This is an optimization exercise on Yosys and OpenROAD, whose aim is small area and a short achievable clock period, not a production implementation. The series may have gaps, and a smaller design here may also do less where the tests do not look. Function was not checked in any run shown here: the RTL went through the layout flow alone. Power figures rest on the tool's default switching activity, not on a simulated workload.

### Power grid, run 1

Drawn at 2 px/um. Pins as bars on the die edge.
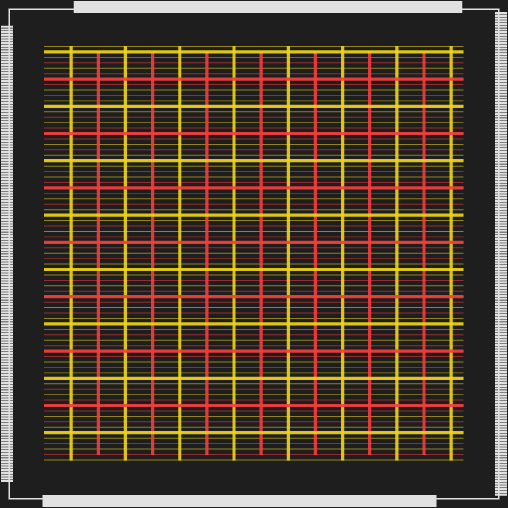
### Port wiring, run 1

Drawn at 2 px/um.
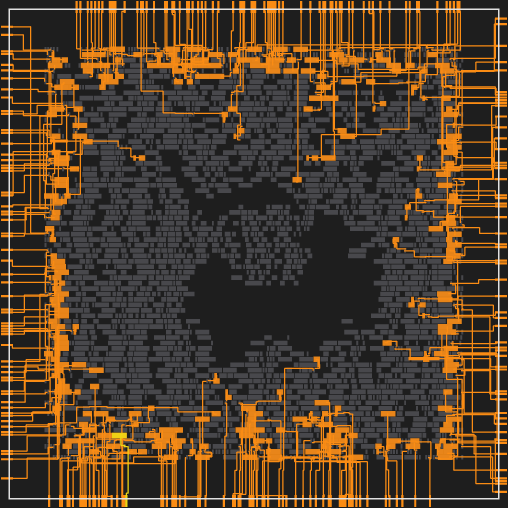
### Close-up of the layout, run 1

Region (163, 163) to (203, 203) um. Cells in gray, sequential cells in the stronger gray; small squares are vias.
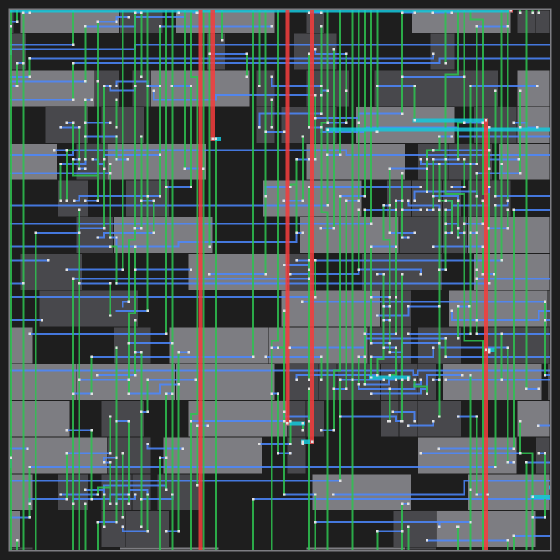
==> flow/design.v <==
module ksa_inv (a, y);
  input a;
  output y;
  assign y = ~a;
endmodule
module ksa_nand2 (a, b, y);
  input a, b;
  output y;
  assign y = ~(a & b);
endmodule
module ksa_nor2 (a, b, y);
  input a, b;
  output y;
  assign y = ~(a | b);
endmodule
module ksa_nand3 (a, b, c, y);
  input a, b, c;
  output y;
  assign y = ~(a & b & c);
endmodule
module ksa_nand4 (a, b, c, d, y);
  input a, b, c, d;
  output y;
  assign y = ~(a & b & c & d);
endmodule
module ksa_and2 (a, b, y);
  input a, b;
  output y;
  assign y = a & b;
endmodule
module ksa_and3 (a, b, c, y);
  input a, b, c;
  output y;
  assign y = a & b & c;
endmodule
module ksa_xor2 (a, b, y);
  input a, b;
  output y;
  assign y = a ^ b;
endmodule
module ksa_xnor2 (a, b, y);
  input a, b;
  output y;
  assign y = ~(a ^ b);
endmodule
module ksa_aoi21 (p, c, g, y);
  input p, c, g;
  output y;
  assign y = ~((p & c) | g);
endmodule
module ksa_a21boi (p, c, ng, y);
  input p, c, ng;
  output y;
  assign y = ~((p & c) | ~ng);
endmodule
module ksa_oai21 (np, nc, ng, y);
  input np, nc, ng;
  output y;
  assign y = ~((np | nc) & ng);
endmodule
module ksa_fa (a, b, ci, s, co);
  input a, b, ci;
  output s, co;
  wire na = ~a, nb = ~b, nc = ~ci;
  assign s = ~(na ^ nb ^ nc);
  assign co = ~((na & nb) | (na & nc) | (nb & nc));
endmodule
module ksa_ha (a, b, s, co);
  input a, b;
  output s, co;
  assign s = a ^ b;
  assign co = a & b;
endmodule
module VKSA_blocks (in_A, in_B, in_CI, out_BS, out_BG);
  input [255:0] in_A, in_B;
  input in_CI;
  output [255:0] out_BS;
  output [64:0] out_BG;
  wire [256:0] c;
  ksa_fa u_0 (.a(in_A[0]), .b(in_B[0]), .ci(in_CI), .s(out_BS[0]), .co(c[1]));
  ksa_fa u_1 (.a(in_A[1]), .b(in_B[1]), .ci(c[1]), .s(out_BS[1]), .co(c[2]));
  wire p_2, ng_2;
  ksa_xor2 x_2 (.a(in_A[2]), .b(in_B[2]), .y(p_2));
  ksa_nand2 n_2 (.a(in_A[2]), .b(in_B[2]), .y(ng_2));
  ksa_xor2 s_2 (.a(p_2), .b(c[2]), .y(out_BS[2]));
  ksa_a21boi o_2 (.p(p_2), .c(c[2]), .ng(ng_2), .y(out_BG[0]));
  ksa_ha u_3 (.a(in_A[3]), .b(in_B[3]), .s(out_BS[3]), .co(c[4]));
  ksa_fa u_4 (.a(in_A[4]), .b(in_B[4]), .ci(c[4]), .s(out_BS[4]), .co(c[5]));
  ksa_fa u_5 (.a(in_A[5]), .b(in_B[5]), .ci(c[5]), .s(out_BS[5]), .co(c[6]));
  wire p_6, ng_6;
  ksa_xor2 x_6 (.a(in_A[6]), .b(in_B[6]), .y(p_6));
  ksa_nand2 n_6 (.a(in_A[6]), .b(in_B[6]), .y(ng_6));
  ksa_xor2 s_6 (.a(p_6), .b(c[6]), .y(out_BS[6]));
  ksa_a21boi o_6 (.p(p_6), .c(c[6]), .ng(ng_6), .y(out_BG[1]));
  ksa_ha u_7 (.a(in_A[7]), .b(in_B[7]), .s(out_BS[7]), .co(c[8]));
  ksa_fa u_8 (.a(in_A[8]), .b(in_B[8]), .ci(c[8]), .s(out_BS[8]), .co(c[9]));
  ksa_fa u_9 (.a(in_A[9]), .b(in_B[9]), .ci(c[9]), .s(out_BS[9]), .co(c[10]));
  wire p_10, ng_10;
  ksa_xor2 x_10 (.a(in_A[10]), .b(in_B[10]), .y(p_10));
  ksa_nand2 n_10 (.a(in_A[10]), .b(in_B[10]), .y(ng_10));
  ksa_xor2 s_10 (.a(p_10), .b(c[10]), .y(out_BS[10]));
  ksa_a21boi o_10 (.p(p_10), .c(c[10]), .ng(ng_10), .y(out_BG[2]));
  ksa_ha u_11 (.a(in_A[11]), .b(in_B[11]), .s(out_BS[11]), .co(c[12]));
  ksa_fa u_12 (.a(in_A[12]), .b(in_B[12]), .ci(c[12]), .s(out_BS[12]), .co(c[13]));
  ksa_fa u_13 (.a(in_A[13]), .b(in_B[13]), .ci(c[13]), .s(out_BS[13]), .co(c[14]));
  wire p_14, ng_14;
  ksa_xor2 x_14 (.a(in_A[14]), .b(in_B[14]), .y(p_14));
  ksa_nand2 n_14 (.a(in_A[14]), .b(in_B[14]), .y(ng_14));
  ksa_xor2 s_14 (.a(p_14), .b(c[14]), .y(out_BS[14]));
  ksa_a21boi o_14 (.p(p_14), .c(c[14]), .ng(ng_14), .y(out_BG[3]));
  ksa_ha u_15 (.a(in_A[15]), .b(in_B[15]), .s(out_BS[15]), .co(c[16]));
  ksa_fa u_16 (.a(in_A[16]), .b(in_B[16]), .ci(c[16]), .s(out_BS[16]), .co(c[17]));
  ksa_fa u_17 (.a(in_A[17]), .b(in_B[17]), .ci(c[17]), .s(out_BS[17]), .co(c[18]));
  wire p_18, ng_18;
  ksa_xor2 x_18 (.a(in_A[18]), .b(in_B[18]), .y(p_18));
  ksa_nand2 n_18 (.a(in_A[18]), .b(in_B[18]), .y(ng_18));
  ksa_xor2 s_18 (.a(p_18), .b(c[18]), .y(out_BS[18]));
  ksa_a21boi o_18 (.p(p_18), .c(c[18]), .ng(ng_18), .y(out_BG[4]));
  ksa_ha u_19 (.a(in_A[19]), .b(in_B[19]), .s(out_BS[19]), .co(c[20]));
  ksa_fa u_20 (.a(in_A[20]), .b(in_B[20]), .ci(c[20]), .s(out_BS[20]), .co(c[21]));
  ksa_fa u_21 (.a(in_A[21]), .b(in_B[21]), .ci(c[21]), .s(out_BS[21]), .co(c[22]));
  wire p_22, ng_22;
  ksa_xor2 x_22 (.a(in_A[22]), .b(in_B[22]), .y(p_22));
  ksa_nand2 n_22 (.a(in_A[22]), .b(in_B[22]), .y(ng_22));
  ksa_xor2 s_22 (.a(p_22), .b(c[22]), .y(out_BS[22]));
  ksa_a21boi o_22 (.p(p_22), .c(c[22]), .ng(ng_22), .y(out_BG[5]));
  ksa_ha u_23 (.a(in_A[23]), .b(in_B[23]), .s(out_BS[23]), .co(c[24]));
  ksa_fa u_24 (.a(in_A[24]), .b(in_B[24]), .ci(c[24]), .s(out_BS[24]), .co(c[25]));
  ksa_fa u_25 (.a(in_A[25]), .b(in_B[25]), .ci(c[25]), .s(out_BS[25]), .co(c[26]));
  wire p_26, ng_26;
  ksa_xor2 x_26 (.a(in_A[26]), .b(in_B[26]), .y(p_26));
  ksa_nand2 n_26 (.a(in_A[26]), .b(in_B[26]), .y(ng_26));
  ksa_xor2 s_26 (.a(p_26), .b(c[26]), .y(out_BS[26]));
  ksa_a21boi o_26 (.p(p_26), .c(c[26]), .ng(ng_26), .y(out_BG[6]));
  ksa_ha u_27 (.a(in_A[27]), .b(in_B[27]), .s(out_BS[27]), .co(c[28]));
  ksa_fa u_28 (.a(in_A[28]), .b(in_B[28]), .ci(c[28]), .s(out_BS[28]), .co(c[29]));
  ksa_fa u_29 (.a(in_A[29]), .b(in_B[29]), .ci(c[29]), .s(out_BS[29]), .co(c[30]));
  wire p_30, ng_30;
  ksa_xor2 x_30 (.a(in_A[30]), .b(in_B[30]), .y(p_30));
  ksa_nand2 n_30 (.a(in_A[30]), .b(in_B[30]), .y(ng_30));
  ksa_xor2 s_30 (.a(p_30), .b(c[30]), .y(out_BS[30]));
  ksa_a21boi o_30 (.p(p_30), .c(c[30]), .ng(ng_30), .y(out_BG[7]));
  ksa_ha u_31 (.a(in_A[31]), .b(in_B[31]), .s(out_BS[31]), .co(c[32]));
  ksa_fa u_32 (.a(in_A[32]), .b(in_B[32]), .ci(c[32]), .s(out_BS[32]), .co(c[33]));
  ksa_fa u_33 (.a(in_A[33]), .b(in_B[33]), .ci(c[33]), .s(out_BS[33]), .co(c[34]));
  wire p_34, ng_34;
  ksa_xor2 x_34 (.a(in_A[34]), .b(in_B[34]), .y(p_34));
  ksa_nand2 n_34 (.a(in_A[34]), .b(in_B[34]), .y(ng_34));
  ksa_xor2 s_34 (.a(p_34), .b(c[34]), .y(out_BS[34]));
  ksa_a21boi o_34 (.p(p_34), .c(c[34]), .ng(ng_34), .y(out_BG[8]));
  ksa_ha u_35 (.a(in_A[35]), .b(in_B[35]), .s(out_BS[35]), .co(c[36]));
  ksa_fa u_36 (.a(in_A[36]), .b(in_B[36]), .ci(c[36]), .s(out_BS[36]), .co(c[37]));
  ksa_fa u_37 (.a(in_A[37]), .b(in_B[37]), .ci(c[37]), .s(out_BS[37]), .co(c[38]));
  wire p_38, ng_38;
  ksa_xor2 x_38 (.a(in_A[38]), .b(in_B[38]), .y(p_38));
  ksa_nand2 n_38 (.a(in_A[38]), .b(in_B[38]), .y(ng_38));
  ksa_xor2 s_38 (.a(p_38), .b(c[38]), .y(out_BS[38]));
  ksa_a21boi o_38 (.p(p_38), .c(c[38]), .ng(ng_38), .y(out_BG[9]));
  ksa_ha u_39 (.a(in_A[39]), .b(in_B[39]), .s(out_BS[39]), .co(c[40]));
  ksa_fa u_40 (.a(in_A[40]), .b(in_B[40]), .ci(c[40]), .s(out_BS[40]), .co(c[41]));
  ksa_fa u_41 (.a(in_A[41]), .b(in_B[41]), .ci(c[41]), .s(out_BS[41]), .co(c[42]));
  wire p_42, ng_42;
  ksa_xor2 x_42 (.a(in_A[42]), .b(in_B[42]), .y(p_42));
  ksa_nand2 n_42 (.a(in_A[42]), .b(in_B[42]), .y(ng_42));
  ksa_xor2 s_42 (.a(p_42), .b(c[42]), .y(out_BS[42]));
  ksa_a21boi o_42 (.p(p_42), .c(c[42]), .ng(ng_42), .y(out_BG[10]));
  ksa_ha u_43 (.a(in_A[43]), .b(in_B[43]), .s(out_BS[43]), .co(c[44]));
  ksa_fa u_44 (.a(in_A[44]), .b(in_B[44]), .ci(c[44]), .s(out_BS[44]), .co(c[45]));
  ksa_fa u_45 (.a(in_A[45]), .b(in_B[45]), .ci(c[45]), .s(out_BS[45]), .co(c[46]));
  wire p_46, ng_46;
  ksa_xor2 x_46 (.a(in_A[46]), .b(in_B[46]), .y(p_46));
  ksa_nand2 n_46 (.a(in_A[46]), .b(in_B[46]), .y(ng_46));
  ksa_xor2 s_46 (.a(p_46), .b(c[46]), .y(out_BS[46]));
  ksa_a21boi o_46 (.p(p_46), .c(c[46]), .ng(ng_46), .y(out_BG[11]));
  ksa_ha u_47 (.a(in_A[47]), .b(in_B[47]), .s(out_BS[47]), .co(c[48]));
  ksa_fa u_48 (.a(in_A[48]), .b(in_B[48]), .ci(c[48]), .s(out_BS[48]), .co(c[49]));
  ksa_fa u_49 (.a(in_A[49]), .b(in_B[49]), .ci(c[49]), .s(out_BS[49]), .co(c[50]));
  wire p_50, ng_50;
  ksa_xor2 x_50 (.a(in_A[50]), .b(in_B[50]), .y(p_50));
  ksa_nand2 n_50 (.a(in_A[50]), .b(in_B[50]), .y(ng_50));
  ksa_xor2 s_50 (.a(p_50), .b(c[50]), .y(out_BS[50]));
  ksa_a21boi o_50 (.p(p_50), .c(c[50]), .ng(ng_50), .y(out_BG[12]));
  ksa_ha u_51 (.a(in_A[51]), .b(in_B[51]), .s(out_BS[51]), .co(c[52]));
  ksa_fa u_52 (.a(in_A[52]), .b(in_B[52]), .ci(c[52]), .s(out_BS[52]), .co(c[53]));
  ksa_fa u_53 (.a(in_A[53]), .b(in_B[53]), .ci(c[53]), .s(out_BS[53]), .co(c[54]));
  wire p_54, ng_54;
  ksa_xor2 x_54 (.a(in_A[54]), .b(in_B[54]), .y(p_54));
  ksa_nand2 n_54 (.a(in_A[54]), .b(in_B[54]), .y(ng_54));
  ksa_xor2 s_54 (.a(p_54), .b(c[54]), .y(out_BS[54]));
  ksa_a21boi o_54 (.p(p_54), .c(c[54]), .ng(ng_54), .y(out_BG[13]));
  ksa_ha u_55 (.a(in_A[55]), .b(in_B[55]), .s(out_BS[55]), .co(c[56]));
  ksa_fa u_56 (.a(in_A[56]), .b(in_B[56]), .ci(c[56]), .s(out_BS[56]), .co(c[57]));
  ksa_fa u_57 (.a(in_A[57]), .b(in_B[57]), .ci(c[57]), .s(out_BS[57]), .co(c[58]));
  wire p_58, ng_58;
  ksa_xor2 x_58 (.a(in_A[58]), .b(in_B[58]), .y(p_58));
  ksa_nand2 n_58 (.a(in_A[58]), .b(in_B[58]), .y(ng_58));
  ksa_xor2 s_58 (.a(p_58), .b(c[58]), .y(out_BS[58]));
  ksa_a21boi o_58 (.p(p_58), .c(c[58]), .ng(ng_58), .y(out_BG[14]));
  ksa_ha u_59 (.a(in_A[59]), .b(in_B[59]), .s(out_BS[59]), .co(c[60]));
  ksa_fa u_60 (.a(in_A[60]), .b(in_B[60]), .ci(c[60]), .s(out_BS[60]), .co(c[61]));
  ksa_fa u_61 (.a(in_A[61]), .b(in_B[61]), .ci(c[61]), .s(out_BS[61]), .co(c[62]));
  wire p_62, ng_62;
  ksa_xor2 x_62 (.a(in_A[62]), .b(in_B[62]), .y(p_62));
  ksa_nand2 n_62 (.a(in_A[62]), .b(in_B[62]), .y(ng_62));
  ksa_xor2 s_62 (.a(p_62), .b(c[62]), .y(out_BS[62]));
  ksa_a21boi o_62 (.p(p_62), .c(c[62]), .ng(ng_62), .y(out_BG[15]));
  ksa_ha u_63 (.a(in_A[63]), .b(in_B[63]), .s(out_BS[63]), .co(c[64]));
  ksa_fa u_64 (.a(in_A[64]), .b(in_B[64]), .ci(c[64]), .s(out_BS[64]), .co(c[65]));
  ksa_fa u_65 (.a(in_A[65]), .b(in_B[65]), .ci(c[65]), .s(out_BS[65]), .co(c[66]));
  wire p_66, ng_66;
  ksa_xor2 x_66 (.a(in_A[66]), .b(in_B[66]), .y(p_66));
  ksa_nand2 n_66 (.a(in_A[66]), .b(in_B[66]), .y(ng_66));
  ksa_xor2 s_66 (.a(p_66), .b(c[66]), .y(out_BS[66]));
  ksa_a21boi o_66 (.p(p_66), .c(c[66]), .ng(ng_66), .y(out_BG[16]));
  ksa_ha u_67 (.a(in_A[67]), .b(in_B[67]), .s(out_BS[67]), .co(c[68]));
  ksa_fa u_68 (.a(in_A[68]), .b(in_B[68]), .ci(c[68]), .s(out_BS[68]), .co(c[69]));
  ksa_fa u_69 (.a(in_A[69]), .b(in_B[69]), .ci(c[69]), .s(out_BS[69]), .co(c[70]));
  wire p_70, ng_70;
  ksa_xor2 x_70 (.a(in_A[70]), .b(in_B[70]), .y(p_70));
  ksa_nand2 n_70 (.a(in_A[70]), .b(in_B[70]), .y(ng_70));
  ksa_xor2 s_70 (.a(p_70), .b(c[70]), .y(out_BS[70]));
  ksa_a21boi o_70 (.p(p_70), .c(c[70]), .ng(ng_70), .y(out_BG[17]));
  ksa_ha u_71 (.a(in_A[71]), .b(in_B[71]), .s(out_BS[71]), .co(c[72]));
  ksa_fa u_72 (.a(in_A[72]), .b(in_B[72]), .ci(c[72]), .s(out_BS[72]), .co(c[73]));
  ksa_fa u_73 (.a(in_A[73]), .b(in_B[73]), .ci(c[73]), .s(out_BS[73]), .co(c[74]));
  wire p_74, ng_74;
  ksa_xor2 x_74 (.a(in_A[74]), .b(in_B[74]), .y(p_74));
  ksa_nand2 n_74 (.a(in_A[74]), .b(in_B[74]), .y(ng_74));
  ksa_xor2 s_74 (.a(p_74), .b(c[74]), .y(out_BS[74]));
  ksa_a21boi o_74 (.p(p_74), .c(c[74]), .ng(ng_74), .y(out_BG[18]));
  ksa_ha u_75 (.a(in_A[75]), .b(in_B[75]), .s(out_BS[75]), .co(c[76]));
  ksa_fa u_76 (.a(in_A[76]), .b(in_B[76]), .ci(c[76]), .s(out_BS[76]), .co(c[77]));
  ksa_fa u_77 (.a(in_A[77]), .b(in_B[77]), .ci(c[77]), .s(out_BS[77]), .co(c[78]));
  wire p_78, ng_78;
  ksa_xor2 x_78 (.a(in_A[78]), .b(in_B[78]), .y(p_78));
  ksa_nand2 n_78 (.a(in_A[78]), .b(in_B[78]), .y(ng_78));
  ksa_xor2 s_78 (.a(p_78), .b(c[78]), .y(out_BS[78]));
  ksa_a21boi o_78 (.p(p_78), .c(c[78]), .ng(ng_78), .y(out_BG[19]));
  ksa_ha u_79 (.a(in_A[79]), .b(in_B[79]), .s(out_BS[79]), .co(c[80]));
  ksa_fa u_80 (.a(in_A[80]), .b(in_B[80]), .ci(c[80]), .s(out_BS[80]), .co(c[81]));
  ksa_fa u_81 (.a(in_A[81]), .b(in_B[81]), .ci(c[81]), .s(out_BS[81]), .co(c[82]));
  wire p_82, ng_82;
  ksa_xor2 x_82 (.a(in_A[82]), .b(in_B[82]), .y(p_82));
  ksa_nand2 n_82 (.a(in_A[82]), .b(in_B[82]), .y(ng_82));
  ksa_xor2 s_82 (.a(p_82), .b(c[82]), .y(out_BS[82]));
  ksa_a21boi o_82 (.p(p_82), .c(c[82]), .ng(ng_82), .y(out_BG[20]));
  ksa_ha u_83 (.a(in_A[83]), .b(in_B[83]), .s(out_BS[83]), .co(c[84]));
  ksa_fa u_84 (.a(in_A[84]), .b(in_B[84]), .ci(c[84]), .s(out_BS[84]), .co(c[85]));
  ksa_fa u_85 (.a(in_A[85]), .b(in_B[85]), .ci(c[85]), .s(out_BS[85]), .co(c[86]));
  wire p_86, ng_86;
  ksa_xor2 x_86 (.a(in_A[86]), .b(in_B[86]), .y(p_86));
  ksa_nand2 n_86 (.a(in_A[86]), .b(in_B[86]), .y(ng_86));
  ksa_xor2 s_86 (.a(p_86), .b(c[86]), .y(out_BS[86]));
  ksa_a21boi o_86 (.p(p_86), .c(c[86]), .ng(ng_86), .y(out_BG[21]));
  ksa_ha u_87 (.a(in_A[87]), .b(in_B[87]), .s(out_BS[87]), .co(c[88]));
  ksa_fa u_88 (.a(in_A[88]), .b(in_B[88]), .ci(c[88]), .s(out_BS[88]), .co(c[89]));
  ksa_fa u_89 (.a(in_A[89]), .b(in_B[89]), .ci(c[89]), .s(out_BS[89]), .co(c[90]));
  wire p_90, ng_90;
  ksa_xor2 x_90 (.a(in_A[90]), .b(in_B[90]), .y(p_90));
  ksa_nand2 n_90 (.a(in_A[90]), .b(in_B[90]), .y(ng_90));
  ksa_xor2 s_90 (.a(p_90), .b(c[90]), .y(out_BS[90]));
  ksa_a21boi o_90 (.p(p_90), .c(c[90]), .ng(ng_90), .y(out_BG[22]));
  ksa_ha u_91 (.a(in_A[91]), .b(in_B[91]), .s(out_BS[91]), .co(c[92]));
  ksa_fa u_92 (.a(in_A[92]), .b(in_B[92]), .ci(c[92]), .s(out_BS[92]), .co(c[93]));
  ksa_fa u_93 (.a(in_A[93]), .b(in_B[93]), .ci(c[93]), .s(out_BS[93]), .co(c[94]));
  wire p_94, ng_94;
  ksa_xor2 x_94 (.a(in_A[94]), .b(in_B[94]), .y(p_94));
  ksa_nand2 n_94 (.a(in_A[94]), .b(in_B[94]), .y(ng_94));
  ksa_xor2 s_94 (.a(p_94), .b(c[94]), .y(out_BS[94]));
  ksa_a21boi o_94 (.p(p_94), .c(c[94]), .ng(ng_94), .y(out_BG[23]));
  ksa_ha u_95 (.a(in_A[95]), .b(in_B[95]), .s(out_BS[95]), .co(c[96]));
  ksa_fa u_96 (.a(in_A[96]), .b(in_B[96]), .ci(c[96]), .s(out_BS[96]), .co(c[97]));
  ksa_fa u_97 (.a(in_A[97]), .b(in_B[97]), .ci(c[97]), .s(out_BS[97]), .co(c[98]));
  wire p_98, ng_98;
  ksa_xor2 x_98 (.a(in_A[98]), .b(in_B[98]), .y(p_98));
  ksa_nand2 n_98 (.a(in_A[98]), .b(in_B[98]), .y(ng_98));
  ksa_xor2 s_98 (.a(p_98), .b(c[98]), .y(out_BS[98]));
  ksa_a21boi o_98 (.p(p_98), .c(c[98]), .ng(ng_98), .y(out_BG[24]));
  ksa_ha u_99 (.a(in_A[99]), .b(in_B[99]), .s(out_BS[99]), .co(c[100]));
  ksa_fa u_100 (.a(in_A[100]), .b(in_B[100]), .ci(c[100]), .s(out_BS[100]), .co(c[101]));
  ksa_fa u_101 (.a(in_A[101]), .b(in_B[101]), .ci(c[101]), .s(out_BS[101]), .co(c[102]));
  wire p_102, ng_102;
  ksa_xor2 x_102 (.a(in_A[102]), .b(in_B[102]), .y(p_102));
  ksa_nand2 n_102 (.a(in_A[102]), .b(in_B[102]), .y(ng_102));
  ksa_xor2 s_102 (.a(p_102), .b(c[102]), .y(out_BS[102]));
  ksa_a21boi o_102 (.p(p_102), .c(c[102]), .ng(ng_102), .y(out_BG[25]));
  ksa_ha u_103 (.a(in_A[103]), .b(in_B[103]), .s(out_BS[103]), .co(c[104]));
  ksa_fa u_104 (.a(in_A[104]), .b(in_B[104]), .ci(c[104]), .s(out_BS[104]), .co(c[105]));
  ksa_fa u_105 (.a(in_A[105]), .b(in_B[105]), .ci(c[105]), .s(out_BS[105]), .co(c[106]));
  wire p_106, ng_106;
  ksa_xor2 x_106 (.a(in_A[106]), .b(in_B[106]), .y(p_106));
  ksa_nand2 n_106 (.a(in_A[106]), .b(in_B[106]), .y(ng_106));
  ksa_xor2 s_106 (.a(p_106), .b(c[106]), .y(out_BS[106]));
  ksa_a21boi o_106 (.p(p_106), .c(c[106]), .ng(ng_106), .y(out_BG[26]));
  ksa_ha u_107 (.a(in_A[107]), .b(in_B[107]), .s(out_BS[107]), .co(c[108]));
  ksa_fa u_108 (.a(in_A[108]), .b(in_B[108]), .ci(c[108]), .s(out_BS[108]), .co(c[109]));
  ksa_fa u_109 (.a(in_A[109]), .b(in_B[109]), .ci(c[109]), .s(out_BS[109]), .co(c[110]));
  wire p_110, ng_110;
  ksa_xor2 x_110 (.a(in_A[110]), .b(in_B[110]), .y(p_110));
  ksa_nand2 n_110 (.a(in_A[110]), .b(in_B[110]), .y(ng_110));
  ksa_xor2 s_110 (.a(p_110), .b(c[110]), .y(out_BS[110]));
  ksa_a21boi o_110 (.p(p_110), .c(c[110]), .ng(ng_110), .y(out_BG[27]));
  ksa_ha u_111 (.a(in_A[111]), .b(in_B[111]), .s(out_BS[111]), .co(c[112]));
  ksa_fa u_112 (.a(in_A[112]), .b(in_B[112]), .ci(c[112]), .s(out_BS[112]), .co(c[113]));
  ksa_fa u_113 (.a(in_A[113]), .b(in_B[113]), .ci(c[113]), .s(out_BS[113]), .co(c[114]));
  wire p_114, ng_114;
  ksa_xor2 x_114 (.a(in_A[114]), .b(in_B[114]), .y(p_114));
  ksa_nand2 n_114 (.a(in_A[114]), .b(in_B[114]), .y(ng_114));
  ksa_xor2 s_114 (.a(p_114), .b(c[114]), .y(out_BS[114]));
  ksa_a21boi o_114 (.p(p_114), .c(c[114]), .ng(ng_114), .y(out_BG[28]));
  ksa_ha u_115 (.a(in_A[115]), .b(in_B[115]), .s(out_BS[115]), .co(c[116]));
  ksa_fa u_116 (.a(in_A[116]), .b(in_B[116]), .ci(c[116]), .s(out_BS[116]), .co(c[117]));
  ksa_fa u_117 (.a(in_A[117]), .b(in_B[117]), .ci(c[117]), .s(out_BS[117]), .co(c[118]));
  wire p_118, ng_118;
  ksa_xor2 x_118 (.a(in_A[118]), .b(in_B[118]), .y(p_118));
  ksa_nand2 n_118 (.a(in_A[118]), .b(in_B[118]), .y(ng_118));
  ksa_xor2 s_118 (.a(p_118), .b(c[118]), .y(out_BS[118]));
  ksa_a21boi o_118 (.p(p_118), .c(c[118]), .ng(ng_118), .y(out_BG[29]));
  ksa_ha u_119 (.a(in_A[119]), .b(in_B[119]), .s(out_BS[119]), .co(c[120]));
  ksa_fa u_120 (.a(in_A[120]), .b(in_B[120]), .ci(c[120]), .s(out_BS[120]), .co(c[121]));
  ksa_fa u_121 (.a(in_A[121]), .b(in_B[121]), .ci(c[121]), .s(out_BS[121]), .co(c[122]));
  wire p_122, ng_122;
  ksa_xor2 x_122 (.a(in_A[122]), .b(in_B[122]), .y(p_122));
  ksa_nand2 n_122 (.a(in_A[122]), .b(in_B[122]), .y(ng_122));
  ksa_xor2 s_122 (.a(p_122), .b(c[122]), .y(out_BS[122]));
  ksa_a21boi o_122 (.p(p_122), .c(c[122]), .ng(ng_122), .y(out_BG[30]));
  ksa_ha u_123 (.a(in_A[123]), .b(in_B[123]), .s(out_BS[123]), .co(c[124]));
  ksa_fa u_124 (.a(in_A[124]), .b(in_B[124]), .ci(c[124]), .s(out_BS[124]), .co(c[125]));
  ksa_fa u_125 (.a(in_A[125]), .b(in_B[125]), .ci(c[125]), .s(out_BS[125]), .co(c[126]));
  wire p_126, ng_126;
  ksa_xor2 x_126 (.a(in_A[126]), .b(in_B[126]), .y(p_126));
  ksa_nand2 n_126 (.a(in_A[126]), .b(in_B[126]), .y(ng_126));
  ksa_xor2 s_126 (.a(p_126), .b(c[126]), .y(out_BS[126]));
  ksa_a21boi o_126 (.p(p_126), .c(c[126]), .ng(ng_126), .y(out_BG[31]));
  ksa_ha u_127 (.a(in_A[127]), .b(in_B[127]), .s(out_BS[127]), .co(c[128]));
  ksa_fa u_128 (.a(in_A[128]), .b(in_B[128]), .ci(c[128]), .s(out_BS[128]), .co(c[129]));
  ksa_fa u_129 (.a(in_A[129]), .b(in_B[129]), .ci(c[129]), .s(out_BS[129]), .co(c[130]));
  wire p_130, ng_130;
  ksa_xor2 x_130 (.a(in_A[130]), .b(in_B[130]), .y(p_130));
  ksa_nand2 n_130 (.a(in_A[130]), .b(in_B[130]), .y(ng_130));
  ksa_xor2 s_130 (.a(p_130), .b(c[130]), .y(out_BS[130]));
  ksa_a21boi o_130 (.p(p_130), .c(c[130]), .ng(ng_130), .y(out_BG[32]));
  ksa_ha u_131 (.a(in_A[131]), .b(in_B[131]), .s(out_BS[131]), .co(c[132]));
  ksa_fa u_132 (.a(in_A[132]), .b(in_B[132]), .ci(c[132]), .s(out_BS[132]), .co(c[133]));
  ksa_fa u_133 (.a(in_A[133]), .b(in_B[133]), .ci(c[133]), .s(out_BS[133]), .co(c[134]));
  wire p_134, ng_134;
  ksa_xor2 x_134 (.a(in_A[134]), .b(in_B[134]), .y(p_134));
  ksa_nand2 n_134 (.a(in_A[134]), .b(in_B[134]), .y(ng_134));
  ksa_xor2 s_134 (.a(p_134), .b(c[134]), .y(out_BS[134]));
  ksa_a21boi o_134 (.p(p_134), .c(c[134]), .ng(ng_134), .y(out_BG[33]));
  ksa_ha u_135 (.a(in_A[135]), .b(in_B[135]), .s(out_BS[135]), .co(c[136]));
  ksa_fa u_136 (.a(in_A[136]), .b(in_B[136]), .ci(c[136]), .s(out_BS[136]), .co(c[137]));
  ksa_fa u_137 (.a(in_A[137]), .b(in_B[137]), .ci(c[137]), .s(out_BS[137]), .co(c[138]));
  wire p_138, ng_138;
  ksa_xor2 x_138 (.a(in_A[138]), .b(in_B[138]), .y(p_138));
  ksa_nand2 n_138 (.a(in_A[138]), .b(in_B[138]), .y(ng_138));
  ksa_xor2 s_138 (.a(p_138), .b(c[138]), .y(out_BS[138]));
  ksa_a21boi o_138 (.p(p_138), .c(c[138]), .ng(ng_138), .y(out_BG[34]));
  ksa_ha u_139 (.a(in_A[139]), .b(in_B[139]), .s(out_BS[139]), .co(c[140]));
  ksa_fa u_140 (.a(in_A[140]), .b(in_B[140]), .ci(c[140]), .s(out_BS[140]), .co(c[141]));
  ksa_fa u_141 (.a(in_A[141]), .b(in_B[141]), .ci(c[141]), .s(out_BS[141]), .co(c[142]));
  wire p_142, ng_142;
  ksa_xor2 x_142 (.a(in_A[142]), .b(in_B[142]), .y(p_142));
  ksa_nand2 n_142 (.a(in_A[142]), .b(in_B[142]), .y(ng_142));
  ksa_xor2 s_142 (.a(p_142), .b(c[142]), .y(out_BS[142]));
  ksa_a21boi o_142 (.p(p_142), .c(c[142]), .ng(ng_142), .y(out_BG[35]));
  ksa_ha u_143 (.a(in_A[143]), .b(in_B[143]), .s(out_BS[143]), .co(c[144]));
  ksa_fa u_144 (.a(in_A[144]), .b(in_B[144]), .ci(c[144]), .s(out_BS[144]), .co(c[145]));
  ksa_fa u_145 (.a(in_A[145]), .b(in_B[145]), .ci(c[145]), .s(out_BS[145]), .co(c[146]));
  wire p_146, ng_146;
  ksa_xor2 x_146 (.a(in_A[146]), .b(in_B[146]), .y(p_146));
  ksa_nand2 n_146 (.a(in_A[146]), .b(in_B[146]), .y(ng_146));
  ksa_xor2 s_146 (.a(p_146), .b(c[146]), .y(out_BS[146]));
  ksa_a21boi o_146 (.p(p_146), .c(c[146]), .ng(ng_146), .y(out_BG[36]));
  ksa_ha u_147 (.a(in_A[147]), .b(in_B[147]), .s(out_BS[147]), .co(c[148]));
  ksa_fa u_148 (.a(in_A[148]), .b(in_B[148]), .ci(c[148]), .s(out_BS[148]), .co(c[149]));
  ksa_fa u_149 (.a(in_A[149]), .b(in_B[149]), .ci(c[149]), .s(out_BS[149]), .co(c[150]));
  wire p_150, ng_150;
  ksa_xor2 x_150 (.a(in_A[150]), .b(in_B[150]), .y(p_150));
  ksa_nand2 n_150 (.a(in_A[150]), .b(in_B[150]), .y(ng_150));
  ksa_xor2 s_150 (.a(p_150), .b(c[150]), .y(out_BS[150]));
  ksa_a21boi o_150 (.p(p_150), .c(c[150]), .ng(ng_150), .y(out_BG[37]));
  ksa_ha u_151 (.a(in_A[151]), .b(in_B[151]), .s(out_BS[151]), .co(c[152]));
  ksa_fa u_152 (.a(in_A[152]), .b(in_B[152]), .ci(c[152]), .s(out_BS[152]), .co(c[153]));
  ksa_fa u_153 (.a(in_A[153]), .b(in_B[153]), .ci(c[153]), .s(out_BS[153]), .co(c[154]));
  wire p_154, ng_154;
  ksa_xor2 x_154 (.a(in_A[154]), .b(in_B[154]), .y(p_154));
  ksa_nand2 n_154 (.a(in_A[154]), .b(in_B[154]), .y(ng_154));
  ksa_xor2 s_154 (.a(p_154), .b(c[154]), .y(out_BS[154]));
  ksa_a21boi o_154 (.p(p_154), .c(c[154]), .ng(ng_154), .y(out_BG[38]));
  ksa_ha u_155 (.a(in_A[155]), .b(in_B[155]), .s(out_BS[155]), .co(c[156]));
  ksa_fa u_156 (.a(in_A[156]), .b(in_B[156]), .ci(c[156]), .s(out_BS[156]), .co(c[157]));
  ksa_fa u_157 (.a(in_A[157]), .b(in_B[157]), .ci(c[157]), .s(out_BS[157]), .co(c[158]));
  wire p_158, ng_158;
  ksa_xor2 x_158 (.a(in_A[158]), .b(in_B[158]), .y(p_158));
  ksa_nand2 n_158 (.a(in_A[158]), .b(in_B[158]), .y(ng_158));
  ksa_xor2 s_158 (.a(p_158), .b(c[158]), .y(out_BS[158]));
  ksa_a21boi o_158 (.p(p_158), .c(c[158]), .ng(ng_158), .y(out_BG[39]));
  ksa_ha u_159 (.a(in_A[159]), .b(in_B[159]), .s(out_BS[159]), .co(c[160]));
  ksa_fa u_160 (.a(in_A[160]), .b(in_B[160]), .ci(c[160]), .s(out_BS[160]), .co(c[161]));
  ksa_fa u_161 (.a(in_A[161]), .b(in_B[161]), .ci(c[161]), .s(out_BS[161]), .co(c[162]));
  wire p_162, ng_162;
  ksa_xor2 x_162 (.a(in_A[162]), .b(in_B[162]), .y(p_162));
  ksa_nand2 n_162 (.a(in_A[162]), .b(in_B[162]), .y(ng_162));
  ksa_xor2 s_162 (.a(p_162), .b(c[162]), .y(out_BS[162]));
  ksa_a21boi o_162 (.p(p_162), .c(c[162]), .ng(ng_162), .y(out_BG[40]));
  ksa_ha u_163 (.a(in_A[163]), .b(in_B[163]), .s(out_BS[163]), .co(c[164]));
  ksa_fa u_164 (.a(in_A[164]), .b(in_B[164]), .ci(c[164]), .s(out_BS[164]), .co(c[165]));
  ksa_fa u_165 (.a(in_A[165]), .b(in_B[165]), .ci(c[165]), .s(out_BS[165]), .co(c[166]));
  wire p_166, ng_166;
  ksa_xor2 x_166 (.a(in_A[166]), .b(in_B[166]), .y(p_166));
  ksa_nand2 n_166 (.a(in_A[166]), .b(in_B[166]), .y(ng_166));
  ksa_xor2 s_166 (.a(p_166), .b(c[166]), .y(out_BS[166]));
  ksa_a21boi o_166 (.p(p_166), .c(c[166]), .ng(ng_166), .y(out_BG[41]));
  ksa_ha u_167 (.a(in_A[167]), .b(in_B[167]), .s(out_BS[167]), .co(c[168]));
  ksa_fa u_168 (.a(in_A[168]), .b(in_B[168]), .ci(c[168]), .s(out_BS[168]), .co(c[169]));
  ksa_fa u_169 (.a(in_A[169]), .b(in_B[169]), .ci(c[169]), .s(out_BS[169]), .co(c[170]));
  wire p_170, ng_170;
  ksa_xor2 x_170 (.a(in_A[170]), .b(in_B[170]), .y(p_170));
  ksa_nand2 n_170 (.a(in_A[170]), .b(in_B[170]), .y(ng_170));
  ksa_xor2 s_170 (.a(p_170), .b(c[170]), .y(out_BS[170]));
  ksa_a21boi o_170 (.p(p_170), .c(c[170]), .ng(ng_170), .y(out_BG[42]));
  ksa_ha u_171 (.a(in_A[171]), .b(in_B[171]), .s(out_BS[171]), .co(c[172]));
  ksa_fa u_172 (.a(in_A[172]), .b(in_B[172]), .ci(c[172]), .s(out_BS[172]), .co(c[173]));
  ksa_fa u_173 (.a(in_A[173]), .b(in_B[173]), .ci(c[173]), .s(out_BS[173]), .co(c[174]));
  wire p_174, ng_174;
  ksa_xor2 x_174 (.a(in_A[174]), .b(in_B[174]), .y(p_174));
  ksa_nand2 n_174 (.a(in_A[174]), .b(in_B[174]), .y(ng_174));
  ksa_xor2 s_174 (.a(p_174), .b(c[174]), .y(out_BS[174]));
  ksa_a21boi o_174 (.p(p_174), .c(c[174]), .ng(ng_174), .y(out_BG[43]));
  ksa_ha u_175 (.a(in_A[175]), .b(in_B[175]), .s(out_BS[175]), .co(c[176]));
  ksa_fa u_176 (.a(in_A[176]), .b(in_B[176]), .ci(c[176]), .s(out_BS[176]), .co(c[177]));
  ksa_fa u_177 (.a(in_A[177]), .b(in_B[177]), .ci(c[177]), .s(out_BS[177]), .co(c[178]));
  wire p_178, ng_178;
  ksa_xor2 x_178 (.a(in_A[178]), .b(in_B[178]), .y(p_178));
  ksa_nand2 n_178 (.a(in_A[178]), .b(in_B[178]), .y(ng_178));
  ksa_xor2 s_178 (.a(p_178), .b(c[178]), .y(out_BS[178]));
  ksa_a21boi o_178 (.p(p_178), .c(c[178]), .ng(ng_178), .y(out_BG[44]));
  ksa_ha u_179 (.a(in_A[179]), .b(in_B[179]), .s(out_BS[179]), .co(c[180]));
  ksa_fa u_180 (.a(in_A[180]), .b(in_B[180]), .ci(c[180]), .s(out_BS[180]), .co(c[181]));
  ksa_fa u_181 (.a(in_A[181]), .b(in_B[181]), .ci(c[181]), .s(out_BS[181]), .co(c[182]));
  wire p_182, ng_182;
  ksa_xor2 x_182 (.a(in_A[182]), .b(in_B[182]), .y(p_182));
  ksa_nand2 n_182 (.a(in_A[182]), .b(in_B[182]), .y(ng_182));
  ksa_xor2 s_182 (.a(p_182), .b(c[182]), .y(out_BS[182]));
  ksa_a21boi o_182 (.p(p_182), .c(c[182]), .ng(ng_182), .y(out_BG[45]));
  ksa_ha u_183 (.a(in_A[183]), .b(in_B[183]), .s(out_BS[183]), .co(c[184]));
  ksa_fa u_184 (.a(in_A[184]), .b(in_B[184]), .ci(c[184]), .s(out_BS[184]), .co(c[185]));
  ksa_fa u_185 (.a(in_A[185]), .b(in_B[185]), .ci(c[185]), .s(out_BS[185]), .co(c[186]));
  wire p_186, ng_186;
  ksa_xor2 x_186 (.a(in_A[186]), .b(in_B[186]), .y(p_186));
  ksa_nand2 n_186 (.a(in_A[186]), .b(in_B[186]), .y(ng_186));
  ksa_xor2 s_186 (.a(p_186), .b(c[186]), .y(out_BS[186]));
  ksa_a21boi o_186 (.p(p_186), .c(c[186]), .ng(ng_186), .y(out_BG[46]));
  ksa_ha u_187 (.a(in_A[187]), .b(in_B[187]), .s(out_BS[187]), .co(c[188]));
  ksa_fa u_188 (.a(in_A[188]), .b(in_B[188]), .ci(c[188]), .s(out_BS[188]), .co(c[189]));
  ksa_fa u_189 (.a(in_A[189]), .b(in_B[189]), .ci(c[189]), .s(out_BS[189]), .co(c[190]));
  wire p_190, ng_190;
  ksa_xor2 x_190 (.a(in_A[190]), .b(in_B[190]), .y(p_190));
  ksa_nand2 n_190 (.a(in_A[190]), .b(in_B[190]), .y(ng_190));
  ksa_xor2 s_190 (.a(p_190), .b(c[190]), .y(out_BS[190]));
  ksa_a21boi o_190 (.p(p_190), .c(c[190]), .ng(ng_190), .y(out_BG[47]));
  ksa_ha u_191 (.a(in_A[191]), .b(in_B[191]), .s(out_BS[191]), .co(c[192]));
  ksa_fa u_192 (.a(in_A[192]), .b(in_B[192]), .ci(c[192]), .s(out_BS[192]), .co(c[193]));
  ksa_fa u_193 (.a(in_A[193]), .b(in_B[193]), .ci(c[193]), .s(out_BS[193]), .co(c[194]));
  wire p_194, ng_194;
  ksa_xor2 x_194 (.a(in_A[194]), .b(in_B[194]), .y(p_194));
  ksa_nand2 n_194 (.a(in_A[194]), .b(in_B[194]), .y(ng_194));
  ksa_xor2 s_194 (.a(p_194), .b(c[194]), .y(out_BS[194]));
  ksa_a21boi o_194 (.p(p_194), .c(c[194]), .ng(ng_194), .y(out_BG[48]));
  ksa_ha u_195 (.a(in_A[195]), .b(in_B[195]), .s(out_BS[195]), .co(c[196]));
  ksa_fa u_196 (.a(in_A[196]), .b(in_B[196]), .ci(c[196]), .s(out_BS[196]), .co(c[197]));
  ksa_fa u_197 (.a(in_A[197]), .b(in_B[197]), .ci(c[197]), .s(out_BS[197]), .co(c[198]));
  wire p_198, ng_198;
  ksa_xor2 x_198 (.a(in_A[198]), .b(in_B[198]), .y(p_198));
  ksa_nand2 n_198 (.a(in_A[198]), .b(in_B[198]), .y(ng_198));
  ksa_xor2 s_198 (.a(p_198), .b(c[198]), .y(out_BS[198]));
  ksa_a21boi o_198 (.p(p_198), .c(c[198]), .ng(ng_198), .y(out_BG[49]));
  ksa_ha u_199 (.a(in_A[199]), .b(in_B[199]), .s(out_BS[199]), .co(c[200]));
  ksa_fa u_200 (.a(in_A[200]), .b(in_B[200]), .ci(c[200]), .s(out_BS[200]), .co(c[201]));
  ksa_fa u_201 (.a(in_A[201]), .b(in_B[201]), .ci(c[201]), .s(out_BS[201]), .co(c[202]));
  wire p_202, ng_202;
  ksa_xor2 x_202 (.a(in_A[202]), .b(in_B[202]), .y(p_202));
  ksa_nand2 n_202 (.a(in_A[202]), .b(in_B[202]), .y(ng_202));
  ksa_xor2 s_202 (.a(p_202), .b(c[202]), .y(out_BS[202]));
  ksa_a21boi o_202 (.p(p_202), .c(c[202]), .ng(ng_202), .y(out_BG[50]));
  ksa_ha u_203 (.a(in_A[203]), .b(in_B[203]), .s(out_BS[203]), .co(c[204]));
  ksa_fa u_204 (.a(in_A[204]), .b(in_B[204]), .ci(c[204]), .s(out_BS[204]), .co(c[205]));
  ksa_fa u_205 (.a(in_A[205]), .b(in_B[205]), .ci(c[205]), .s(out_BS[205]), .co(c[206]));
  wire p_206, ng_206;
  ksa_xor2 x_206 (.a(in_A[206]), .b(in_B[206]), .y(p_206));
  ksa_nand2 n_206 (.a(in_A[206]), .b(in_B[206]), .y(ng_206));
  ksa_xor2 s_206 (.a(p_206), .b(c[206]), .y(out_BS[206]));
  ksa_a21boi o_206 (.p(p_206), .c(c[206]), .ng(ng_206), .y(out_BG[51]));
  ksa_ha u_207 (.a(in_A[207]), .b(in_B[207]), .s(out_BS[207]), .co(c[208]));
  ksa_fa u_208 (.a(in_A[208]), .b(in_B[208]), .ci(c[208]), .s(out_BS[208]), .co(c[209]));
  ksa_fa u_209 (.a(in_A[209]), .b(in_B[209]), .ci(c[209]), .s(out_BS[209]), .co(c[210]));
  wire p_210, ng_210;
  ksa_xor2 x_210 (.a(in_A[210]), .b(in_B[210]), .y(p_210));
  ksa_nand2 n_210 (.a(in_A[210]), .b(in_B[210]), .y(ng_210));
  ksa_xor2 s_210 (.a(p_210), .b(c[210]), .y(out_BS[210]));
  ksa_a21boi o_210 (.p(p_210), .c(c[210]), .ng(ng_210), .y(out_BG[52]));
  ksa_ha u_211 (.a(in_A[211]), .b(in_B[211]), .s(out_BS[211]), .co(c[212]));
  ksa_fa u_212 (.a(in_A[212]), .b(in_B[212]), .ci(c[212]), .s(out_BS[212]), .co(c[213]));
  ksa_fa u_213 (.a(in_A[213]), .b(in_B[213]), .ci(c[213]), .s(out_BS[213]), .co(c[214]));
  wire p_214, ng_214;
  ksa_xor2 x_214 (.a(in_A[214]), .b(in_B[214]), .y(p_214));
  ksa_nand2 n_214 (.a(in_A[214]), .b(in_B[214]), .y(ng_214));
  ksa_xor2 s_214 (.a(p_214), .b(c[214]), .y(out_BS[214]));
  ksa_a21boi o_214 (.p(p_214), .c(c[214]), .ng(ng_214), .y(out_BG[53]));
  ksa_ha u_215 (.a(in_A[215]), .b(in_B[215]), .s(out_BS[215]), .co(c[216]));
  ksa_fa u_216 (.a(in_A[216]), .b(in_B[216]), .ci(c[216]), .s(out_BS[216]), .co(c[217]));
  ksa_fa u_217 (.a(in_A[217]), .b(in_B[217]), .ci(c[217]), .s(out_BS[217]), .co(c[218]));
  wire p_218, ng_218;
  ksa_xor2 x_218 (.a(in_A[218]), .b(in_B[218]), .y(p_218));
  ksa_nand2 n_218 (.a(in_A[218]), .b(in_B[218]), .y(ng_218));
  ksa_xor2 s_218 (.a(p_218), .b(c[218]), .y(out_BS[218]));
  ksa_a21boi o_218 (.p(p_218), .c(c[218]), .ng(ng_218), .y(out_BG[54]));
  ksa_ha u_219 (.a(in_A[219]), .b(in_B[219]), .s(out_BS[219]), .co(c[220]));
  ksa_fa u_220 (.a(in_A[220]), .b(in_B[220]), .ci(c[220]), .s(out_BS[220]), .co(c[221]));
  ksa_fa u_221 (.a(in_A[221]), .b(in_B[221]), .ci(c[221]), .s(out_BS[221]), .co(c[222]));
  wire p_222, ng_222;
  ksa_xor2 x_222 (.a(in_A[222]), .b(in_B[222]), .y(p_222));
  ksa_nand2 n_222 (.a(in_A[222]), .b(in_B[222]), .y(ng_222));
  ksa_xor2 s_222 (.a(p_222), .b(c[222]), .y(out_BS[222]));
  ksa_a21boi o_222 (.p(p_222), .c(c[222]), .ng(ng_222), .y(out_BG[55]));
  ksa_ha u_223 (.a(in_A[223]), .b(in_B[223]), .s(out_BS[223]), .co(c[224]));
  ksa_fa u_224 (.a(in_A[224]), .b(in_B[224]), .ci(c[224]), .s(out_BS[224]), .co(c[225]));
  ksa_fa u_225 (.a(in_A[225]), .b(in_B[225]), .ci(c[225]), .s(out_BS[225]), .co(c[226]));
  wire p_226, ng_226;
  ksa_xor2 x_226 (.a(in_A[226]), .b(in_B[226]), .y(p_226));
  ksa_nand2 n_226 (.a(in_A[226]), .b(in_B[226]), .y(ng_226));
  ksa_xor2 s_226 (.a(p_226), .b(c[226]), .y(out_BS[226]));
  ksa_a21boi o_226 (.p(p_226), .c(c[226]), .ng(ng_226), .y(out_BG[56]));
  ksa_ha u_227 (.a(in_A[227]), .b(in_B[227]), .s(out_BS[227]), .co(c[228]));
  ksa_fa u_228 (.a(in_A[228]), .b(in_B[228]), .ci(c[228]), .s(out_BS[228]), .co(c[229]));
  ksa_fa u_229 (.a(in_A[229]), .b(in_B[229]), .ci(c[229]), .s(out_BS[229]), .co(c[230]));
  wire p_230, ng_230;
  ksa_xor2 x_230 (.a(in_A[230]), .b(in_B[230]), .y(p_230));
  ksa_nand2 n_230 (.a(in_A[230]), .b(in_B[230]), .y(ng_230));
  ksa_xor2 s_230 (.a(p_230), .b(c[230]), .y(out_BS[230]));
  ksa_a21boi o_230 (.p(p_230), .c(c[230]), .ng(ng_230), .y(out_BG[57]));
  ksa_ha u_231 (.a(in_A[231]), .b(in_B[231]), .s(out_BS[231]), .co(c[232]));
  ksa_fa u_232 (.a(in_A[232]), .b(in_B[232]), .ci(c[232]), .s(out_BS[232]), .co(c[233]));
  ksa_fa u_233 (.a(in_A[233]), .b(in_B[233]), .ci(c[233]), .s(out_BS[233]), .co(c[234]));
  wire p_234, ng_234;
  ksa_xor2 x_234 (.a(in_A[234]), .b(in_B[234]), .y(p_234));
  ksa_nand2 n_234 (.a(in_A[234]), .b(in_B[234]), .y(ng_234));
  ksa_xor2 s_234 (.a(p_234), .b(c[234]), .y(out_BS[234]));
  ksa_a21boi o_234 (.p(p_234), .c(c[234]), .ng(ng_234), .y(out_BG[58]));
  ksa_ha u_235 (.a(in_A[235]), .b(in_B[235]), .s(out_BS[235]), .co(c[236]));
  ksa_fa u_236 (.a(in_A[236]), .b(in_B[236]), .ci(c[236]), .s(out_BS[236]), .co(c[237]));
  ksa_fa u_237 (.a(in_A[237]), .b(in_B[237]), .ci(c[237]), .s(out_BS[237]), .co(c[238]));
  wire p_238, ng_238;
  ksa_xor2 x_238 (.a(in_A[238]), .b(in_B[238]), .y(p_238));
  ksa_nand2 n_238 (.a(in_A[238]), .b(in_B[238]), .y(ng_238));
  ksa_xor2 s_238 (.a(p_238), .b(c[238]), .y(out_BS[238]));
  ksa_a21boi o_238 (.p(p_238), .c(c[238]), .ng(ng_238), .y(out_BG[59]));
  ksa_ha u_239 (.a(in_A[239]), .b(in_B[239]), .s(out_BS[239]), .co(c[240]));
  ksa_fa u_240 (.a(in_A[240]), .b(in_B[240]), .ci(c[240]), .s(out_BS[240]), .co(c[241]));
  ksa_fa u_241 (.a(in_A[241]), .b(in_B[241]), .ci(c[241]), .s(out_BS[241]), .co(c[242]));
  wire p_242, ng_242;
  ksa_xor2 x_242 (.a(in_A[242]), .b(in_B[242]), .y(p_242));
  ksa_nand2 n_242 (.a(in_A[242]), .b(in_B[242]), .y(ng_242));
  ksa_xor2 s_242 (.a(p_242), .b(c[242]), .y(out_BS[242]));
  ksa_a21boi o_242 (.p(p_242), .c(c[242]), .ng(ng_242), .y(out_BG[60]));
  ksa_ha u_243 (.a(in_A[243]), .b(in_B[243]), .s(out_BS[243]), .co(c[244]));
  ksa_fa u_244 (.a(in_A[244]), .b(in_B[244]), .ci(c[244]), .s(out_BS[244]), .co(c[245]));
  ksa_fa u_245 (.a(in_A[245]), .b(in_B[245]), .ci(c[245]), .s(out_BS[245]), .co(c[246]));
  wire p_246, ng_246;
  ksa_xor2 x_246 (.a(in_A[246]), .b(in_B[246]), .y(p_246));
  ksa_nand2 n_246 (.a(in_A[246]), .b(in_B[246]), .y(ng_246));
  ksa_xor2 s_246 (.a(p_246), .b(c[246]), .y(out_BS[246]));
  ksa_a21boi o_246 (.p(p_246), .c(c[246]), .ng(ng_246), .y(out_BG[61]));
  ksa_ha u_247 (.a(in_A[247]), .b(in_B[247]), .s(out_BS[247]), .co(c[248]));
  ksa_fa u_248 (.a(in_A[248]), .b(in_B[248]), .ci(c[248]), .s(out_BS[248]), .co(c[249]));
  ksa_fa u_249 (.a(in_A[249]), .b(in_B[249]), .ci(c[249]), .s(out_BS[249]), .co(c[250]));
  wire p_250, ng_250;
  ksa_xor2 x_250 (.a(in_A[250]), .b(in_B[250]), .y(p_250));
  ksa_nand2 n_250 (.a(in_A[250]), .b(in_B[250]), .y(ng_250));
  ksa_xor2 s_250 (.a(p_250), .b(c[250]), .y(out_BS[250]));
  ksa_a21boi o_250 (.p(p_250), .c(c[250]), .ng(ng_250), .y(out_BG[62]));
  ksa_ha u_251 (.a(in_A[251]), .b(in_B[251]), .s(out_BS[251]), .co(c[252]));
  ksa_fa u_252 (.a(in_A[252]), .b(in_B[252]), .ci(c[252]), .s(out_BS[252]), .co(c[253]));
  ksa_fa u_253 (.a(in_A[253]), .b(in_B[253]), .ci(c[253]), .s(out_BS[253]), .co(c[254]));
  wire p_254, ng_254;
  ksa_xor2 x_254 (.a(in_A[254]), .b(in_B[254]), .y(p_254));
  ksa_nand2 n_254 (.a(in_A[254]), .b(in_B[254]), .y(ng_254));
  ksa_xor2 s_254 (.a(p_254), .b(c[254]), .y(out_BS[254]));
  ksa_a21boi o_254 (.p(p_254), .c(c[254]), .ng(ng_254), .y(out_BG[63]));
  ksa_ha u_255 (.a(in_A[255]), .b(in_B[255]), .s(out_BS[255]), .co(out_BG[64]));
endmodule
module VKSA_256 (in_BS, in_BG, out_S, out_CO);
  input [255:0] in_BS;
  input [64:0] in_BG;
  output [255:0] out_S;
  output out_CO;
  wire bp1;
  ksa_nand3 i2 (.a(in_BS[0]), .b(in_BS[1]), .c(in_BS[2]), .y(bp1));
  wire bp3;
  ksa_nand4 i4 (.a(in_BS[3]), .b(in_BS[4]), .c(in_BS[5]), .d(in_BS[6]), .y(bp3));
  wire bp5;
  ksa_nand4 i6 (.a(in_BS[7]), .b(in_BS[8]), .c(in_BS[9]), .d(in_BS[10]), .y(bp5));
  wire bp7;
  ksa_nand4 i8 (.a(in_BS[11]), .b(in_BS[12]), .c(in_BS[13]), .d(in_BS[14]), .y(bp7));
  wire bp9;
  ksa_nand4 i10 (.a(in_BS[15]), .b(in_BS[16]), .c(in_BS[17]), .d(in_BS[18]), .y(bp9));
  wire bp11;
  ksa_nand4 i12 (.a(in_BS[19]), .b(in_BS[20]), .c(in_BS[21]), .d(in_BS[22]), .y(bp11));
  wire bp13;
  ksa_nand4 i14 (.a(in_BS[23]), .b(in_BS[24]), .c(in_BS[25]), .d(in_BS[26]), .y(bp13));
  wire bp15;
  ksa_nand4 i16 (.a(in_BS[27]), .b(in_BS[28]), .c(in_BS[29]), .d(in_BS[30]), .y(bp15));
  wire bp17;
  ksa_nand4 i18 (.a(in_BS[31]), .b(in_BS[32]), .c(in_BS[33]), .d(in_BS[34]), .y(bp17));
  wire bp19;
  ksa_nand4 i20 (.a(in_BS[35]), .b(in_BS[36]), .c(in_BS[37]), .d(in_BS[38]), .y(bp19));
  wire bp21;
  ksa_nand4 i22 (.a(in_BS[39]), .b(in_BS[40]), .c(in_BS[41]), .d(in_BS[42]), .y(bp21));
  wire bp23;
  ksa_nand4 i24 (.a(in_BS[43]), .b(in_BS[44]), .c(in_BS[45]), .d(in_BS[46]), .y(bp23));
  wire bp25;
  ksa_nand4 i26 (.a(in_BS[47]), .b(in_BS[48]), .c(in_BS[49]), .d(in_BS[50]), .y(bp25));
  wire bp27;
  ksa_nand4 i28 (.a(in_BS[51]), .b(in_BS[52]), .c(in_BS[53]), .d(in_BS[54]), .y(bp27));
  wire bp29;
  ksa_nand4 i30 (.a(in_BS[55]), .b(in_BS[56]), .c(in_BS[57]), .d(in_BS[58]), .y(bp29));
  wire bp31;
  ksa_nand4 i32 (.a(in_BS[59]), .b(in_BS[60]), .c(in_BS[61]), .d(in_BS[62]), .y(bp31));
  wire bp33;
  ksa_nand4 i34 (.a(in_BS[63]), .b(in_BS[64]), .c(in_BS[65]), .d(in_BS[66]), .y(bp33));
  wire bp35;
  ksa_nand4 i36 (.a(in_BS[67]), .b(in_BS[68]), .c(in_BS[69]), .d(in_BS[70]), .y(bp35));
  wire bp37;
  ksa_nand4 i38 (.a(in_BS[71]), .b(in_BS[72]), .c(in_BS[73]), .d(in_BS[74]), .y(bp37));
  wire bp39;
  ksa_nand4 i40 (.a(in_BS[75]), .b(in_BS[76]), .c(in_BS[77]), .d(in_BS[78]), .y(bp39));
  wire bp41;
  ksa_nand4 i42 (.a(in_BS[79]), .b(in_BS[80]), .c(in_BS[81]), .d(in_BS[82]), .y(bp41));
  wire bp43;
  ksa_nand4 i44 (.a(in_BS[83]), .b(in_BS[84]), .c(in_BS[85]), .d(in_BS[86]), .y(bp43));
  wire bp45;
  ksa_nand4 i46 (.a(in_BS[87]), .b(in_BS[88]), .c(in_BS[89]), .d(in_BS[90]), .y(bp45));
  wire bp47;
  ksa_nand4 i48 (.a(in_BS[91]), .b(in_BS[92]), .c(in_BS[93]), .d(in_BS[94]), .y(bp47));
  wire bp49;
  ksa_nand4 i50 (.a(in_BS[95]), .b(in_BS[96]), .c(in_BS[97]), .d(in_BS[98]), .y(bp49));
  wire bp51;
  ksa_nand4 i52 (.a(in_BS[99]), .b(in_BS[100]), .c(in_BS[101]), .d(in_BS[102]), .y(bp51));
  wire bp53;
  ksa_nand4 i54 (.a(in_BS[103]), .b(in_BS[104]), .c(in_BS[105]), .d(in_BS[106]), .y(bp53));
  wire bp55;
  ksa_nand4 i56 (.a(in_BS[107]), .b(in_BS[108]), .c(in_BS[109]), .d(in_BS[110]), .y(bp55));
  wire bp57;
  ksa_nand4 i58 (.a(in_BS[111]), .b(in_BS[112]), .c(in_BS[113]), .d(in_BS[114]), .y(bp57));
  wire bp59;
  ksa_nand4 i60 (.a(in_BS[115]), .b(in_BS[116]), .c(in_BS[117]), .d(in_BS[118]), .y(bp59));
  wire bp61;
  ksa_nand4 i62 (.a(in_BS[119]), .b(in_BS[120]), .c(in_BS[121]), .d(in_BS[122]), .y(bp61));
  wire bp63;
  ksa_nand4 i64 (.a(in_BS[123]), .b(in_BS[124]), .c(in_BS[125]), .d(in_BS[126]), .y(bp63));
  wire bp65;
  ksa_nand4 i66 (.a(in_BS[127]), .b(in_BS[128]), .c(in_BS[129]), .d(in_BS[130]), .y(bp65));
  wire bp67;
  ksa_nand4 i68 (.a(in_BS[131]), .b(in_BS[132]), .c(in_BS[133]), .d(in_BS[134]), .y(bp67));
  wire bp69;
  ksa_nand4 i70 (.a(in_BS[135]), .b(in_BS[136]), .c(in_BS[137]), .d(in_BS[138]), .y(bp69));
  wire bp71;
  ksa_nand4 i72 (.a(in_BS[139]), .b(in_BS[140]), .c(in_BS[141]), .d(in_BS[142]), .y(bp71));
  wire bp73;
  ksa_nand4 i74 (.a(in_BS[143]), .b(in_BS[144]), .c(in_BS[145]), .d(in_BS[146]), .y(bp73));
  wire bp75;
  ksa_nand4 i76 (.a(in_BS[147]), .b(in_BS[148]), .c(in_BS[149]), .d(in_BS[150]), .y(bp75));
  wire bp77;
  ksa_nand4 i78 (.a(in_BS[151]), .b(in_BS[152]), .c(in_BS[153]), .d(in_BS[154]), .y(bp77));
  wire bp79;
  ksa_nand4 i80 (.a(in_BS[155]), .b(in_BS[156]), .c(in_BS[157]), .d(in_BS[158]), .y(bp79));
  wire bp81;
  ksa_nand4 i82 (.a(in_BS[159]), .b(in_BS[160]), .c(in_BS[161]), .d(in_BS[162]), .y(bp81));
  wire bp83;
  ksa_nand4 i84 (.a(in_BS[163]), .b(in_BS[164]), .c(in_BS[165]), .d(in_BS[166]), .y(bp83));
  wire bp85;
  ksa_nand4 i86 (.a(in_BS[167]), .b(in_BS[168]), .c(in_BS[169]), .d(in_BS[170]), .y(bp85));
  wire bp87;
  ksa_nand4 i88 (.a(in_BS[171]), .b(in_BS[172]), .c(in_BS[173]), .d(in_BS[174]), .y(bp87));
  wire bp89;
  ksa_nand4 i90 (.a(in_BS[175]), .b(in_BS[176]), .c(in_BS[177]), .d(in_BS[178]), .y(bp89));
  wire bp91;
  ksa_nand4 i92 (.a(in_BS[179]), .b(in_BS[180]), .c(in_BS[181]), .d(in_BS[182]), .y(bp91));
  wire bp93;
  ksa_nand4 i94 (.a(in_BS[183]), .b(in_BS[184]), .c(in_BS[185]), .d(in_BS[186]), .y(bp93));
  wire bp95;
  ksa_nand4 i96 (.a(in_BS[187]), .b(in_BS[188]), .c(in_BS[189]), .d(in_BS[190]), .y(bp95));
  wire bp97;
  ksa_nand4 i98 (.a(in_BS[191]), .b(in_BS[192]), .c(in_BS[193]), .d(in_BS[194]), .y(bp97));
  wire bp99;
  ksa_nand4 i100 (.a(in_BS[195]), .b(in_BS[196]), .c(in_BS[197]), .d(in_BS[198]), .y(bp99));
  wire bp101;
  ksa_nand4 i102 (.a(in_BS[199]), .b(in_BS[200]), .c(in_BS[201]), .d(in_BS[202]), .y(bp101));
  wire bp103;
  ksa_nand4 i104 (.a(in_BS[203]), .b(in_BS[204]), .c(in_BS[205]), .d(in_BS[206]), .y(bp103));
  wire bp105;
  ksa_nand4 i106 (.a(in_BS[207]), .b(in_BS[208]), .c(in_BS[209]), .d(in_BS[210]), .y(bp105));
  wire bp107;
  ksa_nand4 i108 (.a(in_BS[211]), .b(in_BS[212]), .c(in_BS[213]), .d(in_BS[214]), .y(bp107));
  wire bp109;
  ksa_nand4 i110 (.a(in_BS[215]), .b(in_BS[216]), .c(in_BS[217]), .d(in_BS[218]), .y(bp109));
  wire bp111;
  ksa_nand4 i112 (.a(in_BS[219]), .b(in_BS[220]), .c(in_BS[221]), .d(in_BS[222]), .y(bp111));
  wire bp113;
  ksa_nand4 i114 (.a(in_BS[223]), .b(in_BS[224]), .c(in_BS[225]), .d(in_BS[226]), .y(bp113));
  wire bp115;
  ksa_nand4 i116 (.a(in_BS[227]), .b(in_BS[228]), .c(in_BS[229]), .d(in_BS[230]), .y(bp115));
  wire bp117;
  ksa_nand4 i118 (.a(in_BS[231]), .b(in_BS[232]), .c(in_BS[233]), .d(in_BS[234]), .y(bp117));
  wire bp119;
  ksa_nand4 i120 (.a(in_BS[235]), .b(in_BS[236]), .c(in_BS[237]), .d(in_BS[238]), .y(bp119));
  wire bp121;
  ksa_nand4 i122 (.a(in_BS[239]), .b(in_BS[240]), .c(in_BS[241]), .d(in_BS[242]), .y(bp121));
  wire bp123;
  ksa_nand4 i124 (.a(in_BS[243]), .b(in_BS[244]), .c(in_BS[245]), .d(in_BS[246]), .y(bp123));
  wire bp125;
  ksa_nand4 i126 (.a(in_BS[247]), .b(in_BS[248]), .c(in_BS[249]), .d(in_BS[250]), .y(bp125));
  wire bp127;
  ksa_nand4 i128 (.a(in_BS[251]), .b(in_BS[252]), .c(in_BS[253]), .d(in_BS[254]), .y(bp127));
  wire bp129;
  ksa_inv i130 (.a(in_BS[255]), .y(bp129));
  wire g131;
  ksa_oai21 i132 (.np(bp3), .nc(in_BG[0]), .ng(in_BG[1]), .y(g131));
  wire g133;
  ksa_oai21 i134 (.np(bp7), .nc(in_BG[2]), .ng(in_BG[3]), .y(g133));
  wire p135;
  ksa_nor2 i136 (.a(bp7), .b(bp5), .y(p135));
  wire g137;
  ksa_oai21 i138 (.np(bp11), .nc(in_BG[4]), .ng(in_BG[5]), .y(g137));
  wire p139;
  ksa_nor2 i140 (.a(bp11), .b(bp9), .y(p139));
  wire g141;
  ksa_oai21 i142 (.np(bp15), .nc(in_BG[6]), .ng(in_BG[7]), .y(g141));
  wire p143;
  ksa_nor2 i144 (.a(bp15), .b(bp13), .y(p143));
  wire g145;
  ksa_oai21 i146 (.np(bp19), .nc(in_BG[8]), .ng(in_BG[9]), .y(g145));
  wire p147;
  ksa_nor2 i148 (.a(bp19), .b(bp17), .y(p147));
  wire g149;
  ksa_oai21 i150 (.np(bp23), .nc(in_BG[10]), .ng(in_BG[11]), .y(g149));
  wire p151;
  ksa_nor2 i152 (.a(bp23), .b(bp21), .y(p151));
  wire g153;
  ksa_oai21 i154 (.np(bp27), .nc(in_BG[12]), .ng(in_BG[13]), .y(g153));
  wire p155;
  ksa_nor2 i156 (.a(bp27), .b(bp25), .y(p155));
  wire g157;
  ksa_oai21 i158 (.np(bp31), .nc(in_BG[14]), .ng(in_BG[15]), .y(g157));
  wire p159;
  ksa_nor2 i160 (.a(bp31), .b(bp29), .y(p159));
  wire g161;
  ksa_oai21 i162 (.np(bp35), .nc(in_BG[16]), .ng(in_BG[17]), .y(g161));
  wire p163;
  ksa_nor2 i164 (.a(bp35), .b(bp33), .y(p163));
  wire g165;
  ksa_oai21 i166 (.np(bp39), .nc(in_BG[18]), .ng(in_BG[19]), .y(g165));
  wire p167;
  ksa_nor2 i168 (.a(bp39), .b(bp37), .y(p167));
  wire g169;
  ksa_oai21 i170 (.np(bp43), .nc(in_BG[20]), .ng(in_BG[21]), .y(g169));
  wire p171;
  ksa_nor2 i172 (.a(bp43), .b(bp41), .y(p171));
  wire g173;
  ksa_oai21 i174 (.np(bp47), .nc(in_BG[22]), .ng(in_BG[23]), .y(g173));
  wire p175;
  ksa_nor2 i176 (.a(bp47), .b(bp45), .y(p175));
  wire g177;
  ksa_oai21 i178 (.np(bp51), .nc(in_BG[24]), .ng(in_BG[25]), .y(g177));
  wire p179;
  ksa_nor2 i180 (.a(bp51), .b(bp49), .y(p179));
  wire g181;
  ksa_oai21 i182 (.np(bp55), .nc(in_BG[26]), .ng(in_BG[27]), .y(g181));
  wire p183;
  ksa_nor2 i184 (.a(bp55), .b(bp53), .y(p183));
  wire g185;
  ksa_oai21 i186 (.np(bp59), .nc(in_BG[28]), .ng(in_BG[29]), .y(g185));
  wire p187;
  ksa_nor2 i188 (.a(bp59), .b(bp57), .y(p187));
  wire g189;
  ksa_oai21 i190 (.np(bp63), .nc(in_BG[30]), .ng(in_BG[31]), .y(g189));
  wire p191;
  ksa_nor2 i192 (.a(bp63), .b(bp61), .y(p191));
  wire g193;
  ksa_oai21 i194 (.np(bp67), .nc(in_BG[32]), .ng(in_BG[33]), .y(g193));
  wire p195;
  ksa_nor2 i196 (.a(bp67), .b(bp65), .y(p195));
  wire g197;
  ksa_oai21 i198 (.np(bp71), .nc(in_BG[34]), .ng(in_BG[35]), .y(g197));
  wire p199;
  ksa_nor2 i200 (.a(bp71), .b(bp69), .y(p199));
  wire g201;
  ksa_oai21 i202 (.np(bp75), .nc(in_BG[36]), .ng(in_BG[37]), .y(g201));
  wire p203;
  ksa_nor2 i204 (.a(bp75), .b(bp73), .y(p203));
  wire g205;
  ksa_oai21 i206 (.np(bp79), .nc(in_BG[38]), .ng(in_BG[39]), .y(g205));
  wire p207;
  ksa_nor2 i208 (.a(bp79), .b(bp77), .y(p207));
  wire g209;
  ksa_oai21 i210 (.np(bp83), .nc(in_BG[40]), .ng(in_BG[41]), .y(g209));
  wire p211;
  ksa_nor2 i212 (.a(bp83), .b(bp81), .y(p211));
  wire g213;
  ksa_oai21 i214 (.np(bp87), .nc(in_BG[42]), .ng(in_BG[43]), .y(g213));
  wire p215;
  ksa_nor2 i216 (.a(bp87), .b(bp85), .y(p215));
  wire g217;
  ksa_oai21 i218 (.np(bp91), .nc(in_BG[44]), .ng(in_BG[45]), .y(g217));
  wire p219;
  ksa_nor2 i220 (.a(bp91), .b(bp89), .y(p219));
  wire g221;
  ksa_oai21 i222 (.np(bp95), .nc(in_BG[46]), .ng(in_BG[47]), .y(g221));
  wire p223;
  ksa_nor2 i224 (.a(bp95), .b(bp93), .y(p223));
  wire g225;
  ksa_oai21 i226 (.np(bp99), .nc(in_BG[48]), .ng(in_BG[49]), .y(g225));
  wire p227;
  ksa_nor2 i228 (.a(bp99), .b(bp97), .y(p227));
  wire g229;
  ksa_oai21 i230 (.np(bp103), .nc(in_BG[50]), .ng(in_BG[51]), .y(g229));
  wire p231;
  ksa_nor2 i232 (.a(bp103), .b(bp101), .y(p231));
  wire g233;
  ksa_oai21 i234 (.np(bp107), .nc(in_BG[52]), .ng(in_BG[53]), .y(g233));
  wire p235;
  ksa_nor2 i236 (.a(bp107), .b(bp105), .y(p235));
  wire g237;
  ksa_oai21 i238 (.np(bp111), .nc(in_BG[54]), .ng(in_BG[55]), .y(g237));
  wire p239;
  ksa_nor2 i240 (.a(bp111), .b(bp109), .y(p239));
  wire g241;
  ksa_oai21 i242 (.np(bp115), .nc(in_BG[56]), .ng(in_BG[57]), .y(g241));
  wire p243;
  ksa_nor2 i244 (.a(bp115), .b(bp113), .y(p243));
  wire g245;
  ksa_oai21 i246 (.np(bp119), .nc(in_BG[58]), .ng(in_BG[59]), .y(g245));
  wire p247;
  ksa_nor2 i248 (.a(bp119), .b(bp117), .y(p247));
  wire g249;
  ksa_oai21 i250 (.np(bp123), .nc(in_BG[60]), .ng(in_BG[61]), .y(g249));
  wire p251;
  ksa_nor2 i252 (.a(bp123), .b(bp121), .y(p251));
  wire g253;
  ksa_oai21 i254 (.np(bp127), .nc(in_BG[62]), .ng(in_BG[63]), .y(g253));
  wire p255;
  ksa_nor2 i256 (.a(bp127), .b(bp125), .y(p255));
  wire g257;
  ksa_aoi21 i258 (.p(p135), .c(g131), .g(g133), .y(g257));
  wire g259;
  ksa_aoi21 i260 (.p(p139), .c(g133), .g(g137), .y(g259));
  wire p261;
  ksa_nand2 i262 (.a(p139), .b(p135), .y(p261));
  wire g263;
  ksa_aoi21 i264 (.p(p143), .c(g137), .g(g141), .y(g263));
  wire p265;
  ksa_nand2 i266 (.a(p143), .b(p139), .y(p265));
  wire g267;
  ksa_aoi21 i268 (.p(p147), .c(g141), .g(g145), .y(g267));
  wire p269;
  ksa_nand2 i270 (.a(p147), .b(p143), .y(p269));
  wire g271;
  ksa_aoi21 i272 (.p(p151), .c(g145), .g(g149), .y(g271));
  wire p273;
  ksa_nand2 i274 (.a(p151), .b(p147), .y(p273));
  wire g275;
  ksa_aoi21 i276 (.p(p155), .c(g149), .g(g153), .y(g275));
  wire p277;
  ksa_nand2 i278 (.a(p155), .b(p151), .y(p277));
  wire g279;
  ksa_aoi21 i280 (.p(p159), .c(g153), .g(g157), .y(g279));
  wire p281;
  ksa_nand2 i282 (.a(p159), .b(p155), .y(p281));
  wire g283;
  ksa_aoi21 i284 (.p(p163), .c(g157), .g(g161), .y(g283));
  wire p285;
  ksa_nand2 i286 (.a(p163), .b(p159), .y(p285));
  wire g287;
  ksa_aoi21 i288 (.p(p167), .c(g161), .g(g165), .y(g287));
  wire p289;
  ksa_nand2 i290 (.a(p167), .b(p163), .y(p289));
  wire g291;
  ksa_aoi21 i292 (.p(p171), .c(g165), .g(g169), .y(g291));
  wire p293;
  ksa_nand2 i294 (.a(p171), .b(p167), .y(p293));
  wire g295;
  ksa_aoi21 i296 (.p(p175), .c(g169), .g(g173), .y(g295));
  wire p297;
  ksa_nand2 i298 (.a(p175), .b(p171), .y(p297));
  wire g299;
  ksa_aoi21 i300 (.p(p179), .c(g173), .g(g177), .y(g299));
  wire p301;
  ksa_nand2 i302 (.a(p179), .b(p175), .y(p301));
  wire g303;
  ksa_aoi21 i304 (.p(p183), .c(g177), .g(g181), .y(g303));
  wire p305;
  ksa_nand2 i306 (.a(p183), .b(p179), .y(p305));
  wire g307;
  ksa_aoi21 i308 (.p(p187), .c(g181), .g(g185), .y(g307));
  wire p309;
  ksa_nand2 i310 (.a(p187), .b(p183), .y(p309));
  wire g311;
  ksa_aoi21 i312 (.p(p191), .c(g185), .g(g189), .y(g311));
  wire p313;
  ksa_nand2 i314 (.a(p191), .b(p187), .y(p313));
  wire g315;
  ksa_aoi21 i316 (.p(p195), .c(g189), .g(g193), .y(g315));
  wire p317;
  ksa_nand2 i318 (.a(p195), .b(p191), .y(p317));
  wire g319;
  ksa_aoi21 i320 (.p(p199), .c(g193), .g(g197), .y(g319));
  wire p321;
  ksa_nand2 i322 (.a(p199), .b(p195), .y(p321));
  wire g323;
  ksa_aoi21 i324 (.p(p203), .c(g197), .g(g201), .y(g323));
  wire p325;
  ksa_nand2 i326 (.a(p203), .b(p199), .y(p325));
  wire g327;
  ksa_aoi21 i328 (.p(p207), .c(g201), .g(g205), .y(g327));
  wire p329;
  ksa_nand2 i330 (.a(p207), .b(p203), .y(p329));
  wire g331;
  ksa_aoi21 i332 (.p(p211), .c(g205), .g(g209), .y(g331));
  wire p333;
  ksa_nand2 i334 (.a(p211), .b(p207), .y(p333));
  wire g335;
  ksa_aoi21 i336 (.p(p215), .c(g209), .g(g213), .y(g335));
  wire p337;
  ksa_nand2 i338 (.a(p215), .b(p211), .y(p337));
  wire g339;
  ksa_aoi21 i340 (.p(p219), .c(g213), .g(g217), .y(g339));
  wire p341;
  ksa_nand2 i342 (.a(p219), .b(p215), .y(p341));
  wire g343;
  ksa_aoi21 i344 (.p(p223), .c(g217), .g(g221), .y(g343));
  wire p345;
  ksa_nand2 i346 (.a(p223), .b(p219), .y(p345));
  wire g347;
  ksa_aoi21 i348 (.p(p227), .c(g221), .g(g225), .y(g347));
  wire p349;
  ksa_nand2 i350 (.a(p227), .b(p223), .y(p349));
  wire g351;
  ksa_aoi21 i352 (.p(p231), .c(g225), .g(g229), .y(g351));
  wire p353;
  ksa_nand2 i354 (.a(p231), .b(p227), .y(p353));
  wire g355;
  ksa_aoi21 i356 (.p(p235), .c(g229), .g(g233), .y(g355));
  wire p357;
  ksa_nand2 i358 (.a(p235), .b(p231), .y(p357));
  wire g359;
  ksa_aoi21 i360 (.p(p239), .c(g233), .g(g237), .y(g359));
  wire p361;
  ksa_nand2 i362 (.a(p239), .b(p235), .y(p361));
  wire g363;
  ksa_aoi21 i364 (.p(p243), .c(g237), .g(g241), .y(g363));
  wire p365;
  ksa_nand2 i366 (.a(p243), .b(p239), .y(p365));
  wire g367;
  ksa_aoi21 i368 (.p(p247), .c(g241), .g(g245), .y(g367));
  wire p369;
  ksa_nand2 i370 (.a(p247), .b(p243), .y(p369));
  wire g371;
  ksa_aoi21 i372 (.p(p251), .c(g245), .g(g249), .y(g371));
  wire p373;
  ksa_nand2 i374 (.a(p251), .b(p247), .y(p373));
  wire g375;
  ksa_aoi21 i376 (.p(p255), .c(g249), .g(g253), .y(g375));
  wire p377;
  ksa_nand2 i378 (.a(p255), .b(p251), .y(p377));
  wire g379;
  wire iv380;
  ksa_inv i381 (.a(g131), .y(iv380));
  ksa_oai21 i382 (.np(p261), .nc(iv380), .ng(g259), .y(g379));
  wire g383;
  ksa_oai21 i384 (.np(p265), .nc(g257), .ng(g263), .y(g383));
  wire g385;
  ksa_oai21 i386 (.np(p269), .nc(g259), .ng(g267), .y(g385));
  wire p387;
  ksa_nor2 i388 (.a(p269), .b(p261), .y(p387));
  wire g389;
  ksa_oai21 i390 (.np(p273), .nc(g263), .ng(g271), .y(g389));
  wire p391;
  ksa_nor2 i392 (.a(p273), .b(p265), .y(p391));
  wire g393;
  ksa_oai21 i394 (.np(p277), .nc(g267), .ng(g275), .y(g393));
  wire p395;
  ksa_nor2 i396 (.a(p277), .b(p269), .y(p395));
  wire g397;
  ksa_oai21 i398 (.np(p281), .nc(g271), .ng(g279), .y(g397));
  wire p399;
  ksa_nor2 i400 (.a(p281), .b(p273), .y(p399));
  wire g401;
  ksa_oai21 i402 (.np(p285), .nc(g275), .ng(g283), .y(g401));
  wire p403;
  ksa_nor2 i404 (.a(p285), .b(p277), .y(p403));
  wire g405;
  ksa_oai21 i406 (.np(p289), .nc(g279), .ng(g287), .y(g405));
  wire p407;
  ksa_nor2 i408 (.a(p289), .b(p281), .y(p407));
  wire g409;
  ksa_oai21 i410 (.np(p293), .nc(g283), .ng(g291), .y(g409));
  wire p411;
  ksa_nor2 i412 (.a(p293), .b(p285), .y(p411));
  wire g413;
  ksa_oai21 i414 (.np(p297), .nc(g287), .ng(g295), .y(g413));
  wire p415;
  ksa_nor2 i416 (.a(p297), .b(p289), .y(p415));
  wire g417;
  ksa_oai21 i418 (.np(p301), .nc(g291), .ng(g299), .y(g417));
  wire p419;
  ksa_nor2 i420 (.a(p301), .b(p293), .y(p419));
  wire g421;
  ksa_oai21 i422 (.np(p305), .nc(g295), .ng(g303), .y(g421));
  wire p423;
  ksa_nor2 i424 (.a(p305), .b(p297), .y(p423));
  wire g425;
  ksa_oai21 i426 (.np(p309), .nc(g299), .ng(g307), .y(g425));
  wire p427;
  ksa_nor2 i428 (.a(p309), .b(p301), .y(p427));
  wire g429;
  ksa_oai21 i430 (.np(p313), .nc(g303), .ng(g311), .y(g429));
  wire p431;
  ksa_nor2 i432 (.a(p313), .b(p305), .y(p431));
  wire g433;
  ksa_oai21 i434 (.np(p317), .nc(g307), .ng(g315), .y(g433));
  wire p435;
  ksa_nor2 i436 (.a(p317), .b(p309), .y(p435));
  wire g437;
  ksa_oai21 i438 (.np(p321), .nc(g311), .ng(g319), .y(g437));
  wire p439;
  ksa_nor2 i440 (.a(p321), .b(p313), .y(p439));
  wire g441;
  ksa_oai21 i442 (.np(p325), .nc(g315), .ng(g323), .y(g441));
  wire p443;
  ksa_nor2 i444 (.a(p325), .b(p317), .y(p443));
  wire g445;
  ksa_oai21 i446 (.np(p329), .nc(g319), .ng(g327), .y(g445));
  wire p447;
  ksa_nor2 i448 (.a(p329), .b(p321), .y(p447));
  wire g449;
  ksa_oai21 i450 (.np(p333), .nc(g323), .ng(g331), .y(g449));
  wire p451;
  ksa_nor2 i452 (.a(p333), .b(p325), .y(p451));
  wire g453;
  ksa_oai21 i454 (.np(p337), .nc(g327), .ng(g335), .y(g453));
  wire p455;
  ksa_nor2 i456 (.a(p337), .b(p329), .y(p455));
  wire g457;
  ksa_oai21 i458 (.np(p341), .nc(g331), .ng(g339), .y(g457));
  wire p459;
  ksa_nor2 i460 (.a(p341), .b(p333), .y(p459));
  wire g461;
  ksa_oai21 i462 (.np(p345), .nc(g335), .ng(g343), .y(g461));
  wire p463;
  ksa_nor2 i464 (.a(p345), .b(p337), .y(p463));
  wire g465;
  ksa_oai21 i466 (.np(p349), .nc(g339), .ng(g347), .y(g465));
  wire p467;
  ksa_nor2 i468 (.a(p349), .b(p341), .y(p467));
  wire g469;
  ksa_oai21 i470 (.np(p353), .nc(g343), .ng(g351), .y(g469));
  wire p471;
  ksa_nor2 i472 (.a(p353), .b(p345), .y(p471));
  wire g473;
  ksa_oai21 i474 (.np(p357), .nc(g347), .ng(g355), .y(g473));
  wire p475;
  ksa_nor2 i476 (.a(p357), .b(p349), .y(p475));
  wire g477;
  ksa_oai21 i478 (.np(p361), .nc(g351), .ng(g359), .y(g477));
  wire p479;
  ksa_nor2 i480 (.a(p361), .b(p353), .y(p479));
  wire g481;
  ksa_oai21 i482 (.np(p365), .nc(g355), .ng(g363), .y(g481));
  wire p483;
  ksa_nor2 i484 (.a(p365), .b(p357), .y(p483));
  wire g485;
  ksa_oai21 i486 (.np(p369), .nc(g359), .ng(g367), .y(g485));
  wire p487;
  ksa_nor2 i488 (.a(p369), .b(p361), .y(p487));
  wire g489;
  ksa_oai21 i490 (.np(p373), .nc(g363), .ng(g371), .y(g489));
  wire p491;
  ksa_nor2 i492 (.a(p373), .b(p365), .y(p491));
  wire g493;
  ksa_oai21 i494 (.np(p377), .nc(g367), .ng(g375), .y(g493));
  wire p495;
  ksa_nor2 i496 (.a(p377), .b(p369), .y(p495));
  wire g497;
  ksa_aoi21 i498 (.p(p387), .c(g131), .g(g385), .y(g497));
  wire g499;
  wire iv500;
  ksa_inv i501 (.a(g257), .y(iv500));
  ksa_aoi21 i502 (.p(p391), .c(iv500), .g(g389), .y(g499));
  wire g503;
  ksa_aoi21 i504 (.p(p395), .c(g379), .g(g393), .y(g503));
  wire g505;
  ksa_aoi21 i506 (.p(p399), .c(g383), .g(g397), .y(g505));
  wire g507;
  ksa_aoi21 i508 (.p(p403), .c(g385), .g(g401), .y(g507));
  wire p509;
  ksa_nand2 i510 (.a(p403), .b(p387), .y(p509));
  wire g511;
  ksa_aoi21 i512 (.p(p407), .c(g389), .g(g405), .y(g511));
  wire p513;
  ksa_nand2 i514 (.a(p407), .b(p391), .y(p513));
  wire g515;
  ksa_aoi21 i516 (.p(p411), .c(g393), .g(g409), .y(g515));
  wire p517;
  ksa_nand2 i518 (.a(p411), .b(p395), .y(p517));
  wire g519;
  ksa_aoi21 i520 (.p(p415), .c(g397), .g(g413), .y(g519));
  wire p521;
  ksa_nand2 i522 (.a(p415), .b(p399), .y(p521));
  wire g523;
  ksa_aoi21 i524 (.p(p419), .c(g401), .g(g417), .y(g523));
  wire p525;
  ksa_nand2 i526 (.a(p419), .b(p403), .y(p525));
  wire g527;
  ksa_aoi21 i528 (.p(p423), .c(g405), .g(g421), .y(g527));
  wire p529;
  ksa_nand2 i530 (.a(p423), .b(p407), .y(p529));
  wire g531;
  ksa_aoi21 i532 (.p(p427), .c(g409), .g(g425), .y(g531));
  wire p533;
  ksa_nand2 i534 (.a(p427), .b(p411), .y(p533));
  wire g535;
  ksa_aoi21 i536 (.p(p431), .c(g413), .g(g429), .y(g535));
  wire p537;
  ksa_nand2 i538 (.a(p431), .b(p415), .y(p537));
  wire g539;
  ksa_aoi21 i540 (.p(p435), .c(g417), .g(g433), .y(g539));
  wire p541;
  ksa_nand2 i542 (.a(p435), .b(p419), .y(p541));
  wire g543;
  ksa_aoi21 i544 (.p(p439), .c(g421), .g(g437), .y(g543));
  wire p545;
  ksa_nand2 i546 (.a(p439), .b(p423), .y(p545));
  wire g547;
  ksa_aoi21 i548 (.p(p443), .c(g425), .g(g441), .y(g547));
  wire p549;
  ksa_nand2 i550 (.a(p443), .b(p427), .y(p549));
  wire g551;
  ksa_aoi21 i552 (.p(p447), .c(g429), .g(g445), .y(g551));
  wire p553;
  ksa_nand2 i554 (.a(p447), .b(p431), .y(p553));
  wire g555;
  ksa_aoi21 i556 (.p(p451), .c(g433), .g(g449), .y(g555));
  wire p557;
  ksa_nand2 i558 (.a(p451), .b(p435), .y(p557));
  wire g559;
  ksa_aoi21 i560 (.p(p455), .c(g437), .g(g453), .y(g559));
  wire p561;
  ksa_nand2 i562 (.a(p455), .b(p439), .y(p561));
  wire g563;
  ksa_aoi21 i564 (.p(p459), .c(g441), .g(g457), .y(g563));
  wire p565;
  ksa_nand2 i566 (.a(p459), .b(p443), .y(p565));
  wire g567;
  ksa_aoi21 i568 (.p(p463), .c(g445), .g(g461), .y(g567));
  wire p569;
  ksa_nand2 i570 (.a(p463), .b(p447), .y(p569));
  wire g571;
  ksa_aoi21 i572 (.p(p467), .c(g449), .g(g465), .y(g571));
  wire p573;
  ksa_nand2 i574 (.a(p467), .b(p451), .y(p573));
  wire g575;
  ksa_aoi21 i576 (.p(p471), .c(g453), .g(g469), .y(g575));
  wire p577;
  ksa_nand2 i578 (.a(p471), .b(p455), .y(p577));
  wire g579;
  ksa_aoi21 i580 (.p(p475), .c(g457), .g(g473), .y(g579));
  wire p581;
  ksa_nand2 i582 (.a(p475), .b(p459), .y(p581));
  wire g583;
  ksa_aoi21 i584 (.p(p479), .c(g461), .g(g477), .y(g583));
  wire p585;
  ksa_nand2 i586 (.a(p479), .b(p463), .y(p585));
  wire g587;
  ksa_aoi21 i588 (.p(p483), .c(g465), .g(g481), .y(g587));
  wire p589;
  ksa_nand2 i590 (.a(p483), .b(p467), .y(p589));
  wire g591;
  ksa_aoi21 i592 (.p(p487), .c(g469), .g(g485), .y(g591));
  wire p593;
  ksa_nand2 i594 (.a(p487), .b(p471), .y(p593));
  wire g595;
  ksa_aoi21 i596 (.p(p491), .c(g473), .g(g489), .y(g595));
  wire p597;
  ksa_nand2 i598 (.a(p491), .b(p475), .y(p597));
  wire g599;
  ksa_aoi21 i600 (.p(p495), .c(g477), .g(g493), .y(g599));
  wire p601;
  ksa_nand2 i602 (.a(p495), .b(p479), .y(p601));
  wire g603;
  ksa_oai21 i604 (.np(p509), .nc(iv380), .ng(g507), .y(g603));
  wire g605;
  ksa_oai21 i606 (.np(p513), .nc(g257), .ng(g511), .y(g605));
  wire g607;
  wire iv608;
  ksa_inv i609 (.a(g379), .y(iv608));
  ksa_oai21 i610 (.np(p517), .nc(iv608), .ng(g515), .y(g607));
  wire g611;
  wire iv612;
  ksa_inv i613 (.a(g383), .y(iv612));
  ksa_oai21 i614 (.np(p521), .nc(iv612), .ng(g519), .y(g611));
  wire g615;
  ksa_oai21 i616 (.np(p525), .nc(g497), .ng(g523), .y(g615));
  wire g617;
  ksa_oai21 i618 (.np(p529), .nc(g499), .ng(g527), .y(g617));
  wire g619;
  ksa_oai21 i620 (.np(p533), .nc(g503), .ng(g531), .y(g619));
  wire g621;
  ksa_oai21 i622 (.np(p537), .nc(g505), .ng(g535), .y(g621));
  wire g623;
  ksa_oai21 i624 (.np(p541), .nc(g507), .ng(g539), .y(g623));
  wire p625;
  ksa_nor2 i626 (.a(p541), .b(p509), .y(p625));
  wire g627;
  ksa_oai21 i628 (.np(p545), .nc(g511), .ng(g543), .y(g627));
  wire p629;
  ksa_nor2 i630 (.a(p545), .b(p513), .y(p629));
  wire g631;
  ksa_oai21 i632 (.np(p549), .nc(g515), .ng(g547), .y(g631));
  wire p633;
  ksa_nor2 i634 (.a(p549), .b(p517), .y(p633));
  wire g635;
  ksa_oai21 i636 (.np(p553), .nc(g519), .ng(g551), .y(g635));
  wire p637;
  ksa_nor2 i638 (.a(p553), .b(p521), .y(p637));
  wire g639;
  ksa_oai21 i640 (.np(p557), .nc(g523), .ng(g555), .y(g639));
  wire p641;
  ksa_nor2 i642 (.a(p557), .b(p525), .y(p641));
  wire g643;
  ksa_oai21 i644 (.np(p561), .nc(g527), .ng(g559), .y(g643));
  wire p645;
  ksa_nor2 i646 (.a(p561), .b(p529), .y(p645));
  wire g647;
  ksa_oai21 i648 (.np(p565), .nc(g531), .ng(g563), .y(g647));
  wire p649;
  ksa_nor2 i650 (.a(p565), .b(p533), .y(p649));
  wire g651;
  ksa_oai21 i652 (.np(p569), .nc(g535), .ng(g567), .y(g651));
  wire p653;
  ksa_nor2 i654 (.a(p569), .b(p537), .y(p653));
  wire g655;
  ksa_oai21 i656 (.np(p573), .nc(g539), .ng(g571), .y(g655));
  wire p657;
  ksa_nor2 i658 (.a(p573), .b(p541), .y(p657));
  wire g659;
  ksa_oai21 i660 (.np(p577), .nc(g543), .ng(g575), .y(g659));
  wire p661;
  ksa_nor2 i662 (.a(p577), .b(p545), .y(p661));
  wire g663;
  ksa_oai21 i664 (.np(p581), .nc(g547), .ng(g579), .y(g663));
  wire p665;
  ksa_nor2 i666 (.a(p581), .b(p549), .y(p665));
  wire g667;
  ksa_oai21 i668 (.np(p585), .nc(g551), .ng(g583), .y(g667));
  wire p669;
  ksa_nor2 i670 (.a(p585), .b(p553), .y(p669));
  wire g671;
  ksa_oai21 i672 (.np(p589), .nc(g555), .ng(g587), .y(g671));
  wire p673;
  ksa_nor2 i674 (.a(p589), .b(p557), .y(p673));
  wire g675;
  ksa_oai21 i676 (.np(p593), .nc(g559), .ng(g591), .y(g675));
  wire p677;
  ksa_nor2 i678 (.a(p593), .b(p561), .y(p677));
  wire g679;
  ksa_oai21 i680 (.np(p597), .nc(g563), .ng(g595), .y(g679));
  wire p681;
  ksa_nor2 i682 (.a(p597), .b(p565), .y(p681));
  wire g683;
  ksa_oai21 i684 (.np(p601), .nc(g567), .ng(g599), .y(g683));
  wire p685;
  ksa_nor2 i686 (.a(p601), .b(p569), .y(p685));
  wire g687;
  ksa_aoi21 i688 (.p(p625), .c(g131), .g(g623), .y(g687));
  wire g689;
  ksa_aoi21 i690 (.p(p629), .c(iv500), .g(g627), .y(g689));
  wire g691;
  ksa_aoi21 i692 (.p(p633), .c(g379), .g(g631), .y(g691));
  wire g693;
  ksa_aoi21 i694 (.p(p637), .c(g383), .g(g635), .y(g693));
  wire g695;
  wire iv696;
  ksa_inv i697 (.a(g497), .y(iv696));
  ksa_aoi21 i698 (.p(p641), .c(iv696), .g(g639), .y(g695));
  wire g699;
  wire iv700;
  ksa_inv i701 (.a(g499), .y(iv700));
  ksa_aoi21 i702 (.p(p645), .c(iv700), .g(g643), .y(g699));
  wire g703;
  wire iv704;
  ksa_inv i705 (.a(g503), .y(iv704));
  ksa_aoi21 i706 (.p(p649), .c(iv704), .g(g647), .y(g703));
  wire g707;
  wire iv708;
  ksa_inv i709 (.a(g505), .y(iv708));
  ksa_aoi21 i710 (.p(p653), .c(iv708), .g(g651), .y(g707));
  wire g711;
  ksa_aoi21 i712 (.p(p657), .c(g603), .g(g655), .y(g711));
  wire g713;
  ksa_aoi21 i714 (.p(p661), .c(g605), .g(g659), .y(g713));
  wire g715;
  ksa_aoi21 i716 (.p(p665), .c(g607), .g(g663), .y(g715));
  wire g717;
  ksa_aoi21 i718 (.p(p669), .c(g611), .g(g667), .y(g717));
  wire g719;
  ksa_aoi21 i720 (.p(p673), .c(g615), .g(g671), .y(g719));
  wire g721;
  ksa_aoi21 i722 (.p(p677), .c(g617), .g(g675), .y(g721));
  wire g723;
  ksa_aoi21 i724 (.p(p681), .c(g619), .g(g679), .y(g723));
  wire g725;
  ksa_aoi21 i726 (.p(p685), .c(g621), .g(g683), .y(g725));
  wire g727;
  ksa_oai21 i728 (.np(bp5), .nc(iv380), .ng(in_BG[2]), .y(g727));
  wire g729;
  ksa_oai21 i730 (.np(bp9), .nc(g257), .ng(in_BG[4]), .y(g729));
  wire g731;
  ksa_oai21 i732 (.np(bp13), .nc(iv608), .ng(in_BG[6]), .y(g731));
  wire g733;
  ksa_oai21 i734 (.np(bp17), .nc(iv612), .ng(in_BG[8]), .y(g733));
  wire g735;
  ksa_oai21 i736 (.np(bp21), .nc(g497), .ng(in_BG[10]), .y(g735));
  wire g737;
  ksa_oai21 i738 (.np(bp25), .nc(g499), .ng(in_BG[12]), .y(g737));
  wire g739;
  ksa_oai21 i740 (.np(bp29), .nc(g503), .ng(in_BG[14]), .y(g739));
  wire g741;
  ksa_oai21 i742 (.np(bp33), .nc(g505), .ng(in_BG[16]), .y(g741));
  wire g743;
  wire iv744;
  ksa_inv i745 (.a(g603), .y(iv744));
  ksa_oai21 i746 (.np(bp37), .nc(iv744), .ng(in_BG[18]), .y(g743));
  wire g747;
  wire iv748;
  ksa_inv i749 (.a(g605), .y(iv748));
  ksa_oai21 i750 (.np(bp41), .nc(iv748), .ng(in_BG[20]), .y(g747));
  wire g751;
  wire iv752;
  ksa_inv i753 (.a(g607), .y(iv752));
  ksa_oai21 i754 (.np(bp45), .nc(iv752), .ng(in_BG[22]), .y(g751));
  wire g755;
  wire iv756;
  ksa_inv i757 (.a(g611), .y(iv756));
  ksa_oai21 i758 (.np(bp49), .nc(iv756), .ng(in_BG[24]), .y(g755));
  wire g759;
  wire iv760;
  ksa_inv i761 (.a(g615), .y(iv760));
  ksa_oai21 i762 (.np(bp53), .nc(iv760), .ng(in_BG[26]), .y(g759));
  wire g763;
  wire iv764;
  ksa_inv i765 (.a(g617), .y(iv764));
  ksa_oai21 i766 (.np(bp57), .nc(iv764), .ng(in_BG[28]), .y(g763));
  wire g767;
  wire iv768;
  ksa_inv i769 (.a(g619), .y(iv768));
  ksa_oai21 i770 (.np(bp61), .nc(iv768), .ng(in_BG[30]), .y(g767));
  wire g771;
  wire iv772;
  ksa_inv i773 (.a(g621), .y(iv772));
  ksa_oai21 i774 (.np(bp65), .nc(iv772), .ng(in_BG[32]), .y(g771));
  wire g775;
  ksa_oai21 i776 (.np(bp69), .nc(g687), .ng(in_BG[34]), .y(g775));
  wire g777;
  ksa_oai21 i778 (.np(bp73), .nc(g689), .ng(in_BG[36]), .y(g777));
  wire g779;
  ksa_oai21 i780 (.np(bp77), .nc(g691), .ng(in_BG[38]), .y(g779));
  wire g781;
  ksa_oai21 i782 (.np(bp81), .nc(g693), .ng(in_BG[40]), .y(g781));
  wire g783;
  ksa_oai21 i784 (.np(bp85), .nc(g695), .ng(in_BG[42]), .y(g783));
  wire g785;
  ksa_oai21 i786 (.np(bp89), .nc(g699), .ng(in_BG[44]), .y(g785));
  wire g787;
  ksa_oai21 i788 (.np(bp93), .nc(g703), .ng(in_BG[46]), .y(g787));
  wire g789;
  ksa_oai21 i790 (.np(bp97), .nc(g707), .ng(in_BG[48]), .y(g789));
  wire g791;
  ksa_oai21 i792 (.np(bp101), .nc(g711), .ng(in_BG[50]), .y(g791));
  wire g793;
  ksa_oai21 i794 (.np(bp105), .nc(g713), .ng(in_BG[52]), .y(g793));
  wire g795;
  ksa_oai21 i796 (.np(bp109), .nc(g715), .ng(in_BG[54]), .y(g795));
  wire g797;
  ksa_oai21 i798 (.np(bp113), .nc(g717), .ng(in_BG[56]), .y(g797));
  wire g799;
  ksa_oai21 i800 (.np(bp117), .nc(g719), .ng(in_BG[58]), .y(g799));
  wire g801;
  ksa_oai21 i802 (.np(bp121), .nc(g721), .ng(in_BG[60]), .y(g801));
  wire g803;
  ksa_oai21 i804 (.np(bp125), .nc(g723), .ng(in_BG[62]), .y(g803));
  wire g805;
  wire iv806;
  ksa_inv i807 (.a(bp129), .y(iv806));
  wire iv808;
  ksa_inv i809 (.a(g725), .y(iv808));
  ksa_aoi21 i810 (.p(iv806), .c(iv808), .g(in_BG[64]), .y(g805));
  assign out_S[0] = in_BS[0];
  assign out_S[1] = in_BS[1];
  assign out_S[2] = in_BS[2];
  ksa_xnor2 i811 (.a(in_BS[3]), .b(in_BG[0]), .y(out_S[3]));
  wire nq812;
  ksa_inv i813 (.a(in_BS[3]), .y(nq812));
  wire t814;
  ksa_nor2 i815 (.a(in_BG[0]), .b(nq812), .y(t814));
  ksa_xor2 i816 (.a(in_BS[4]), .b(t814), .y(out_S[4]));
  wire nq817;
  ksa_nand2 i818 (.a(in_BS[3]), .b(in_BS[4]), .y(nq817));
  wire t819;
  ksa_nor2 i820 (.a(in_BG[0]), .b(nq817), .y(t819));
  ksa_xor2 i821 (.a(in_BS[5]), .b(t819), .y(out_S[5]));
  wire nq822;
  ksa_nand3 i823 (.a(in_BS[3]), .b(in_BS[4]), .c(in_BS[5]), .y(nq822));
  wire t824;
  ksa_nor2 i825 (.a(in_BG[0]), .b(nq822), .y(t824));
  ksa_xor2 i826 (.a(in_BS[6]), .b(t824), .y(out_S[6]));
  ksa_xor2 i827 (.a(in_BS[7]), .b(g131), .y(out_S[7]));
  wire t828;
  ksa_nand2 i829 (.a(g131), .b(in_BS[7]), .y(t828));
  ksa_xnor2 i830 (.a(in_BS[8]), .b(t828), .y(out_S[8]));
  wire t831;
  ksa_nand3 i832 (.a(g131), .b(in_BS[7]), .c(in_BS[8]), .y(t831));
  ksa_xnor2 i833 (.a(in_BS[9]), .b(t831), .y(out_S[9]));
  wire t834;
  ksa_nand4 i835 (.a(g131), .b(in_BS[7]), .c(in_BS[8]), .d(in_BS[9]), .y(t834));
  ksa_xnor2 i836 (.a(in_BS[10]), .b(t834), .y(out_S[10]));
  ksa_xor2 i837 (.a(in_BS[11]), .b(g727), .y(out_S[11]));
  wire t838;
  ksa_nand2 i839 (.a(g727), .b(in_BS[11]), .y(t838));
  ksa_xnor2 i840 (.a(in_BS[12]), .b(t838), .y(out_S[12]));
  wire t841;
  ksa_nand3 i842 (.a(g727), .b(in_BS[11]), .c(in_BS[12]), .y(t841));
  ksa_xnor2 i843 (.a(in_BS[13]), .b(t841), .y(out_S[13]));
  wire t844;
  ksa_nand4 i845 (.a(g727), .b(in_BS[11]), .c(in_BS[12]), .d(in_BS[13]), .y(t844));
  ksa_xnor2 i846 (.a(in_BS[14]), .b(t844), .y(out_S[14]));
  ksa_xnor2 i847 (.a(in_BS[15]), .b(g257), .y(out_S[15]));
  wire nq848;
  ksa_inv i849 (.a(in_BS[15]), .y(nq848));
  wire t850;
  ksa_nor2 i851 (.a(g257), .b(nq848), .y(t850));
  ksa_xor2 i852 (.a(in_BS[16]), .b(t850), .y(out_S[16]));
  wire nq853;
  ksa_nand2 i854 (.a(in_BS[15]), .b(in_BS[16]), .y(nq853));
  wire t855;
  ksa_nor2 i856 (.a(g257), .b(nq853), .y(t855));
  ksa_xor2 i857 (.a(in_BS[17]), .b(t855), .y(out_S[17]));
  wire nq858;
  ksa_nand3 i859 (.a(in_BS[15]), .b(in_BS[16]), .c(in_BS[17]), .y(nq858));
  wire t860;
  ksa_nor2 i861 (.a(g257), .b(nq858), .y(t860));
  ksa_xor2 i862 (.a(in_BS[18]), .b(t860), .y(out_S[18]));
  ksa_xor2 i863 (.a(in_BS[19]), .b(g729), .y(out_S[19]));
  wire t864;
  ksa_nand2 i865 (.a(g729), .b(in_BS[19]), .y(t864));
  ksa_xnor2 i866 (.a(in_BS[20]), .b(t864), .y(out_S[20]));
  wire t867;
  ksa_nand3 i868 (.a(g729), .b(in_BS[19]), .c(in_BS[20]), .y(t867));
  ksa_xnor2 i869 (.a(in_BS[21]), .b(t867), .y(out_S[21]));
  wire t870;
  ksa_nand4 i871 (.a(g729), .b(in_BS[19]), .c(in_BS[20]), .d(in_BS[21]), .y(t870));
  ksa_xnor2 i872 (.a(in_BS[22]), .b(t870), .y(out_S[22]));
  ksa_xor2 i873 (.a(in_BS[23]), .b(g379), .y(out_S[23]));
  wire t874;
  ksa_nand2 i875 (.a(g379), .b(in_BS[23]), .y(t874));
  ksa_xnor2 i876 (.a(in_BS[24]), .b(t874), .y(out_S[24]));
  wire t877;
  ksa_nand3 i878 (.a(g379), .b(in_BS[23]), .c(in_BS[24]), .y(t877));
  ksa_xnor2 i879 (.a(in_BS[25]), .b(t877), .y(out_S[25]));
  wire t880;
  ksa_nand4 i881 (.a(g379), .b(in_BS[23]), .c(in_BS[24]), .d(in_BS[25]), .y(t880));
  ksa_xnor2 i882 (.a(in_BS[26]), .b(t880), .y(out_S[26]));
  ksa_xor2 i883 (.a(in_BS[27]), .b(g731), .y(out_S[27]));
  wire t884;
  ksa_nand2 i885 (.a(g731), .b(in_BS[27]), .y(t884));
  ksa_xnor2 i886 (.a(in_BS[28]), .b(t884), .y(out_S[28]));
  wire t887;
  ksa_nand3 i888 (.a(g731), .b(in_BS[27]), .c(in_BS[28]), .y(t887));
  ksa_xnor2 i889 (.a(in_BS[29]), .b(t887), .y(out_S[29]));
  wire t890;
  ksa_nand4 i891 (.a(g731), .b(in_BS[27]), .c(in_BS[28]), .d(in_BS[29]), .y(t890));
  ksa_xnor2 i892 (.a(in_BS[30]), .b(t890), .y(out_S[30]));
  ksa_xor2 i893 (.a(in_BS[31]), .b(g383), .y(out_S[31]));
  wire t894;
  ksa_nand2 i895 (.a(g383), .b(in_BS[31]), .y(t894));
  ksa_xnor2 i896 (.a(in_BS[32]), .b(t894), .y(out_S[32]));
  wire t897;
  ksa_nand3 i898 (.a(g383), .b(in_BS[31]), .c(in_BS[32]), .y(t897));
  ksa_xnor2 i899 (.a(in_BS[33]), .b(t897), .y(out_S[33]));
  wire t900;
  ksa_nand4 i901 (.a(g383), .b(in_BS[31]), .c(in_BS[32]), .d(in_BS[33]), .y(t900));
  ksa_xnor2 i902 (.a(in_BS[34]), .b(t900), .y(out_S[34]));
  ksa_xor2 i903 (.a(in_BS[35]), .b(g733), .y(out_S[35]));
  wire t904;
  ksa_nand2 i905 (.a(g733), .b(in_BS[35]), .y(t904));
  ksa_xnor2 i906 (.a(in_BS[36]), .b(t904), .y(out_S[36]));
  wire t907;
  ksa_nand3 i908 (.a(g733), .b(in_BS[35]), .c(in_BS[36]), .y(t907));
  ksa_xnor2 i909 (.a(in_BS[37]), .b(t907), .y(out_S[37]));
  wire t910;
  ksa_nand4 i911 (.a(g733), .b(in_BS[35]), .c(in_BS[36]), .d(in_BS[37]), .y(t910));
  ksa_xnor2 i912 (.a(in_BS[38]), .b(t910), .y(out_S[38]));
  ksa_xnor2 i913 (.a(in_BS[39]), .b(g497), .y(out_S[39]));
  wire nq914;
  ksa_inv i915 (.a(in_BS[39]), .y(nq914));
  wire t916;
  ksa_nor2 i917 (.a(g497), .b(nq914), .y(t916));
  ksa_xor2 i918 (.a(in_BS[40]), .b(t916), .y(out_S[40]));
  wire nq919;
  ksa_nand2 i920 (.a(in_BS[39]), .b(in_BS[40]), .y(nq919));
  wire t921;
  ksa_nor2 i922 (.a(g497), .b(nq919), .y(t921));
  ksa_xor2 i923 (.a(in_BS[41]), .b(t921), .y(out_S[41]));
  wire nq924;
  ksa_nand3 i925 (.a(in_BS[39]), .b(in_BS[40]), .c(in_BS[41]), .y(nq924));
  wire t926;
  ksa_nor2 i927 (.a(g497), .b(nq924), .y(t926));
  ksa_xor2 i928 (.a(in_BS[42]), .b(t926), .y(out_S[42]));
  ksa_xor2 i929 (.a(in_BS[43]), .b(g735), .y(out_S[43]));
  wire t930;
  ksa_nand2 i931 (.a(g735), .b(in_BS[43]), .y(t930));
  ksa_xnor2 i932 (.a(in_BS[44]), .b(t930), .y(out_S[44]));
  wire t933;
  ksa_nand3 i934 (.a(g735), .b(in_BS[43]), .c(in_BS[44]), .y(t933));
  ksa_xnor2 i935 (.a(in_BS[45]), .b(t933), .y(out_S[45]));
  wire t936;
  ksa_nand4 i937 (.a(g735), .b(in_BS[43]), .c(in_BS[44]), .d(in_BS[45]), .y(t936));
  ksa_xnor2 i938 (.a(in_BS[46]), .b(t936), .y(out_S[46]));
  ksa_xnor2 i939 (.a(in_BS[47]), .b(g499), .y(out_S[47]));
  wire nq940;
  ksa_inv i941 (.a(in_BS[47]), .y(nq940));
  wire t942;
  ksa_nor2 i943 (.a(g499), .b(nq940), .y(t942));
  ksa_xor2 i944 (.a(in_BS[48]), .b(t942), .y(out_S[48]));
  wire nq945;
  ksa_nand2 i946 (.a(in_BS[47]), .b(in_BS[48]), .y(nq945));
  wire t947;
  ksa_nor2 i948 (.a(g499), .b(nq945), .y(t947));
  ksa_xor2 i949 (.a(in_BS[49]), .b(t947), .y(out_S[49]));
  wire nq950;
  ksa_nand3 i951 (.a(in_BS[47]), .b(in_BS[48]), .c(in_BS[49]), .y(nq950));
  wire t952;
  ksa_nor2 i953 (.a(g499), .b(nq950), .y(t952));
  ksa_xor2 i954 (.a(in_BS[50]), .b(t952), .y(out_S[50]));
  ksa_xor2 i955 (.a(in_BS[51]), .b(g737), .y(out_S[51]));
  wire t956;
  ksa_nand2 i957 (.a(g737), .b(in_BS[51]), .y(t956));
  ksa_xnor2 i958 (.a(in_BS[52]), .b(t956), .y(out_S[52]));
  wire t959;
  ksa_nand3 i960 (.a(g737), .b(in_BS[51]), .c(in_BS[52]), .y(t959));
  ksa_xnor2 i961 (.a(in_BS[53]), .b(t959), .y(out_S[53]));
  wire t962;
  ksa_nand4 i963 (.a(g737), .b(in_BS[51]), .c(in_BS[52]), .d(in_BS[53]), .y(t962));
  ksa_xnor2 i964 (.a(in_BS[54]), .b(t962), .y(out_S[54]));
  ksa_xnor2 i965 (.a(in_BS[55]), .b(g503), .y(out_S[55]));
  wire nq966;
  ksa_inv i967 (.a(in_BS[55]), .y(nq966));
  wire t968;
  ksa_nor2 i969 (.a(g503), .b(nq966), .y(t968));
  ksa_xor2 i970 (.a(in_BS[56]), .b(t968), .y(out_S[56]));
  wire nq971;
  ksa_nand2 i972 (.a(in_BS[55]), .b(in_BS[56]), .y(nq971));
  wire t973;
  ksa_nor2 i974 (.a(g503), .b(nq971), .y(t973));
  ksa_xor2 i975 (.a(in_BS[57]), .b(t973), .y(out_S[57]));
  wire nq976;
  ksa_nand3 i977 (.a(in_BS[55]), .b(in_BS[56]), .c(in_BS[57]), .y(nq976));
  wire t978;
  ksa_nor2 i979 (.a(g503), .b(nq976), .y(t978));
  ksa_xor2 i980 (.a(in_BS[58]), .b(t978), .y(out_S[58]));
  ksa_xor2 i981 (.a(in_BS[59]), .b(g739), .y(out_S[59]));
  wire t982;
  ksa_nand2 i983 (.a(g739), .b(in_BS[59]), .y(t982));
  ksa_xnor2 i984 (.a(in_BS[60]), .b(t982), .y(out_S[60]));
  wire t985;
  ksa_nand3 i986 (.a(g739), .b(in_BS[59]), .c(in_BS[60]), .y(t985));
  ksa_xnor2 i987 (.a(in_BS[61]), .b(t985), .y(out_S[61]));
  wire t988;
  ksa_nand4 i989 (.a(g739), .b(in_BS[59]), .c(in_BS[60]), .d(in_BS[61]), .y(t988));
  ksa_xnor2 i990 (.a(in_BS[62]), .b(t988), .y(out_S[62]));
  ksa_xnor2 i991 (.a(in_BS[63]), .b(g505), .y(out_S[63]));
  wire nq992;
  ksa_inv i993 (.a(in_BS[63]), .y(nq992));
  wire t994;
  ksa_nor2 i995 (.a(g505), .b(nq992), .y(t994));
  ksa_xor2 i996 (.a(in_BS[64]), .b(t994), .y(out_S[64]));
  wire nq997;
  ksa_nand2 i998 (.a(in_BS[63]), .b(in_BS[64]), .y(nq997));
  wire t999;
  ksa_nor2 i1000 (.a(g505), .b(nq997), .y(t999));
  ksa_xor2 i1001 (.a(in_BS[65]), .b(t999), .y(out_S[65]));
  wire nq1002;
  ksa_nand3 i1003 (.a(in_BS[63]), .b(in_BS[64]), .c(in_BS[65]), .y(nq1002));
  wire t1004;
  ksa_nor2 i1005 (.a(g505), .b(nq1002), .y(t1004));
  ksa_xor2 i1006 (.a(in_BS[66]), .b(t1004), .y(out_S[66]));
  ksa_xor2 i1007 (.a(in_BS[67]), .b(g741), .y(out_S[67]));
  wire t1008;
  ksa_nand2 i1009 (.a(g741), .b(in_BS[67]), .y(t1008));
  ksa_xnor2 i1010 (.a(in_BS[68]), .b(t1008), .y(out_S[68]));
  wire t1011;
  ksa_nand3 i1012 (.a(g741), .b(in_BS[67]), .c(in_BS[68]), .y(t1011));
  ksa_xnor2 i1013 (.a(in_BS[69]), .b(t1011), .y(out_S[69]));
  wire t1014;
  ksa_nand4 i1015 (.a(g741), .b(in_BS[67]), .c(in_BS[68]), .d(in_BS[69]), .y(t1014));
  ksa_xnor2 i1016 (.a(in_BS[70]), .b(t1014), .y(out_S[70]));
  ksa_xor2 i1017 (.a(in_BS[71]), .b(g603), .y(out_S[71]));
  wire t1018;
  ksa_nand2 i1019 (.a(g603), .b(in_BS[71]), .y(t1018));
  ksa_xnor2 i1020 (.a(in_BS[72]), .b(t1018), .y(out_S[72]));
  wire t1021;
  ksa_nand3 i1022 (.a(g603), .b(in_BS[71]), .c(in_BS[72]), .y(t1021));
  ksa_xnor2 i1023 (.a(in_BS[73]), .b(t1021), .y(out_S[73]));
  wire t1024;
  ksa_nand4 i1025 (.a(g603), .b(in_BS[71]), .c(in_BS[72]), .d(in_BS[73]), .y(t1024));
  ksa_xnor2 i1026 (.a(in_BS[74]), .b(t1024), .y(out_S[74]));
  ksa_xor2 i1027 (.a(in_BS[75]), .b(g743), .y(out_S[75]));
  wire t1028;
  ksa_nand2 i1029 (.a(g743), .b(in_BS[75]), .y(t1028));
  ksa_xnor2 i1030 (.a(in_BS[76]), .b(t1028), .y(out_S[76]));
  wire t1031;
  ksa_nand3 i1032 (.a(g743), .b(in_BS[75]), .c(in_BS[76]), .y(t1031));
  ksa_xnor2 i1033 (.a(in_BS[77]), .b(t1031), .y(out_S[77]));
  wire t1034;
  ksa_nand4 i1035 (.a(g743), .b(in_BS[75]), .c(in_BS[76]), .d(in_BS[77]), .y(t1034));
  ksa_xnor2 i1036 (.a(in_BS[78]), .b(t1034), .y(out_S[78]));
  ksa_xor2 i1037 (.a(in_BS[79]), .b(g605), .y(out_S[79]));
  wire t1038;
  ksa_nand2 i1039 (.a(g605), .b(in_BS[79]), .y(t1038));
  ksa_xnor2 i1040 (.a(in_BS[80]), .b(t1038), .y(out_S[80]));
  wire t1041;
  ksa_nand3 i1042 (.a(g605), .b(in_BS[79]), .c(in_BS[80]), .y(t1041));
  ksa_xnor2 i1043 (.a(in_BS[81]), .b(t1041), .y(out_S[81]));
  wire t1044;
  ksa_nand4 i1045 (.a(g605), .b(in_BS[79]), .c(in_BS[80]), .d(in_BS[81]), .y(t1044));
  ksa_xnor2 i1046 (.a(in_BS[82]), .b(t1044), .y(out_S[82]));
  ksa_xor2 i1047 (.a(in_BS[83]), .b(g747), .y(out_S[83]));
  wire t1048;
  ksa_nand2 i1049 (.a(g747), .b(in_BS[83]), .y(t1048));
  ksa_xnor2 i1050 (.a(in_BS[84]), .b(t1048), .y(out_S[84]));
  wire t1051;
  ksa_nand3 i1052 (.a(g747), .b(in_BS[83]), .c(in_BS[84]), .y(t1051));
  ksa_xnor2 i1053 (.a(in_BS[85]), .b(t1051), .y(out_S[85]));
  wire t1054;
  ksa_nand4 i1055 (.a(g747), .b(in_BS[83]), .c(in_BS[84]), .d(in_BS[85]), .y(t1054));
  ksa_xnor2 i1056 (.a(in_BS[86]), .b(t1054), .y(out_S[86]));
  ksa_xor2 i1057 (.a(in_BS[87]), .b(g607), .y(out_S[87]));
  wire t1058;
  ksa_nand2 i1059 (.a(g607), .b(in_BS[87]), .y(t1058));
  ksa_xnor2 i1060 (.a(in_BS[88]), .b(t1058), .y(out_S[88]));
  wire t1061;
  ksa_nand3 i1062 (.a(g607), .b(in_BS[87]), .c(in_BS[88]), .y(t1061));
  ksa_xnor2 i1063 (.a(in_BS[89]), .b(t1061), .y(out_S[89]));
  wire t1064;
  ksa_nand4 i1065 (.a(g607), .b(in_BS[87]), .c(in_BS[88]), .d(in_BS[89]), .y(t1064));
  ksa_xnor2 i1066 (.a(in_BS[90]), .b(t1064), .y(out_S[90]));
  ksa_xor2 i1067 (.a(in_BS[91]), .b(g751), .y(out_S[91]));
  wire t1068;
  ksa_nand2 i1069 (.a(g751), .b(in_BS[91]), .y(t1068));
  ksa_xnor2 i1070 (.a(in_BS[92]), .b(t1068), .y(out_S[92]));
  wire t1071;
  ksa_nand3 i1072 (.a(g751), .b(in_BS[91]), .c(in_BS[92]), .y(t1071));
  ksa_xnor2 i1073 (.a(in_BS[93]), .b(t1071), .y(out_S[93]));
  wire t1074;
  ksa_nand4 i1075 (.a(g751), .b(in_BS[91]), .c(in_BS[92]), .d(in_BS[93]), .y(t1074));
  ksa_xnor2 i1076 (.a(in_BS[94]), .b(t1074), .y(out_S[94]));
  ksa_xor2 i1077 (.a(in_BS[95]), .b(g611), .y(out_S[95]));
  wire t1078;
  ksa_nand2 i1079 (.a(g611), .b(in_BS[95]), .y(t1078));
  ksa_xnor2 i1080 (.a(in_BS[96]), .b(t1078), .y(out_S[96]));
  wire t1081;
  ksa_nand3 i1082 (.a(g611), .b(in_BS[95]), .c(in_BS[96]), .y(t1081));
  ksa_xnor2 i1083 (.a(in_BS[97]), .b(t1081), .y(out_S[97]));
  wire t1084;
  ksa_nand4 i1085 (.a(g611), .b(in_BS[95]), .c(in_BS[96]), .d(in_BS[97]), .y(t1084));
  ksa_xnor2 i1086 (.a(in_BS[98]), .b(t1084), .y(out_S[98]));
  ksa_xor2 i1087 (.a(in_BS[99]), .b(g755), .y(out_S[99]));
  wire t1088;
  ksa_nand2 i1089 (.a(g755), .b(in_BS[99]), .y(t1088));
  ksa_xnor2 i1090 (.a(in_BS[100]), .b(t1088), .y(out_S[100]));
  wire t1091;
  ksa_nand3 i1092 (.a(g755), .b(in_BS[99]), .c(in_BS[100]), .y(t1091));
  ksa_xnor2 i1093 (.a(in_BS[101]), .b(t1091), .y(out_S[101]));
  wire t1094;
  ksa_nand4 i1095 (.a(g755), .b(in_BS[99]), .c(in_BS[100]), .d(in_BS[101]), .y(t1094));
  ksa_xnor2 i1096 (.a(in_BS[102]), .b(t1094), .y(out_S[102]));
  ksa_xor2 i1097 (.a(in_BS[103]), .b(g615), .y(out_S[103]));
  wire t1098;
  ksa_nand2 i1099 (.a(g615), .b(in_BS[103]), .y(t1098));
  ksa_xnor2 i1100 (.a(in_BS[104]), .b(t1098), .y(out_S[104]));
  wire t1101;
  ksa_nand3 i1102 (.a(g615), .b(in_BS[103]), .c(in_BS[104]), .y(t1101));
  ksa_xnor2 i1103 (.a(in_BS[105]), .b(t1101), .y(out_S[105]));
  wire t1104;
  ksa_nand4 i1105 (.a(g615), .b(in_BS[103]), .c(in_BS[104]), .d(in_BS[105]), .y(t1104));
  ksa_xnor2 i1106 (.a(in_BS[106]), .b(t1104), .y(out_S[106]));
  ksa_xor2 i1107 (.a(in_BS[107]), .b(g759), .y(out_S[107]));
  wire t1108;
  ksa_nand2 i1109 (.a(g759), .b(in_BS[107]), .y(t1108));
  ksa_xnor2 i1110 (.a(in_BS[108]), .b(t1108), .y(out_S[108]));
  wire t1111;
  ksa_nand3 i1112 (.a(g759), .b(in_BS[107]), .c(in_BS[108]), .y(t1111));
  ksa_xnor2 i1113 (.a(in_BS[109]), .b(t1111), .y(out_S[109]));
  wire t1114;
  ksa_nand4 i1115 (.a(g759), .b(in_BS[107]), .c(in_BS[108]), .d(in_BS[109]), .y(t1114));
  ksa_xnor2 i1116 (.a(in_BS[110]), .b(t1114), .y(out_S[110]));
  ksa_xor2 i1117 (.a(in_BS[111]), .b(g617), .y(out_S[111]));
  wire t1118;
  ksa_nand2 i1119 (.a(g617), .b(in_BS[111]), .y(t1118));
  ksa_xnor2 i1120 (.a(in_BS[112]), .b(t1118), .y(out_S[112]));
  wire t1121;
  ksa_nand3 i1122 (.a(g617), .b(in_BS[111]), .c(in_BS[112]), .y(t1121));
  ksa_xnor2 i1123 (.a(in_BS[113]), .b(t1121), .y(out_S[113]));
  wire t1124;
  ksa_nand4 i1125 (.a(g617), .b(in_BS[111]), .c(in_BS[112]), .d(in_BS[113]), .y(t1124));
  ksa_xnor2 i1126 (.a(in_BS[114]), .b(t1124), .y(out_S[114]));
  ksa_xor2 i1127 (.a(in_BS[115]), .b(g763), .y(out_S[115]));
  wire t1128;
  ksa_nand2 i1129 (.a(g763), .b(in_BS[115]), .y(t1128));
  ksa_xnor2 i1130 (.a(in_BS[116]), .b(t1128), .y(out_S[116]));
  wire t1131;
  ksa_nand3 i1132 (.a(g763), .b(in_BS[115]), .c(in_BS[116]), .y(t1131));
  ksa_xnor2 i1133 (.a(in_BS[117]), .b(t1131), .y(out_S[117]));
  wire t1134;
  ksa_nand4 i1135 (.a(g763), .b(in_BS[115]), .c(in_BS[116]), .d(in_BS[117]), .y(t1134));
  ksa_xnor2 i1136 (.a(in_BS[118]), .b(t1134), .y(out_S[118]));
  ksa_xor2 i1137 (.a(in_BS[119]), .b(g619), .y(out_S[119]));
  wire t1138;
  ksa_nand2 i1139 (.a(g619), .b(in_BS[119]), .y(t1138));
  ksa_xnor2 i1140 (.a(in_BS[120]), .b(t1138), .y(out_S[120]));
  wire t1141;
  ksa_nand3 i1142 (.a(g619), .b(in_BS[119]), .c(in_BS[120]), .y(t1141));
  ksa_xnor2 i1143 (.a(in_BS[121]), .b(t1141), .y(out_S[121]));
  wire t1144;
  ksa_nand4 i1145 (.a(g619), .b(in_BS[119]), .c(in_BS[120]), .d(in_BS[121]), .y(t1144));
  ksa_xnor2 i1146 (.a(in_BS[122]), .b(t1144), .y(out_S[122]));
  ksa_xor2 i1147 (.a(in_BS[123]), .b(g767), .y(out_S[123]));
  wire t1148;
  ksa_nand2 i1149 (.a(g767), .b(in_BS[123]), .y(t1148));
  ksa_xnor2 i1150 (.a(in_BS[124]), .b(t1148), .y(out_S[124]));
  wire t1151;
  ksa_nand3 i1152 (.a(g767), .b(in_BS[123]), .c(in_BS[124]), .y(t1151));
  ksa_xnor2 i1153 (.a(in_BS[125]), .b(t1151), .y(out_S[125]));
  wire t1154;
  ksa_nand4 i1155 (.a(g767), .b(in_BS[123]), .c(in_BS[124]), .d(in_BS[125]), .y(t1154));
  ksa_xnor2 i1156 (.a(in_BS[126]), .b(t1154), .y(out_S[126]));
  ksa_xor2 i1157 (.a(in_BS[127]), .b(g621), .y(out_S[127]));
  wire t1158;
  ksa_nand2 i1159 (.a(g621), .b(in_BS[127]), .y(t1158));
  ksa_xnor2 i1160 (.a(in_BS[128]), .b(t1158), .y(out_S[128]));
  wire t1161;
  ksa_nand3 i1162 (.a(g621), .b(in_BS[127]), .c(in_BS[128]), .y(t1161));
  ksa_xnor2 i1163 (.a(in_BS[129]), .b(t1161), .y(out_S[129]));
  wire t1164;
  ksa_nand4 i1165 (.a(g621), .b(in_BS[127]), .c(in_BS[128]), .d(in_BS[129]), .y(t1164));
  ksa_xnor2 i1166 (.a(in_BS[130]), .b(t1164), .y(out_S[130]));
  ksa_xor2 i1167 (.a(in_BS[131]), .b(g771), .y(out_S[131]));
  wire t1168;
  ksa_nand2 i1169 (.a(g771), .b(in_BS[131]), .y(t1168));
  ksa_xnor2 i1170 (.a(in_BS[132]), .b(t1168), .y(out_S[132]));
  wire t1171;
  ksa_nand3 i1172 (.a(g771), .b(in_BS[131]), .c(in_BS[132]), .y(t1171));
  ksa_xnor2 i1173 (.a(in_BS[133]), .b(t1171), .y(out_S[133]));
  wire t1174;
  ksa_nand4 i1175 (.a(g771), .b(in_BS[131]), .c(in_BS[132]), .d(in_BS[133]), .y(t1174));
  ksa_xnor2 i1176 (.a(in_BS[134]), .b(t1174), .y(out_S[134]));
  ksa_xnor2 i1177 (.a(in_BS[135]), .b(g687), .y(out_S[135]));
  wire nq1178;
  ksa_inv i1179 (.a(in_BS[135]), .y(nq1178));
  wire t1180;
  ksa_nor2 i1181 (.a(g687), .b(nq1178), .y(t1180));
  ksa_xor2 i1182 (.a(in_BS[136]), .b(t1180), .y(out_S[136]));
  wire nq1183;
  ksa_nand2 i1184 (.a(in_BS[135]), .b(in_BS[136]), .y(nq1183));
  wire t1185;
  ksa_nor2 i1186 (.a(g687), .b(nq1183), .y(t1185));
  ksa_xor2 i1187 (.a(in_BS[137]), .b(t1185), .y(out_S[137]));
  wire nq1188;
  ksa_nand3 i1189 (.a(in_BS[135]), .b(in_BS[136]), .c(in_BS[137]), .y(nq1188));
  wire t1190;
  ksa_nor2 i1191 (.a(g687), .b(nq1188), .y(t1190));
  ksa_xor2 i1192 (.a(in_BS[138]), .b(t1190), .y(out_S[138]));
  ksa_xor2 i1193 (.a(in_BS[139]), .b(g775), .y(out_S[139]));
  wire t1194;
  ksa_nand2 i1195 (.a(g775), .b(in_BS[139]), .y(t1194));
  ksa_xnor2 i1196 (.a(in_BS[140]), .b(t1194), .y(out_S[140]));
  wire t1197;
  ksa_nand3 i1198 (.a(g775), .b(in_BS[139]), .c(in_BS[140]), .y(t1197));
  ksa_xnor2 i1199 (.a(in_BS[141]), .b(t1197), .y(out_S[141]));
  wire t1200;
  ksa_nand4 i1201 (.a(g775), .b(in_BS[139]), .c(in_BS[140]), .d(in_BS[141]), .y(t1200));
  ksa_xnor2 i1202 (.a(in_BS[142]), .b(t1200), .y(out_S[142]));
  ksa_xnor2 i1203 (.a(in_BS[143]), .b(g689), .y(out_S[143]));
  wire nq1204;
  ksa_inv i1205 (.a(in_BS[143]), .y(nq1204));
  wire t1206;
  ksa_nor2 i1207 (.a(g689), .b(nq1204), .y(t1206));
  ksa_xor2 i1208 (.a(in_BS[144]), .b(t1206), .y(out_S[144]));
  wire nq1209;
  ksa_nand2 i1210 (.a(in_BS[143]), .b(in_BS[144]), .y(nq1209));
  wire t1211;
  ksa_nor2 i1212 (.a(g689), .b(nq1209), .y(t1211));
  ksa_xor2 i1213 (.a(in_BS[145]), .b(t1211), .y(out_S[145]));
  wire nq1214;
  ksa_nand3 i1215 (.a(in_BS[143]), .b(in_BS[144]), .c(in_BS[145]), .y(nq1214));
  wire t1216;
  ksa_nor2 i1217 (.a(g689), .b(nq1214), .y(t1216));
  ksa_xor2 i1218 (.a(in_BS[146]), .b(t1216), .y(out_S[146]));
  ksa_xor2 i1219 (.a(in_BS[147]), .b(g777), .y(out_S[147]));
  wire t1220;
  ksa_nand2 i1221 (.a(g777), .b(in_BS[147]), .y(t1220));
  ksa_xnor2 i1222 (.a(in_BS[148]), .b(t1220), .y(out_S[148]));
  wire t1223;
  ksa_nand3 i1224 (.a(g777), .b(in_BS[147]), .c(in_BS[148]), .y(t1223));
  ksa_xnor2 i1225 (.a(in_BS[149]), .b(t1223), .y(out_S[149]));
  wire t1226;
  ksa_nand4 i1227 (.a(g777), .b(in_BS[147]), .c(in_BS[148]), .d(in_BS[149]), .y(t1226));
  ksa_xnor2 i1228 (.a(in_BS[150]), .b(t1226), .y(out_S[150]));
  ksa_xnor2 i1229 (.a(in_BS[151]), .b(g691), .y(out_S[151]));
  wire nq1230;
  ksa_inv i1231 (.a(in_BS[151]), .y(nq1230));
  wire t1232;
  ksa_nor2 i1233 (.a(g691), .b(nq1230), .y(t1232));
  ksa_xor2 i1234 (.a(in_BS[152]), .b(t1232), .y(out_S[152]));
  wire nq1235;
  ksa_nand2 i1236 (.a(in_BS[151]), .b(in_BS[152]), .y(nq1235));
  wire t1237;
  ksa_nor2 i1238 (.a(g691), .b(nq1235), .y(t1237));
  ksa_xor2 i1239 (.a(in_BS[153]), .b(t1237), .y(out_S[153]));
  wire nq1240;
  ksa_nand3 i1241 (.a(in_BS[151]), .b(in_BS[152]), .c(in_BS[153]), .y(nq1240));
  wire t1242;
  ksa_nor2 i1243 (.a(g691), .b(nq1240), .y(t1242));
  ksa_xor2 i1244 (.a(in_BS[154]), .b(t1242), .y(out_S[154]));
  ksa_xor2 i1245 (.a(in_BS[155]), .b(g779), .y(out_S[155]));
  wire t1246;
  ksa_nand2 i1247 (.a(g779), .b(in_BS[155]), .y(t1246));
  ksa_xnor2 i1248 (.a(in_BS[156]), .b(t1246), .y(out_S[156]));
  wire t1249;
  ksa_nand3 i1250 (.a(g779), .b(in_BS[155]), .c(in_BS[156]), .y(t1249));
  ksa_xnor2 i1251 (.a(in_BS[157]), .b(t1249), .y(out_S[157]));
  wire t1252;
  ksa_nand4 i1253 (.a(g779), .b(in_BS[155]), .c(in_BS[156]), .d(in_BS[157]), .y(t1252));
  ksa_xnor2 i1254 (.a(in_BS[158]), .b(t1252), .y(out_S[158]));
  ksa_xnor2 i1255 (.a(in_BS[159]), .b(g693), .y(out_S[159]));
  wire nq1256;
  ksa_inv i1257 (.a(in_BS[159]), .y(nq1256));
  wire t1258;
  ksa_nor2 i1259 (.a(g693), .b(nq1256), .y(t1258));
  ksa_xor2 i1260 (.a(in_BS[160]), .b(t1258), .y(out_S[160]));
  wire nq1261;
  ksa_nand2 i1262 (.a(in_BS[159]), .b(in_BS[160]), .y(nq1261));
  wire t1263;
  ksa_nor2 i1264 (.a(g693), .b(nq1261), .y(t1263));
  ksa_xor2 i1265 (.a(in_BS[161]), .b(t1263), .y(out_S[161]));
  wire nq1266;
  ksa_nand3 i1267 (.a(in_BS[159]), .b(in_BS[160]), .c(in_BS[161]), .y(nq1266));
  wire t1268;
  ksa_nor2 i1269 (.a(g693), .b(nq1266), .y(t1268));
  ksa_xor2 i1270 (.a(in_BS[162]), .b(t1268), .y(out_S[162]));
  ksa_xor2 i1271 (.a(in_BS[163]), .b(g781), .y(out_S[163]));
  wire t1272;
  ksa_nand2 i1273 (.a(g781), .b(in_BS[163]), .y(t1272));
  ksa_xnor2 i1274 (.a(in_BS[164]), .b(t1272), .y(out_S[164]));
  wire t1275;
  ksa_nand3 i1276 (.a(g781), .b(in_BS[163]), .c(in_BS[164]), .y(t1275));
  ksa_xnor2 i1277 (.a(in_BS[165]), .b(t1275), .y(out_S[165]));
  wire t1278;
  ksa_nand4 i1279 (.a(g781), .b(in_BS[163]), .c(in_BS[164]), .d(in_BS[165]), .y(t1278));
  ksa_xnor2 i1280 (.a(in_BS[166]), .b(t1278), .y(out_S[166]));
  ksa_xnor2 i1281 (.a(in_BS[167]), .b(g695), .y(out_S[167]));
  wire nq1282;
  ksa_inv i1283 (.a(in_BS[167]), .y(nq1282));
  wire t1284;
  ksa_nor2 i1285 (.a(g695), .b(nq1282), .y(t1284));
  ksa_xor2 i1286 (.a(in_BS[168]), .b(t1284), .y(out_S[168]));
  wire nq1287;
  ksa_nand2 i1288 (.a(in_BS[167]), .b(in_BS[168]), .y(nq1287));
  wire t1289;
  ksa_nor2 i1290 (.a(g695), .b(nq1287), .y(t1289));
  ksa_xor2 i1291 (.a(in_BS[169]), .b(t1289), .y(out_S[169]));
  wire nq1292;
  ksa_nand3 i1293 (.a(in_BS[167]), .b(in_BS[168]), .c(in_BS[169]), .y(nq1292));
  wire t1294;
  ksa_nor2 i1295 (.a(g695), .b(nq1292), .y(t1294));
  ksa_xor2 i1296 (.a(in_BS[170]), .b(t1294), .y(out_S[170]));
  ksa_xor2 i1297 (.a(in_BS[171]), .b(g783), .y(out_S[171]));
  wire t1298;
  ksa_nand2 i1299 (.a(g783), .b(in_BS[171]), .y(t1298));
  ksa_xnor2 i1300 (.a(in_BS[172]), .b(t1298), .y(out_S[172]));
  wire t1301;
  ksa_nand3 i1302 (.a(g783), .b(in_BS[171]), .c(in_BS[172]), .y(t1301));
  ksa_xnor2 i1303 (.a(in_BS[173]), .b(t1301), .y(out_S[173]));
  wire t1304;
  ksa_nand4 i1305 (.a(g783), .b(in_BS[171]), .c(in_BS[172]), .d(in_BS[173]), .y(t1304));
  ksa_xnor2 i1306 (.a(in_BS[174]), .b(t1304), .y(out_S[174]));
  ksa_xnor2 i1307 (.a(in_BS[175]), .b(g699), .y(out_S[175]));
  wire nq1308;
  ksa_inv i1309 (.a(in_BS[175]), .y(nq1308));
  wire t1310;
  ksa_nor2 i1311 (.a(g699), .b(nq1308), .y(t1310));
  ksa_xor2 i1312 (.a(in_BS[176]), .b(t1310), .y(out_S[176]));
  wire nq1313;
  ksa_nand2 i1314 (.a(in_BS[175]), .b(in_BS[176]), .y(nq1313));
  wire t1315;
  ksa_nor2 i1316 (.a(g699), .b(nq1313), .y(t1315));
  ksa_xor2 i1317 (.a(in_BS[177]), .b(t1315), .y(out_S[177]));
  wire nq1318;
  ksa_nand3 i1319 (.a(in_BS[175]), .b(in_BS[176]), .c(in_BS[177]), .y(nq1318));
  wire t1320;
  ksa_nor2 i1321 (.a(g699), .b(nq1318), .y(t1320));
  ksa_xor2 i1322 (.a(in_BS[178]), .b(t1320), .y(out_S[178]));
  ksa_xor2 i1323 (.a(in_BS[179]), .b(g785), .y(out_S[179]));
  wire t1324;
  ksa_nand2 i1325 (.a(g785), .b(in_BS[179]), .y(t1324));
  ksa_xnor2 i1326 (.a(in_BS[180]), .b(t1324), .y(out_S[180]));
  wire t1327;
  ksa_nand3 i1328 (.a(g785), .b(in_BS[179]), .c(in_BS[180]), .y(t1327));
  ksa_xnor2 i1329 (.a(in_BS[181]), .b(t1327), .y(out_S[181]));
  wire t1330;
  ksa_nand4 i1331 (.a(g785), .b(in_BS[179]), .c(in_BS[180]), .d(in_BS[181]), .y(t1330));
  ksa_xnor2 i1332 (.a(in_BS[182]), .b(t1330), .y(out_S[182]));
  ksa_xnor2 i1333 (.a(in_BS[183]), .b(g703), .y(out_S[183]));
  wire nq1334;
  ksa_inv i1335 (.a(in_BS[183]), .y(nq1334));
  wire t1336;
  ksa_nor2 i1337 (.a(g703), .b(nq1334), .y(t1336));
  ksa_xor2 i1338 (.a(in_BS[184]), .b(t1336), .y(out_S[184]));
  wire nq1339;
  ksa_nand2 i1340 (.a(in_BS[183]), .b(in_BS[184]), .y(nq1339));
  wire t1341;
  ksa_nor2 i1342 (.a(g703), .b(nq1339), .y(t1341));
  ksa_xor2 i1343 (.a(in_BS[185]), .b(t1341), .y(out_S[185]));
  wire nq1344;
  ksa_nand3 i1345 (.a(in_BS[183]), .b(in_BS[184]), .c(in_BS[185]), .y(nq1344));
  wire t1346;
  ksa_nor2 i1347 (.a(g703), .b(nq1344), .y(t1346));
  ksa_xor2 i1348 (.a(in_BS[186]), .b(t1346), .y(out_S[186]));
  ksa_xor2 i1349 (.a(in_BS[187]), .b(g787), .y(out_S[187]));
  wire t1350;
  ksa_nand2 i1351 (.a(g787), .b(in_BS[187]), .y(t1350));
  ksa_xnor2 i1352 (.a(in_BS[188]), .b(t1350), .y(out_S[188]));
  wire t1353;
  ksa_nand3 i1354 (.a(g787), .b(in_BS[187]), .c(in_BS[188]), .y(t1353));
  ksa_xnor2 i1355 (.a(in_BS[189]), .b(t1353), .y(out_S[189]));
  wire t1356;
  ksa_nand4 i1357 (.a(g787), .b(in_BS[187]), .c(in_BS[188]), .d(in_BS[189]), .y(t1356));
  ksa_xnor2 i1358 (.a(in_BS[190]), .b(t1356), .y(out_S[190]));
  ksa_xnor2 i1359 (.a(in_BS[191]), .b(g707), .y(out_S[191]));
  wire nq1360;
  ksa_inv i1361 (.a(in_BS[191]), .y(nq1360));
  wire t1362;
  ksa_nor2 i1363 (.a(g707), .b(nq1360), .y(t1362));
  ksa_xor2 i1364 (.a(in_BS[192]), .b(t1362), .y(out_S[192]));
  wire nq1365;
  ksa_nand2 i1366 (.a(in_BS[191]), .b(in_BS[192]), .y(nq1365));
  wire t1367;
  ksa_nor2 i1368 (.a(g707), .b(nq1365), .y(t1367));
  ksa_xor2 i1369 (.a(in_BS[193]), .b(t1367), .y(out_S[193]));
  wire nq1370;
  ksa_nand3 i1371 (.a(in_BS[191]), .b(in_BS[192]), .c(in_BS[193]), .y(nq1370));
  wire t1372;
  ksa_nor2 i1373 (.a(g707), .b(nq1370), .y(t1372));
  ksa_xor2 i1374 (.a(in_BS[194]), .b(t1372), .y(out_S[194]));
  ksa_xor2 i1375 (.a(in_BS[195]), .b(g789), .y(out_S[195]));
  wire t1376;
  ksa_nand2 i1377 (.a(g789), .b(in_BS[195]), .y(t1376));
  ksa_xnor2 i1378 (.a(in_BS[196]), .b(t1376), .y(out_S[196]));
  wire t1379;
  ksa_nand3 i1380 (.a(g789), .b(in_BS[195]), .c(in_BS[196]), .y(t1379));
  ksa_xnor2 i1381 (.a(in_BS[197]), .b(t1379), .y(out_S[197]));
  wire t1382;
  ksa_nand4 i1383 (.a(g789), .b(in_BS[195]), .c(in_BS[196]), .d(in_BS[197]), .y(t1382));
  ksa_xnor2 i1384 (.a(in_BS[198]), .b(t1382), .y(out_S[198]));
  ksa_xnor2 i1385 (.a(in_BS[199]), .b(g711), .y(out_S[199]));
  wire nq1386;
  ksa_inv i1387 (.a(in_BS[199]), .y(nq1386));
  wire t1388;
  ksa_nor2 i1389 (.a(g711), .b(nq1386), .y(t1388));
  ksa_xor2 i1390 (.a(in_BS[200]), .b(t1388), .y(out_S[200]));
  wire nq1391;
  ksa_nand2 i1392 (.a(in_BS[199]), .b(in_BS[200]), .y(nq1391));
  wire t1393;
  ksa_nor2 i1394 (.a(g711), .b(nq1391), .y(t1393));
  ksa_xor2 i1395 (.a(in_BS[201]), .b(t1393), .y(out_S[201]));
  wire nq1396;
  ksa_nand3 i1397 (.a(in_BS[199]), .b(in_BS[200]), .c(in_BS[201]), .y(nq1396));
  wire t1398;
  ksa_nor2 i1399 (.a(g711), .b(nq1396), .y(t1398));
  ksa_xor2 i1400 (.a(in_BS[202]), .b(t1398), .y(out_S[202]));
  ksa_xor2 i1401 (.a(in_BS[203]), .b(g791), .y(out_S[203]));
  wire t1402;
  ksa_nand2 i1403 (.a(g791), .b(in_BS[203]), .y(t1402));
  ksa_xnor2 i1404 (.a(in_BS[204]), .b(t1402), .y(out_S[204]));
  wire t1405;
  ksa_nand3 i1406 (.a(g791), .b(in_BS[203]), .c(in_BS[204]), .y(t1405));
  ksa_xnor2 i1407 (.a(in_BS[205]), .b(t1405), .y(out_S[205]));
  wire t1408;
  ksa_nand4 i1409 (.a(g791), .b(in_BS[203]), .c(in_BS[204]), .d(in_BS[205]), .y(t1408));
  ksa_xnor2 i1410 (.a(in_BS[206]), .b(t1408), .y(out_S[206]));
  ksa_xnor2 i1411 (.a(in_BS[207]), .b(g713), .y(out_S[207]));
  wire nq1412;
  ksa_inv i1413 (.a(in_BS[207]), .y(nq1412));
  wire t1414;
  ksa_nor2 i1415 (.a(g713), .b(nq1412), .y(t1414));
  ksa_xor2 i1416 (.a(in_BS[208]), .b(t1414), .y(out_S[208]));
  wire nq1417;
  ksa_nand2 i1418 (.a(in_BS[207]), .b(in_BS[208]), .y(nq1417));
  wire t1419;
  ksa_nor2 i1420 (.a(g713), .b(nq1417), .y(t1419));
  ksa_xor2 i1421 (.a(in_BS[209]), .b(t1419), .y(out_S[209]));
  wire nq1422;
  ksa_nand3 i1423 (.a(in_BS[207]), .b(in_BS[208]), .c(in_BS[209]), .y(nq1422));
  wire t1424;
  ksa_nor2 i1425 (.a(g713), .b(nq1422), .y(t1424));
  ksa_xor2 i1426 (.a(in_BS[210]), .b(t1424), .y(out_S[210]));
  ksa_xor2 i1427 (.a(in_BS[211]), .b(g793), .y(out_S[211]));
  wire t1428;
  ksa_nand2 i1429 (.a(g793), .b(in_BS[211]), .y(t1428));
  ksa_xnor2 i1430 (.a(in_BS[212]), .b(t1428), .y(out_S[212]));
  wire t1431;
  ksa_nand3 i1432 (.a(g793), .b(in_BS[211]), .c(in_BS[212]), .y(t1431));
  ksa_xnor2 i1433 (.a(in_BS[213]), .b(t1431), .y(out_S[213]));
  wire t1434;
  ksa_nand4 i1435 (.a(g793), .b(in_BS[211]), .c(in_BS[212]), .d(in_BS[213]), .y(t1434));
  ksa_xnor2 i1436 (.a(in_BS[214]), .b(t1434), .y(out_S[214]));
  ksa_xnor2 i1437 (.a(in_BS[215]), .b(g715), .y(out_S[215]));
  wire nq1438;
  ksa_inv i1439 (.a(in_BS[215]), .y(nq1438));
  wire t1440;
  ksa_nor2 i1441 (.a(g715), .b(nq1438), .y(t1440));
  ksa_xor2 i1442 (.a(in_BS[216]), .b(t1440), .y(out_S[216]));
  wire nq1443;
  ksa_nand2 i1444 (.a(in_BS[215]), .b(in_BS[216]), .y(nq1443));
  wire t1445;
  ksa_nor2 i1446 (.a(g715), .b(nq1443), .y(t1445));
  ksa_xor2 i1447 (.a(in_BS[217]), .b(t1445), .y(out_S[217]));
  wire nq1448;
  ksa_nand3 i1449 (.a(in_BS[215]), .b(in_BS[216]), .c(in_BS[217]), .y(nq1448));
  wire t1450;
  ksa_nor2 i1451 (.a(g715), .b(nq1448), .y(t1450));
  ksa_xor2 i1452 (.a(in_BS[218]), .b(t1450), .y(out_S[218]));
  ksa_xor2 i1453 (.a(in_BS[219]), .b(g795), .y(out_S[219]));
  wire t1454;
  ksa_nand2 i1455 (.a(g795), .b(in_BS[219]), .y(t1454));
  ksa_xnor2 i1456 (.a(in_BS[220]), .b(t1454), .y(out_S[220]));
  wire t1457;
  ksa_nand3 i1458 (.a(g795), .b(in_BS[219]), .c(in_BS[220]), .y(t1457));
  ksa_xnor2 i1459 (.a(in_BS[221]), .b(t1457), .y(out_S[221]));
  wire t1460;
  ksa_nand4 i1461 (.a(g795), .b(in_BS[219]), .c(in_BS[220]), .d(in_BS[221]), .y(t1460));
  ksa_xnor2 i1462 (.a(in_BS[222]), .b(t1460), .y(out_S[222]));
  ksa_xnor2 i1463 (.a(in_BS[223]), .b(g717), .y(out_S[223]));
  wire nq1464;
  ksa_inv i1465 (.a(in_BS[223]), .y(nq1464));
  wire t1466;
  ksa_nor2 i1467 (.a(g717), .b(nq1464), .y(t1466));
  ksa_xor2 i1468 (.a(in_BS[224]), .b(t1466), .y(out_S[224]));
  wire nq1469;
  ksa_nand2 i1470 (.a(in_BS[223]), .b(in_BS[224]), .y(nq1469));
  wire t1471;
  ksa_nor2 i1472 (.a(g717), .b(nq1469), .y(t1471));
  ksa_xor2 i1473 (.a(in_BS[225]), .b(t1471), .y(out_S[225]));
  wire nq1474;
  ksa_nand3 i1475 (.a(in_BS[223]), .b(in_BS[224]), .c(in_BS[225]), .y(nq1474));
  wire t1476;
  ksa_nor2 i1477 (.a(g717), .b(nq1474), .y(t1476));
  ksa_xor2 i1478 (.a(in_BS[226]), .b(t1476), .y(out_S[226]));
  ksa_xor2 i1479 (.a(in_BS[227]), .b(g797), .y(out_S[227]));
  wire t1480;
  ksa_nand2 i1481 (.a(g797), .b(in_BS[227]), .y(t1480));
  ksa_xnor2 i1482 (.a(in_BS[228]), .b(t1480), .y(out_S[228]));
  wire t1483;
  ksa_nand3 i1484 (.a(g797), .b(in_BS[227]), .c(in_BS[228]), .y(t1483));
  ksa_xnor2 i1485 (.a(in_BS[229]), .b(t1483), .y(out_S[229]));
  wire t1486;
  ksa_nand4 i1487 (.a(g797), .b(in_BS[227]), .c(in_BS[228]), .d(in_BS[229]), .y(t1486));
  ksa_xnor2 i1488 (.a(in_BS[230]), .b(t1486), .y(out_S[230]));
  ksa_xnor2 i1489 (.a(in_BS[231]), .b(g719), .y(out_S[231]));
  wire nq1490;
  ksa_inv i1491 (.a(in_BS[231]), .y(nq1490));
  wire t1492;
  ksa_nor2 i1493 (.a(g719), .b(nq1490), .y(t1492));
  ksa_xor2 i1494 (.a(in_BS[232]), .b(t1492), .y(out_S[232]));
  wire nq1495;
  ksa_nand2 i1496 (.a(in_BS[231]), .b(in_BS[232]), .y(nq1495));
  wire t1497;
  ksa_nor2 i1498 (.a(g719), .b(nq1495), .y(t1497));
  ksa_xor2 i1499 (.a(in_BS[233]), .b(t1497), .y(out_S[233]));
  wire nq1500;
  ksa_nand3 i1501 (.a(in_BS[231]), .b(in_BS[232]), .c(in_BS[233]), .y(nq1500));
  wire t1502;
  ksa_nor2 i1503 (.a(g719), .b(nq1500), .y(t1502));
  ksa_xor2 i1504 (.a(in_BS[234]), .b(t1502), .y(out_S[234]));
  ksa_xor2 i1505 (.a(in_BS[235]), .b(g799), .y(out_S[235]));
  wire t1506;
  ksa_nand2 i1507 (.a(g799), .b(in_BS[235]), .y(t1506));
  ksa_xnor2 i1508 (.a(in_BS[236]), .b(t1506), .y(out_S[236]));
  wire t1509;
  ksa_nand3 i1510 (.a(g799), .b(in_BS[235]), .c(in_BS[236]), .y(t1509));
  ksa_xnor2 i1511 (.a(in_BS[237]), .b(t1509), .y(out_S[237]));
  wire t1512;
  ksa_nand4 i1513 (.a(g799), .b(in_BS[235]), .c(in_BS[236]), .d(in_BS[237]), .y(t1512));
  ksa_xnor2 i1514 (.a(in_BS[238]), .b(t1512), .y(out_S[238]));
  ksa_xnor2 i1515 (.a(in_BS[239]), .b(g721), .y(out_S[239]));
  wire nq1516;
  ksa_inv i1517 (.a(in_BS[239]), .y(nq1516));
  wire t1518;
  ksa_nor2 i1519 (.a(g721), .b(nq1516), .y(t1518));
  ksa_xor2 i1520 (.a(in_BS[240]), .b(t1518), .y(out_S[240]));
  wire nq1521;
  ksa_nand2 i1522 (.a(in_BS[239]), .b(in_BS[240]), .y(nq1521));
  wire t1523;
  ksa_nor2 i1524 (.a(g721), .b(nq1521), .y(t1523));
  ksa_xor2 i1525 (.a(in_BS[241]), .b(t1523), .y(out_S[241]));
  wire nq1526;
  ksa_nand3 i1527 (.a(in_BS[239]), .b(in_BS[240]), .c(in_BS[241]), .y(nq1526));
  wire t1528;
  ksa_nor2 i1529 (.a(g721), .b(nq1526), .y(t1528));
  ksa_xor2 i1530 (.a(in_BS[242]), .b(t1528), .y(out_S[242]));
  ksa_xor2 i1531 (.a(in_BS[243]), .b(g801), .y(out_S[243]));
  wire t1532;
  ksa_nand2 i1533 (.a(g801), .b(in_BS[243]), .y(t1532));
  ksa_xnor2 i1534 (.a(in_BS[244]), .b(t1532), .y(out_S[244]));
  wire t1535;
  ksa_nand3 i1536 (.a(g801), .b(in_BS[243]), .c(in_BS[244]), .y(t1535));
  ksa_xnor2 i1537 (.a(in_BS[245]), .b(t1535), .y(out_S[245]));
  wire t1538;
  ksa_nand4 i1539 (.a(g801), .b(in_BS[243]), .c(in_BS[244]), .d(in_BS[245]), .y(t1538));
  ksa_xnor2 i1540 (.a(in_BS[246]), .b(t1538), .y(out_S[246]));
  ksa_xnor2 i1541 (.a(in_BS[247]), .b(g723), .y(out_S[247]));
  wire nq1542;
  ksa_inv i1543 (.a(in_BS[247]), .y(nq1542));
  wire t1544;
  ksa_nor2 i1545 (.a(g723), .b(nq1542), .y(t1544));
  ksa_xor2 i1546 (.a(in_BS[248]), .b(t1544), .y(out_S[248]));
  wire nq1547;
  ksa_nand2 i1548 (.a(in_BS[247]), .b(in_BS[248]), .y(nq1547));
  wire t1549;
  ksa_nor2 i1550 (.a(g723), .b(nq1547), .y(t1549));
  ksa_xor2 i1551 (.a(in_BS[249]), .b(t1549), .y(out_S[249]));
  wire nq1552;
  ksa_nand3 i1553 (.a(in_BS[247]), .b(in_BS[248]), .c(in_BS[249]), .y(nq1552));
  wire t1554;
  ksa_nor2 i1555 (.a(g723), .b(nq1552), .y(t1554));
  ksa_xor2 i1556 (.a(in_BS[250]), .b(t1554), .y(out_S[250]));
  ksa_xor2 i1557 (.a(in_BS[251]), .b(g803), .y(out_S[251]));
  wire t1558;
  ksa_nand2 i1559 (.a(g803), .b(in_BS[251]), .y(t1558));
  ksa_xnor2 i1560 (.a(in_BS[252]), .b(t1558), .y(out_S[252]));
  wire t1561;
  ksa_nand3 i1562 (.a(g803), .b(in_BS[251]), .c(in_BS[252]), .y(t1561));
  ksa_xnor2 i1563 (.a(in_BS[253]), .b(t1561), .y(out_S[253]));
  wire t1564;
  ksa_nand4 i1565 (.a(g803), .b(in_BS[251]), .c(in_BS[252]), .d(in_BS[253]), .y(t1564));
  ksa_xnor2 i1566 (.a(in_BS[254]), .b(t1564), .y(out_S[254]));
  ksa_xnor2 i1567 (.a(in_BS[255]), .b(g725), .y(out_S[255]));
  ksa_inv i1568 (.a(g805), .y(out_CO));
endmodule
module VKSA_256_top (in_clk, in_A, in_B, in_CI, out_S, out_CO);
  input in_clk;
  input [255:0] in_A, in_B;
  input in_CI;
  output reg [255:0] out_S;
  output reg out_CO;
  wire [255:0] w_bs;
  wire [64:0] w_bg;
  reg [255:0] r_bs;
  reg [64:0] r_bg;
  wire [255:0] w_S;
  wire w_CO;
  VKSA_blocks U0 (.in_A(in_A), .in_B(in_B), .in_CI(in_CI), .out_BS(w_bs), .out_BG(w_bg));
  always @(posedge in_clk) begin
    r_bs <= w_bs;
    r_bg <= w_bg;
    out_S <= w_S;
    out_CO <= w_CO;
  end
  VKSA_256 U1 (.in_BS(r_bs), .in_BG(r_bg), .out_S(w_S), .out_CO(w_CO));
endmodule
==> flow/flow/run.sh <==
#!/bin/bash
# Standard synthesis and layout, but with plain buffers on the ports
# (buffer_ports would otherwise pick clkdlybuf4s50_1, a slow delay cell).
set -euo pipefail
bash standard.sh synth > synth.log 2>&1
bash standard.sh "BUFFER_PORTS_ARGS=-buffer_cell ${PORT_BUF:-sky130_fd_sc_hd__buf_1}" finish > layout.log 2>&1
==> flow/standard.sh <==
#!/bin/bash
# synth_recipe.tcl (not shown) runs the flow's synth.tcl, then flattens the netlist and writes it again
# the make line also repeats each setting of config.mk as NAME=value (left out here)
make -C /OpenROAD-flow-scripts/flow DESIGN_CONFIG=/design/flow/config.mk WORK_HOME=/design/flow/orfs CLKGATE_MAP_FILE= SYNTH_SCRIPT=/design/flow/synth_recipe.tcl "${@:-finish}"
==> flow/config.mk <==
export PLATFORM = sky130hd
export DESIGN_NAME = VKSA_256_top
export DESIGN_NICKNAME = VKSA_256_top
export VERILOG_FILES = /design/flow/design.v
export SDC_FILE = /design/flow/constraint.sdc
export NUM_CORES = 4
export LEC_CHECK = 0
export CAP_MARGIN = 20
export CORE_AREA = 17 17 227 227
export CTS_CLUSTER_DIAMETER = 120
export CTS_CLUSTER_SIZE = 24
export DIE_AREA = 0 0 244 244
export PLACE_DENSITY = 0.75
export SETUP_SLACK_MARGIN = 3.25
export SLEW_MARGIN = 20
export SYNTH_HIERARCHICAL = 1
export TNS_END_PERCENT = 5
==> flow/constraint.sdc <==
create_clock -name core_clock -period 5.5 [get_ports {in_clk}]
set_input_delay 1.1000 -clock core_clock [delete_from_list [all_inputs] [get_ports {in_clk}]]
set_output_delay 1.1000 -clock core_clock [all_outputs]
set_load 0.01 [all_outputs]
==> notes.md, run 1 <==
Final Wtd Congestion=1.03; hpwl dp=73700 um; cell area after synthesis=22600 sq um; startpoint type of the worst setup path=flip-flop; Leak Pwr=11.1 nW; area share of the largest cell type after synthesis=0.512; status=no timing/DRC/antenna violations; area delta synth->final=28.3%; CP Data Arrival Time=2870 ps; initial antenna violation count=4; router iterations before antenna repair=5; CP cell instances=nand4_1 -> nor2_4 -> nand2_2 -> nor2_4 -> nand2_1 -> o21ai_4 -> inv_1 -> o21ai_4 -> nand3_1 -> xnor2_2; Tcrit/Tclk final=0.434; MaxCap Viol Count=0; Ys Warns=7; worst vdd ir=0.268 mV; FF/Latch Area=11700 sq um; # H-tree levels=1; fill cell count=3324; Worst R2R End=out_S[77]; cells on worst reg2reg path=10; first-iteration detailed-routing DRC count=945; slowest CP cell=dfxtp_4; metal3 WL=6210 um; synthesized instance count=1939; met2 WL=45700 um; synth top area cells=dfxtp_1 (51%), fa_1 (11%), xor2_1 (9.0%); CTS sink cnt=578; post-cts hold buffer count=0; register area share after synthesis=0.512; Yosys cell types=14; worst r2r src=r_bs[51]; Core Area=43400 sq um; share of layout cells above drive strength 1=0.183; number of buffers created by CTS=28; total grt overflow=0; Crit Path Category=reg -> reg; RSZ-0062 raised after global routing=yes; Mapped Nets=2645; fin crit period=2380 ps; post-DR wirelength/cell=25.0 um; slowest stage delay, CP=380 ps; Via density=5.12; largest net degree at the start of global routing=25; Slew Limit Fails=0
Notes on 'Power grid' above:
Key: yellow = VSS; red = VDD
77 met1 rails follow the rows. 15 straps on met4. The core has 76 rows.

Notes on 'Port wiring' above:
Key: orange = `in_B` [bits 256, direction input, edge 72 north, 70 south, 59 west, 55 east, end cells 320, buffers 256, wire 12000 um]; yellow = `in_CI` [bits 1, direction input, edge south, end cells 1, buffers 1, wire 37.2 um]
port bufs: 770
# IOs: 771

Notes on 'Close-up of the layout' above:
Key: green = M2; cyan = M3; red = M4; blue = M1
Sequential cells in the window: 31. 91 logic cells have their middle in the window. Most frequent: dfxtp_1 (31), xnor2_1 (11), buf_1 (9). Netlist names of flops here include `out_S` (15), `r_bs` (14), `r_bg` (2).

run 1: per-module statistics from Yosys (local to each module, per instance), a selection:
module        copies in the design  flops+latches  area (sq um)
ksa_inv                         41              0          3.75
ksa_xnor2                      148              0          8.76
ksa_aoi21                       76              0          8.76
VKSA_256                         1              0          22.5
ksa_oai21                      117              0          5.00
ksa_fa                         128              0          20.0
VKSA_256_top                     1            578         11600
ksa_nor2                       138              0          3.75
ksa_ha                          64              0          12.5
ksa_xor2                       233              0          8.76
ksa_nand2                      181              0          3.75
ksa_nand4                      105              0          6.26
ksa_nand3                       63              0          5.00
ksa_a21boi                      64              0          11.3
run 1: worst min-delay path by stage:
stage / start / depth (start not counted) / slack (ps) / to
after floorplan: r_bg[64] / 2 / 390 / out_CO
after detailed placement: r_bs[0] / 0 / 320 / out_S[0]
after global placement: r_bs[0] / 0 / 310 / out_S[0]
after global routing: r_bs[1] / 0 / 340 / out_S[1]
final: r_bs[1] / 0 / 340 / out_S[1]
after CTS: r_bs[0] / 0 / 340 / out_S[0]
run 1: what timing repair did:
item | 4_1_cts | 5_1_grt
endpoints found under the setup margin | 298 | 321
pin swaps | 67 | 104
buffers inserted | 33 | 46
resized for setup | 234 | 135
run 1: worst max-delay path: cells and delay by family (launching register included):
| kind | cells | cell delay [ps] |
|---|---|---|
| buffers and inverters | 1 | 120 |
| AO/OA/AOI/OAI | 2 | 440 |
| AND/OR/NAND/NOR | 6 | 1130 |
| XOR/XNOR | 1 | 180 |
| flip-flops | 1 | 380 |
run 1: power by group:
| part | switching (mW) | internal, mW |
|---|---|---|
| Sequential | 0.585 | 5.06 |
| Combinational | 1.59 | 1.01 |
| Clock | 1.27 | 0.949 |
| Total | 3.45 | 7.02 |
run 1: per-stage QoR:
| stage | worst slack [ps] | instances | area (sq um) |
|---|---|---|---|
| detailed placement | 2440 | 3291 | 26300 |
| global route | 3010 | 3401 | 29000 |
| CTS | 3180 | 3354 | 28100 |
| finish | 3120 | 3404 | 29000 |
| floorplan | 3140 | 1939 | 22700 |
| global placement | 2560 | 3291 | 26300 |
run 1: area by class of cell:
cell class,count,share of cell area
inverter,41,0.00531
clock buffer,29,0.0250
sequential,578,0.402
antenna,4,0.000345
tap,585,0.0253
timing repair buffer,849,0.122
multi-input combinational,1317,0.419
clock inverter,1,0.00104
run 1: synth_stat cells:
cell type,instances
nand3_1,63
nand2_1,181
a21oi_2,76
a21boi_2,64
xor2_1,233
o21ai_1,117
nor2_1,138
fa_1,128
nand4_1,105
inv_1,41
ha_1,64
buf_4,3
xnor2_1,148
dfxtp_1,578
run 1: sequential cells by signal, summed over array words and instances, names as in the netlist:
| register | cells |
|---|---|
| out_CO | 1 |
| r_bg | 65 |
| r_bs | 256 |
| out_S | 256 |
run 1: logic make-up (layout without fill, tap and decap cells):
logic type                 after synthesis  count (layout)  share of synthesized area
adders and majority gates              192             192                      0.149
xor gates and xnor gates               381             381                      0.148
and+or+nand+nor                        487             487                     0.0960
AOI/OAI and AO/OA                      257             257                     0.0873
other                                    0               4                          0
buffers and inverters                   44             920                    0.00781
DFF                                    578             578                      0.512
run 1: per-layer routing:
layer  track usage  vias to the layer above
met3        0.0766                      130
li1              -                     8189
met1         0.273                     8483
met5             0                        -
met2         0.506                      632
met4        0.0755                        6
### M4 wires, run 1

Drawn at 2 px/um. Supply wires on this layer in gray.
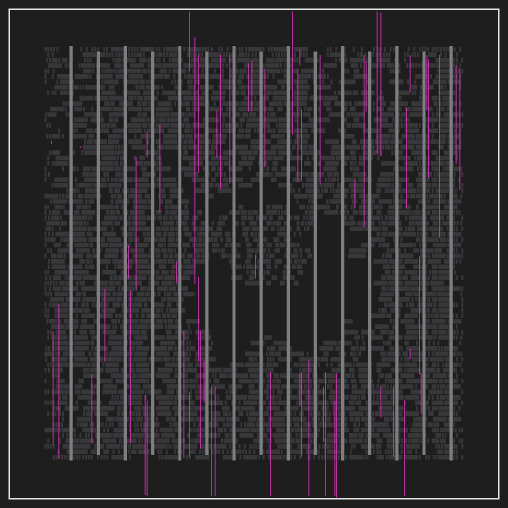

--- run 2 (diff from run 1) ---
--- a/flow/config.mk
+++ b/flow/config.mk
@@ -11,7 +11,6 @@
 export CTS_CLUSTER_SIZE = 24
 export DIE_AREA = 0 0 244 244
-export PLACE_DENSITY = 0.75
 export SETUP_SLACK_MARGIN = 3.25
 export SLEW_MARGIN = 20
 export SYNTH_HIERARCHICAL = 1
-export TNS_END_PERCENT = 5
+export TNS_END_PERCENT = 20
### M4 wires, run 2

Drawn at 2 px/um. Supply wires on this layer in gray.
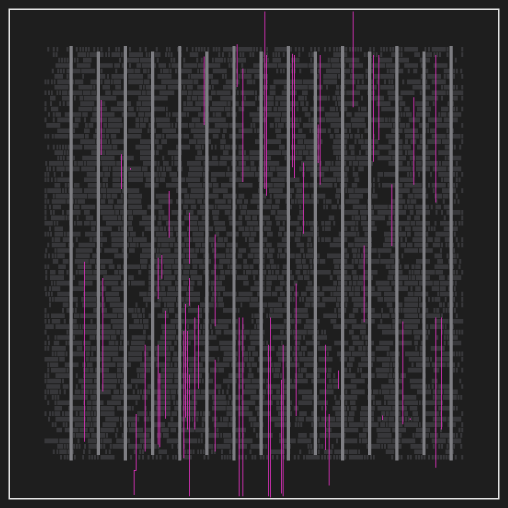
43 nets have wire on it. The wires run mostly vertical. The layer holds 3.1% of the routed length. The longest straight run is 89.8 um. The layer carries 2590 um of wire.

### Port wiring, run 2

Drawn at 2 px/um.
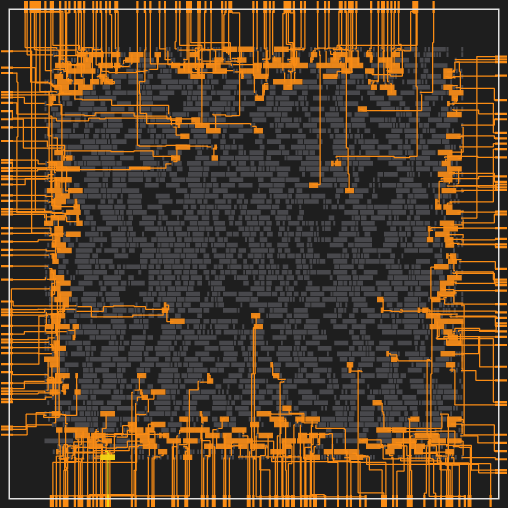
Key: yellow = `in_CI` [bits 1, direction input, edge south, end cells 1, buffers 1, wire 27.5 um]; orange = `in_B` [bits 256, direction input, edge 81 south, 78 north, 51 west, 46 east, end cells 320, buffers 256, wire 12100 um]

==> notes.md, run 2 <==
status=no timing/DRC/antenna violations; Core Util, Final=0.678; share of layout cells above drive strength 1=0.202; cell area after layout=29400 sq um; post-cts hold buffer count=0; internal reg-to-reg setup slack=3170 ps; Worst R2R End=out_S[235]; worst r2r src=r_bs[79]; Mapped Nets=2645; worst vdd ir=0.245 mV; first-pass GRT wire length=117000 um; # DRC=0; Seq cells post-synth=578; Crit Path Category=reg -> reg; Slew HR=0.688; CP cell instances=nand4_1 -> nor2_4 -> buf_12 -> buf_6 -> a21oi_4 -> o21ai_2 -> a21oi_2 -> o21ai_4 -> a21oi_4 -> o21ai_2 -> buf_4 -> xor2_1; Yosys cell types=14; slowest stage delay, CP=350 ps; Worst setup endpoint=out_S[235]; Slew Limit Fails=0; area share of the largest cell type after synthesis=0.512; row count=76; Final nets=3550; fin crit period=2330 ps; number of buffers created by CTS=28; met1 Use GR=0.271; Max Clock Freq=0.429 GHz; port bufs=770; hpwl dp=73000 um; Die Span X=244 um; Via density=5.02; Final Hold Viols=0; first-iteration detailed-routing DRC count=885; startpoint type of the worst setup path=flip-flop; Worst Slack Setup Final=3170 ps; largest registers=out_S (256), r_bs (256), r_bg (65); Initial Util=0.521; antenna viol nets, final=0; Primary FF master, synth=dfxtp_1; router iterations before antenna repair=6; most common cell in the netlist=dfxtp_1; Worst Setup End Kind=flip-flop; die area=59500 sq um; CTS root buf=clkbuf_16; # H-tree levels=1; area leader, netlist=dfxtp_1; RSZ-0062 raised after global routing=yes; Total Power=10.5 mW; worst-margin pin slew=465 ps; FF/Latch Area=11700 sq um; Placement Setup Slack=2490 ps; fill cell count=3500; M3 GR Usage=0.0768; Final Wtd Congestion=0.970; synthesized instance count=1939; Max clock buf depth=3; register area share after synthesis=0.512; DP Area=26300 sq um; list of most frequent post-synthesis cells=dfxtp_1 (578), xor2_1 (233), nand2_1 (181); initial antenna violation count=8; synth top area cells=dfxtp_1 (51%), fa_1 (11%), xor2_1 (9.0%); total grt overflow=0; most common cell after layout, fill and taps aside=buf_1; footprint of the multi-input gates=12300 sq um; final WL=84400 um; final setup TNS=0 ps; GR Util All Layers=0.258; power per cell area=357 nW/um^2; Crit Path Max Fanout=4; Chip Height=244 um; vias in the first global route=18082; largest net degree at the start of global routing=25; Tcrit/Tclk final=0.424; commonest non-fill, non-tap cells in the layout=buf_1 (764), dfxtp_1 (495), xor2_1 (233); area delta synth->final=30.1%; met2 Use GR=0.487; busiest grt layer=met2; MaxCap Viol Count=0; CTS sink cnt=578; Post-synth EDFFs=0; clock slew at reported path FFs=90 ps; CP Data Arrival Time=2800 ps; cells on worst reg2reg path=12; FFs w/ async S/R, synth=0; post-DR wirelength/cell=24.6 um; Clock Skews=25.9 ps; # IOs=771; cell area after synthesis=22600 sq um; Syn Area/Cell=11.6 sq um; Core Area=43400 sq um; Clock Latency Late Sink=590 ps; critical path startpoint=r_bs[79]; Min-Delay Path Class=reg -> reg; CTS tree=yes; worst path required time=5960 ps; # setup viols final=0; Leak Pwr=11.3 nW; slowest CP cell=dfxtp_4; Ys Warns=7; Via Count=17247
[run 2: area by class of cell]
| type | count | area share |
|---|---|---|
| clock buffer | 29 | 0.0247 |
| tap | 585 | 0.0249 |
| timing repair buffer | 878 | 0.127 |
| antenna | 9 | 0.000766 |
| multi-input combinational | 1317 | 0.418 |
| clock inverter | 1 | 0.00102 |
| sequential | 578 | 0.398 |
| inverter | 41 | 0.00524 |
[run 2: Yosys stat by module, one instance, submodules excluded, a selection]
module        cells  flip-flops and latches
ksa_fa            1                       0
ksa_xor2          1                       0
ksa_nand2         1                       0
ksa_ha            1                       0
ksa_aoi21         1                       0
ksa_a21boi        1                       0
ksa_inv           1                       0
ksa_nand4         1                       0
VKSA_256_top    578                     578
ksa_nand3         1                       0
ksa_nor2          1                       0
ksa_oai21         1                       0
[run 2: logic make-up after synthesis]
group	share of synthesized area
DFF	0.512
buffers and inverters	0.00781
and+or+nand+nor	0.0960
xor gates and xnor gates	0.148
adders and majority gates	0.149
AOI/OAI and AO/OA	0.0873
[run 2: metrics by stage]
stage          hold WS [ps]  cells
3_3_place_gp            310   3291
5_1_grt                 342   3434
2_1_floorplan           392   1939
6_report                335   3438
4_1_cts                 334   3362
3_5_place_dp            312   3291
[run 2: worst max-delay path, delay by kind of cell (launching register included)]
kind	cells	cell delay, ps
flip-flops	1	350
AO/OA/AOI/OAI	6	1030
AND/OR/NAND/NOR	2	280
buffers and inverters	3	400
XOR/XNOR	1	140
[run 2: how the worst min path moves through the flow]
stage,start,end,slack (ps),depth (start not counted)
floorplan,r_bg[64],out_CO,390,2
global placement,r_bs[0],out_S[0],310,0
detailed placement,r_bs[2],out_S[2],310,0
CTS,r_bs[2],out_S[2],330,0
global route,r_bs[0],out_S[0],340,0
finish,r_bs[2],out_S[2],330,0
[run 2: power by group]
part	internal, mW	switching (mW)	leakage (nW)
combinational	1.04	1.59	6.06
sequential	5.07	0.592	4.88
clock	0.949	1.25	0.369
total	7.06	3.43	11.3
[run 2: layer usage]
metal / part of all wire / wire, um
met5: 0.00027 / 23
met4: 0.031 / 2590
met3: 0.070 / 5870
met2: 0.53 / 45000
met1: 0.37 / 30900
[run 2: repair_timing]
item / 4_1_cts / 5_1_grt
resized for setup: 210 / 219
setup endpoints to repair: 283 / 296
pin swaps: 61 / 126
setup buffers: 41 / 67
### Cell outlines without signal wires, run 2

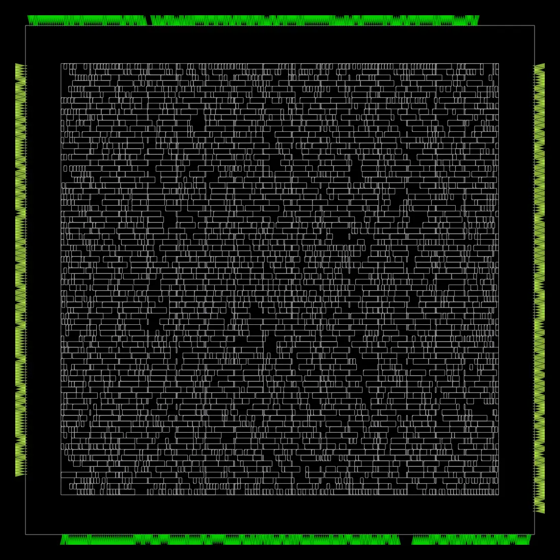

--- run 3 (diff from run 2) ---
--- a/flow/config.mk
+++ b/flow/config.mk
@@ -7,5 +7,5 @@
 export LEC_CHECK = 0
 export CAP_MARGIN = 20
-export CORE_AREA = 17 17 227 227
+export CORE_AREA = 22 22 222 222
 export CTS_CLUSTER_DIAMETER = 120
 export CTS_CLUSTER_SIZE = 24
@@ -14,3 +14,3 @@
 export SLEW_MARGIN = 20
 export SYNTH_HIERARCHICAL = 1
-export TNS_END_PERCENT = 20
+export TNS_END_PERCENT = 5
### Cell outlines without signal wires, run 3

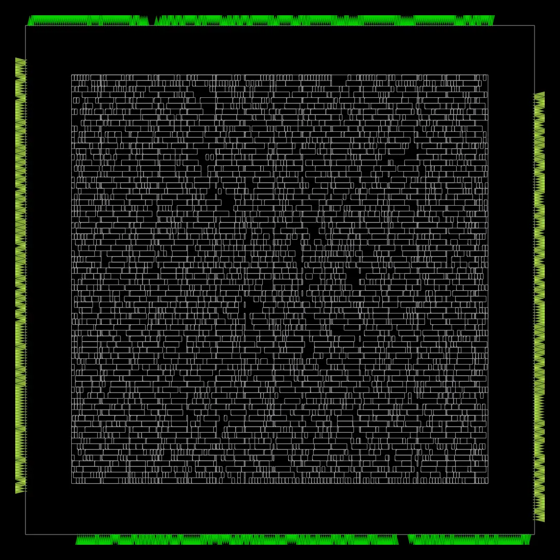
Core Util, Final: 0.728
fraction of area in registers: 0.408

==> notes.md, run 3 <==
CTS root buf=clkbuf_16; Final nets=3507; Max Clock Freq=0.424 GHz; Crit Path Max Fanout=5; Post-synth EDFFs=0; hpwl dp=76500 um; most common cell in the netlist=dfxtp_1; share of layout cells above drive strength 1=0.160; status=no timing/DRC/antenna violations; startpoint type of the worst setup path=flip-flop; number of buffers created by CTS=28; Final Hold Viols=0; footprint of the multi-input gates=11900 sq um; area leader, netlist=dfxtp_1; RSZ-0062 raised after global routing=yes; MaxCap Viol Count=0; cell area after layout=28500 sq um; row count=72; final WL=86600 um; die area=59500 sq um; Final Wtd Congestion=0.879; # DRC=0; power per cell area=365 nW/um^2; first-pass GRT wire length=120000 um; Max clock buf depth=3; synth top area cells=dfxtp_1 (51%), fa_1 (11%), xor2_1 (9.0%); first-iteration detailed-routing DRC count=864; commonest non-fill, non-tap cells in the layout=buf_1 (765), dfxtp_1 (538), xor2_1 (233); initial antenna violation count=4; Mapped Nets=2645; synthesized instance count=1939; port bufs=770; most common cell after layout, fill and taps aside=buf_1; Yosys cell types=14; worst path required time=5970 ps; hold path cells=0; Via Count=17232; cells on worst reg2reg path=11; Via density=5.19; DP Area=26200 sq um; largest net degree at the start of global routing=25; GR Util All Layers=0.264; # H-tree levels=1; area share of the largest cell type after synthesis=0.512; Core Area=39100 sq um; # IOs=771; clock slew at reported path FFs=90 ps; Initial Util=0.578; Leak Pwr=10.9 nW; Crit Path Category=reg -> reg; Tcrit/Tclk final=0.429; Total Power=10.4 mW; Min-Delay Path Class=reg -> reg; Seq cells post-synth=578; Syn Area/Cell=11.6 sq um; CTS tree=yes; worst vdd ir=0.225 mV; metal3 WL=6320 um; met2 WL=46800 um; post-DR wirelength/cell=26.1 um; CTS sink cnt=578; router iterations before antenna repair=5; fin crit period=2360 ps; FF/Latch Area=11600 sq um; largest registers=out_S (256), r_bs (256), r_bg (65); Slew HR=0.713; Clock Skews=18.3 ps; # setup viols final=0; Hold Worst Slack=333 ps; total grt overflow=0; Clock Latency Late Sink=570 ps; Primary FF master, synth=dfxtp_1; Worst Setup End Kind=flip-flop; Die Span X=244 um; Ys Warns=7; cell area after synthesis=22600 sq um; internal reg-to-reg setup slack=3140 ps; area delta synth->final=26.1%; fill cell count=2971; Max Used Layer=met5; register area share after synthesis=0.512; met1 WL=31000 um; vias in the first global route=17746; final setup TNS=0 ps; antenna viol nets, final=0; Slew Limit Fails=0; CP Data Arrival Time=2830 ps; worst-margin pin slew=428 ps; list of most frequent post-synthesis cells=dfxtp_1 (578), xor2_1 (233), nand2_1 (181); Chip Height=244 um; FFs w/ async S/R, synth=0
### Port wiring, run 3

Drawn at 2 px/um.
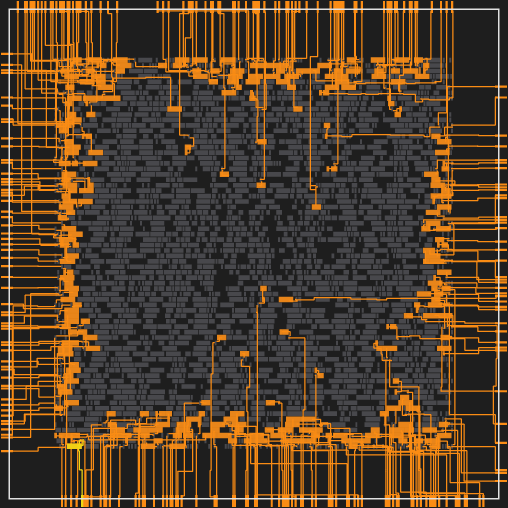
Key: yellow = `in_CI` [bits 1, direction input, edge south, end cells 1, buffers 1, wire 37.4 um]; orange = `in_B` [bits 256, direction input, edge 82 north, 79 south, 56 west, 39 east, end cells 320, buffers 256, wire 13100 um]

## run 3: changes by cell type in the layout (fill, tap and decap cells not counted), sizes merged
cell / previous run / this run
diode: 9 / 3
buf: 878 / 835
## run 3: cell type report
cell class / instances / area share
Tap cell: 518 / 0.0228
Clock buffer: 29 / 0.0255
Inverter: 41 / 0.00549
Timing Repair Buffer: 835 / 0.119
Sequential cell: 578 / 0.408
Multi-Input combinational cell: 1317 / 0.418
Clock inverter: 1 / 0.00105
Antenna cell: 3 / 0.000264
## run 3: routing by layer
layer / vias to the layer above / track usage
met4: 2 / 0.0638
met2: 574 / 0.509
met1: 8384 / 0.272
li1: 8157 / -
met5: - / 0
met3: 115 / 0.0776
## run 3: repair_timing
item / in CTS / in global routing
hold endpoints to repair: 0 / 0
pin swaps: 46 / 88
hold buffers: 0 / 0
buffers inserted: 30 / 35
gates resized for setup: 165 / 126
endpoints found under the setup margin: 267 / 277
## run 3: logic make-up (layout without fill, tap and decap cells)
logic type | after synthesis | after routing | synth area share
AO/OA/AOI/OAI | 257 | 257 | 0.0873
XOR/XNOR | 381 | 381 | 0.148
adder cells (fa/ha/maj) | 192 | 192 | 0.149
buffers and inverters | 44 | 906 | 0.00781
flip-flops | 578 | 578 | 0.512
other | 0 | 3 | 0
AND/OR/NAND/NOR | 487 | 487 | 0.0960
## run 3: final timing paths
path | startpoint | endpoint
hold / removal | r_bs[2] | out_S[2]
setup / recovery | r_bs[155] | out_S[182]
hold reg to reg | r_bs[2] | out_S[2]
setup reg to reg | r_bs[155] | out_S[182]
## run 3: report_power, final
| group | internal (mW) | switching [mW] |
|---|---|---|
| clock network | 0.948 | 1.25 |
| registers | 5.06 | 0.520 |
| logic | 0.984 | 1.63 |
## run 3: per-stage QoR
stage                     setup slack (ps)  instances  utilization
after CTS                             3140       3284        0.710
after global placement                2650       3224        0.669
after global routing                  3000       3321        0.728
after floorplan                       3140       1939            -
after detailed placement              2470       3224        0.669
final                                 3140       3322        0.728
## run 3: worst max-delay path, stage by stage (launching register included)
cell     delay, ps
dfxtp_1        430
nand4_1        140
buf_4          180
nor2_4         160
nand2_1        170
nor2_2         230
nand2_2        150
o21ai_2        190
a21oi_4         90
o21ai_2        230
nand4_1        140
xnor2_1        150
## run 3: per-module statistics from Yosys (local to each module, per instance), a selection
module,cell area (sq um),times used,cells,flip-flops and latches
ksa_aoi21,8.76,76,1,0
ksa_fa,20.0,128,1,0
ksa_xnor2,8.76,148,1,0
VKSA_256_top,11600,1,578,578
ksa_nand3,5.00,63,1,0
ksa_nand2,3.75,181,1,0
VKSA_256,22.5,1,3,0
ksa_a21boi,11.3,64,1,0
ksa_oai21,5.00,117,1,0
ksa_nand4,6.26,105,1,0
ksa_nor2,3.75,138,1,0
ksa_inv,3.75,41,1,0
ksa_ha,12.5,64,1,0
ksa_xor2,8.76,233,1,0
### Close-up of the layout, run 3

Region (163, 163) to (203, 203) um. Cells in gray, sequential cells in the stronger gray; small squares are vias.
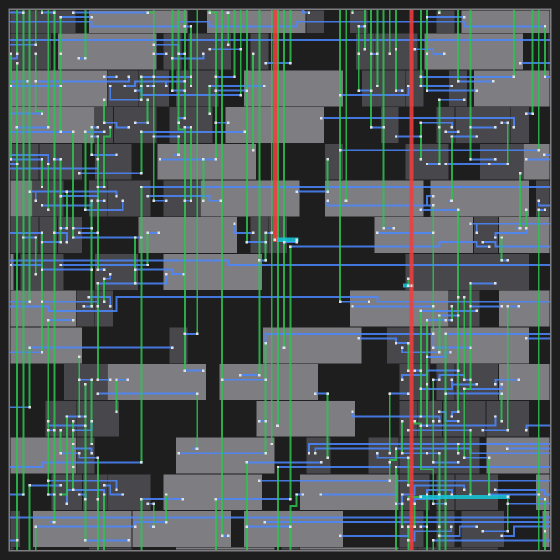

--- run 4 (diff from run 3) ---
--- a/flow/config.mk
+++ b/flow/config.mk
@@ -7,9 +7,9 @@
 export LEC_CHECK = 0
 export CAP_MARGIN = 20
-export CORE_AREA = 22 22 222 222
+export CORE_AREA = 17 17 227 227
 export CTS_CLUSTER_DIAMETER = 120
 export CTS_CLUSTER_SIZE = 24
 export DIE_AREA = 0 0 244 244
-export SETUP_SLACK_MARGIN = 3.25
+export SETUP_SLACK_MARGIN = 3.35
 export SLEW_MARGIN = 20
 export SYNTH_HIERARCHICAL = 1
### Close-up of the layout, run 4

Region (163, 163) to (203, 203) um. Cells in gray, sequential cells in the stronger gray; small squares are vias.
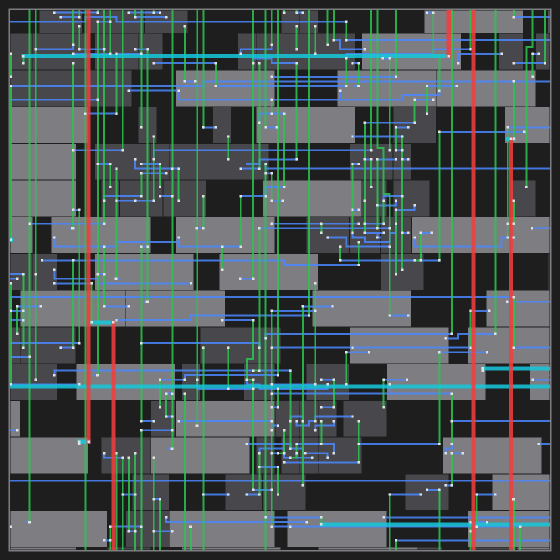
Key: cyan = M3; red = M4; green = M2; blue = M1
Most frequent: dfxtp_1 (29), xor2_1 (10), buf_1 (7). Netlist names of flops here include `out_S` (17), `r_bs` (12), `r_bg` (3). 87 logic cells have their middle in the window. Sequential cells in the window: 32.

### Cell outlines without signal wires, run 4

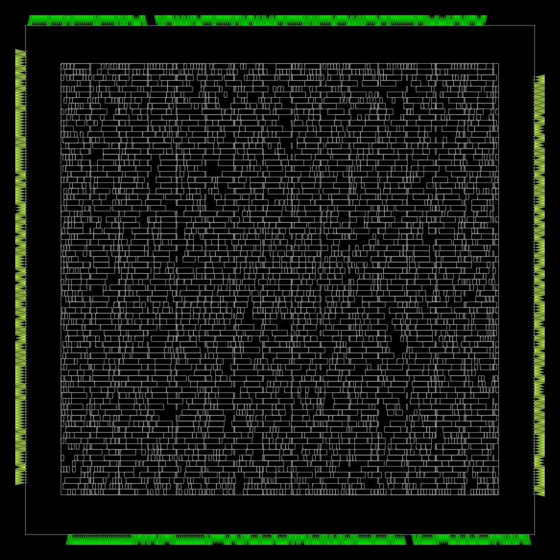
Core Util, Final: 0.691
fill cell count: 3405

==> notes.md, run 4 <==
Slew HR=0.701; Crit path buffers/inverters=3; CP cell instances=nand4_1 -> nor2_4 -> buf_12 -> a21oi_2 -> o21ai_4 -> a21oi_2 -> o21ai_4 -> buf_12 -> a21oi_4 -> o21ai_4 -> buf_4 -> xor2_1; CTS sink cnt=578; internal reg-to-reg setup slack=3200 ps; Clock Latency Late Sink=590 ps; slowest CP cell=dfxtp_2; Ys Warns=7; router iterations before antenna repair=5; fin crit period=2300 ps; Post-synth EDFFs=0; Finished Layout Cells=3463; # DRC=0; most common cell after layout, fill and taps aside=buf_1; area leader, netlist=dfxtp_1; RSZ-0062 raised after global routing=yes; Hold Worst Slack=339 ps; critical path's most frequent cell=o21ai_4; total grt overflow=0; Mapped Nets=2645; startpoint type of the worst setup path=flip-flop; instance count on the critical path=12; register area share after synthesis=0.512; hpwl dp=72400 um; # IOs=771; row count=76; first-pass GRT wire length=119000 um; final WL=84000 um; antenna viol nets, final=0; Worst Setup End Kind=flip-flop; CTS tree=yes; Initial Util=0.521; area delta synth->final=32.7%; worst path required time=5960 ps; largest registers=out_S (256), r_bs (256), r_bg (65); # H-tree levels=1; worst-margin pin slew=446 ps; Max Clock Freq=0.435 GHz; clock slew at reported path FFs=90 ps; Hold Path Sink=out_S[1]; initial antenna violation count=17; GR Util All Layers=0.262; FFs w/ async S/R, synth=0; share of layout cells above drive strength 1=0.305; Syn Area/Cell=11.6 sq um; MaxCap Viol Count=0; Worst R2R End=out_S[219]; number of cells in the design after placement=3291; synth top area cells=dfxtp_1 (51%), fa_1 (11%), xor2_1 (9.0%); Seq cells post-synth=578; CP Data Arrival Time=2760 ps; Chip Height=244 um; Die Span X=244 um; Tcrit/Tclk final=0.418; Primary FF master, synth=dfxtp_1; slowest stage delay, CP=330 ps; cells on worst reg2reg path=12; critical path's top delay family=compound AO/OA/AOI/OAI gates; number of buffers created by CTS=28; post-DR wirelength/cell=24.3 um; Min-Delay Path Class=reg -> reg; die area=59500 sq um; hold path cells=0; CTS root buf=clkbuf_16; status=no timing/DRC/antenna violations; cell area after synthesis=22600 sq um; Crit Path Category=reg -> reg; largest net degree at the start of global routing=25; area share of the largest cell type after synthesis=0.512; power per cell area=357 nW/um^2; Worst Slack Setup Final=3200 ps; most common cell in the netlist=dfxtp_1; Clock Skews=26.6 ps; Final nets=3572; Final Wtd Congestion=0.936; Slew Limit Fails=0; Via density=5.02; Crit Path Max Fanout=4; Max clock buf depth=3; Total Power=10.7 mW; Core Area=43400 sq um; Via Count=17401; Final Hold Viols=0; Yosys cell types=14; post-cts hold buffer count=0; worst vdd ir=0.242 mV; worst r2r src=r_bs[83]; first-iteration detailed-routing DRC count=886; final setup TNS=0 ps; commonest non-fill, non-tap cells in the layout=buf_1 (574), dfxtp_1 (402), xor2_1 (233); port bufs=770; hold_sp=r_bs[1]; synthesized instance count=1939; list of most frequent post-synthesis cells=dfxtp_1 (578), xor2_1 (233), nand2_1 (181); # setup viols final=0; Placement Setup Slack=2490 ps; Leak Pwr=12.0 nW
run 4: worst max path at each step:
stage,from,to
after floorplan,in_A[103],r_bs[106]
after global placement,r_bs[55],out_S[214]
after detailed placement,r_bs[55],out_S[213]
after CTS,out_S[71],out_S[71]
after global routing,r_bs[21],out_S[238]
final,r_bs[83],out_S[219]
run 4: final cells by class:
type,count,area [sq um]
clock inverter,1,30.0
sequential,578,11800
clock buffer,29,726
fill,3405,13400
multi-input combinational,1317,12200
tap,585,732
timing repair buffer,900,4260
inverter,41,159
antenna,12,30.0
run 4: power by group:
group          leakage (nW)  total (mW)  switching (mW)  internal [mW]
clock                 0.369        2.21            1.26          0.949
sequential             4.88        5.69           0.586           5.11
combinational          6.77        2.79            1.59           1.20
total                  12.0        10.7            3.44           7.26
run 4: cells by family (layout without fill, tap and decap cells):
family          count (synthesis)  in the layout  share of synthesized area
fa+ha+maj                     192            192                      0.149
xor+xnor                      381            381                      0.148
buf+inv                        44            971                    0.00781
simple gates                  487            487                     0.0960
flops                         578            578                      0.512
compound gates                257            257                     0.0873
other cells                     0             12                          0
run 4: routing by layer:
metal	global-route usage	part of all wire
met1	0.276	0.36
met2	0.484	0.53
met3	0.0788	0.074
met4	0.0987	0.037
met5	0	0.00083
run 4: metrics by stage:
step,util,cell area (sq um)
5_1_grt,0.691,30000
3_3_place_gp,0.606,26300
4_1_cts,0.678,29400
3_5_place_dp,0.606,26300
6_report,0.691,30000
2_1_floorplan,-,22700
run 4: what timing repair did:
action                                 4_1_cts  5_1_grt
endpoints found under the hold margin        0        0
setup endpoints to repair                  456      432
pin swaps                                  154       80
gates resized for setup                    635       79
cloned                                       0        0
buffers inserted                            94       36
run 4: worst register-to-register path, delay by kind of cell (launching register included):
kind / cells / cell delay [ps]
buffers and inverters: 3 / 430
xor gates and xnor gates: 1 / 150
DFF: 1 / 330
AOI/OAI and AO/OA: 6 / 970
and+or+nand+nor: 2 / 280
run 4: Yosys stat by module, one instance, submodules excluded, a selection:
module / cells / times used / area (sq um) / flip-flops and latches
ksa_xor2: 1 / 233 / 8.76 / 0
ksa_a21boi: 1 / 64 / 11.3 / 0
ksa_fa: 1 / 128 / 20.0 / 0
ksa_nand2: 1 / 181 / 3.75 / 0
ksa_aoi21: 1 / 76 / 8.76 / 0
ksa_xnor2: 1 / 148 / 8.76 / 0
### Power grid, run 4

Drawn at 2 px/um. Pins as bars on the die edge.
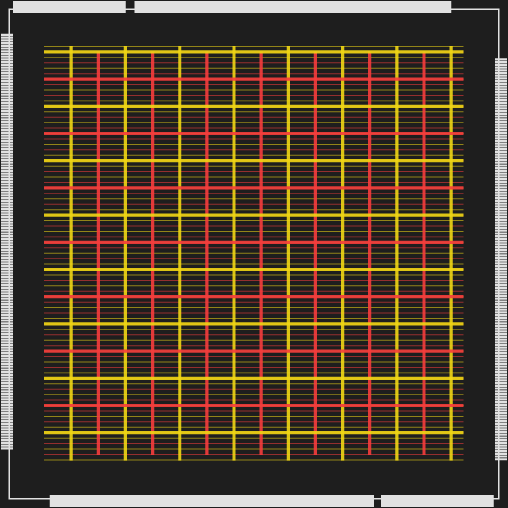

--- run 5 (diff from run 4) ---
==> flow/flow/run.sh (replaced) <==
#!/bin/bash
# Standard synthesis and layout, with plain minimum-size buffers on the ports
# (buffer_ports would otherwise pick clkdlybuf4s50_1, a slow delay cell), and
# with every gate reset to its smallest drive strength after global placement
# (flow/downsize.tcl), so that timing repair upsizes only what it needs.
set -euo pipefail
bash standard.sh synth > synth.log 2>&1
bash standard.sh "BUFFER_PORTS_ARGS=-buffer_cell sky130_fd_sc_hd__buf_1" \
  "POST_GLOBAL_PLACE_TCL=$PWD/flow/downsize.tcl" finish > layout.log 2>&1
==> flow/flow/downsize.tcl (new file) <==
# Start timing repair from minimum-size gates: every combinational cell that
# synthesis mapped to a larger drive strength is swapped for the smallest cell
# of the same function (same name but for the drive-strength suffix). The
# resizer then upsizes only the gates that timing needs.
set n 0
set saved 0.0
foreach inst [get_cells *] {
  set lc [get_lib_cells -of_objects $inst]
  if {$lc eq "" || $lc eq "NULL"} { continue }
  set name [get_name $lc]
  if {![regexp {^(sky130_fd_sc_hd__[a-z0-9]+)_([0-9]+)$} $name -> base drive]} { continue }
  if {[string match "*df*" $base] || [string match "*clk*" $base] || [string match "*tap*" $base]} { continue }
  set best $name
  set best_area [get_property $lc area]
  foreach cand [get_lib_cells ${base}_*] {
    set cname [get_name $cand]
    if {![regexp "^${base}_\[0-9\]+\$" $cname]} { continue }
    if {[get_property $cand dont_use]} { continue }
    set a [get_property $cand area]
    if {$a < $best_area} { set best $cname; set best_area $a }
  }
  if {$best ne $name} {
    set saved [expr {$saved + [get_property $lc area] - $best_area}]
    replace_cell $inst [get_lib_cells $best]
    incr n
  }
}
puts "downsize.tcl: downsized $n cells, [format %.1f $saved] um2"
--- a/flow/config.mk
+++ b/flow/config.mk
@@ -11,5 +11,5 @@
 export CTS_CLUSTER_SIZE = 24
 export DIE_AREA = 0 0 244 244
-export SETUP_SLACK_MARGIN = 3.35
+export SETUP_SLACK_MARGIN = 3.25
 export SLEW_MARGIN = 20
 export SYNTH_HIERARCHICAL = 1
### Power grid, run 5

Drawn at 2 px/um. Pins as bars on the die edge.
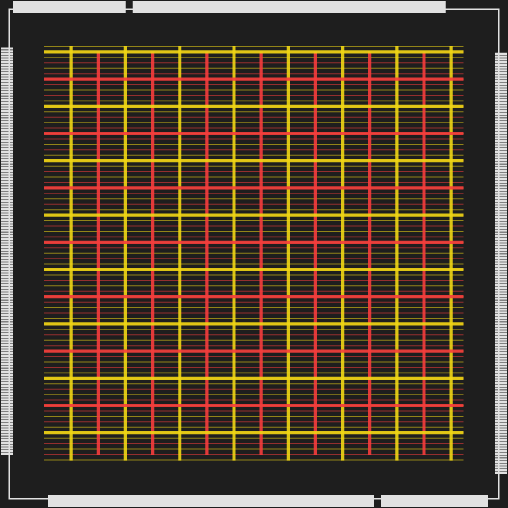
Key: yellow = VSS; red = VDD
77 met1 rails follow the rows. The core has 76 rows. 15 straps on met5.
Die Span X: 244 um
Chip Height: 244 um
worst vdd ir: 0.234 mV

### Cell outlines without signal wires, run 5

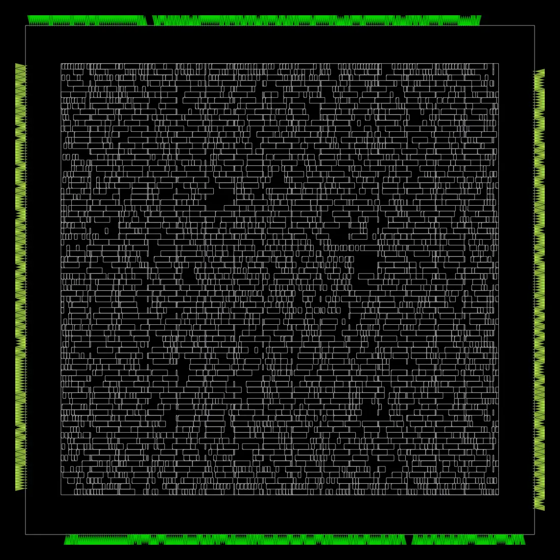
fraction of area in registers: 0.413
Core Area: 43400 sq um
num tapcells: 585
Finished Layout Cells: 3381

==> notes.md, run 5 <==
Clock Latency Late Sink=580 ps; CTS root buf=clkbuf_16; Worst Setup End Kind=output pin; post-cts hold buffer count=0; most common cell after layout, fill and taps aside=buf_1; status=no timing/DRC/antenna violations; Via density=5.02; critical path's top delay family=flip-flops; CP Data Arrival Time=1220 ps; Final Hold Viols=0; most common cell in the netlist=dfxtp_1; Crit Path Max Fanout=1; Via Count=16959; M3 GR Usage=0.0647; Leak Pwr=10.9 nW; worst-margin pin slew=441 ps; worst path required time=4400 ps; row count=76; clock slew at reported path FFs=90 ps; startpoint type of the worst setup path=flip-flop; largest net degree at the start of global routing=25; list of most frequent post-synthesis cells=dfxtp_1 (578), xor2_1 (233), nand2_1 (181); number of buffers created by CTS=28; FFs w/ async S/R, synth=0; slowest stage delay, CP=380 ps; Mapped Nets=2645; final setup TNS=0 ps; power per cell area=365 nW/um^2; # setup viols final=0; synthesized instance count=1939; Crit path buffers/inverters=1; # DRC=0; router iterations before antenna repair=5; area leader, netlist=dfxtp_1; Tcrit/Tclk final=0.421; commonest non-fill, non-tap cells in the layout=buf_1 (766), dfxtp_1 (508), xor2_1 (233); Ys Warns=7; RSZ-0062 raised after global routing=yes; fin crit period=2320 ps; initial antenna violation count=7; Seq cells post-synth=578; met2 Use GR=0.485; area delta synth->final=25.2%; Crit Path Category=reg -> out; Primary FF master, synth=dfxtp_1; # H-tree levels=1; Clock Skews=25.4 ps; port bufs=770; Slew HR=0.704; Final nets=3496; MaxCap Viol Count=0; die area=59500 sq um; met1 Use GR=0.282; Initial Util=0.521; Max Clock Freq=0.431 GHz; Post-synth EDFFs=0; Syn Area/Cell=11.6 sq um; hpwl dp=71800 um; share of layout cells above drive strength 1=0.135; post-DR wirelength/cell=24.2 um; vias in the first global route=17888; CP cell instances=buf_1; # IOs=771; cell area after layout=28300 sq um; largest registers=out_S (256), r_bs (256), r_bg (65); CTS sink cnt=578; Max clock buf depth=3; Yosys cell types=14; register area share after synthesis=0.512; GR Util All Layers=0.256; first-iteration detailed-routing DRC count=910; slowest CP cell=dfxtp_1; antenna viol nets, final=0; busiest grt layer=met2; final WL=81900 um; first-pass GRT wire length=116000 um; CTS tree=yes; cell area after synthesis=22600 sq um; total grt overflow=0; DP Area=25700 sq um; area share of the largest cell type after synthesis=0.512; Min-Delay Path Class=reg -> reg; Slew Limit Fails=0; synth top area cells=dfxtp_1 (51%), fa_1 (11%), xor2_1 (9.0%)
run 5: cell count changes in the layout (fill, tap and decap cells not counted), sizes merged:
cell	before	now
buf	900	823
diode	12	6
clkbuf	29	30
run 5: worst reg2reg max path: stages (launching register included):
cell,delay [ps]
dfxtp_4,370
nand4_1,250
nor2_4,280
nand2_4,110
o21ai_4,210
a21oi_4,100
o21ai_4,230
a21oi_4,140
o21ai_4,220
nand4_1,140
xnor2_1,150
run 5: cell families after synthesis:
group | after synthesis | synth area share
XOR/XNOR | 381 | 0.148
AND/OR/NAND/NOR | 487 | 0.0960
flip-flops | 578 | 0.512
AO/OA/AOI/OAI | 257 | 0.0873
adder cells (fa/ha/maj) | 192 | 0.149
buffers and inverters | 44 | 0.00781
run 5: routing by layer:
layer / vias up / wire (um)
li1: 8138 / -
met1: 8233 / 30700
met2: 499 / 43900
met3: 87 / 5330
met4: 2 / 1930
met5: - / 13
run 5: cell type report:
type,count,area [sq um]
fill,3662,15100
tap,585,732
multi-input combinational,1317,11600
clock inverter,1,30.0
sequential,578,11700
inverter,41,156
antenna,6,15.0
timing repair buffer,824,3340
clock buffer,29,726
run 5: path summary, 6_finish.rpt:
kind / to / from / cells after the start / slack, ps
setup reg to reg: out_S[238] / r_bs[27] / 10 / 3190
setup / recovery: out_S[161] / out_S[161] / 1 / 3180
hold / removal: out_S[1] / r_bs[1] / 0 / 340
hold reg to reg: out_S[1] / r_bs[1] / 0 / 340
run 5: metrics by stage:
step           worst slack [ps]  cells  utilization  power, mW  hold WS (ps)
5_1_grt                    3080   3380        0.652       10.8           350
4_1_cts                    3130   3347        0.631       10.3           340
6_report                   3180   3381        0.652       10.3           341
3_3_place_gp               2580   3291        0.605       8.06           310
3_5_place_dp                306   3291        0.592       7.98           318
2_1_floorplan              3140   1939            -       6.74           392
run 5: what timing repair did:
| action | CTS | global route |
|---|---|---|
| gates resized for setup | 190 | 211 |
| endpoints found under the setup margin | 367 | 317 |
| endpoints found under the hold margin | 0 | 0 |
| pin swaps | 45 | 111 |
| setup buffers | 26 | 28 |
| cloned | 0 | 0 |
run 5: per-module statistics from Yosys, one instance, submodules excluded, a selection:
module	flip-flops and latches	cells	cell area, sq um
ksa_a21boi	0	1	11.3
ksa_ha	0	1	12.5
ksa_oai21	0	1	5.00
ksa_xnor2	0	1	8.76
ksa_nand4	0	1	6.26
VKSA_256	0	3	22.5
ksa_nand3	0	1	5.00
ksa_nand2	0	1	3.75
ksa_nor2	0	1	3.75
ksa_xor2	0	1	8.76
VKSA_256_top	578	578	11600
ksa_inv	0	1	3.75
ksa_fa	0	1	20.0
run 5: report_power, final:
group | total (mW) | switching, mW | leakage (nW) | internal, mW
clock | 2.20 | 1.25 | 0.369 | 0.949
sequential | 5.66 | 0.593 | 4.88 | 5.07
combinational | 2.45 | 1.50 | 5.62 | 0.950
### M4 wires, run 5

Drawn at 2 px/um. Supply wires on this layer in gray.
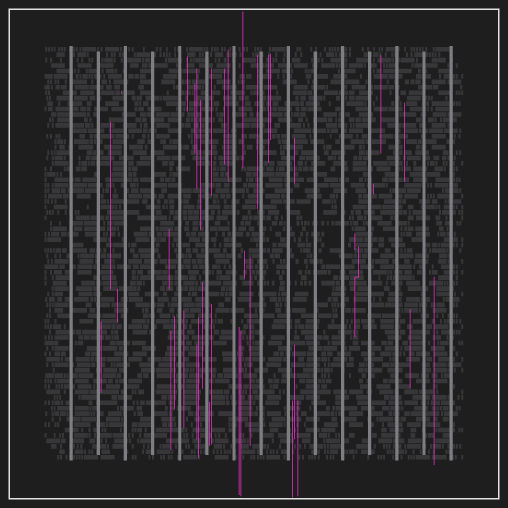

--- run 6 (diff from run 5) ---
--- a/flow/config.mk
+++ b/flow/config.mk
@@ -11,5 +11,6 @@
 export CTS_CLUSTER_SIZE = 24
 export DIE_AREA = 0 0 244 244
-export SETUP_SLACK_MARGIN = 3.25
+export PLACE_DENSITY = 0.5
+export SETUP_SLACK_MARGIN = 3.2
 export SLEW_MARGIN = 20
 export SYNTH_HIERARCHICAL = 1
### M4 wires, run 6

Drawn at 2 px/um. Supply wires on this layer in gray.
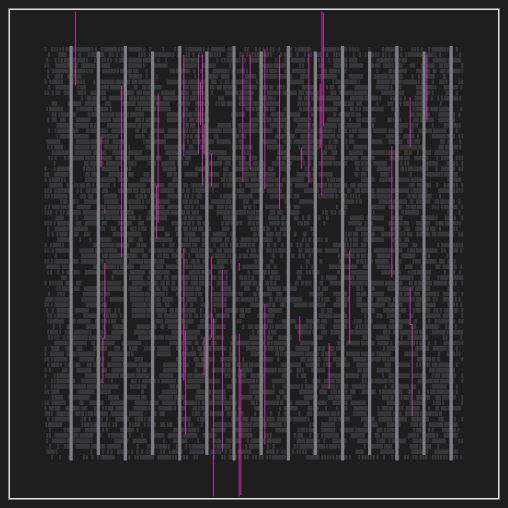
24 nets have wire on it. The longest straight run is 91.8 um.
Via Count: 16852
final WL: 81400 um

### Port wiring, run 6

Drawn at 2 px/um.
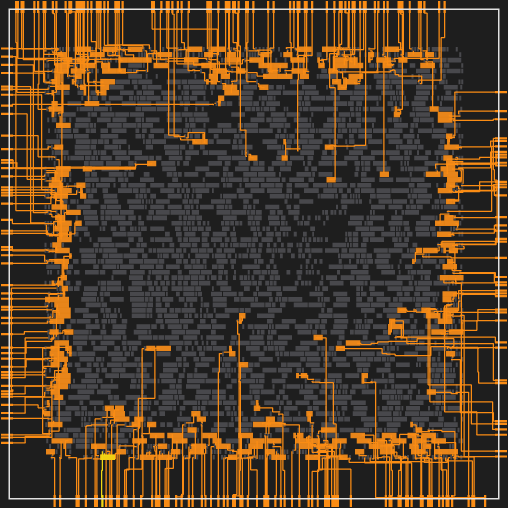
Key: yellow = `in_CI` [bits 1, direction input, edge south, end cells 1, buffers 1, wire 28.5 um]; orange = `in_B` [bits 256, direction input, edge 84 north, 80 south, 52 west, 40 east, end cells 320, buffers 256, wire 11400 um]

==> notes.md, run 6 <==
# DRC=0; first-iteration detailed-routing DRC count=868; Tcrit/Tclk final=0.429; Placement Setup Slack=513 ps; Clock Latency Late Sink=580 ps; Leak Pwr=10.8 nW; share of layout cells above drive strength 1=0.131; Max clock buf depth=3; fill cell count=3639; # H-tree levels=1; FFs w/ async S/R, synth=0; Chip Height=244 um; Total Power=10.3 mW; Initial Util=0.521; RSZ-0062 raised after global routing=yes; Ys Warns=7; Max Clock Freq=0.424 GHz; list of most frequent post-synthesis cells=dfxtp_1 (578), xor2_1 (233), nand2_1 (181); synth top area cells=dfxtp_1 (51%), fa_1 (11%), xor2_1 (9.0%); startpoint type of the worst setup path=flip-flop; Final Hold Viols=0; worst vdd ir=0.206 mV; GR Util All Layers=0.252; FF/Latch Area=11700 sq um; Core Area=43400 sq um; post-DR wirelength/cell=24.0 um; total grt overflow=0; Post-synth EDFFs=0; worst-margin pin slew=459 ps; largest registers=out_S (256), r_bs (256), r_bg (65); router iterations before antenna repair=5; Clk pwr share=0.216; clock slew at reported path FFs=90 ps; Die Span X=244 um; status=no timing/DRC/antenna violations; Primary FF master, synth=dfxtp_1; Worst Setup End Kind=flip-flop; P_sw=3.33 mW; commonest non-fill, non-tap cells in the layout=buf_1 (769), dfxtp_1 (511), xor2_1 (233); CTS tree=yes; largest net degree at the start of global routing=25; Min-Delay Path Class=reg -> reg; Clock Skews=22.0 ps; Yosys cell types=14; cell area after synthesis=22600 sq um; port bufs=770; most common cell after layout, fill and taps aside=buf_1; Sequential Power Share=0.550; area share of the largest cell type after synthesis=0.512; worst path required time=6010 ps; first-pass GRT wire length=115000 um; hpwl dp=71300 um; footprint of the multi-input gates=11500 sq um; fin crit period=2360 ps; # setup viols final=0; CTS root buf=clkbuf_16; Comb pwr share=0.235; Slew HR=0.691; Syn Area/Cell=11.6 sq um; synthesized instance count=1939; Worst Slack Setup Final=3140 ps; switching share of total power=0.323; final setup TNS=0 ps; Slew Limit Fails=0; die area=59500 sq um; initial antenna violation count=9; MaxCap Viol Count=0; area delta synth->final=24.9%; number of buffers created by CTS=28; register area share after synthesis=0.512; area leader, netlist=dfxtp_1; row count=76; antenna viol nets, final=0; internal power=6.97 mW; Mapped Nets=2645; Seq cells post-synth=578; Crit Path Max Fanout=7; CTS sink cnt=578; power per cell area=365 nW/um^2; # IOs=771; Via density=4.98; Final nets=3498; most common cell in the netlist=dfxtp_1; vias in the first global route=17484; CP Data Arrival Time=2870 ps; Crit Path Category=reg -> reg
-- run 6: cell counts after synthesis --
Identical to the previous run, type by type.
-- run 6: Yosys stat by module (local to each module, per instance), excerpt --
| module | flip-flops and latches | area, sq um | copies in the design | cells inside |
|---|---|---|---|---|
| ksa_fa | 0 | 20.0 | 128 | 1 |
| ksa_ha | 0 | 12.5 | 64 | 1 |
| ksa_a21boi | 0 | 11.3 | 64 | 1 |
| ksa_aoi21 | 0 | 8.76 | 76 | 1 |
| ksa_xor2 | 0 | 8.76 | 233 | 1 |
| ksa_nand4 | 0 | 6.26 | 105 | 1 |
| ksa_inv | 0 | 3.75 | 41 | 1 |
| ksa_nand2 | 0 | 3.75 | 181 | 1 |
| ksa_nor2 | 0 | 3.75 | 138 | 1 |
-- run 6: repair_timing --
item,in CTS,in global routing
buffers inserted,22,33
hold buffers,0,0
resized for setup,154,221
pin swaps,33,101
setup endpoints to repair,260,182
-- run 6: worst paths after layout --
path / from / end / slack (ps) / depth (start not counted)
min reg2reg: r_bs[0] / out_S[0] / 330 / 0
max reg2reg: r_bs[29] / out_S[246] / 3140 / 11
min: r_bs[0] / out_S[0] / 330 / 0
max: r_bs[29] / out_S[246] / 3140 / 11
-- run 6: cells by family after synthesis --
group                      Yosys count  synth area share
DFF                                578             0.512
and+or+nand+nor                    487            0.0960
xor gates and xnor gates           381             0.148
AOI/OAI and AO/OA                  257            0.0873
adders and majority gates          192             0.149
buffers and inverters               44           0.00781
-- run 6: critical path: stages (launching register included) --
cell and delay (ps):
dfxtp_1 380, nand4_1 220, nor2_2 220, buf_4 140
a21oi_2 80, o21ai_2 230, a21oi_4 100, o21ai_4 250
a21oi_4 140, o21ai_4 180, nand4_1 140, xnor2_1 200
-- run 6: power by group through the flow --
stage	Combinational [mW]	Sequential (mW)	Clock, mW
after floorplan	0.961	5.78	0
after global placement	2.33	5.70	0
after detailed placement	2.24	5.72	0
after CTS	2.37	5.64	2.27
after global routing	2.64	5.75	2.40
final	2.42	5.66	2.22
-- run 6: final cells by class --
cell class / instances / share of cell area
antenna: 7 / 0.000621
clock buffer: 29 / 0.0257
clock inverter: 1 / 0.00106
inverter: 41 / 0.00546
multi-input combinational: 1317 / 0.408
sequential: 578 / 0.414
tap: 585 / 0.0260
timing repair buffer: 826 / 0.119
-- run 6: metal layers --
metal  vias to the layer above  part of all wire  global-route usage
li1                       8132                 -                   -
met5                         -           0.00042                   0
met4                         4             0.023              0.0571
met1                      8091              0.37               0.275
met3                        87             0.066              0.0643
met2                       538              0.54               0.481
-- run 6: through the flow --
step	instances	util	hold slack, ps	area [sq um]
global route	3383	0.650	344	28200
detailed placement	3292	0.592	316	25700
floorplan	1939	-	392	22600
global placement	3291	0.605	311	26200
CTS	3344	0.627	337	27200
finish	3384	0.650	334	28200
### Cell outlines without signal wires, run 6

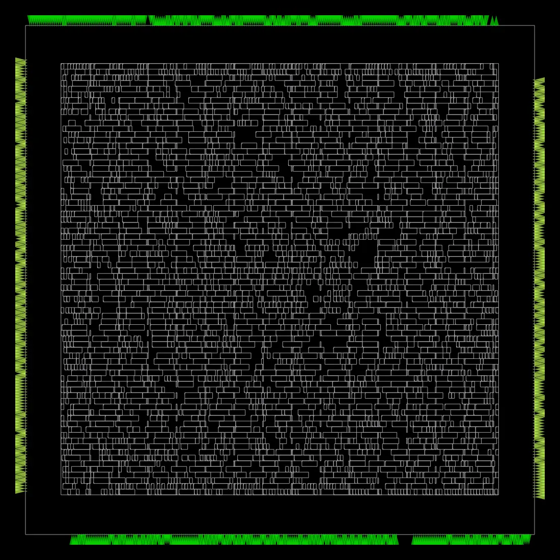

--- run 7 (diff from run 6) ---
==> flow/flow/run.sh (replaced) <==
#!/bin/bash
# Standard synthesis and layout, with:
# - plain minimum-size buffers on the ports (buffer_ports would otherwise pick
#   clkdlybuf4s50_1, a slow delay cell);
# - the pins in bit order around the die (flow/pins.tcl);
# - every gate reset to its smallest drive strength after global placement
#   (flow/downsize.tcl), so that timing repair upsizes only what it needs.
set -euo pipefail
bash standard.sh synth > synth.log 2>&1
bash standard.sh "BUFFER_PORTS_ARGS=-buffer_cell sky130_fd_sc_hd__buf_1" \
  "PRE_IO_PLACEMENT_TCL=$PWD/flow/pins.tcl" \
  "POST_GLOBAL_PLACE_TCL=$PWD/flow/downsize.tcl" finish > layout.log 2>&1
==> flow/flow/pins.tcl (new file) <==
# Pin order: the adder's bit slices follow each other around the die, each
# bit's in_A, in_B and out_S pins side by side, so that the carry network runs
# around a ring of bit slices: bits 0-79 on the bottom edge, 80-127 on the
# right, 128-207 on the top and 208-255 on the left (the top and bottom edges
# have the finer pin pitch).
set edges {bottom right top left}
set bounds {0 80 128 208 256}
for {set q 0} {$q < 4} {incr q} {
  set names {}
  if {$q == 0} { lappend names in_CI }
  for {set i [lindex $bounds $q]} {$i < [lindex $bounds [expr {$q + 1}]]} {incr i} {
    lappend names "in_A\[$i\]" "in_B\[$i\]" "out_S\[$i\]"
  }
  if {$q == 3} { lappend names out_CO }
  if {$q >= 2} { set names [lreverse $names] }
  set_io_pin_constraint -pin_names $names -region [lindex $edges $q]:* -group -order
}
--- a/flow/config.mk
+++ b/flow/config.mk
@@ -11,6 +11,5 @@
 export CTS_CLUSTER_SIZE = 24
 export DIE_AREA = 0 0 244 244
-export PLACE_DENSITY = 0.5
-export SETUP_SLACK_MARGIN = 3.2
+export SETUP_SLACK_MARGIN = 3.25
 export SLEW_MARGIN = 20
 export SYNTH_HIERARCHICAL = 1
### Cell outlines without signal wires, run 7

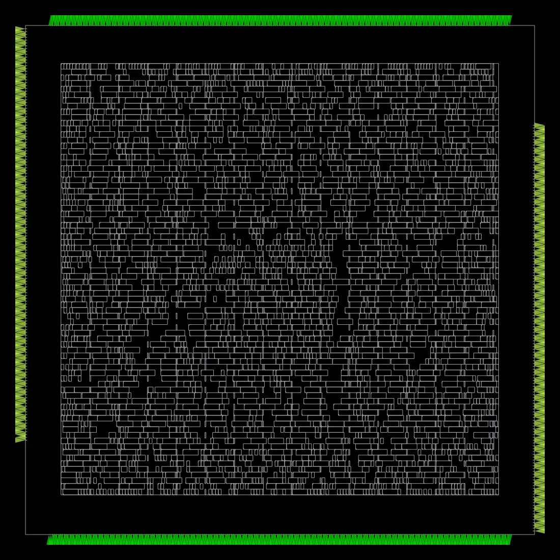
row count: 76
fraction of area in registers: 0.411

==> notes.md, run 7 <==
Tcrit/Tclk final=0.428; # setup viols final=0; worst-margin pin slew=559 ps; hpwl dp=71000 um; Crit Path Max Fanout=1; Mapped Nets=2645; Hold Worst Slack=308 ps; footprint of the multi-input gates=11600 sq um; Worst Slack Setup Final=3150 ps; Seq cells post-synth=578; total grt overflow=0; Max Clock Freq=0.425 GHz; startpoint type of the worst setup path=flip-flop; CP cell instances=buf_1; # H-tree levels=1; cell area after layout=28400 sq um; list of most frequent post-synthesis cells=dfxtp_1 (578), xor2_1 (233), nand2_1 (181); slowest stage delay, CP=340 ps; Post-synth EDFFs=0; fill cell count=3570; largest registers=out_S (256), r_bs (256), r_bg (65); Min-Delay Path Class=reg -> reg; # DRC=0; commonest non-fill, non-tap cells in the layout=buf_1 (762), dfxtp_1 (515), xor2_1 (233); Leak Pwr=11.0 nW; Placement Setup Slack=560 ps; clock slew at reported path FFs=90 ps; Crit path buffers/inverters=1; Clock Latency Late Sink=580 ps; antenna cells=0; status=no timing/DRC/antenna violations; power per cell area=368 nW/um^2; # IOs=771; Initial Util=0.521; share of layout cells above drive strength 1=0.137; post-cts hold buffer count=0; CTS sink cnt=578; first-pass GRT wire length=117000 um; FFs w/ async S/R, synth=0; cell area after synthesis=22600 sq um; worst vdd ir=0.315 mV; Syn Area/Cell=11.6 sq um; worst r2r src=r_bs[51]; final setup TNS=0 ps; die area=59500 sq um; post-DR wirelength/cell=24.3 um; critical path startpoint=out_S[204]; GR Util All Layers=0.254; number of buffers created by CTS=28; final WL=82400 um; Final Hold Viols=0; FF/Latch Area=11700 sq um; synth top area cells=dfxtp_1 (51%), fa_1 (11%), xor2_1 (9.0%); antenna viol nets, final=0; Finished Layout Cells=3390; Die Span X=244 um; Via Count=17105; Ys Warns=7; Primary FF master, synth=dfxtp_1; Yosys cell types=14; worst path required time=4400 ps; Worst Setup End Kind=output pin; Clock Skews=21.0 ps; critical path's top delay family=buffers and inverters; synthesized instance count=1939; hold_sp=r_bs[1]; largest net degree at the start of global routing=25; router iterations before antenna repair=5; first-iteration detailed-routing DRC count=804; area share of the largest cell type after synthesis=0.512
### Close-up of the layout, run 7

Region (163, 163) to (203, 203) um. Cells in gray, sequential cells in the stronger gray; small squares are vias.
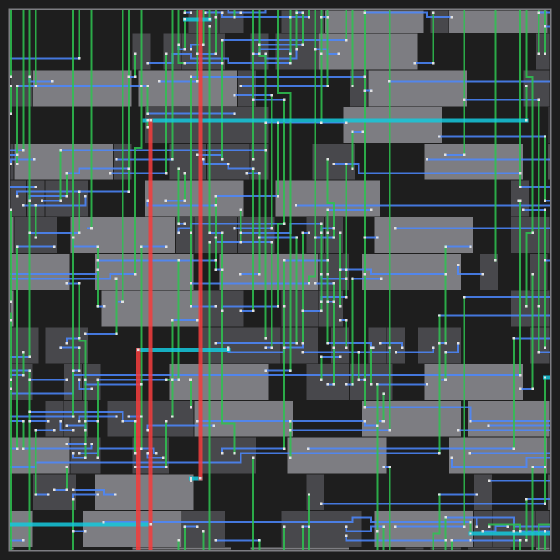
Key: blue = M1; green = M2; red = M4; cyan = M3
Netlist names of flops here include `out_S` (12), `r_bs` (12), `r_bg` (5). Sequential cells in the window: 29. 90 logic cells have their middle in the window. Most frequent: dfxtp_1 (27), xor2_1 (11), buf_1 (11).

run 7: cell counts after synthesis:
Identical to the previous run, type by type.
run 7: routing by layer:
layer | GRT usage | part of all wire
met2 | 0.501 | 0.55
met3 | 0.0590 | 0.063
met5 | 0 | 0.00015
met1 | 0.267 | 0.36
met4 | 0.0595 | 0.030
run 7: worst paths after layout:
kind	end	slack, ps	cells past startpoint
setup / recovery	out_S[204]	3150	1
hold / removal	out_S[1]	310	0
setup reg to reg	out_S[125]	3160	11
hold reg to reg	out_S[1]	310	0
run 7: what timing repair did:
action	in CTS	in global routing
pin swaps	45	121
setup buffers	27	42
endpoints found under the setup margin	373	358
gates resized for setup	164	236
run 7: area by class of cell:
type / instances / area share
inverters: 41 / 0.00551
flip-flops and latches: 578 / 0.411
clock inverters: 1 / 0.00106
well taps: 585 / 0.0258
multi-input cells: 1317 / 0.410
repair buffers: 839 / 0.122
clock buffers: 29 / 0.0255
run 7: kinds of logic (layout without fill, tap and decap cells):
logic type	count (synthesis)	after routing	synth area share
xor gates and xnor gates	381	381	0.148
adders and majority gates	192	192	0.149
buffers and inverters	44	910	0.00781
and+or+nand+nor	487	487	0.0960
AOI/OAI and AO/OA	257	257	0.0873
DFF	578	578	0.512
run 7: metrics by stage:
stage          utilization  power [mW]
2_1_floorplan            -        6.74
3_3_place_gp         0.605        8.15
3_5_place_dp         0.592        8.07
4_1_cts              0.629        10.4
5_1_grt              0.655        10.9
6_report             0.655        10.5
run 7: modules after synthesis, one instance, submodules excluded, excerpt:
| module | copies in the design | flip-flops and latches | cell area [sq um] | cells |
|---|---|---|---|---|
| VKSA_256 | 1 | 0 | 22.5 | 3 |
| VKSA_256_top | 1 | 578 | 11600 | 578 |
| ksa_ha | 64 | 0 | 12.5 | 1 |
| ksa_inv | 41 | 0 | 3.75 | 1 |
| ksa_nand2 | 181 | 0 | 3.75 | 1 |
| ksa_nand3 | 63 | 0 | 5.00 | 1 |
| ksa_nand4 | 105 | 0 | 6.26 | 1 |
| ksa_nor2 | 138 | 0 | 3.75 | 1 |
| ksa_xnor2 | 148 | 0 | 8.76 | 1 |
| ksa_xor2 | 233 | 0 | 8.76 | 1 |
run 7: power by group:
part,internal [mW],switching (mW)
sequential,5.07,0.595
clock,0.949,1.26
combinational,0.990,1.59
total,7.00,3.45
### Power grid, run 7

Drawn at 2 px/um. Pins as bars on the die edge.
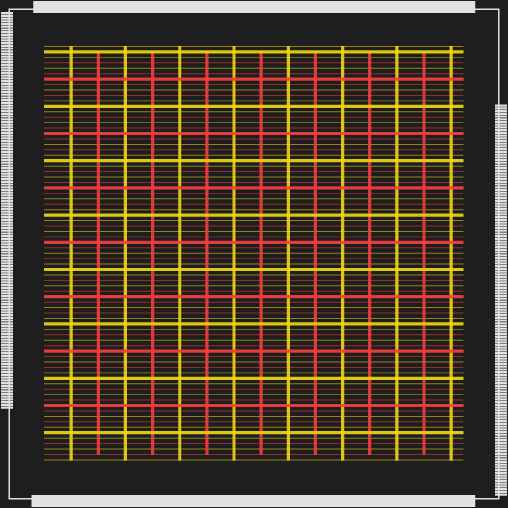

==> run 8: too many edits to list; what changed since run 7 <==
flow/design.v: 2190 -> 914 lines; modules unchanged: 0
  VKSA_blocks: edited, 519 -> 25 lines
  VKSA_256: edited, 1577 -> 868 lines
  VKSA_256_top: edited, 21 -> 21 lines
  removed: ksa_inv, ksa_nand2, ksa_nor2, ksa_nand3, ksa_nand4, ksa_and2, ksa_and3, ksa_xor2, ksa_xnor2, ksa_aoi21, ksa_a21boi, ksa_oai21, ksa_fa, ksa_ha
==> module VKSA_256_top as of run 8 <==
module VKSA_256_top (in_clk, in_A, in_B, in_CI, out_S, out_CO);
  input in_clk;
  input [255:0] in_A, in_B;
  input in_CI;
  output reg [255:0] out_S;
  output reg out_CO;
  wire [255:0] w_bs;
  wire [85:0] w_bg;
  reg [255:0] r_bs;
  reg [85:0] r_bg;
  wire [255:0] w_S;
  wire w_CO;
  VKSA_blocks U0 (.in_A(in_A), .in_B(in_B), .in_CI(in_CI), .out_BS(w_bs), .out_BG(w_bg));
  always @(posedge in_clk) begin
    r_bs <= w_bs;
    r_bg <= w_bg;
    out_S <= w_S;
    out_CO <= w_CO;
  end
  VKSA_256 U1 (.in_BS(r_bs), .in_BG(r_bg), .out_S(w_S), .out_CO(w_CO));
endmodule
==> module VKSA_blocks as of run 8 <==
module VKSA_blocks (in_A, in_B, in_CI, out_BS, out_BG);
  input [255:0] in_A, in_B;
  input in_CI;
  output [255:0] out_BS;
  output [85:0] out_BG;
  wire [256:0] c;
  genvar i;
  generate
    for (i = 0; i < 256; i = i + 1) begin : g_bit
      wire ci;
      if (i == 0) begin : g_first
        assign ci = in_CI;
      end else if (i % 3 == 0) begin : g_block
        assign ci = 1'b0;
      end else begin : g_chain
        assign ci = c[i];
      end
      assign out_BS[i] = in_A[i] ^ in_B[i] ^ ci;
      assign c[i+1] = (in_A[i] & in_B[i]) | (in_A[i] & ci) | (in_B[i] & ci);
    end
    for (i = 0; i < 86; i = i + 1) begin : g_bg
      assign out_BG[i] = c[(i+1)*3 > 256 ? 256 : (i+1)*3];
    end
  endgenerate
endmodule
==> flow/flow/run.sh (replaced) <==
#!/bin/bash
# Standard synthesis and layout, but with plain buffers on the ports
# (buffer_ports would otherwise pick clkdlybuf4s50_1, a slow delay cell).
set -euo pipefail
bash standard.sh synth > synth.log 2>&1
bash standard.sh "BUFFER_PORTS_ARGS=-buffer_cell ${PORT_BUF:-sky130_fd_sc_hd__buf_1}" finish > layout.log 2>&1
==> flow/config.mk (replaced) <==
export PLATFORM = sky130hd
export DESIGN_NAME = VKSA_256_top
export DESIGN_NICKNAME = VKSA_256_top
export VERILOG_FILES = /design/flow/design.v
export SDC_FILE = /design/flow/constraint.sdc
export NUM_CORES = 4
export LEC_CHECK = 0
export ABC_CLOCK_PERIOD_IN_PS = 1500
export CAP_MARGIN = 20
export CORE_MARGIN = 2
export CORE_UTILIZATION = 40
export SETUP_SLACK_MARGIN = 3.3
export SLEW_MARGIN = 20
removed: flow/flow/downsize.tcl
removed: flow/flow/pins.tcl
### Power grid, run 8

Drawn at 2 px/um. Pins as bars on the die edge.
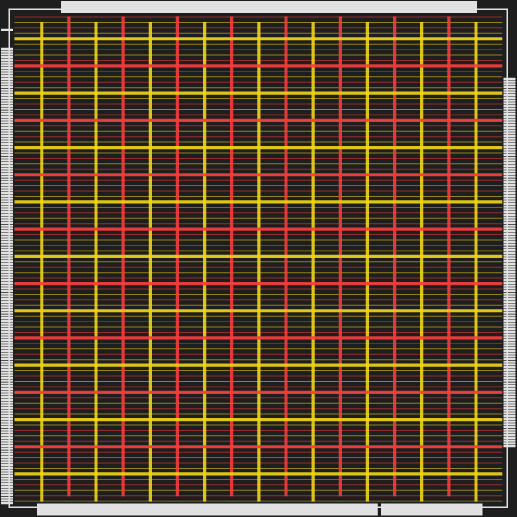
Key: yellow = VSS; red = VDD
17 straps on met5. 771 signal pins sit on the boundary. The core has 89 rows. 17 straps on met4.
Die Span X: 248 um
Chip Height: 248 um
Core Area: 59000 sq um
worst vdd ir: 0.295 mV

==> notes.md, run 8 <==
fill cell count=4865; CTS sink cnt=599; Min-Delay Path Class=reg -> reg; met2 WL=38400 um; area share of the largest cell type after synthesis=0.502; first-pass GRT wire length=105000 um; Synth Area in Adders=0.232; largest net degree at the start of global routing=15; Tcrit/Tclk final=0.528; worst path required time=5980 ps; GR Util All Layers=0.227; post-DR wirelength/cell=19.0 um; final setup TNS=0 ps; clock slew at reported path FFs=60 ps; Sequential Power Share=0.439; # DRC=0; die area=61600 sq um; worst-margin pin slew=906 ps; startpoint type of the worst setup path=flip-flop; area delta synth->final=46.4%; switching share of total power=0.290; Comb pwr share=0.226; Syn Area/Cell=11.6 sq um; CTS tree=yes; largest family of logic cells by synthesized area=adder cells; hpwl dp=59400 um; Final Wtd Congestion=1.05; internal power=9.44 mW; Synth Area in XOR/XNOR=0.0609; Clk pwr share=0.335; fin crit period=2910 ps; final WL=73700 um; Seq cells post-synth=599; mux cell area share after synthesis=0.000419; Total Power=13.3 mW; Max Clock Freq=0.344 GHz; Slew HR=0.388; FF/Latch Area=12300 sq um; Slew Limit Fails=0; list of most frequent post-synthesis cells=dfxtp_1 (599), inv_1 (452), fa_1 (171); # setup viols final=0; metal3 WL=4110 um; Yosys cell types=75; Max clock buf depth=3; synth top area cells=dfxtp_1 (50%), fa_1 (14%), ha_1 (8.9%); status=no timing/DRC/antenna violations; footprint of the multi-input gates=12800 sq um; # IOs=771; power per cell area=381 nW/um^2; Via Count=17875; Simple-Gate Fraction of Synth Area=0.0680; CP Data Arrival Time=3390 ps; Ys Warns=1; P_sw=3.86 mW; Mapped Nets=2912; post-cts hold buffer count=0; commonest non-fill, non-tap cells in the layout=buf_1 (514), inv_1 (440), dfxtp_1 (438); Final Hold Viols=0; most common cell in the netlist=dfxtp_1; Initial Util=0.404; Post-synth EDFFs=0; met1 WL=28900 um; initial antenna violation count=1; row count=89; # H-tree levels=2; complex-gate fraction of the synthesized area=0.0649; antenna viol nets, final=0; FFs w/ async S/R, synth=0; cell area after synthesis=23900 sq um; Primary FF master, synth=dfxtp_1; port bufs=770; most common cell after layout, fill and taps aside=buf_1; Final nets=3899; router iterations before antenna repair=5; first-iteration detailed-routing DRC count=485; Max Used Layer=met5; Clock Skews=12.7 ps; synthesized instance count=2058; CTS root buf=clkbuf_16; RSZ-0062 raised after global routing=yes; share of layout cells above drive strength 1=0.329; Crit Path Category=reg -> reg; Via density=4.62; Crit Path Max Fanout=4; Leak Pwr=16.0 nW; Clock Latency Late Sink=600 ps; total grt overflow=0; vias in the first global route=18791; area leader, netlist=dfxtp_1; MaxCap Viol Count=0
### Close-up of the layout, run 8

Region (166, 166) to (206, 206) um. Cells in gray, sequential cells in the stronger gray; small squares are vias.
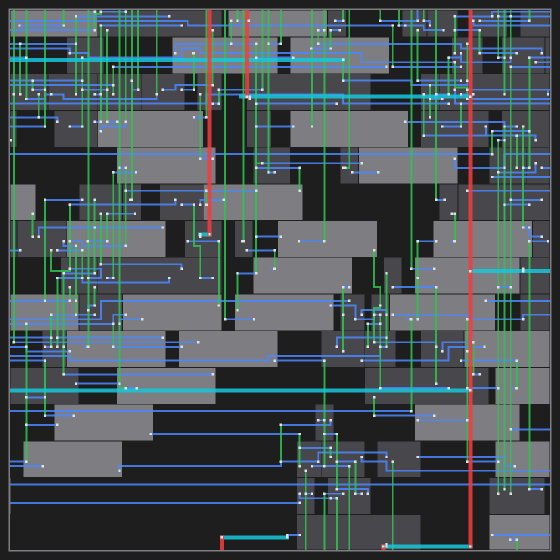
Key: blue = M1; green = M2; red = M4; cyan = M3
Most frequent: dfxtp_1 (21), xor2_1 (7), dfxtp_2 (6). 82 logic cells have their middle in the window. Netlist names of flops here include `r_bs` (14), `out_S` (11), `r_bg` (3). Sequential cells in the window: 28.

## run 8: cell types whose count changed in the layout (fill, tap and decap cells not counted), sizes merged, moves of 92 or more
| cell | before | now |
|---|---|---|
| ha | 64 | 169 |
| inv | 41 | 455 |
| nand2 | 181 | 55 |
| nand4 | 105 | 13 |
| nor2 | 138 | 38 |
| o21ai | 117 | 16 |
| xnor2 | 148 | 51 |
| xor2 | 233 | 115 |
## run 8: cell families after synthesis
group | after synthesis
flops | 599
simple gates | 305
compound gates | 193
fa+ha+maj | 340
buf+inv | 454
mux | 1
xor+xnor | 166
## run 8: worst paths after layout
kind / startpoint / slack, ps / endpoint / depth (start not counted)
worst max-delay path: r_bs[195] / 2590 / out_S[253] / 11
worst min-delay path: r_bs[2] / 320 / out_S[2] / 0
worst max register to register: r_bs[195] / 2590 / out_S[253] / 11
worst min register to register: r_bs[2] / 320 / out_S[2] / 0
## run 8: worst max-delay path, stage by stage (launching register included)
cell and delay [ps]:
dfxtp_1 350, a41o_2 340, a21oi_2 200, o31ai_4 120
a2bb2oi_4 190, a211oi_4 340, and4_4 300, a21o_4 190
a21oi_4 90, or3_4 370, ha_4 160, xor2_1 130
## run 8: what timing repair did
action | CTS | global route
endpoints found under the setup margin | 458 | 313
setup buffers | 108 | 48
pin swaps | 135 | 105
gates resized for setup | 658 | 282
## run 8: final cells by class
type / count / area share
clock buffer: 83 / 0.0504
clock inverter: 29 / 0.0127
multi-input combinational: 1005 / 0.365
tap: 773 / 0.0277
sequential: 599 / 0.352
timing repair buffer: 926 / 0.143
inverter: 453 / 0.0490
## run 8: per-layer routing
layer | track usage | vias to the layer above
li1 | - | 8541
met5 | 0 | -
met4 | 0.0714 | 2
met1 | 0.267 | 8713
met2 | 0.414 | 498
met3 | 0.0427 | 121
## run 8: metrics by stage
stage / utilization / setup WS (ps) / cells / hold WS, ps / cell area, sq um
2_1_floorplan: - / 2850 / 2058 / 310 / 24500
3_3_place_gp: 0.481 / 2090 / 3600 / 311 / 28400
5_1_grt: 0.592 / 2510 / 3868 / 342 / 35000
4_1_cts: 0.566 / 2650 / 3820 / 328 / 33400
6_report: 0.592 / 2590 / 3868 / 325 / 35000
3_5_place_dp: 0.481 / 2040 / 3600 / 312 / 28400
## run 8: power groups by stage
stage	sequential, mW	clock (mW)	combinational, mW
final	5.83	4.46	3.01
after global routing	5.92	4.72	3.27
after CTS	5.77	4.54	2.81
after detailed placement	5.79	0	2.30
after global placement	5.77	0	2.28
after floorplan	5.91	0	0.910
### Port wiring, run 8

Drawn at 2 px/um.
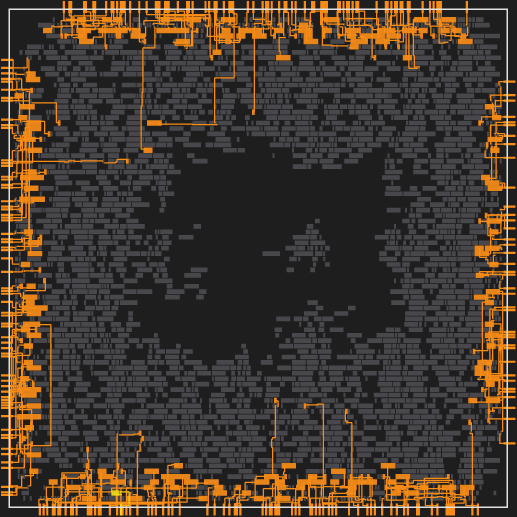

--- run 9 (diff from run 8) ---
--- a/flow/config.mk
+++ b/flow/config.mk
@@ -6,8 +6,6 @@
 export NUM_CORES = 4
 export LEC_CHECK = 0
-export ABC_CLOCK_PERIOD_IN_PS = 1500
 export CAP_MARGIN = 20
 export CORE_MARGIN = 2
 export CORE_UTILIZATION = 40
-export SETUP_SLACK_MARGIN = 3.3
 export SLEW_MARGIN = 20
### Port wiring, run 9

Drawn at 2 px/um.
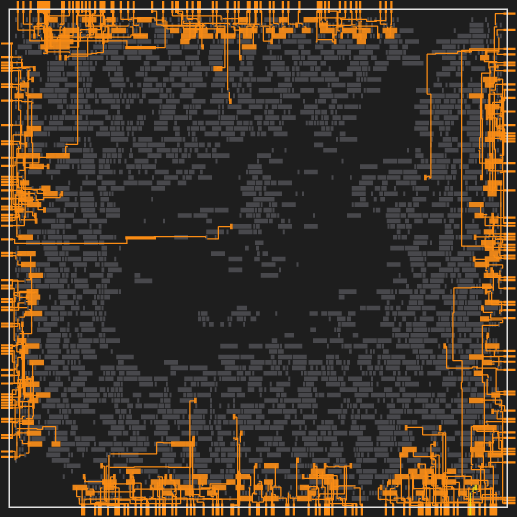
Key: orange = `in_B` [bits 256, direction input, edge 79 south, 65 north, 57 west, 55 east, end cells 256, buffers 256, wire 7250 um]; yellow = `in_CI` [bits 1, direction input, edge south, end cells 1, buffers 1, wire 9.90 um]

==> notes.md, run 9 <==
status=no timing/DRC/antenna violations; number of buffers created by CTS=61; Seq cells post-synth=599; footprint of the multi-input gates=10200 sq um; Final Wtd Congestion=1.03; worst vdd ir=0.274 mV; FFs w/ async S/R, synth=0; CTS tree=yes; area leader, netlist=dfxtp_1; cells on worst reg2reg path=12; # H-tree levels=2; Post-synth EDFFs=0; FF/Latch Area=12000 sq um; port bufs=770; final setup TNS=0 ps; CTS sink cnt=599; Sequential Power Share=0.469; Ys Warns=1; synthesized instance count=2058; power per cell area=406 nW/um^2; Final nets=3744; fin crit period=3520 ps; register area share after synthesis=0.502; P_sw=3.58 mW; Max Clock Freq=0.284 GHz; Core Util, Final=0.505; RSZ-0062 raised after global routing=no; clock slew at reported path FFs=60 ps; Clock Skews=32.4 ps; Yosys cell types=75; commonest non-fill, non-tap cells in the layout=buf_1 (770), dfxtp_1 (599), inv_1 (452); switching share of total power=0.296; initial antenna violation count=7; router iterations before antenna repair=5; fill cell count=5422; MaxCap Viol Count=0; CP Data Arrival Time=4000 ps; Slew Limit Fails=0; worst path required time=5990 ps; Leak Pwr=13.9 nW; Hold Worst Slack=328 ps; post-cts hold buffer count=0; die area=61600 sq um; startpoint type of the worst setup path=flip-flop; largest registers=out_S (256), r_bs (256), r_bg (86); CTS root buf=clkbuf_16; Worst R2R End=out_S[238]; share of layout cells above drive strength 1=0.0466; internal power=8.51 mW; post_cts resized=0; hold path cells=0; area share of the largest cell type after synthesis=0.502; hpwl dp=60700 um; Via density=4.63; # IOs=771; row count=89; first-pass GRT wire length=101000 um; Mapped Nets=2912; most common cell in the netlist=dfxtp_1
### M4 wires, run 9

Drawn at 2 px/um. Supply wires on this layer in gray.
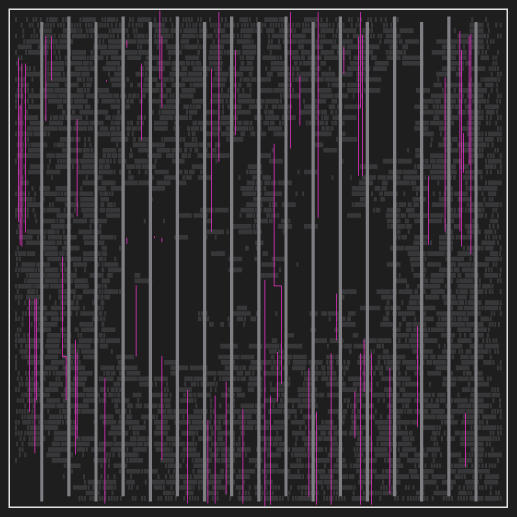
The longest straight run is 113 um. The layer carries 3270 um of wire. The layer holds 4.6% of the routed length. 48 nets have wire on it.
Via Count: 17209
final WL: 70700 um

-- run 9: cell counts after synthesis --
Identical to the previous run, type by type.
-- run 9: how the worst max path moves through the flow --
stage,cells after the start,end,startpoint
2_1_floorplan,12,out_S[205],r_bs[113]
3_3_place_gp,12,out_S[205],r_bs[159]
3_5_place_dp,12,out_S[238],r_bs[159]
4_1_cts,12,out_S[238],r_bs[159]
5_1_grt,12,out_S[205],r_bs[153]
6_report,12,out_S[238],r_bs[159]
-- run 9: routing by layer --
layer	up-vias	share of wire	GRT usage
li1	8235	-	-
met1	8224	0.38	0.251
met2	604	0.50	0.392
met3	136	0.071	0.0547
met4	10	0.046	0.103
met5	-	0.00098	0
-- run 9: power groups by stage --
stage | logic (mW) | clock network (mW) | registers (mW)
global placement | 2.25 | 0 | 5.73
global route | 2.47 | 4.47 | 5.76
floorplan | 0.854 | 0 | 5.89
detailed placement | 2.25 | 0 | 5.76
CTS | 2.27 | 4.29 | 5.67
finish | 2.23 | 4.19 | 5.67
-- run 9: worst max-delay path, cell delays in order, from the launching register on --
cell and delay [ps]:
dfxtp_1 350, a41oi_1 390, o21bai_1 100, a221oi_1 450
nor2_1 110, nor3_2 380, and3_1 400, a21boi_2 140
o21bai_1 330, nand2_1 130, a41o_1 270, ha_1 200
xor2_1 140
-- run 9: stage by stage --
step | cell area (sq um) | total power, mW | cells | setup WS, ps
final | 29800 | 12.1 | 3714 | 1980
after CTS | 29800 | 12.2 | 3713 | 1890
after global routing | 29800 | 12.7 | 3714 | 1660
after detailed placement | 27700 | 8.01 | 3600 | 1910
after global placement | 27700 | 7.98 | 3600 | 1950
after floorplan | 23900 | 6.74 | 2058 | 2660
-- run 9: cells by family (layout without fill, tap and decap cells) --
logic type | after synthesis | in the layout | share of synthesized area
flops | 599 | 599 | 0.502
buf+inv | 454 | 1336 | 0.0714
fa+ha+maj | 340 | 340 | 0.232
simple gates | 305 | 305 | 0.0680
compound gates | 193 | 193 | 0.0649
xor+xnor | 166 | 166 | 0.0609
mux | 1 | 1 | 0.000419
other cells | 0 | 1 | 0
-- run 9: layout make-up --
| cell class | count | area share |
|---|---|---|
| inverter | 453 | 0.0571 |
| sequential | 599 | 0.403 |
| clock buffer | 85 | 0.0580 |
| clock inverter | 28 | 0.0109 |
| antenna | 1 | 0.0000840 |
| tap | 773 | 0.0325 |
| multi-input combinational | 1005 | 0.342 |
| timing repair buffer | 770 | 0.0971 |
### Cell outlines without signal wires, run 9

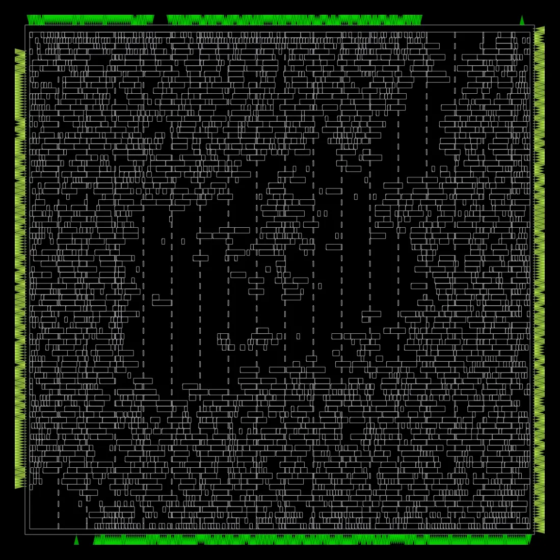

--- run 10 (diff from run 9) ---
--- a/flow/design.v
+++ b/flow/design.v
@@ -16,6 +16,7 @@
         assign ci = c[i];
       end
-      assign out_BS[i] = in_A[i] ^ in_B[i] ^ ci;
-      assign c[i+1] = (in_A[i] & in_B[i]) | (in_A[i] & ci) | (in_B[i] & ci);
+      wire na = ~in_A[i], nb = ~in_B[i], nc = ~ci;
+      assign out_BS[i] = ~(na ^ nb ^ nc);
+      assign c[i+1] = ~((na & nb) | (na & nc) | (nb & nc));
     end
     for (i = 0; i < 86; i = i + 1) begin : g_bg
--- a/flow/config.mk
+++ b/flow/config.mk
@@ -6,4 +6,5 @@
 export NUM_CORES = 4
 export LEC_CHECK = 0
+export ABC_AREA = 1
 export CAP_MARGIN = 20
 export CORE_MARGIN = 2
### Cell outlines without signal wires, run 10

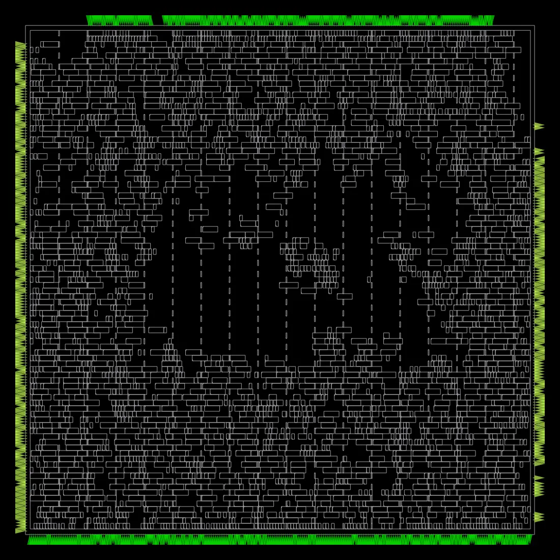
Core Util, Final: 0.506
fill cell count: 5371
Seq Cell Count: 599
row count: 89

### Power grid, run 10

Drawn at 2 px/um. Pins as bars on the die edge.
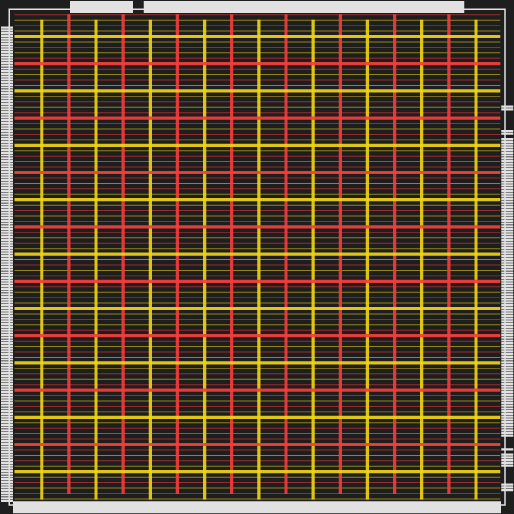
Key: yellow = VSS; red = VDD
The core has 89 rows. 17 straps on met5. 90 met1 rails follow the rows.
worst vdd ir: 0.263 mV
Die Span X: 247 um
Chip Height: 247 um
Core Area: 58800 sq um

==> notes.md, run 10 <==
status=no timing/DRC/antenna violations; Crit Path Max Fanout=23; Seq cells post-synth=599; Tcrit/Tclk final=0.523; CP Data Arrival Time=3370 ps; power per cell area=419 nW/um^2; antenna viol nets, final=0; CTS tree=yes; footprint of the multi-input gates=10700 sq um; Clock Latency Late Sink=590 ps; Leak Pwr=13.4 nW; RSZ-0062 raised after global routing=no; Max Clock Freq=0.348 GHz; # IOs=771; Initial Util=0.402; commonest non-fill, non-tap cells in the layout=buf_1 (770), dfxtp_1 (599), nand2_1 (324); worst-margin pin slew=662 ps; postcts setup bufs=0; list of most frequent post-synthesis cells=dfxtp_1 (599), nand2_1 (324), inv_1 (208); Slew HR=0.559; clock slew at reported path FFs=60 ps; synth top area cells=dfxtp_1 (51%), fa_1 (14%), ha_1 (8.9%); Min-Delay Path Class=reg -> reg; Comb pwr share=0.178; Primary FF master, synth=dfxtp_1; synthesized instance count=2113; internal reg-to-reg setup slack=2620 ps; total grt overflow=0; router iterations before antenna repair=5; CTS sink cnt=599; # H-tree levels=3; Total Power=12.5 mW; slowest CP cell=nand2_4; critical path's most frequent cell=nand2_2; Final Wtd Congestion=1.03; Max clock buf depth=3; cell area after synthesis=23700 sq um; most common cell in the netlist=dfxtp_1; area leader, netlist=dfxtp_1; initial antenna violation count=10; Syn Area/Cell=11.2 sq um; Mapped Nets=2967; # DRC=0; final setup TNS=0 ps; fin crit period=2880 ps; internal power=8.84 mW; worst path required time=6000 ps; Post-synth EDFFs=0; post-cts hold buffer count=0; Slew Limit Fails=0; P_sw=3.63 mW; register area share after synthesis=0.507; slowest stage delay, CP=480 ps; port bufs=770; Worst Setup End Kind=flip-flop; Final nets=3800; largest net degree at the start of global routing=24; GR Util All Layers=0.220; die area=61100 sq um; final WL=69000 um; # setup viols final=0; startpoint type of the worst setup path=flip-flop; post_cts resized=0; vias in the first global route=17695; post-DR wirelength/cell=18.3 um; FF/Latch Area=12000 sq um; switching share of total power=0.291; CTS root buf=clkbuf_16; most common cell after layout, fill and taps aside=buf_1; CP cell instances=nand3_1 -> nor2_1 -> and2_1 -> nand2_2 -> nand2_4 -> nand2_1 -> nand2_2 -> nand2_2 -> nand2_4 -> nand2_2 -> nand2_4 -> nand2_1 -> nand2_1 -> ha_1 -> xor2_1; Via density=4.54; area share of the largest cell type after synthesis=0.507; first-pass GRT wire length=98800 um; Final Hold Viols=0; Yosys cell types=39; FFs w/ async S/R, synth=0; Clock Skews=23.7 ps; Crit Path Category=reg -> reg; Sequential Power Share=0.448; MaxCap Viol Count=0; number of buffers created by CTS=66; share of layout cells above drive strength 1=0.0908; hpwl dp=59000 um; Clk pwr share=0.374; Ys Warns=1; area delta synth->final=25.9%; first-iteration detailed-routing DRC count=556; Via Count=17118; largest registers=out_S (256), r_bs (256), r_bg (86)
run 10: cell count changes in the layout (fill, tap and decap cells not counted), sizes merged, moves of 16 or more:
cell / delta
a21oi: +17
a41o: -25
a41oi: -24
and3: -39
inv: -221
nand2: +367
nand3: +40
nor2: +73
o21bai: +16
o31ai: -16
xnor2: -32
xor2: -23
run 10: cell families (layout without fill, tap and decap cells):
family / Yosys count / count (layout) / synth area share
XOR/XNOR: 111 / 111 / 0.0411
adder cells (fa/ha/maj): 340 / 340 / 0.234
AND/OR/NAND/NOR: 708 / 708 / 0.147
other: 0 / 1 / 0
flip-flops: 599 / 599 / 0.507
AO/OA/AOI/OAI: 119 / 119 / 0.0308
buffers and inverters: 236 / 1119 / 0.0396
run 10: critical path: cells and delay by family, from the launching register on:
kind                       cells  cell delay, ps
and+or+nand+nor               13            2040
xor gates and xnor gates       1             150
adders and majority gates      1             180
DFF                            1             370
run 10: through the flow:
stage | setup WS (ps) | cell area, sq um | instances | hold WS [ps] | utilization
2_1_floorplan | 3060 | 23700 | 2113 | 310 | -
3_3_place_gp | 2690 | 27400 | 3651 | 310 | 0.467
3_5_place_dp | 2580 | 27400 | 3651 | 312 | 0.467
4_1_cts | 2590 | 29800 | 3769 | 325 | 0.506
5_1_grt | 2310 | 29800 | 3769 | 330 | 0.506
6_report | 2620 | 29800 | 3770 | 326 | 0.506
run 10: routing by layer:
| layer | wire length (um) | part of all wire | global-route usage | up-vias |
|---|---|---|---|---|
| met2 | 33500 | 0.49 | 0.374 | 540 |
| met5 | 95 | 0.0014 | 0 | - |
| met1 | 27600 | 0.40 | 0.257 | 8043 |
| li1 | - | - | - | 8366 |
| met3 | 4910 | 0.071 | 0.0627 | 153 |
| met4 | 2900 | 0.042 | 0.0986 | 16 |
run 10: final timing paths:
kind,from,endpoint,cells after the start
max,r_bs[21],out_S[211],15
min,r_bs[0],out_S[0],0
max reg2reg,r_bs[21],out_S[211],15
min reg2reg,r_bs[0],out_S[0],0
run 10: area by class of cell:
cell class | instances | area share
Sequential cell | 599 | 0.403
Multi-Input combinational cell | 1278 | 0.360
Timing Repair Buffer | 770 | 0.0971
Clock buffer | 94 | 0.0658
Tap cell | 773 | 0.0325
Inverter | 231 | 0.0291
Clock inverter | 24 | 0.0126
Antenna cell | 1 | 0.0000840
run 10: power by group through the flow:
stage / clock, mW / combinational [mW] / sequential [mW]
4_1_cts: 4.77 / 2.27 / 5.59
2_1_floorplan: 0 / 0.882 / 5.80
3_5_place_dp: 0 / 2.25 / 5.67
5_1_grt: 4.93 / 2.47 / 5.67
6_report: 4.67 / 2.21 / 5.59
3_3_place_gp: 0 / 2.22 / 5.67
### Close-up of the layout, run 10

Region (165, 165) to (205, 205) um. Cells in gray, sequential cells in the stronger gray; small squares are vias.
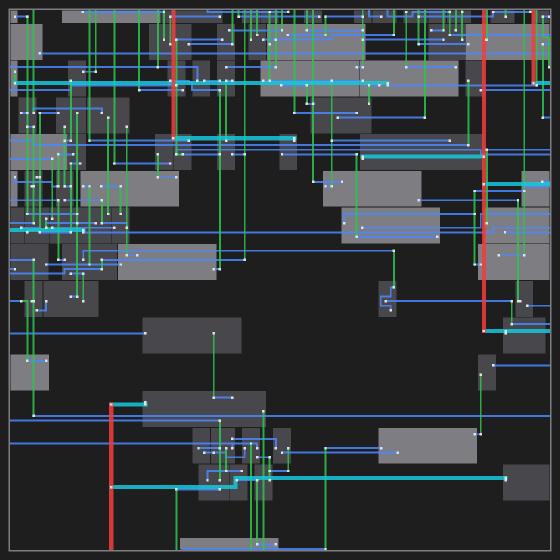

==> run 11: too many edits to list; what changed since run 10 <==
flow/design.v: 915 -> 759 lines; modules unchanged: 0
  VKSA_blocks: edited, 26 -> 26 lines
  VKSA_256: edited, 868 -> 712 lines
  VKSA_256_top: edited, 21 -> 21 lines
==> module VKSA_blocks as of run 11 <==
module VKSA_blocks (in_A, in_B, in_CI, out_BS, out_BG);
  input [255:0] in_A, in_B;
  input in_CI;
  output [255:0] out_BS;
  output [63:0] out_BG;
  wire [256:0] c;
  genvar i;
  generate
    for (i = 0; i < 256; i = i + 1) begin : g_bit
      wire ci;
      if (i == 0) begin : g_first
        assign ci = in_CI;
      end else if (i % 4 == 0) begin : g_block
        assign ci = 1'b0;
      end else begin : g_chain
        assign ci = c[i];
      end
      wire na = ~in_A[i], nb = ~in_B[i], nc = ~ci;
      assign out_BS[i] = ~(na ^ nb ^ nc);
      assign c[i+1] = ~((na & nb) | (na & nc) | (nb & nc));
    end
    for (i = 0; i < 64; i = i + 1) begin : g_bg
      assign out_BG[i] = c[(i+1)*4 > 256 ? 256 : (i+1)*4];
    end
  endgenerate
endmodule
==> module VKSA_256_top as of run 11 <==
module VKSA_256_top (in_clk, in_A, in_B, in_CI, out_S, out_CO);
  input in_clk;
  input [255:0] in_A, in_B;
  input in_CI;
  output reg [255:0] out_S;
  output reg out_CO;
  wire [255:0] w_bs;
  wire [63:0] w_bg;
  reg [255:0] r_bs;
  reg [63:0] r_bg;
  wire [255:0] w_S;
  wire w_CO;
  VKSA_blocks U0 (.in_A(in_A), .in_B(in_B), .in_CI(in_CI), .out_BS(w_bs), .out_BG(w_bg));
  always @(posedge in_clk) begin
    r_bs <= w_bs;
    r_bg <= w_bg;
    out_S <= w_S;
    out_CO <= w_CO;
  end
  VKSA_256 U1 (.in_BS(r_bs), .in_BG(r_bg), .out_S(w_S), .out_CO(w_CO));
endmodule
### Close-up of the layout, run 11

Region (165, 165) to (205, 205) um. Cells in gray, sequential cells in the stronger gray; small squares are vias.
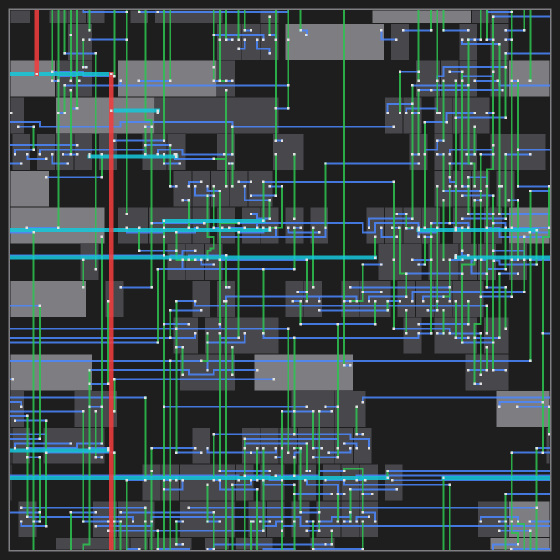
Key: green = M2; cyan = M3; red = M4; blue = M1
Netlist names of flops here include `out_S` (4), `r_bg` (2), `r_bs` (2). 127 logic cells have their middle in the window. Most frequent: nand2_1 (42), inv_1 (21), nor2_1 (17). Sequential cells in the window: 8.

==> notes.md, run 11 <==
status=no timing/DRC/antenna violations; number of buffers created by CTS=58; CTS root buf=clkbuf_16; Initial Util=0.406; most common cell in the netlist=dfxtp_1; Core Util, Final=0.506; Clock Latency Late Sink=610 ps; post_cts resized=0; Min-Delay Path Class=reg -> reg; router iterations before antenna repair=7; postcts setup bufs=0; largest registers=out_S (256), r_bs (256), r_bg (64); worst r2r src=r_bs[32]; Final Wtd Congestion=0.946; port bufs=770; final setup TNS=0 ps; CTS tree=yes; list of most frequent post-synthesis cells=dfxtp_1 (577), nand2_1 (530), inv_1 (211); slowest CP cell=dfxtp_1; Post-synth EDFFs=0; Via density=4.56; power per cell area=402 nW/um^2; cell area after layout=29200 sq um; Primary FF master, synth=dfxtp_1; Slew Limit Fails=0; Total Power=11.8 mW; area share of the largest cell type after synthesis=0.493; startpoint type of the worst setup path=flip-flop; Crit Path Max Fanout=35; Die Span X=246 um; total grt overflow=0; Mapped Nets=3072; Clock Skews=22.3 ps; die area=60600 sq um; post-DR wirelength/cell=17.6 um; clock slew at reported path FFs=60 ps; slowest stage delay, CP=360 ps; fill cell count=5384; Max Clock Freq=0.370 GHz; initial antenna violation count=5; first-pass GRT wire length=101000 um; Ys Warns=1; # IOs=771; cell area after synthesis=23400 sq um; Final nets=3897; post-cts hold buffer count=0; CTS sink cnt=577; Chip Height=246 um; Slew HR=0.659; # DRC=0; Yosys cell types=40; critical path startpoint=r_bs[32]; commonest non-fill, non-tap cells in the layout=buf_1 (770), dfxtp_1 (577), nand2_1 (530); Crit Path Category=reg -> reg; Leak Pwr=13.2 nW; MaxCap Viol Count=0; # setup viols final=0; vias in the first global route=18331; Tcrit/Tclk final=0.491; FF/Latch Area=11600 sq um; Crit path buffers/inverters=0; Via Count=17699; area leader, netlist=dfxtp_1; synthesized instance count=2239; final WL=68100 um; row count=88; Syn Area/Cell=10.5 sq um; GR Util All Layers=0.220; largest net degree at the start of global routing=36; CP Data Arrival Time=3180 ps; worst path required time=5980 ps; DP Area=27200 sq um; Final Hold Viols=0; hold_sp=r_bs[1]; most common cell after layout, fill and taps aside=buf_1; fin crit period=2700 ps; first-iteration detailed-routing DRC count=607; worst vdd ir=0.264 mV; Seq cells post-synth=577; RSZ-0062 raised after global routing=no; antenna viol nets, final=0; hpwl dp=58300 um; Max clock buf depth=3; # H-tree levels=2; CP cell instances=nand2_1 -> nor2_1 -> and2_1 -> nand2_1 -> nor3_4 -> nand2_4 -> nand2_4 -> nand2_4 -> nand2_8 -> nand2_1 -> nand2_2 -> ha_1 -> xor2_1; Worst Setup End Kind=flip-flop; critical path's top delay family=simple AND/OR/NAND/NOR gates; footprint of the multi-input gates=10900 sq um; register area share after synthesis=0.493; area delta synth->final=24.7%; FFs w/ async S/R, synth=0; Hold Worst Slack=327 ps; share of layout cells above drive strength 1=0.0771; synth top area cells=dfxtp_1 (49%), fa_1 (16%), nand2_1 (8.5%); worst-margin pin slew=513 ps
### Cell outlines without signal wires, run 11

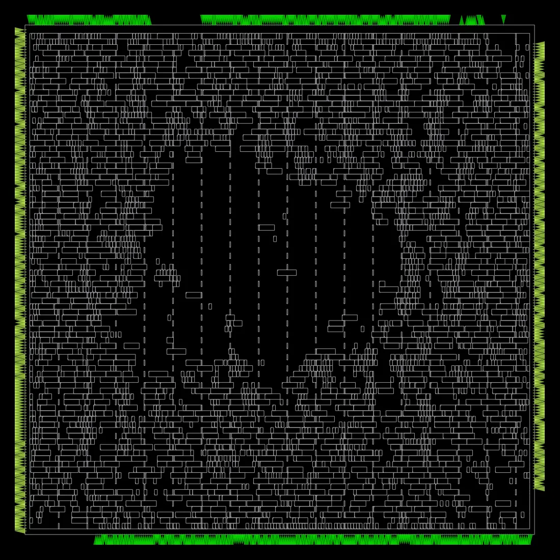
Core Area: 57800 sq um
Finished Layout Cells: 3880
fraction of area in registers: 0.395
num tapcells: 765
Seq Cell Count: 577

[run 11: cell types whose count changed after synthesis, moves of 15 or more]
cell / before / now
dfxtp_1: 599 / 577
fa_1: 171 / 193
ha_1: 169 / 126
inv_2: 23 / 46
nand2_1: 324 / 530
nand2_2: 60 / 22
nand3_1: 133 / 117
nor2_1: 88 / 134
o21bai_1: 20 / 5
[run 11: logic make-up (layout without fill, tap and decap cells)]
logic type | Yosys count | in the layout | synth area share
AND/OR/NAND/NOR | 888 | 888 | 0.169
flip-flops | 577 | 577 | 0.493
adder cells (fa/ha/maj) | 319 | 319 | 0.232
buffers and inverters | 262 | 1135 | 0.0445
XOR/XNOR | 99 | 99 | 0.0370
AO/OA/AOI/OAI | 94 | 94 | 0.0251
other | 0 | 3 | 0
[run 11: area by class of cell]
class                   count  share of cell area
flip-flops and latches    577               0.395
multi-input cells        1400               0.371
repair buffers            770              0.0988
clock buffers              83              0.0584
inverters                 257              0.0330
well taps                 765              0.0327
clock inverters            25              0.0108
diodes                      3            0.000257
[run 11: per-layer routing]
metal | wire length (um) | up-vias | GRT usage
met2 | 36400 | 557 | 0.420
met4 | 1890 | 2 | 0.0717
met1 | 25500 | 8434 | 0.243
met5 | 13 | - | 0
met3 | 4310 | 108 | 0.0429
li1 | - | 8598 | -
[run 11: final timing paths]
| check | to | slack (ps) | depth (start not counted) |
|---|---|---|---|
| max | out_S[217] | 2800 | 13 |
| min | out_S[1] | 330 | 0 |
| max reg2reg | out_S[217] | 2800 | 13 |
| min reg2reg | out_S[1] | 330 | 0 |
[run 11: power breakdown]
group	total [mW]	leakage [nW]	internal, mW	switching [mW]
Sequential	5.41	4.87	5.02	0.397
Combinational	2.24	7.36	0.794	1.44
Clock	4.11	0.979	2.45	1.67
[run 11: through the flow]
step | std cells | setup WS (ps)
3_3_place_gp | 3769 | 2490
5_1_grt | 3880 | 2650
4_1_cts | 3877 | 2770
6_report | 3880 | 2800
2_1_floorplan | 2239 | 2680
3_5_place_dp | 3769 | 2500
[run 11: worst register-to-register path: stages (launching register included)]
cell and delay (ps):
dfxtp_1 360, nand2_1 70, nor2_1 210, and2_1 200, nand2_1 120, nor3_4 160, nand2_4 70, nand2_4 210
nand2_4 130, nand2_8 270, nand2_1 160, nand2_2 140, ha_1 180, xor2_1 300
### Port wiring, run 11

Drawn at 2 px/um.
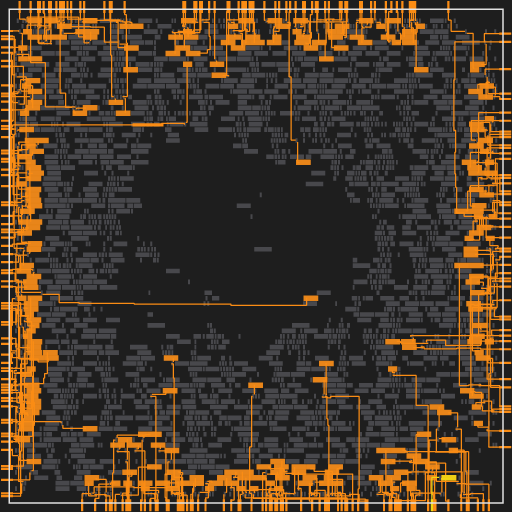

--- run 12 (diff from run 11) ---
--- a/flow/design.v
+++ b/flow/design.v
@@ -16,7 +16,6 @@
         assign ci = c[i];
       end
-      wire na = ~in_A[i], nb = ~in_B[i], nc = ~ci;
-      assign out_BS[i] = ~(na ^ nb ^ nc);
-      assign c[i+1] = ~((na & nb) | (na & nc) | (nb & nc));
+      assign out_BS[i] = in_A[i] ^ in_B[i] ^ ci;
+      assign c[i+1] = (in_A[i] & in_B[i]) | (in_A[i] & ci) | (in_B[i] & ci);
     end
     for (i = 0; i < 64; i = i + 1) begin : g_bg
==> flow/run.sh (new file) <==
#!/bin/bash
# synth_recipe.tcl (not shown) runs the flow's synth.tcl, then flattens the netlist and writes it again
# the make line also repeats each setting of config.mk as NAME=value (left out here)
make -C /OpenROAD-flow-scripts/flow DESIGN_CONFIG=/design/flow/config.mk WORK_HOME=/design/flow/orfs CLKGATE_MAP_FILE= SYNTH_SCRIPT=/design/flow/synth_recipe.tcl finish
--- a/flow/config.mk
+++ b/flow/config.mk
@@ -6,5 +6,4 @@
 export NUM_CORES = 4
 export LEC_CHECK = 0
-export ABC_AREA = 1
 export CAP_MARGIN = 20
 export CORE_MARGIN = 2
removed: flow/flow/run.sh
removed: flow/standard.sh
### Port wiring, run 12

Drawn at 2 px/um.
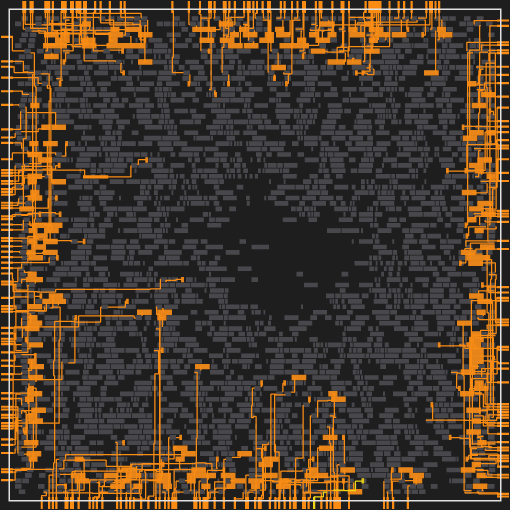
Key: yellow = `in_CI` [bits 1, direction input, edge south, end cells 1, buffers 1, wire 29.5 um]; orange = `in_B` [bits 256, direction input, edge 71 north, 64 west, 63 south, 58 east, end cells 256, buffers 256, wire 8420 um]

### M4 wires, run 12

Drawn at 2 px/um. Supply wires on this layer in gray.
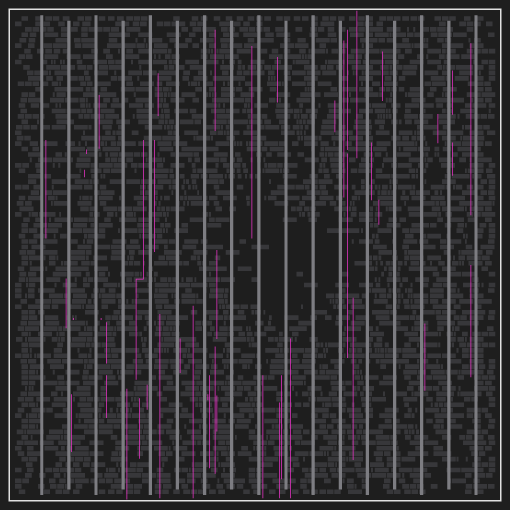
The layer carries 1960 um of wire. The wires run mostly vertical.
final WL: 75100 um
Via Count: 16862

==> notes.md, run 12 <==
largest net degree at the start of global routing=15; fill cell count=4795; CTS root buf=clkbuf_16; Via density=4.63; Leak Pwr=15.1 nW; initial antenna violation count=6; synthesized instance count=1997; Slew HR=0.387; register area share after synthesis=0.497; Tcrit/Tclk final=0.675; hold_sp=r_bs[1]; footprint of the multi-input gates=10300 sq um; Clock Skews=31.1 ps; status=no timing/DRC/antenna violations; clock slew at reported path FFs=60 ps; Hold Worst Slack=326 ps; worst r2r src=r_bs[38]; post_cts resized=0; fin crit period=3710 ps; worst vdd ir=0.273 mV; worst path required time=5990 ps; number of buffers created by CTS=59; P_sw=3.55 mW; # DRC=0; Final nets=3658; Die Span X=245 um; Worst Setup End Kind=flip-flop; largest registers=out_S (256), r_bs (256), r_bg (64); Chip Height=245 um; internal power=9.22 mW; most common cell after layout, fill and taps aside=clkdlybuf4s50_1; CTS sink cnt=577; Sequential Power Share=0.433; switching share of total power=0.278; CTS tree=yes; commonest non-fill, non-tap cells in the layout=clkdlybuf4s50_1 (770), dfxtp_1 (577), inv_1 (370); startpoint type of the worst setup path=flip-flop; Comb pwr share=0.245; # IOs=771; # setup viols final=0; Clk pwr share=0.323; Initial Util=0.403; FFs w/ async S/R, synth=0; Crit Path Category=reg -> reg; Final Hold Viols=0; postcts setup bufs=0; most common cell in the netlist=dfxtp_1; router iterations before antenna repair=5; Max Clock Freq=0.269 GHz; critical path startpoint=r_bs[38]; Final Wtd Congestion=0.980; list of most frequent post-synthesis cells=dfxtp_1 (577), inv_1 (370), fa_1 (193); area leader, netlist=dfxtp_1; area delta synth->final=46.0%; Placement Setup Slack=1820 ps; Ys Warns=1; area share of the largest cell type after synthesis=0.497; total grt overflow=0; RSZ-0062 raised after global routing=no; final setup TNS=0 ps; port bufs=770; share of layout cells above drive strength 1=0.0435; Slew Limit Fails=0; first-iteration detailed-routing DRC count=627; row count=88; hpwl dp=65100 um; Min-Delay Path Class=reg -> reg; post-DR wirelength/cell=20.6 um; Post-synth EDFFs=0; post-cts hold buffer count=0; die area=60000 sq um; power per cell area=376 nW/um^2; Mapped Nets=2830; # H-tree levels=2; Core Area=57600 sq um; worst-margin pin slew=912 ps; CP Data Arrival Time=4200 ps; first-pass GRT wire length=108000 um; Crit Path Max Fanout=13; vias in the first global route=17939; Max clock buf depth=3; MaxCap Viol Count=0; antenna viol nets, final=0; Worst Slack Setup Final=1790 ps; Syn Area/Cell=11.6 sq um; Yosys cell types=69; GR Util All Layers=0.246; FF/Latch Area=11600 sq um; Clock Latency Late Sink=610 ps; cell area after synthesis=23200 sq um; Seq cells post-synth=577; synth top area cells=dfxtp_1 (50%), fa_1 (17%), ha_1 (6.8%); Primary FF master, synth=dfxtp_1
-- run 12: cell types whose count changed in the layout (fill, tap and decap cells not counted), sizes merged, moves of 20 or more --
cell           previous run  this run
and4                      0        21
nand4                     9        68
xor2                     81       113
o21ai                     2        32
nand3                   119        48
xnor2                    18        68
and3                      1        21
nor2                    156        53
clkdlybuf4s50             0       770
buf                     770         0
nand2                   582        75
inv                     261       373
-- run 12: final timing paths --
kind,endpoint,slack (ps),cells after the start
worst max-delay path,out_S[217],1790,13
worst min-delay path,out_S[1],330,0
worst max register to register,out_S[217],1790,13
worst min register to register,out_S[1],330,0
-- run 12: power by group through the flow --
stage	sequential (mW)	combinational, mW	clock [mW]
final	5.52	3.13	4.12
after global routing	5.62	3.37	4.37
after floorplan	5.75	0.844	0
after detailed placement	5.61	3.16	0
after CTS	5.53	3.19	4.20
after global placement	5.59	3.16	0
-- run 12: worst max-delay path: stages (launching register included) --
cell	delay, ps
dfxtp_1	340
and4_1	220
a2111oi_0	430
a211o_1	200
a21oi_1	160
o31ai_1	700
and3b_4	380
inv_4	60
a21oi_2	460
inv_2	120
nand2_1	80
nand2_1	60
ha_1	210
xor2_1	130
-- run 12: kinds of logic after synthesis --
group	synth area share
flops	0.497
buf+inv	0.0612
compound gates	0.0531
fa+ha+maj	0.234
xor+xnor	0.0683
simple gates	0.0858
-- run 12: cell type report --
type,instances,share of cell area
Timing Repair Buffer,770,0.227
Multi-Input combinational cell,1044,0.302
Clock inverter,18,0.00657
Sequential cell,577,0.341
Tap cell,765,0.0282
Antenna cell,2,0.000148
Inverter,373,0.0414
Clock buffer,89,0.0534
-- run 12: layer usage --
layer,up-vias,GRT usage,routed length (um)
met2,541,0.467,39700
met4,6,0.0735,1960
li1,8083,-,-
met5,-,0,34
met1,8123,0.265,27800
met3,109,0.0658,5550
-- run 12: metrics by stage --
stage	total power, mW	utilization	cells	instance area [sq um]
CTS	12.9	0.589	3636	33900
detailed placement	8.77	0.553	3529	31900
floorplan	6.59	-	1997	23200
global placement	8.75	0.553	3529	31900
finish	12.8	0.589	3638	33900
global route	13.4	0.589	3638	33900
--- run 13 (diff from run 12) ---
--- a/flow/config.mk
+++ b/flow/config.mk
@@ -6,6 +6,7 @@
 export NUM_CORES = 4
 export LEC_CHECK = 0
+export ABC_AREA = 1
 export CAP_MARGIN = 20
 export CORE_MARGIN = 2
-export CORE_UTILIZATION = 40
+export CORE_UTILIZATION = 60
 export SLEW_MARGIN = 20
==> notes.md, run 13 <==
status=did not finish; Exit stage=3_2_place_iop; tool error message=[ERROR PPL-0024] Number of IO pins (771) exceeds maximum number of available positions (742). Increase the die perimeter from 828.16um to 1048.56um.; Seq cells post-synth=577; cell area after synthesis=24700 sq um; Post-synth EDFFs=0; Simple-Gate Fraction of Synth Area=0.169; row count=74; most common cell in the netlist=dfxtp_1; FFs w/ async S/R, synth=0; Synth Area in XOR/XNOR=0.0343; Mapped Nets=3389; Chip Height=207 um; area share of the largest cell type after synthesis=0.467; area leader, netlist=dfxtp_1; synthesized instance count=2556; largest family of logic cells by synthesized area=adder cells; Syn Area/Cell=9.68 sq um; Synth Area in Adders=0.220; complex-gate fraction of the synthesized area=0.0207; Primary FF master, synth=dfxtp_1; Ys Warns=1; Yosys cell types=38; synth top area cells=dfxtp_1 (47%), fa_1 (16%), inv_1 (8.5%); Initial Util=0.607; register area share after synthesis=0.467; mux cell area share after synthesis=0; list of most frequent post-synthesis cells=dfxtp_1 (577), inv_1 (561), nand2_1 (521); Die Span X=207 um
-- run 13: cell types whose count changed after synthesis, moves of 36 or more --
cell,previous run,this run
xnor2_1,68,20
xor2_1,113,77
nand4_1,68,11
nand2_1,75,521
inv_1,370,561
nand2_4,0,50
nand3_1,48,114
nor2_1,53,126
-- run 13: logic make-up after synthesis --
group	count (synthesis)
AOI/OAI and AO/OA	88
xor gates and xnor gates	97
adders and majority gates	319
buffers and inverters	573
DFF	577
and+or+nand+nor	902
## Run 14: large edit since run 13, in outline
flow/design.v: 758 -> 1017 lines; modules unchanged: 1
  VKSA_blocks: edited, 25 -> 26 lines
  VKSA_256: edited, 712 -> 970 lines
==> module VKSA_blocks as of run 14 <==
module VKSA_blocks (in_A, in_B, in_CI, out_BS, out_BG);
  input [255:0] in_A, in_B;
  input in_CI;
  output [255:0] out_BS;
  output [63:0] out_BG;
  wire [256:0] c;
  genvar i;
  generate
    for (i = 0; i < 256; i = i + 1) begin : g_bit
      wire ci;
      if (i == 0) begin : g_first
        assign ci = in_CI;
      end else if (i % 4 == 0) begin : g_block
        assign ci = 1'b0;
      end else begin : g_chain
        assign ci = c[i];
      end
      wire na = ~in_A[i], nb = ~in_B[i], nc = ~ci;
      assign out_BS[i] = ~(na ^ nb ^ nc);
      assign c[i+1] = ~((na & nb) | (na & nc) | (nb & nc));
    end
    for (i = 0; i < 64; i = i + 1) begin : g_bg
      assign out_BG[i] = c[(i+1)*4 > 256 ? 256 : (i+1)*4];
    end
  endgenerate
endmodule
==> flow/flow/run.sh (new file) <==
#!/bin/bash
# Standard synthesis and layout, but with plain buffers on the ports
# (buffer_ports would otherwise pick clkdlybuf4s50_1, a slow delay cell).
set -euo pipefail
bash standard.sh synth > synth.log 2>&1
bash standard.sh "BUFFER_PORTS_ARGS=-buffer_cell ${PORT_BUF:-sky130_fd_sc_hd__buf_1}" finish > layout.log 2>&1
==> flow/standard.sh (new file) <==
#!/bin/bash
# synth_recipe.tcl (not shown) runs the flow's synth.tcl, then flattens the netlist and writes it again
# the make line also repeats each setting of config.mk as NAME=value (left out here)
make -C /OpenROAD-flow-scripts/flow DESIGN_CONFIG=/design/flow/config.mk WORK_HOME=/design/flow/orfs CLKGATE_MAP_FILE= SYNTH_SCRIPT=/design/flow/synth_recipe.tcl "${@:-finish}"
--- a/flow/config.mk
+++ b/flow/config.mk
@@ -9,4 +9,4 @@
 export CAP_MARGIN = 20
 export CORE_MARGIN = 2
-export CORE_UTILIZATION = 60
+export CORE_UTILIZATION = 40
 export SLEW_MARGIN = 20
removed: flow/run.sh
### Cell outlines without signal wires, run 14

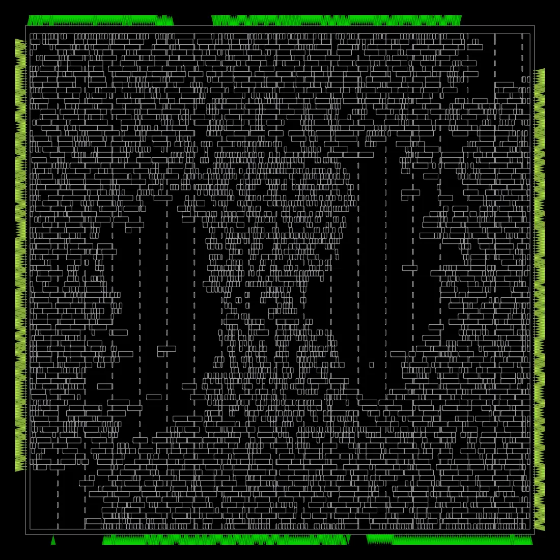
Core Util, Final: 0.498
fraction of area in registers: 0.367

### Close-up of the layout, run 14

Region (173, 173) to (213, 213) um. Cells in gray, sequential cells in the stronger gray; small squares are vias.
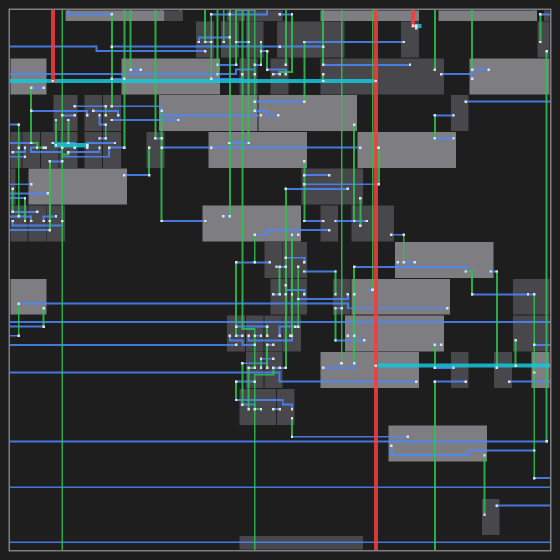
Key: cyan = M3; red = M4; blue = M1; green = M2
Most frequent: nand2_1 (18), dfxtp_1 (13). Sequential cells in the window: 13. 54 logic cells have their middle in the window. Netlist names of flops here include `out_S` (6), `r_bs` (5), `r_bg` (2).

==> notes.md, run 14 <==
Total Power=11.7 mW; hold_sp=r_bs[2]; instance count on the critical path=12; Final nets=4441; GR Util All Layers=0.235; # IOs=771; Chip Height=257 um; slowest CP cell=nor2_1; CTS tree=yes; MaxCap Viol Count=0; final WL=78500 um; area delta synth->final=22.8%; power per cell area=372 nW/um^2; commonest non-fill, non-tap cells in the layout=nand2_1 (813), buf_1 (770), dfxtp_1 (577); worst path required time=6020 ps; Ys Warns=1; initial antenna violation count=3; Yosys cell types=34; worst r2r src=r_bs[109]; Leak Pwr=15.0 nW; clock slew at reported path FFs=60 ps; area leader, netlist=dfxtp_1; number of buffers created by CTS=57; Max Clock Freq=0.393 GHz; postcts setup bufs=0; Initial Util=0.406; Hold Path Sink=out_S[2]; post-cts hold buffer count=0; Crit path buffers/inverters=1; final setup TNS=0 ps; Final Wtd Congestion=0.915; first-iteration detailed-routing DRC count=935; list of most frequent post-synthesis cells=nand2_1 (813), dfxtp_1 (577), inv_1 (424); row count=92; fin crit period=2540 ps; router iterations before antenna repair=5; largest registers=out_S (256), r_bs (256), r_bg (64); RSZ-0062 raised after global routing=no; FFs w/ async S/R, synth=0; Die Span X=257 um; cell area after layout=31500 sq um; Via Count=19817; vias in the first global route=19804; cell area after synthesis=25600 sq um; slowest stage delay, CP=370 ps; largest net degree at the start of global routing=15; CTS root buf=clkbuf_16; Primary FF master, synth=dfxtp_1; Final Hold Viols=0; Max clock buf depth=3; hpwl dp=68600 um; Post-synth EDFFs=0; most common cell in the netlist=nand2_1; register area share after synthesis=0.451; startpoint type of the worst setup path=flip-flop; post_cts resized=0; share of layout cells above drive strength 1=0.0756; port bufs=770; Crit Path Max Fanout=5; Worst Setup End Kind=flip-flop; Clock Skews=20.4 ps; CP Data Arrival Time=3060 ps; synthesized instance count=2779; status=no timing/DRC/antenna violations; antenna viol nets, final=0; critical path's top delay family=simple AND/OR/NAND/NOR gates; CTS sink cnt=577; post-DR wirelength/cell=17.5 um; Tcrit/Tclk final=0.462; Crit Path Category=reg -> reg; # DRC=0; # H-tree levels=2; Syn Area/Cell=9.22 sq um; DP Area=29600 sq um; hold path cells=0; Worst R2R End=out_S[253]; most common cell after layout, fill and taps aside=nand2_1; CP cell instances=nand2_1 -> inv_1 -> nand2_1 -> nor2_1 -> nand2_1 -> nor2_1 -> a21oi_1 -> nand2_4 -> nand2_4 -> nand2_4 -> ha_1 -> xor2_1; die area=66100 sq um; # setup viols final=0; Mapped Nets=3612; total grt overflow=0; first-pass GRT wire length=116000 um
==> run 14: cell types whose count changed after synthesis, sizes merged, moves of 6 or more <==
cell / change
inv: -135
nor2: +80
and2: +6
nand3: -28
nand3b: +12
xnor2: +13
nand2: +297
nor3: -6
==> run 14: kinds of logic after synthesis <==
group	count (synthesis)	share of synthesized area
simple gates	1263	0.220
fa+ha+maj	319	0.212
compound gates	77	0.0165
flops	577	0.451
xor+xnor	109	0.0373
buf+inv	434	0.0636
==> run 14: routing by layer <==
metal | share of wire | vias up | track usage
met3 | 0.058 | 120 | 0.0429
met5 | 0.00017 | - | 0
met2 | 0.48 | 609 | 0.410
met4 | 0.028 | 2 | 0.0694
met1 | 0.43 | 9072 | 0.296
li1 | - | 10014 | -
==> run 14: worst max-delay path by stage <==
stage,to,from
after floorplan,r_bs[3],in_A[0]
after global routing,out_S[237],r_bs[101]
final,out_S[253],r_bs[109]
after detailed placement,r_bs[3],in_A[0]
after global placement,r_bs[3],in_A[0]
after CTS,out_S[173],r_bs[102]
==> run 14: report_power, final <==
part           switching (mW)  internal [mW]  total (mW)
Combinational            1.56          0.848        2.41
Clock                    1.63           2.27        3.90
Sequential              0.394           5.02        5.41
==> run 14: cell type report <==
type | count | area, sq um
multi-input combinational | 1768 | 12400
timing repair buffer | 770 | 2890
antenna | 1 | 2.50
clock buffer | 76 | 1600
clock inverter | 28 | 289
tap | 846 | 1060
inverter | 434 | 1630
sequential | 577 | 11600
fill | 6045 | 31700
==> run 14: per-stage QoR <==
step	setup WS [ps]	hold slack (ps)	cells
2_1_floorplan	2680	310	2779
6_report	2960	329	4500
3_3_place_gp	2550	313	4395
3_5_place_dp	2510	314	4395
4_1_cts	2890	329	4499
5_1_grt	2750	340	4500

==> separate check: timing with driven ports <==
In the flow no input, the clock included, has a driving cell. The finished layouts below were timed again as built, in two steps.
Step 1 assumes that a clkbuf_16 drives the clock port and a buf_2 every other input.
Step 2 moves the port delays by t, midway between the first and last clock arrival at a register: inputs arrive t later, outputs are due t later. That takes back most of the time a late clock gives input paths.
a / b / c = no drivers / after step 1 / after step 2; a / b = the first two.
run	shift t [ns]	setup slack, ns	worst register clock-pin slew, ns	worst data-port slew with drivers (ns)	cell pins on the clock port's net
run 1	0.639	3.115 / 3.115 / 2.816	0.10 / 0.10	0.14	1
run 2	0.630	3.169 / 3.118 / 2.832	0.10 / 0.10	0.13	1
run 3	0.630	3.142 / 3.098 / 2.834	0.10 / 0.10	0.13	1
run 4	0.637	3.201 / 3.201 / 2.838	0.10 / 0.10	0.12	1
run 5	0.633	3.182 / 3.122 / 2.768	0.10 / 0.10	0.11	1
run 6	0.633	3.141 / 3.123 / 2.738	0.10 / 0.10	0.13	1
run 7	0.627	3.147 / 3.092 / 2.680	0.10 / 0.10	0.08	1
run 8	0.651	2.594 / 2.594 / 2.594	0.06 / 0.06	0.08	1
run 9	0.658	1.984 / 1.984 / 1.984	0.07 / 0.07	0.14	1
run 10	0.628	2.623 / 2.623 / 2.623	0.06 / 0.06	0.11	1
run 11	0.661	2.799 / 2.799 / 2.470	0.07 / 0.07	0.12	1
run 12	0.657	1.787 / 1.787 / 1.787	0.06 / 0.06	0.11	1
run 14	0.653	2.958 / 2.958 / 2.496	0.07 / 0.07	0.10	1
After both steps setup and hold are still met in every run listed. The setup slack of run 7, which loses most, moves by -0.055 ns with the drivers and by -0.467 ns with both steps.
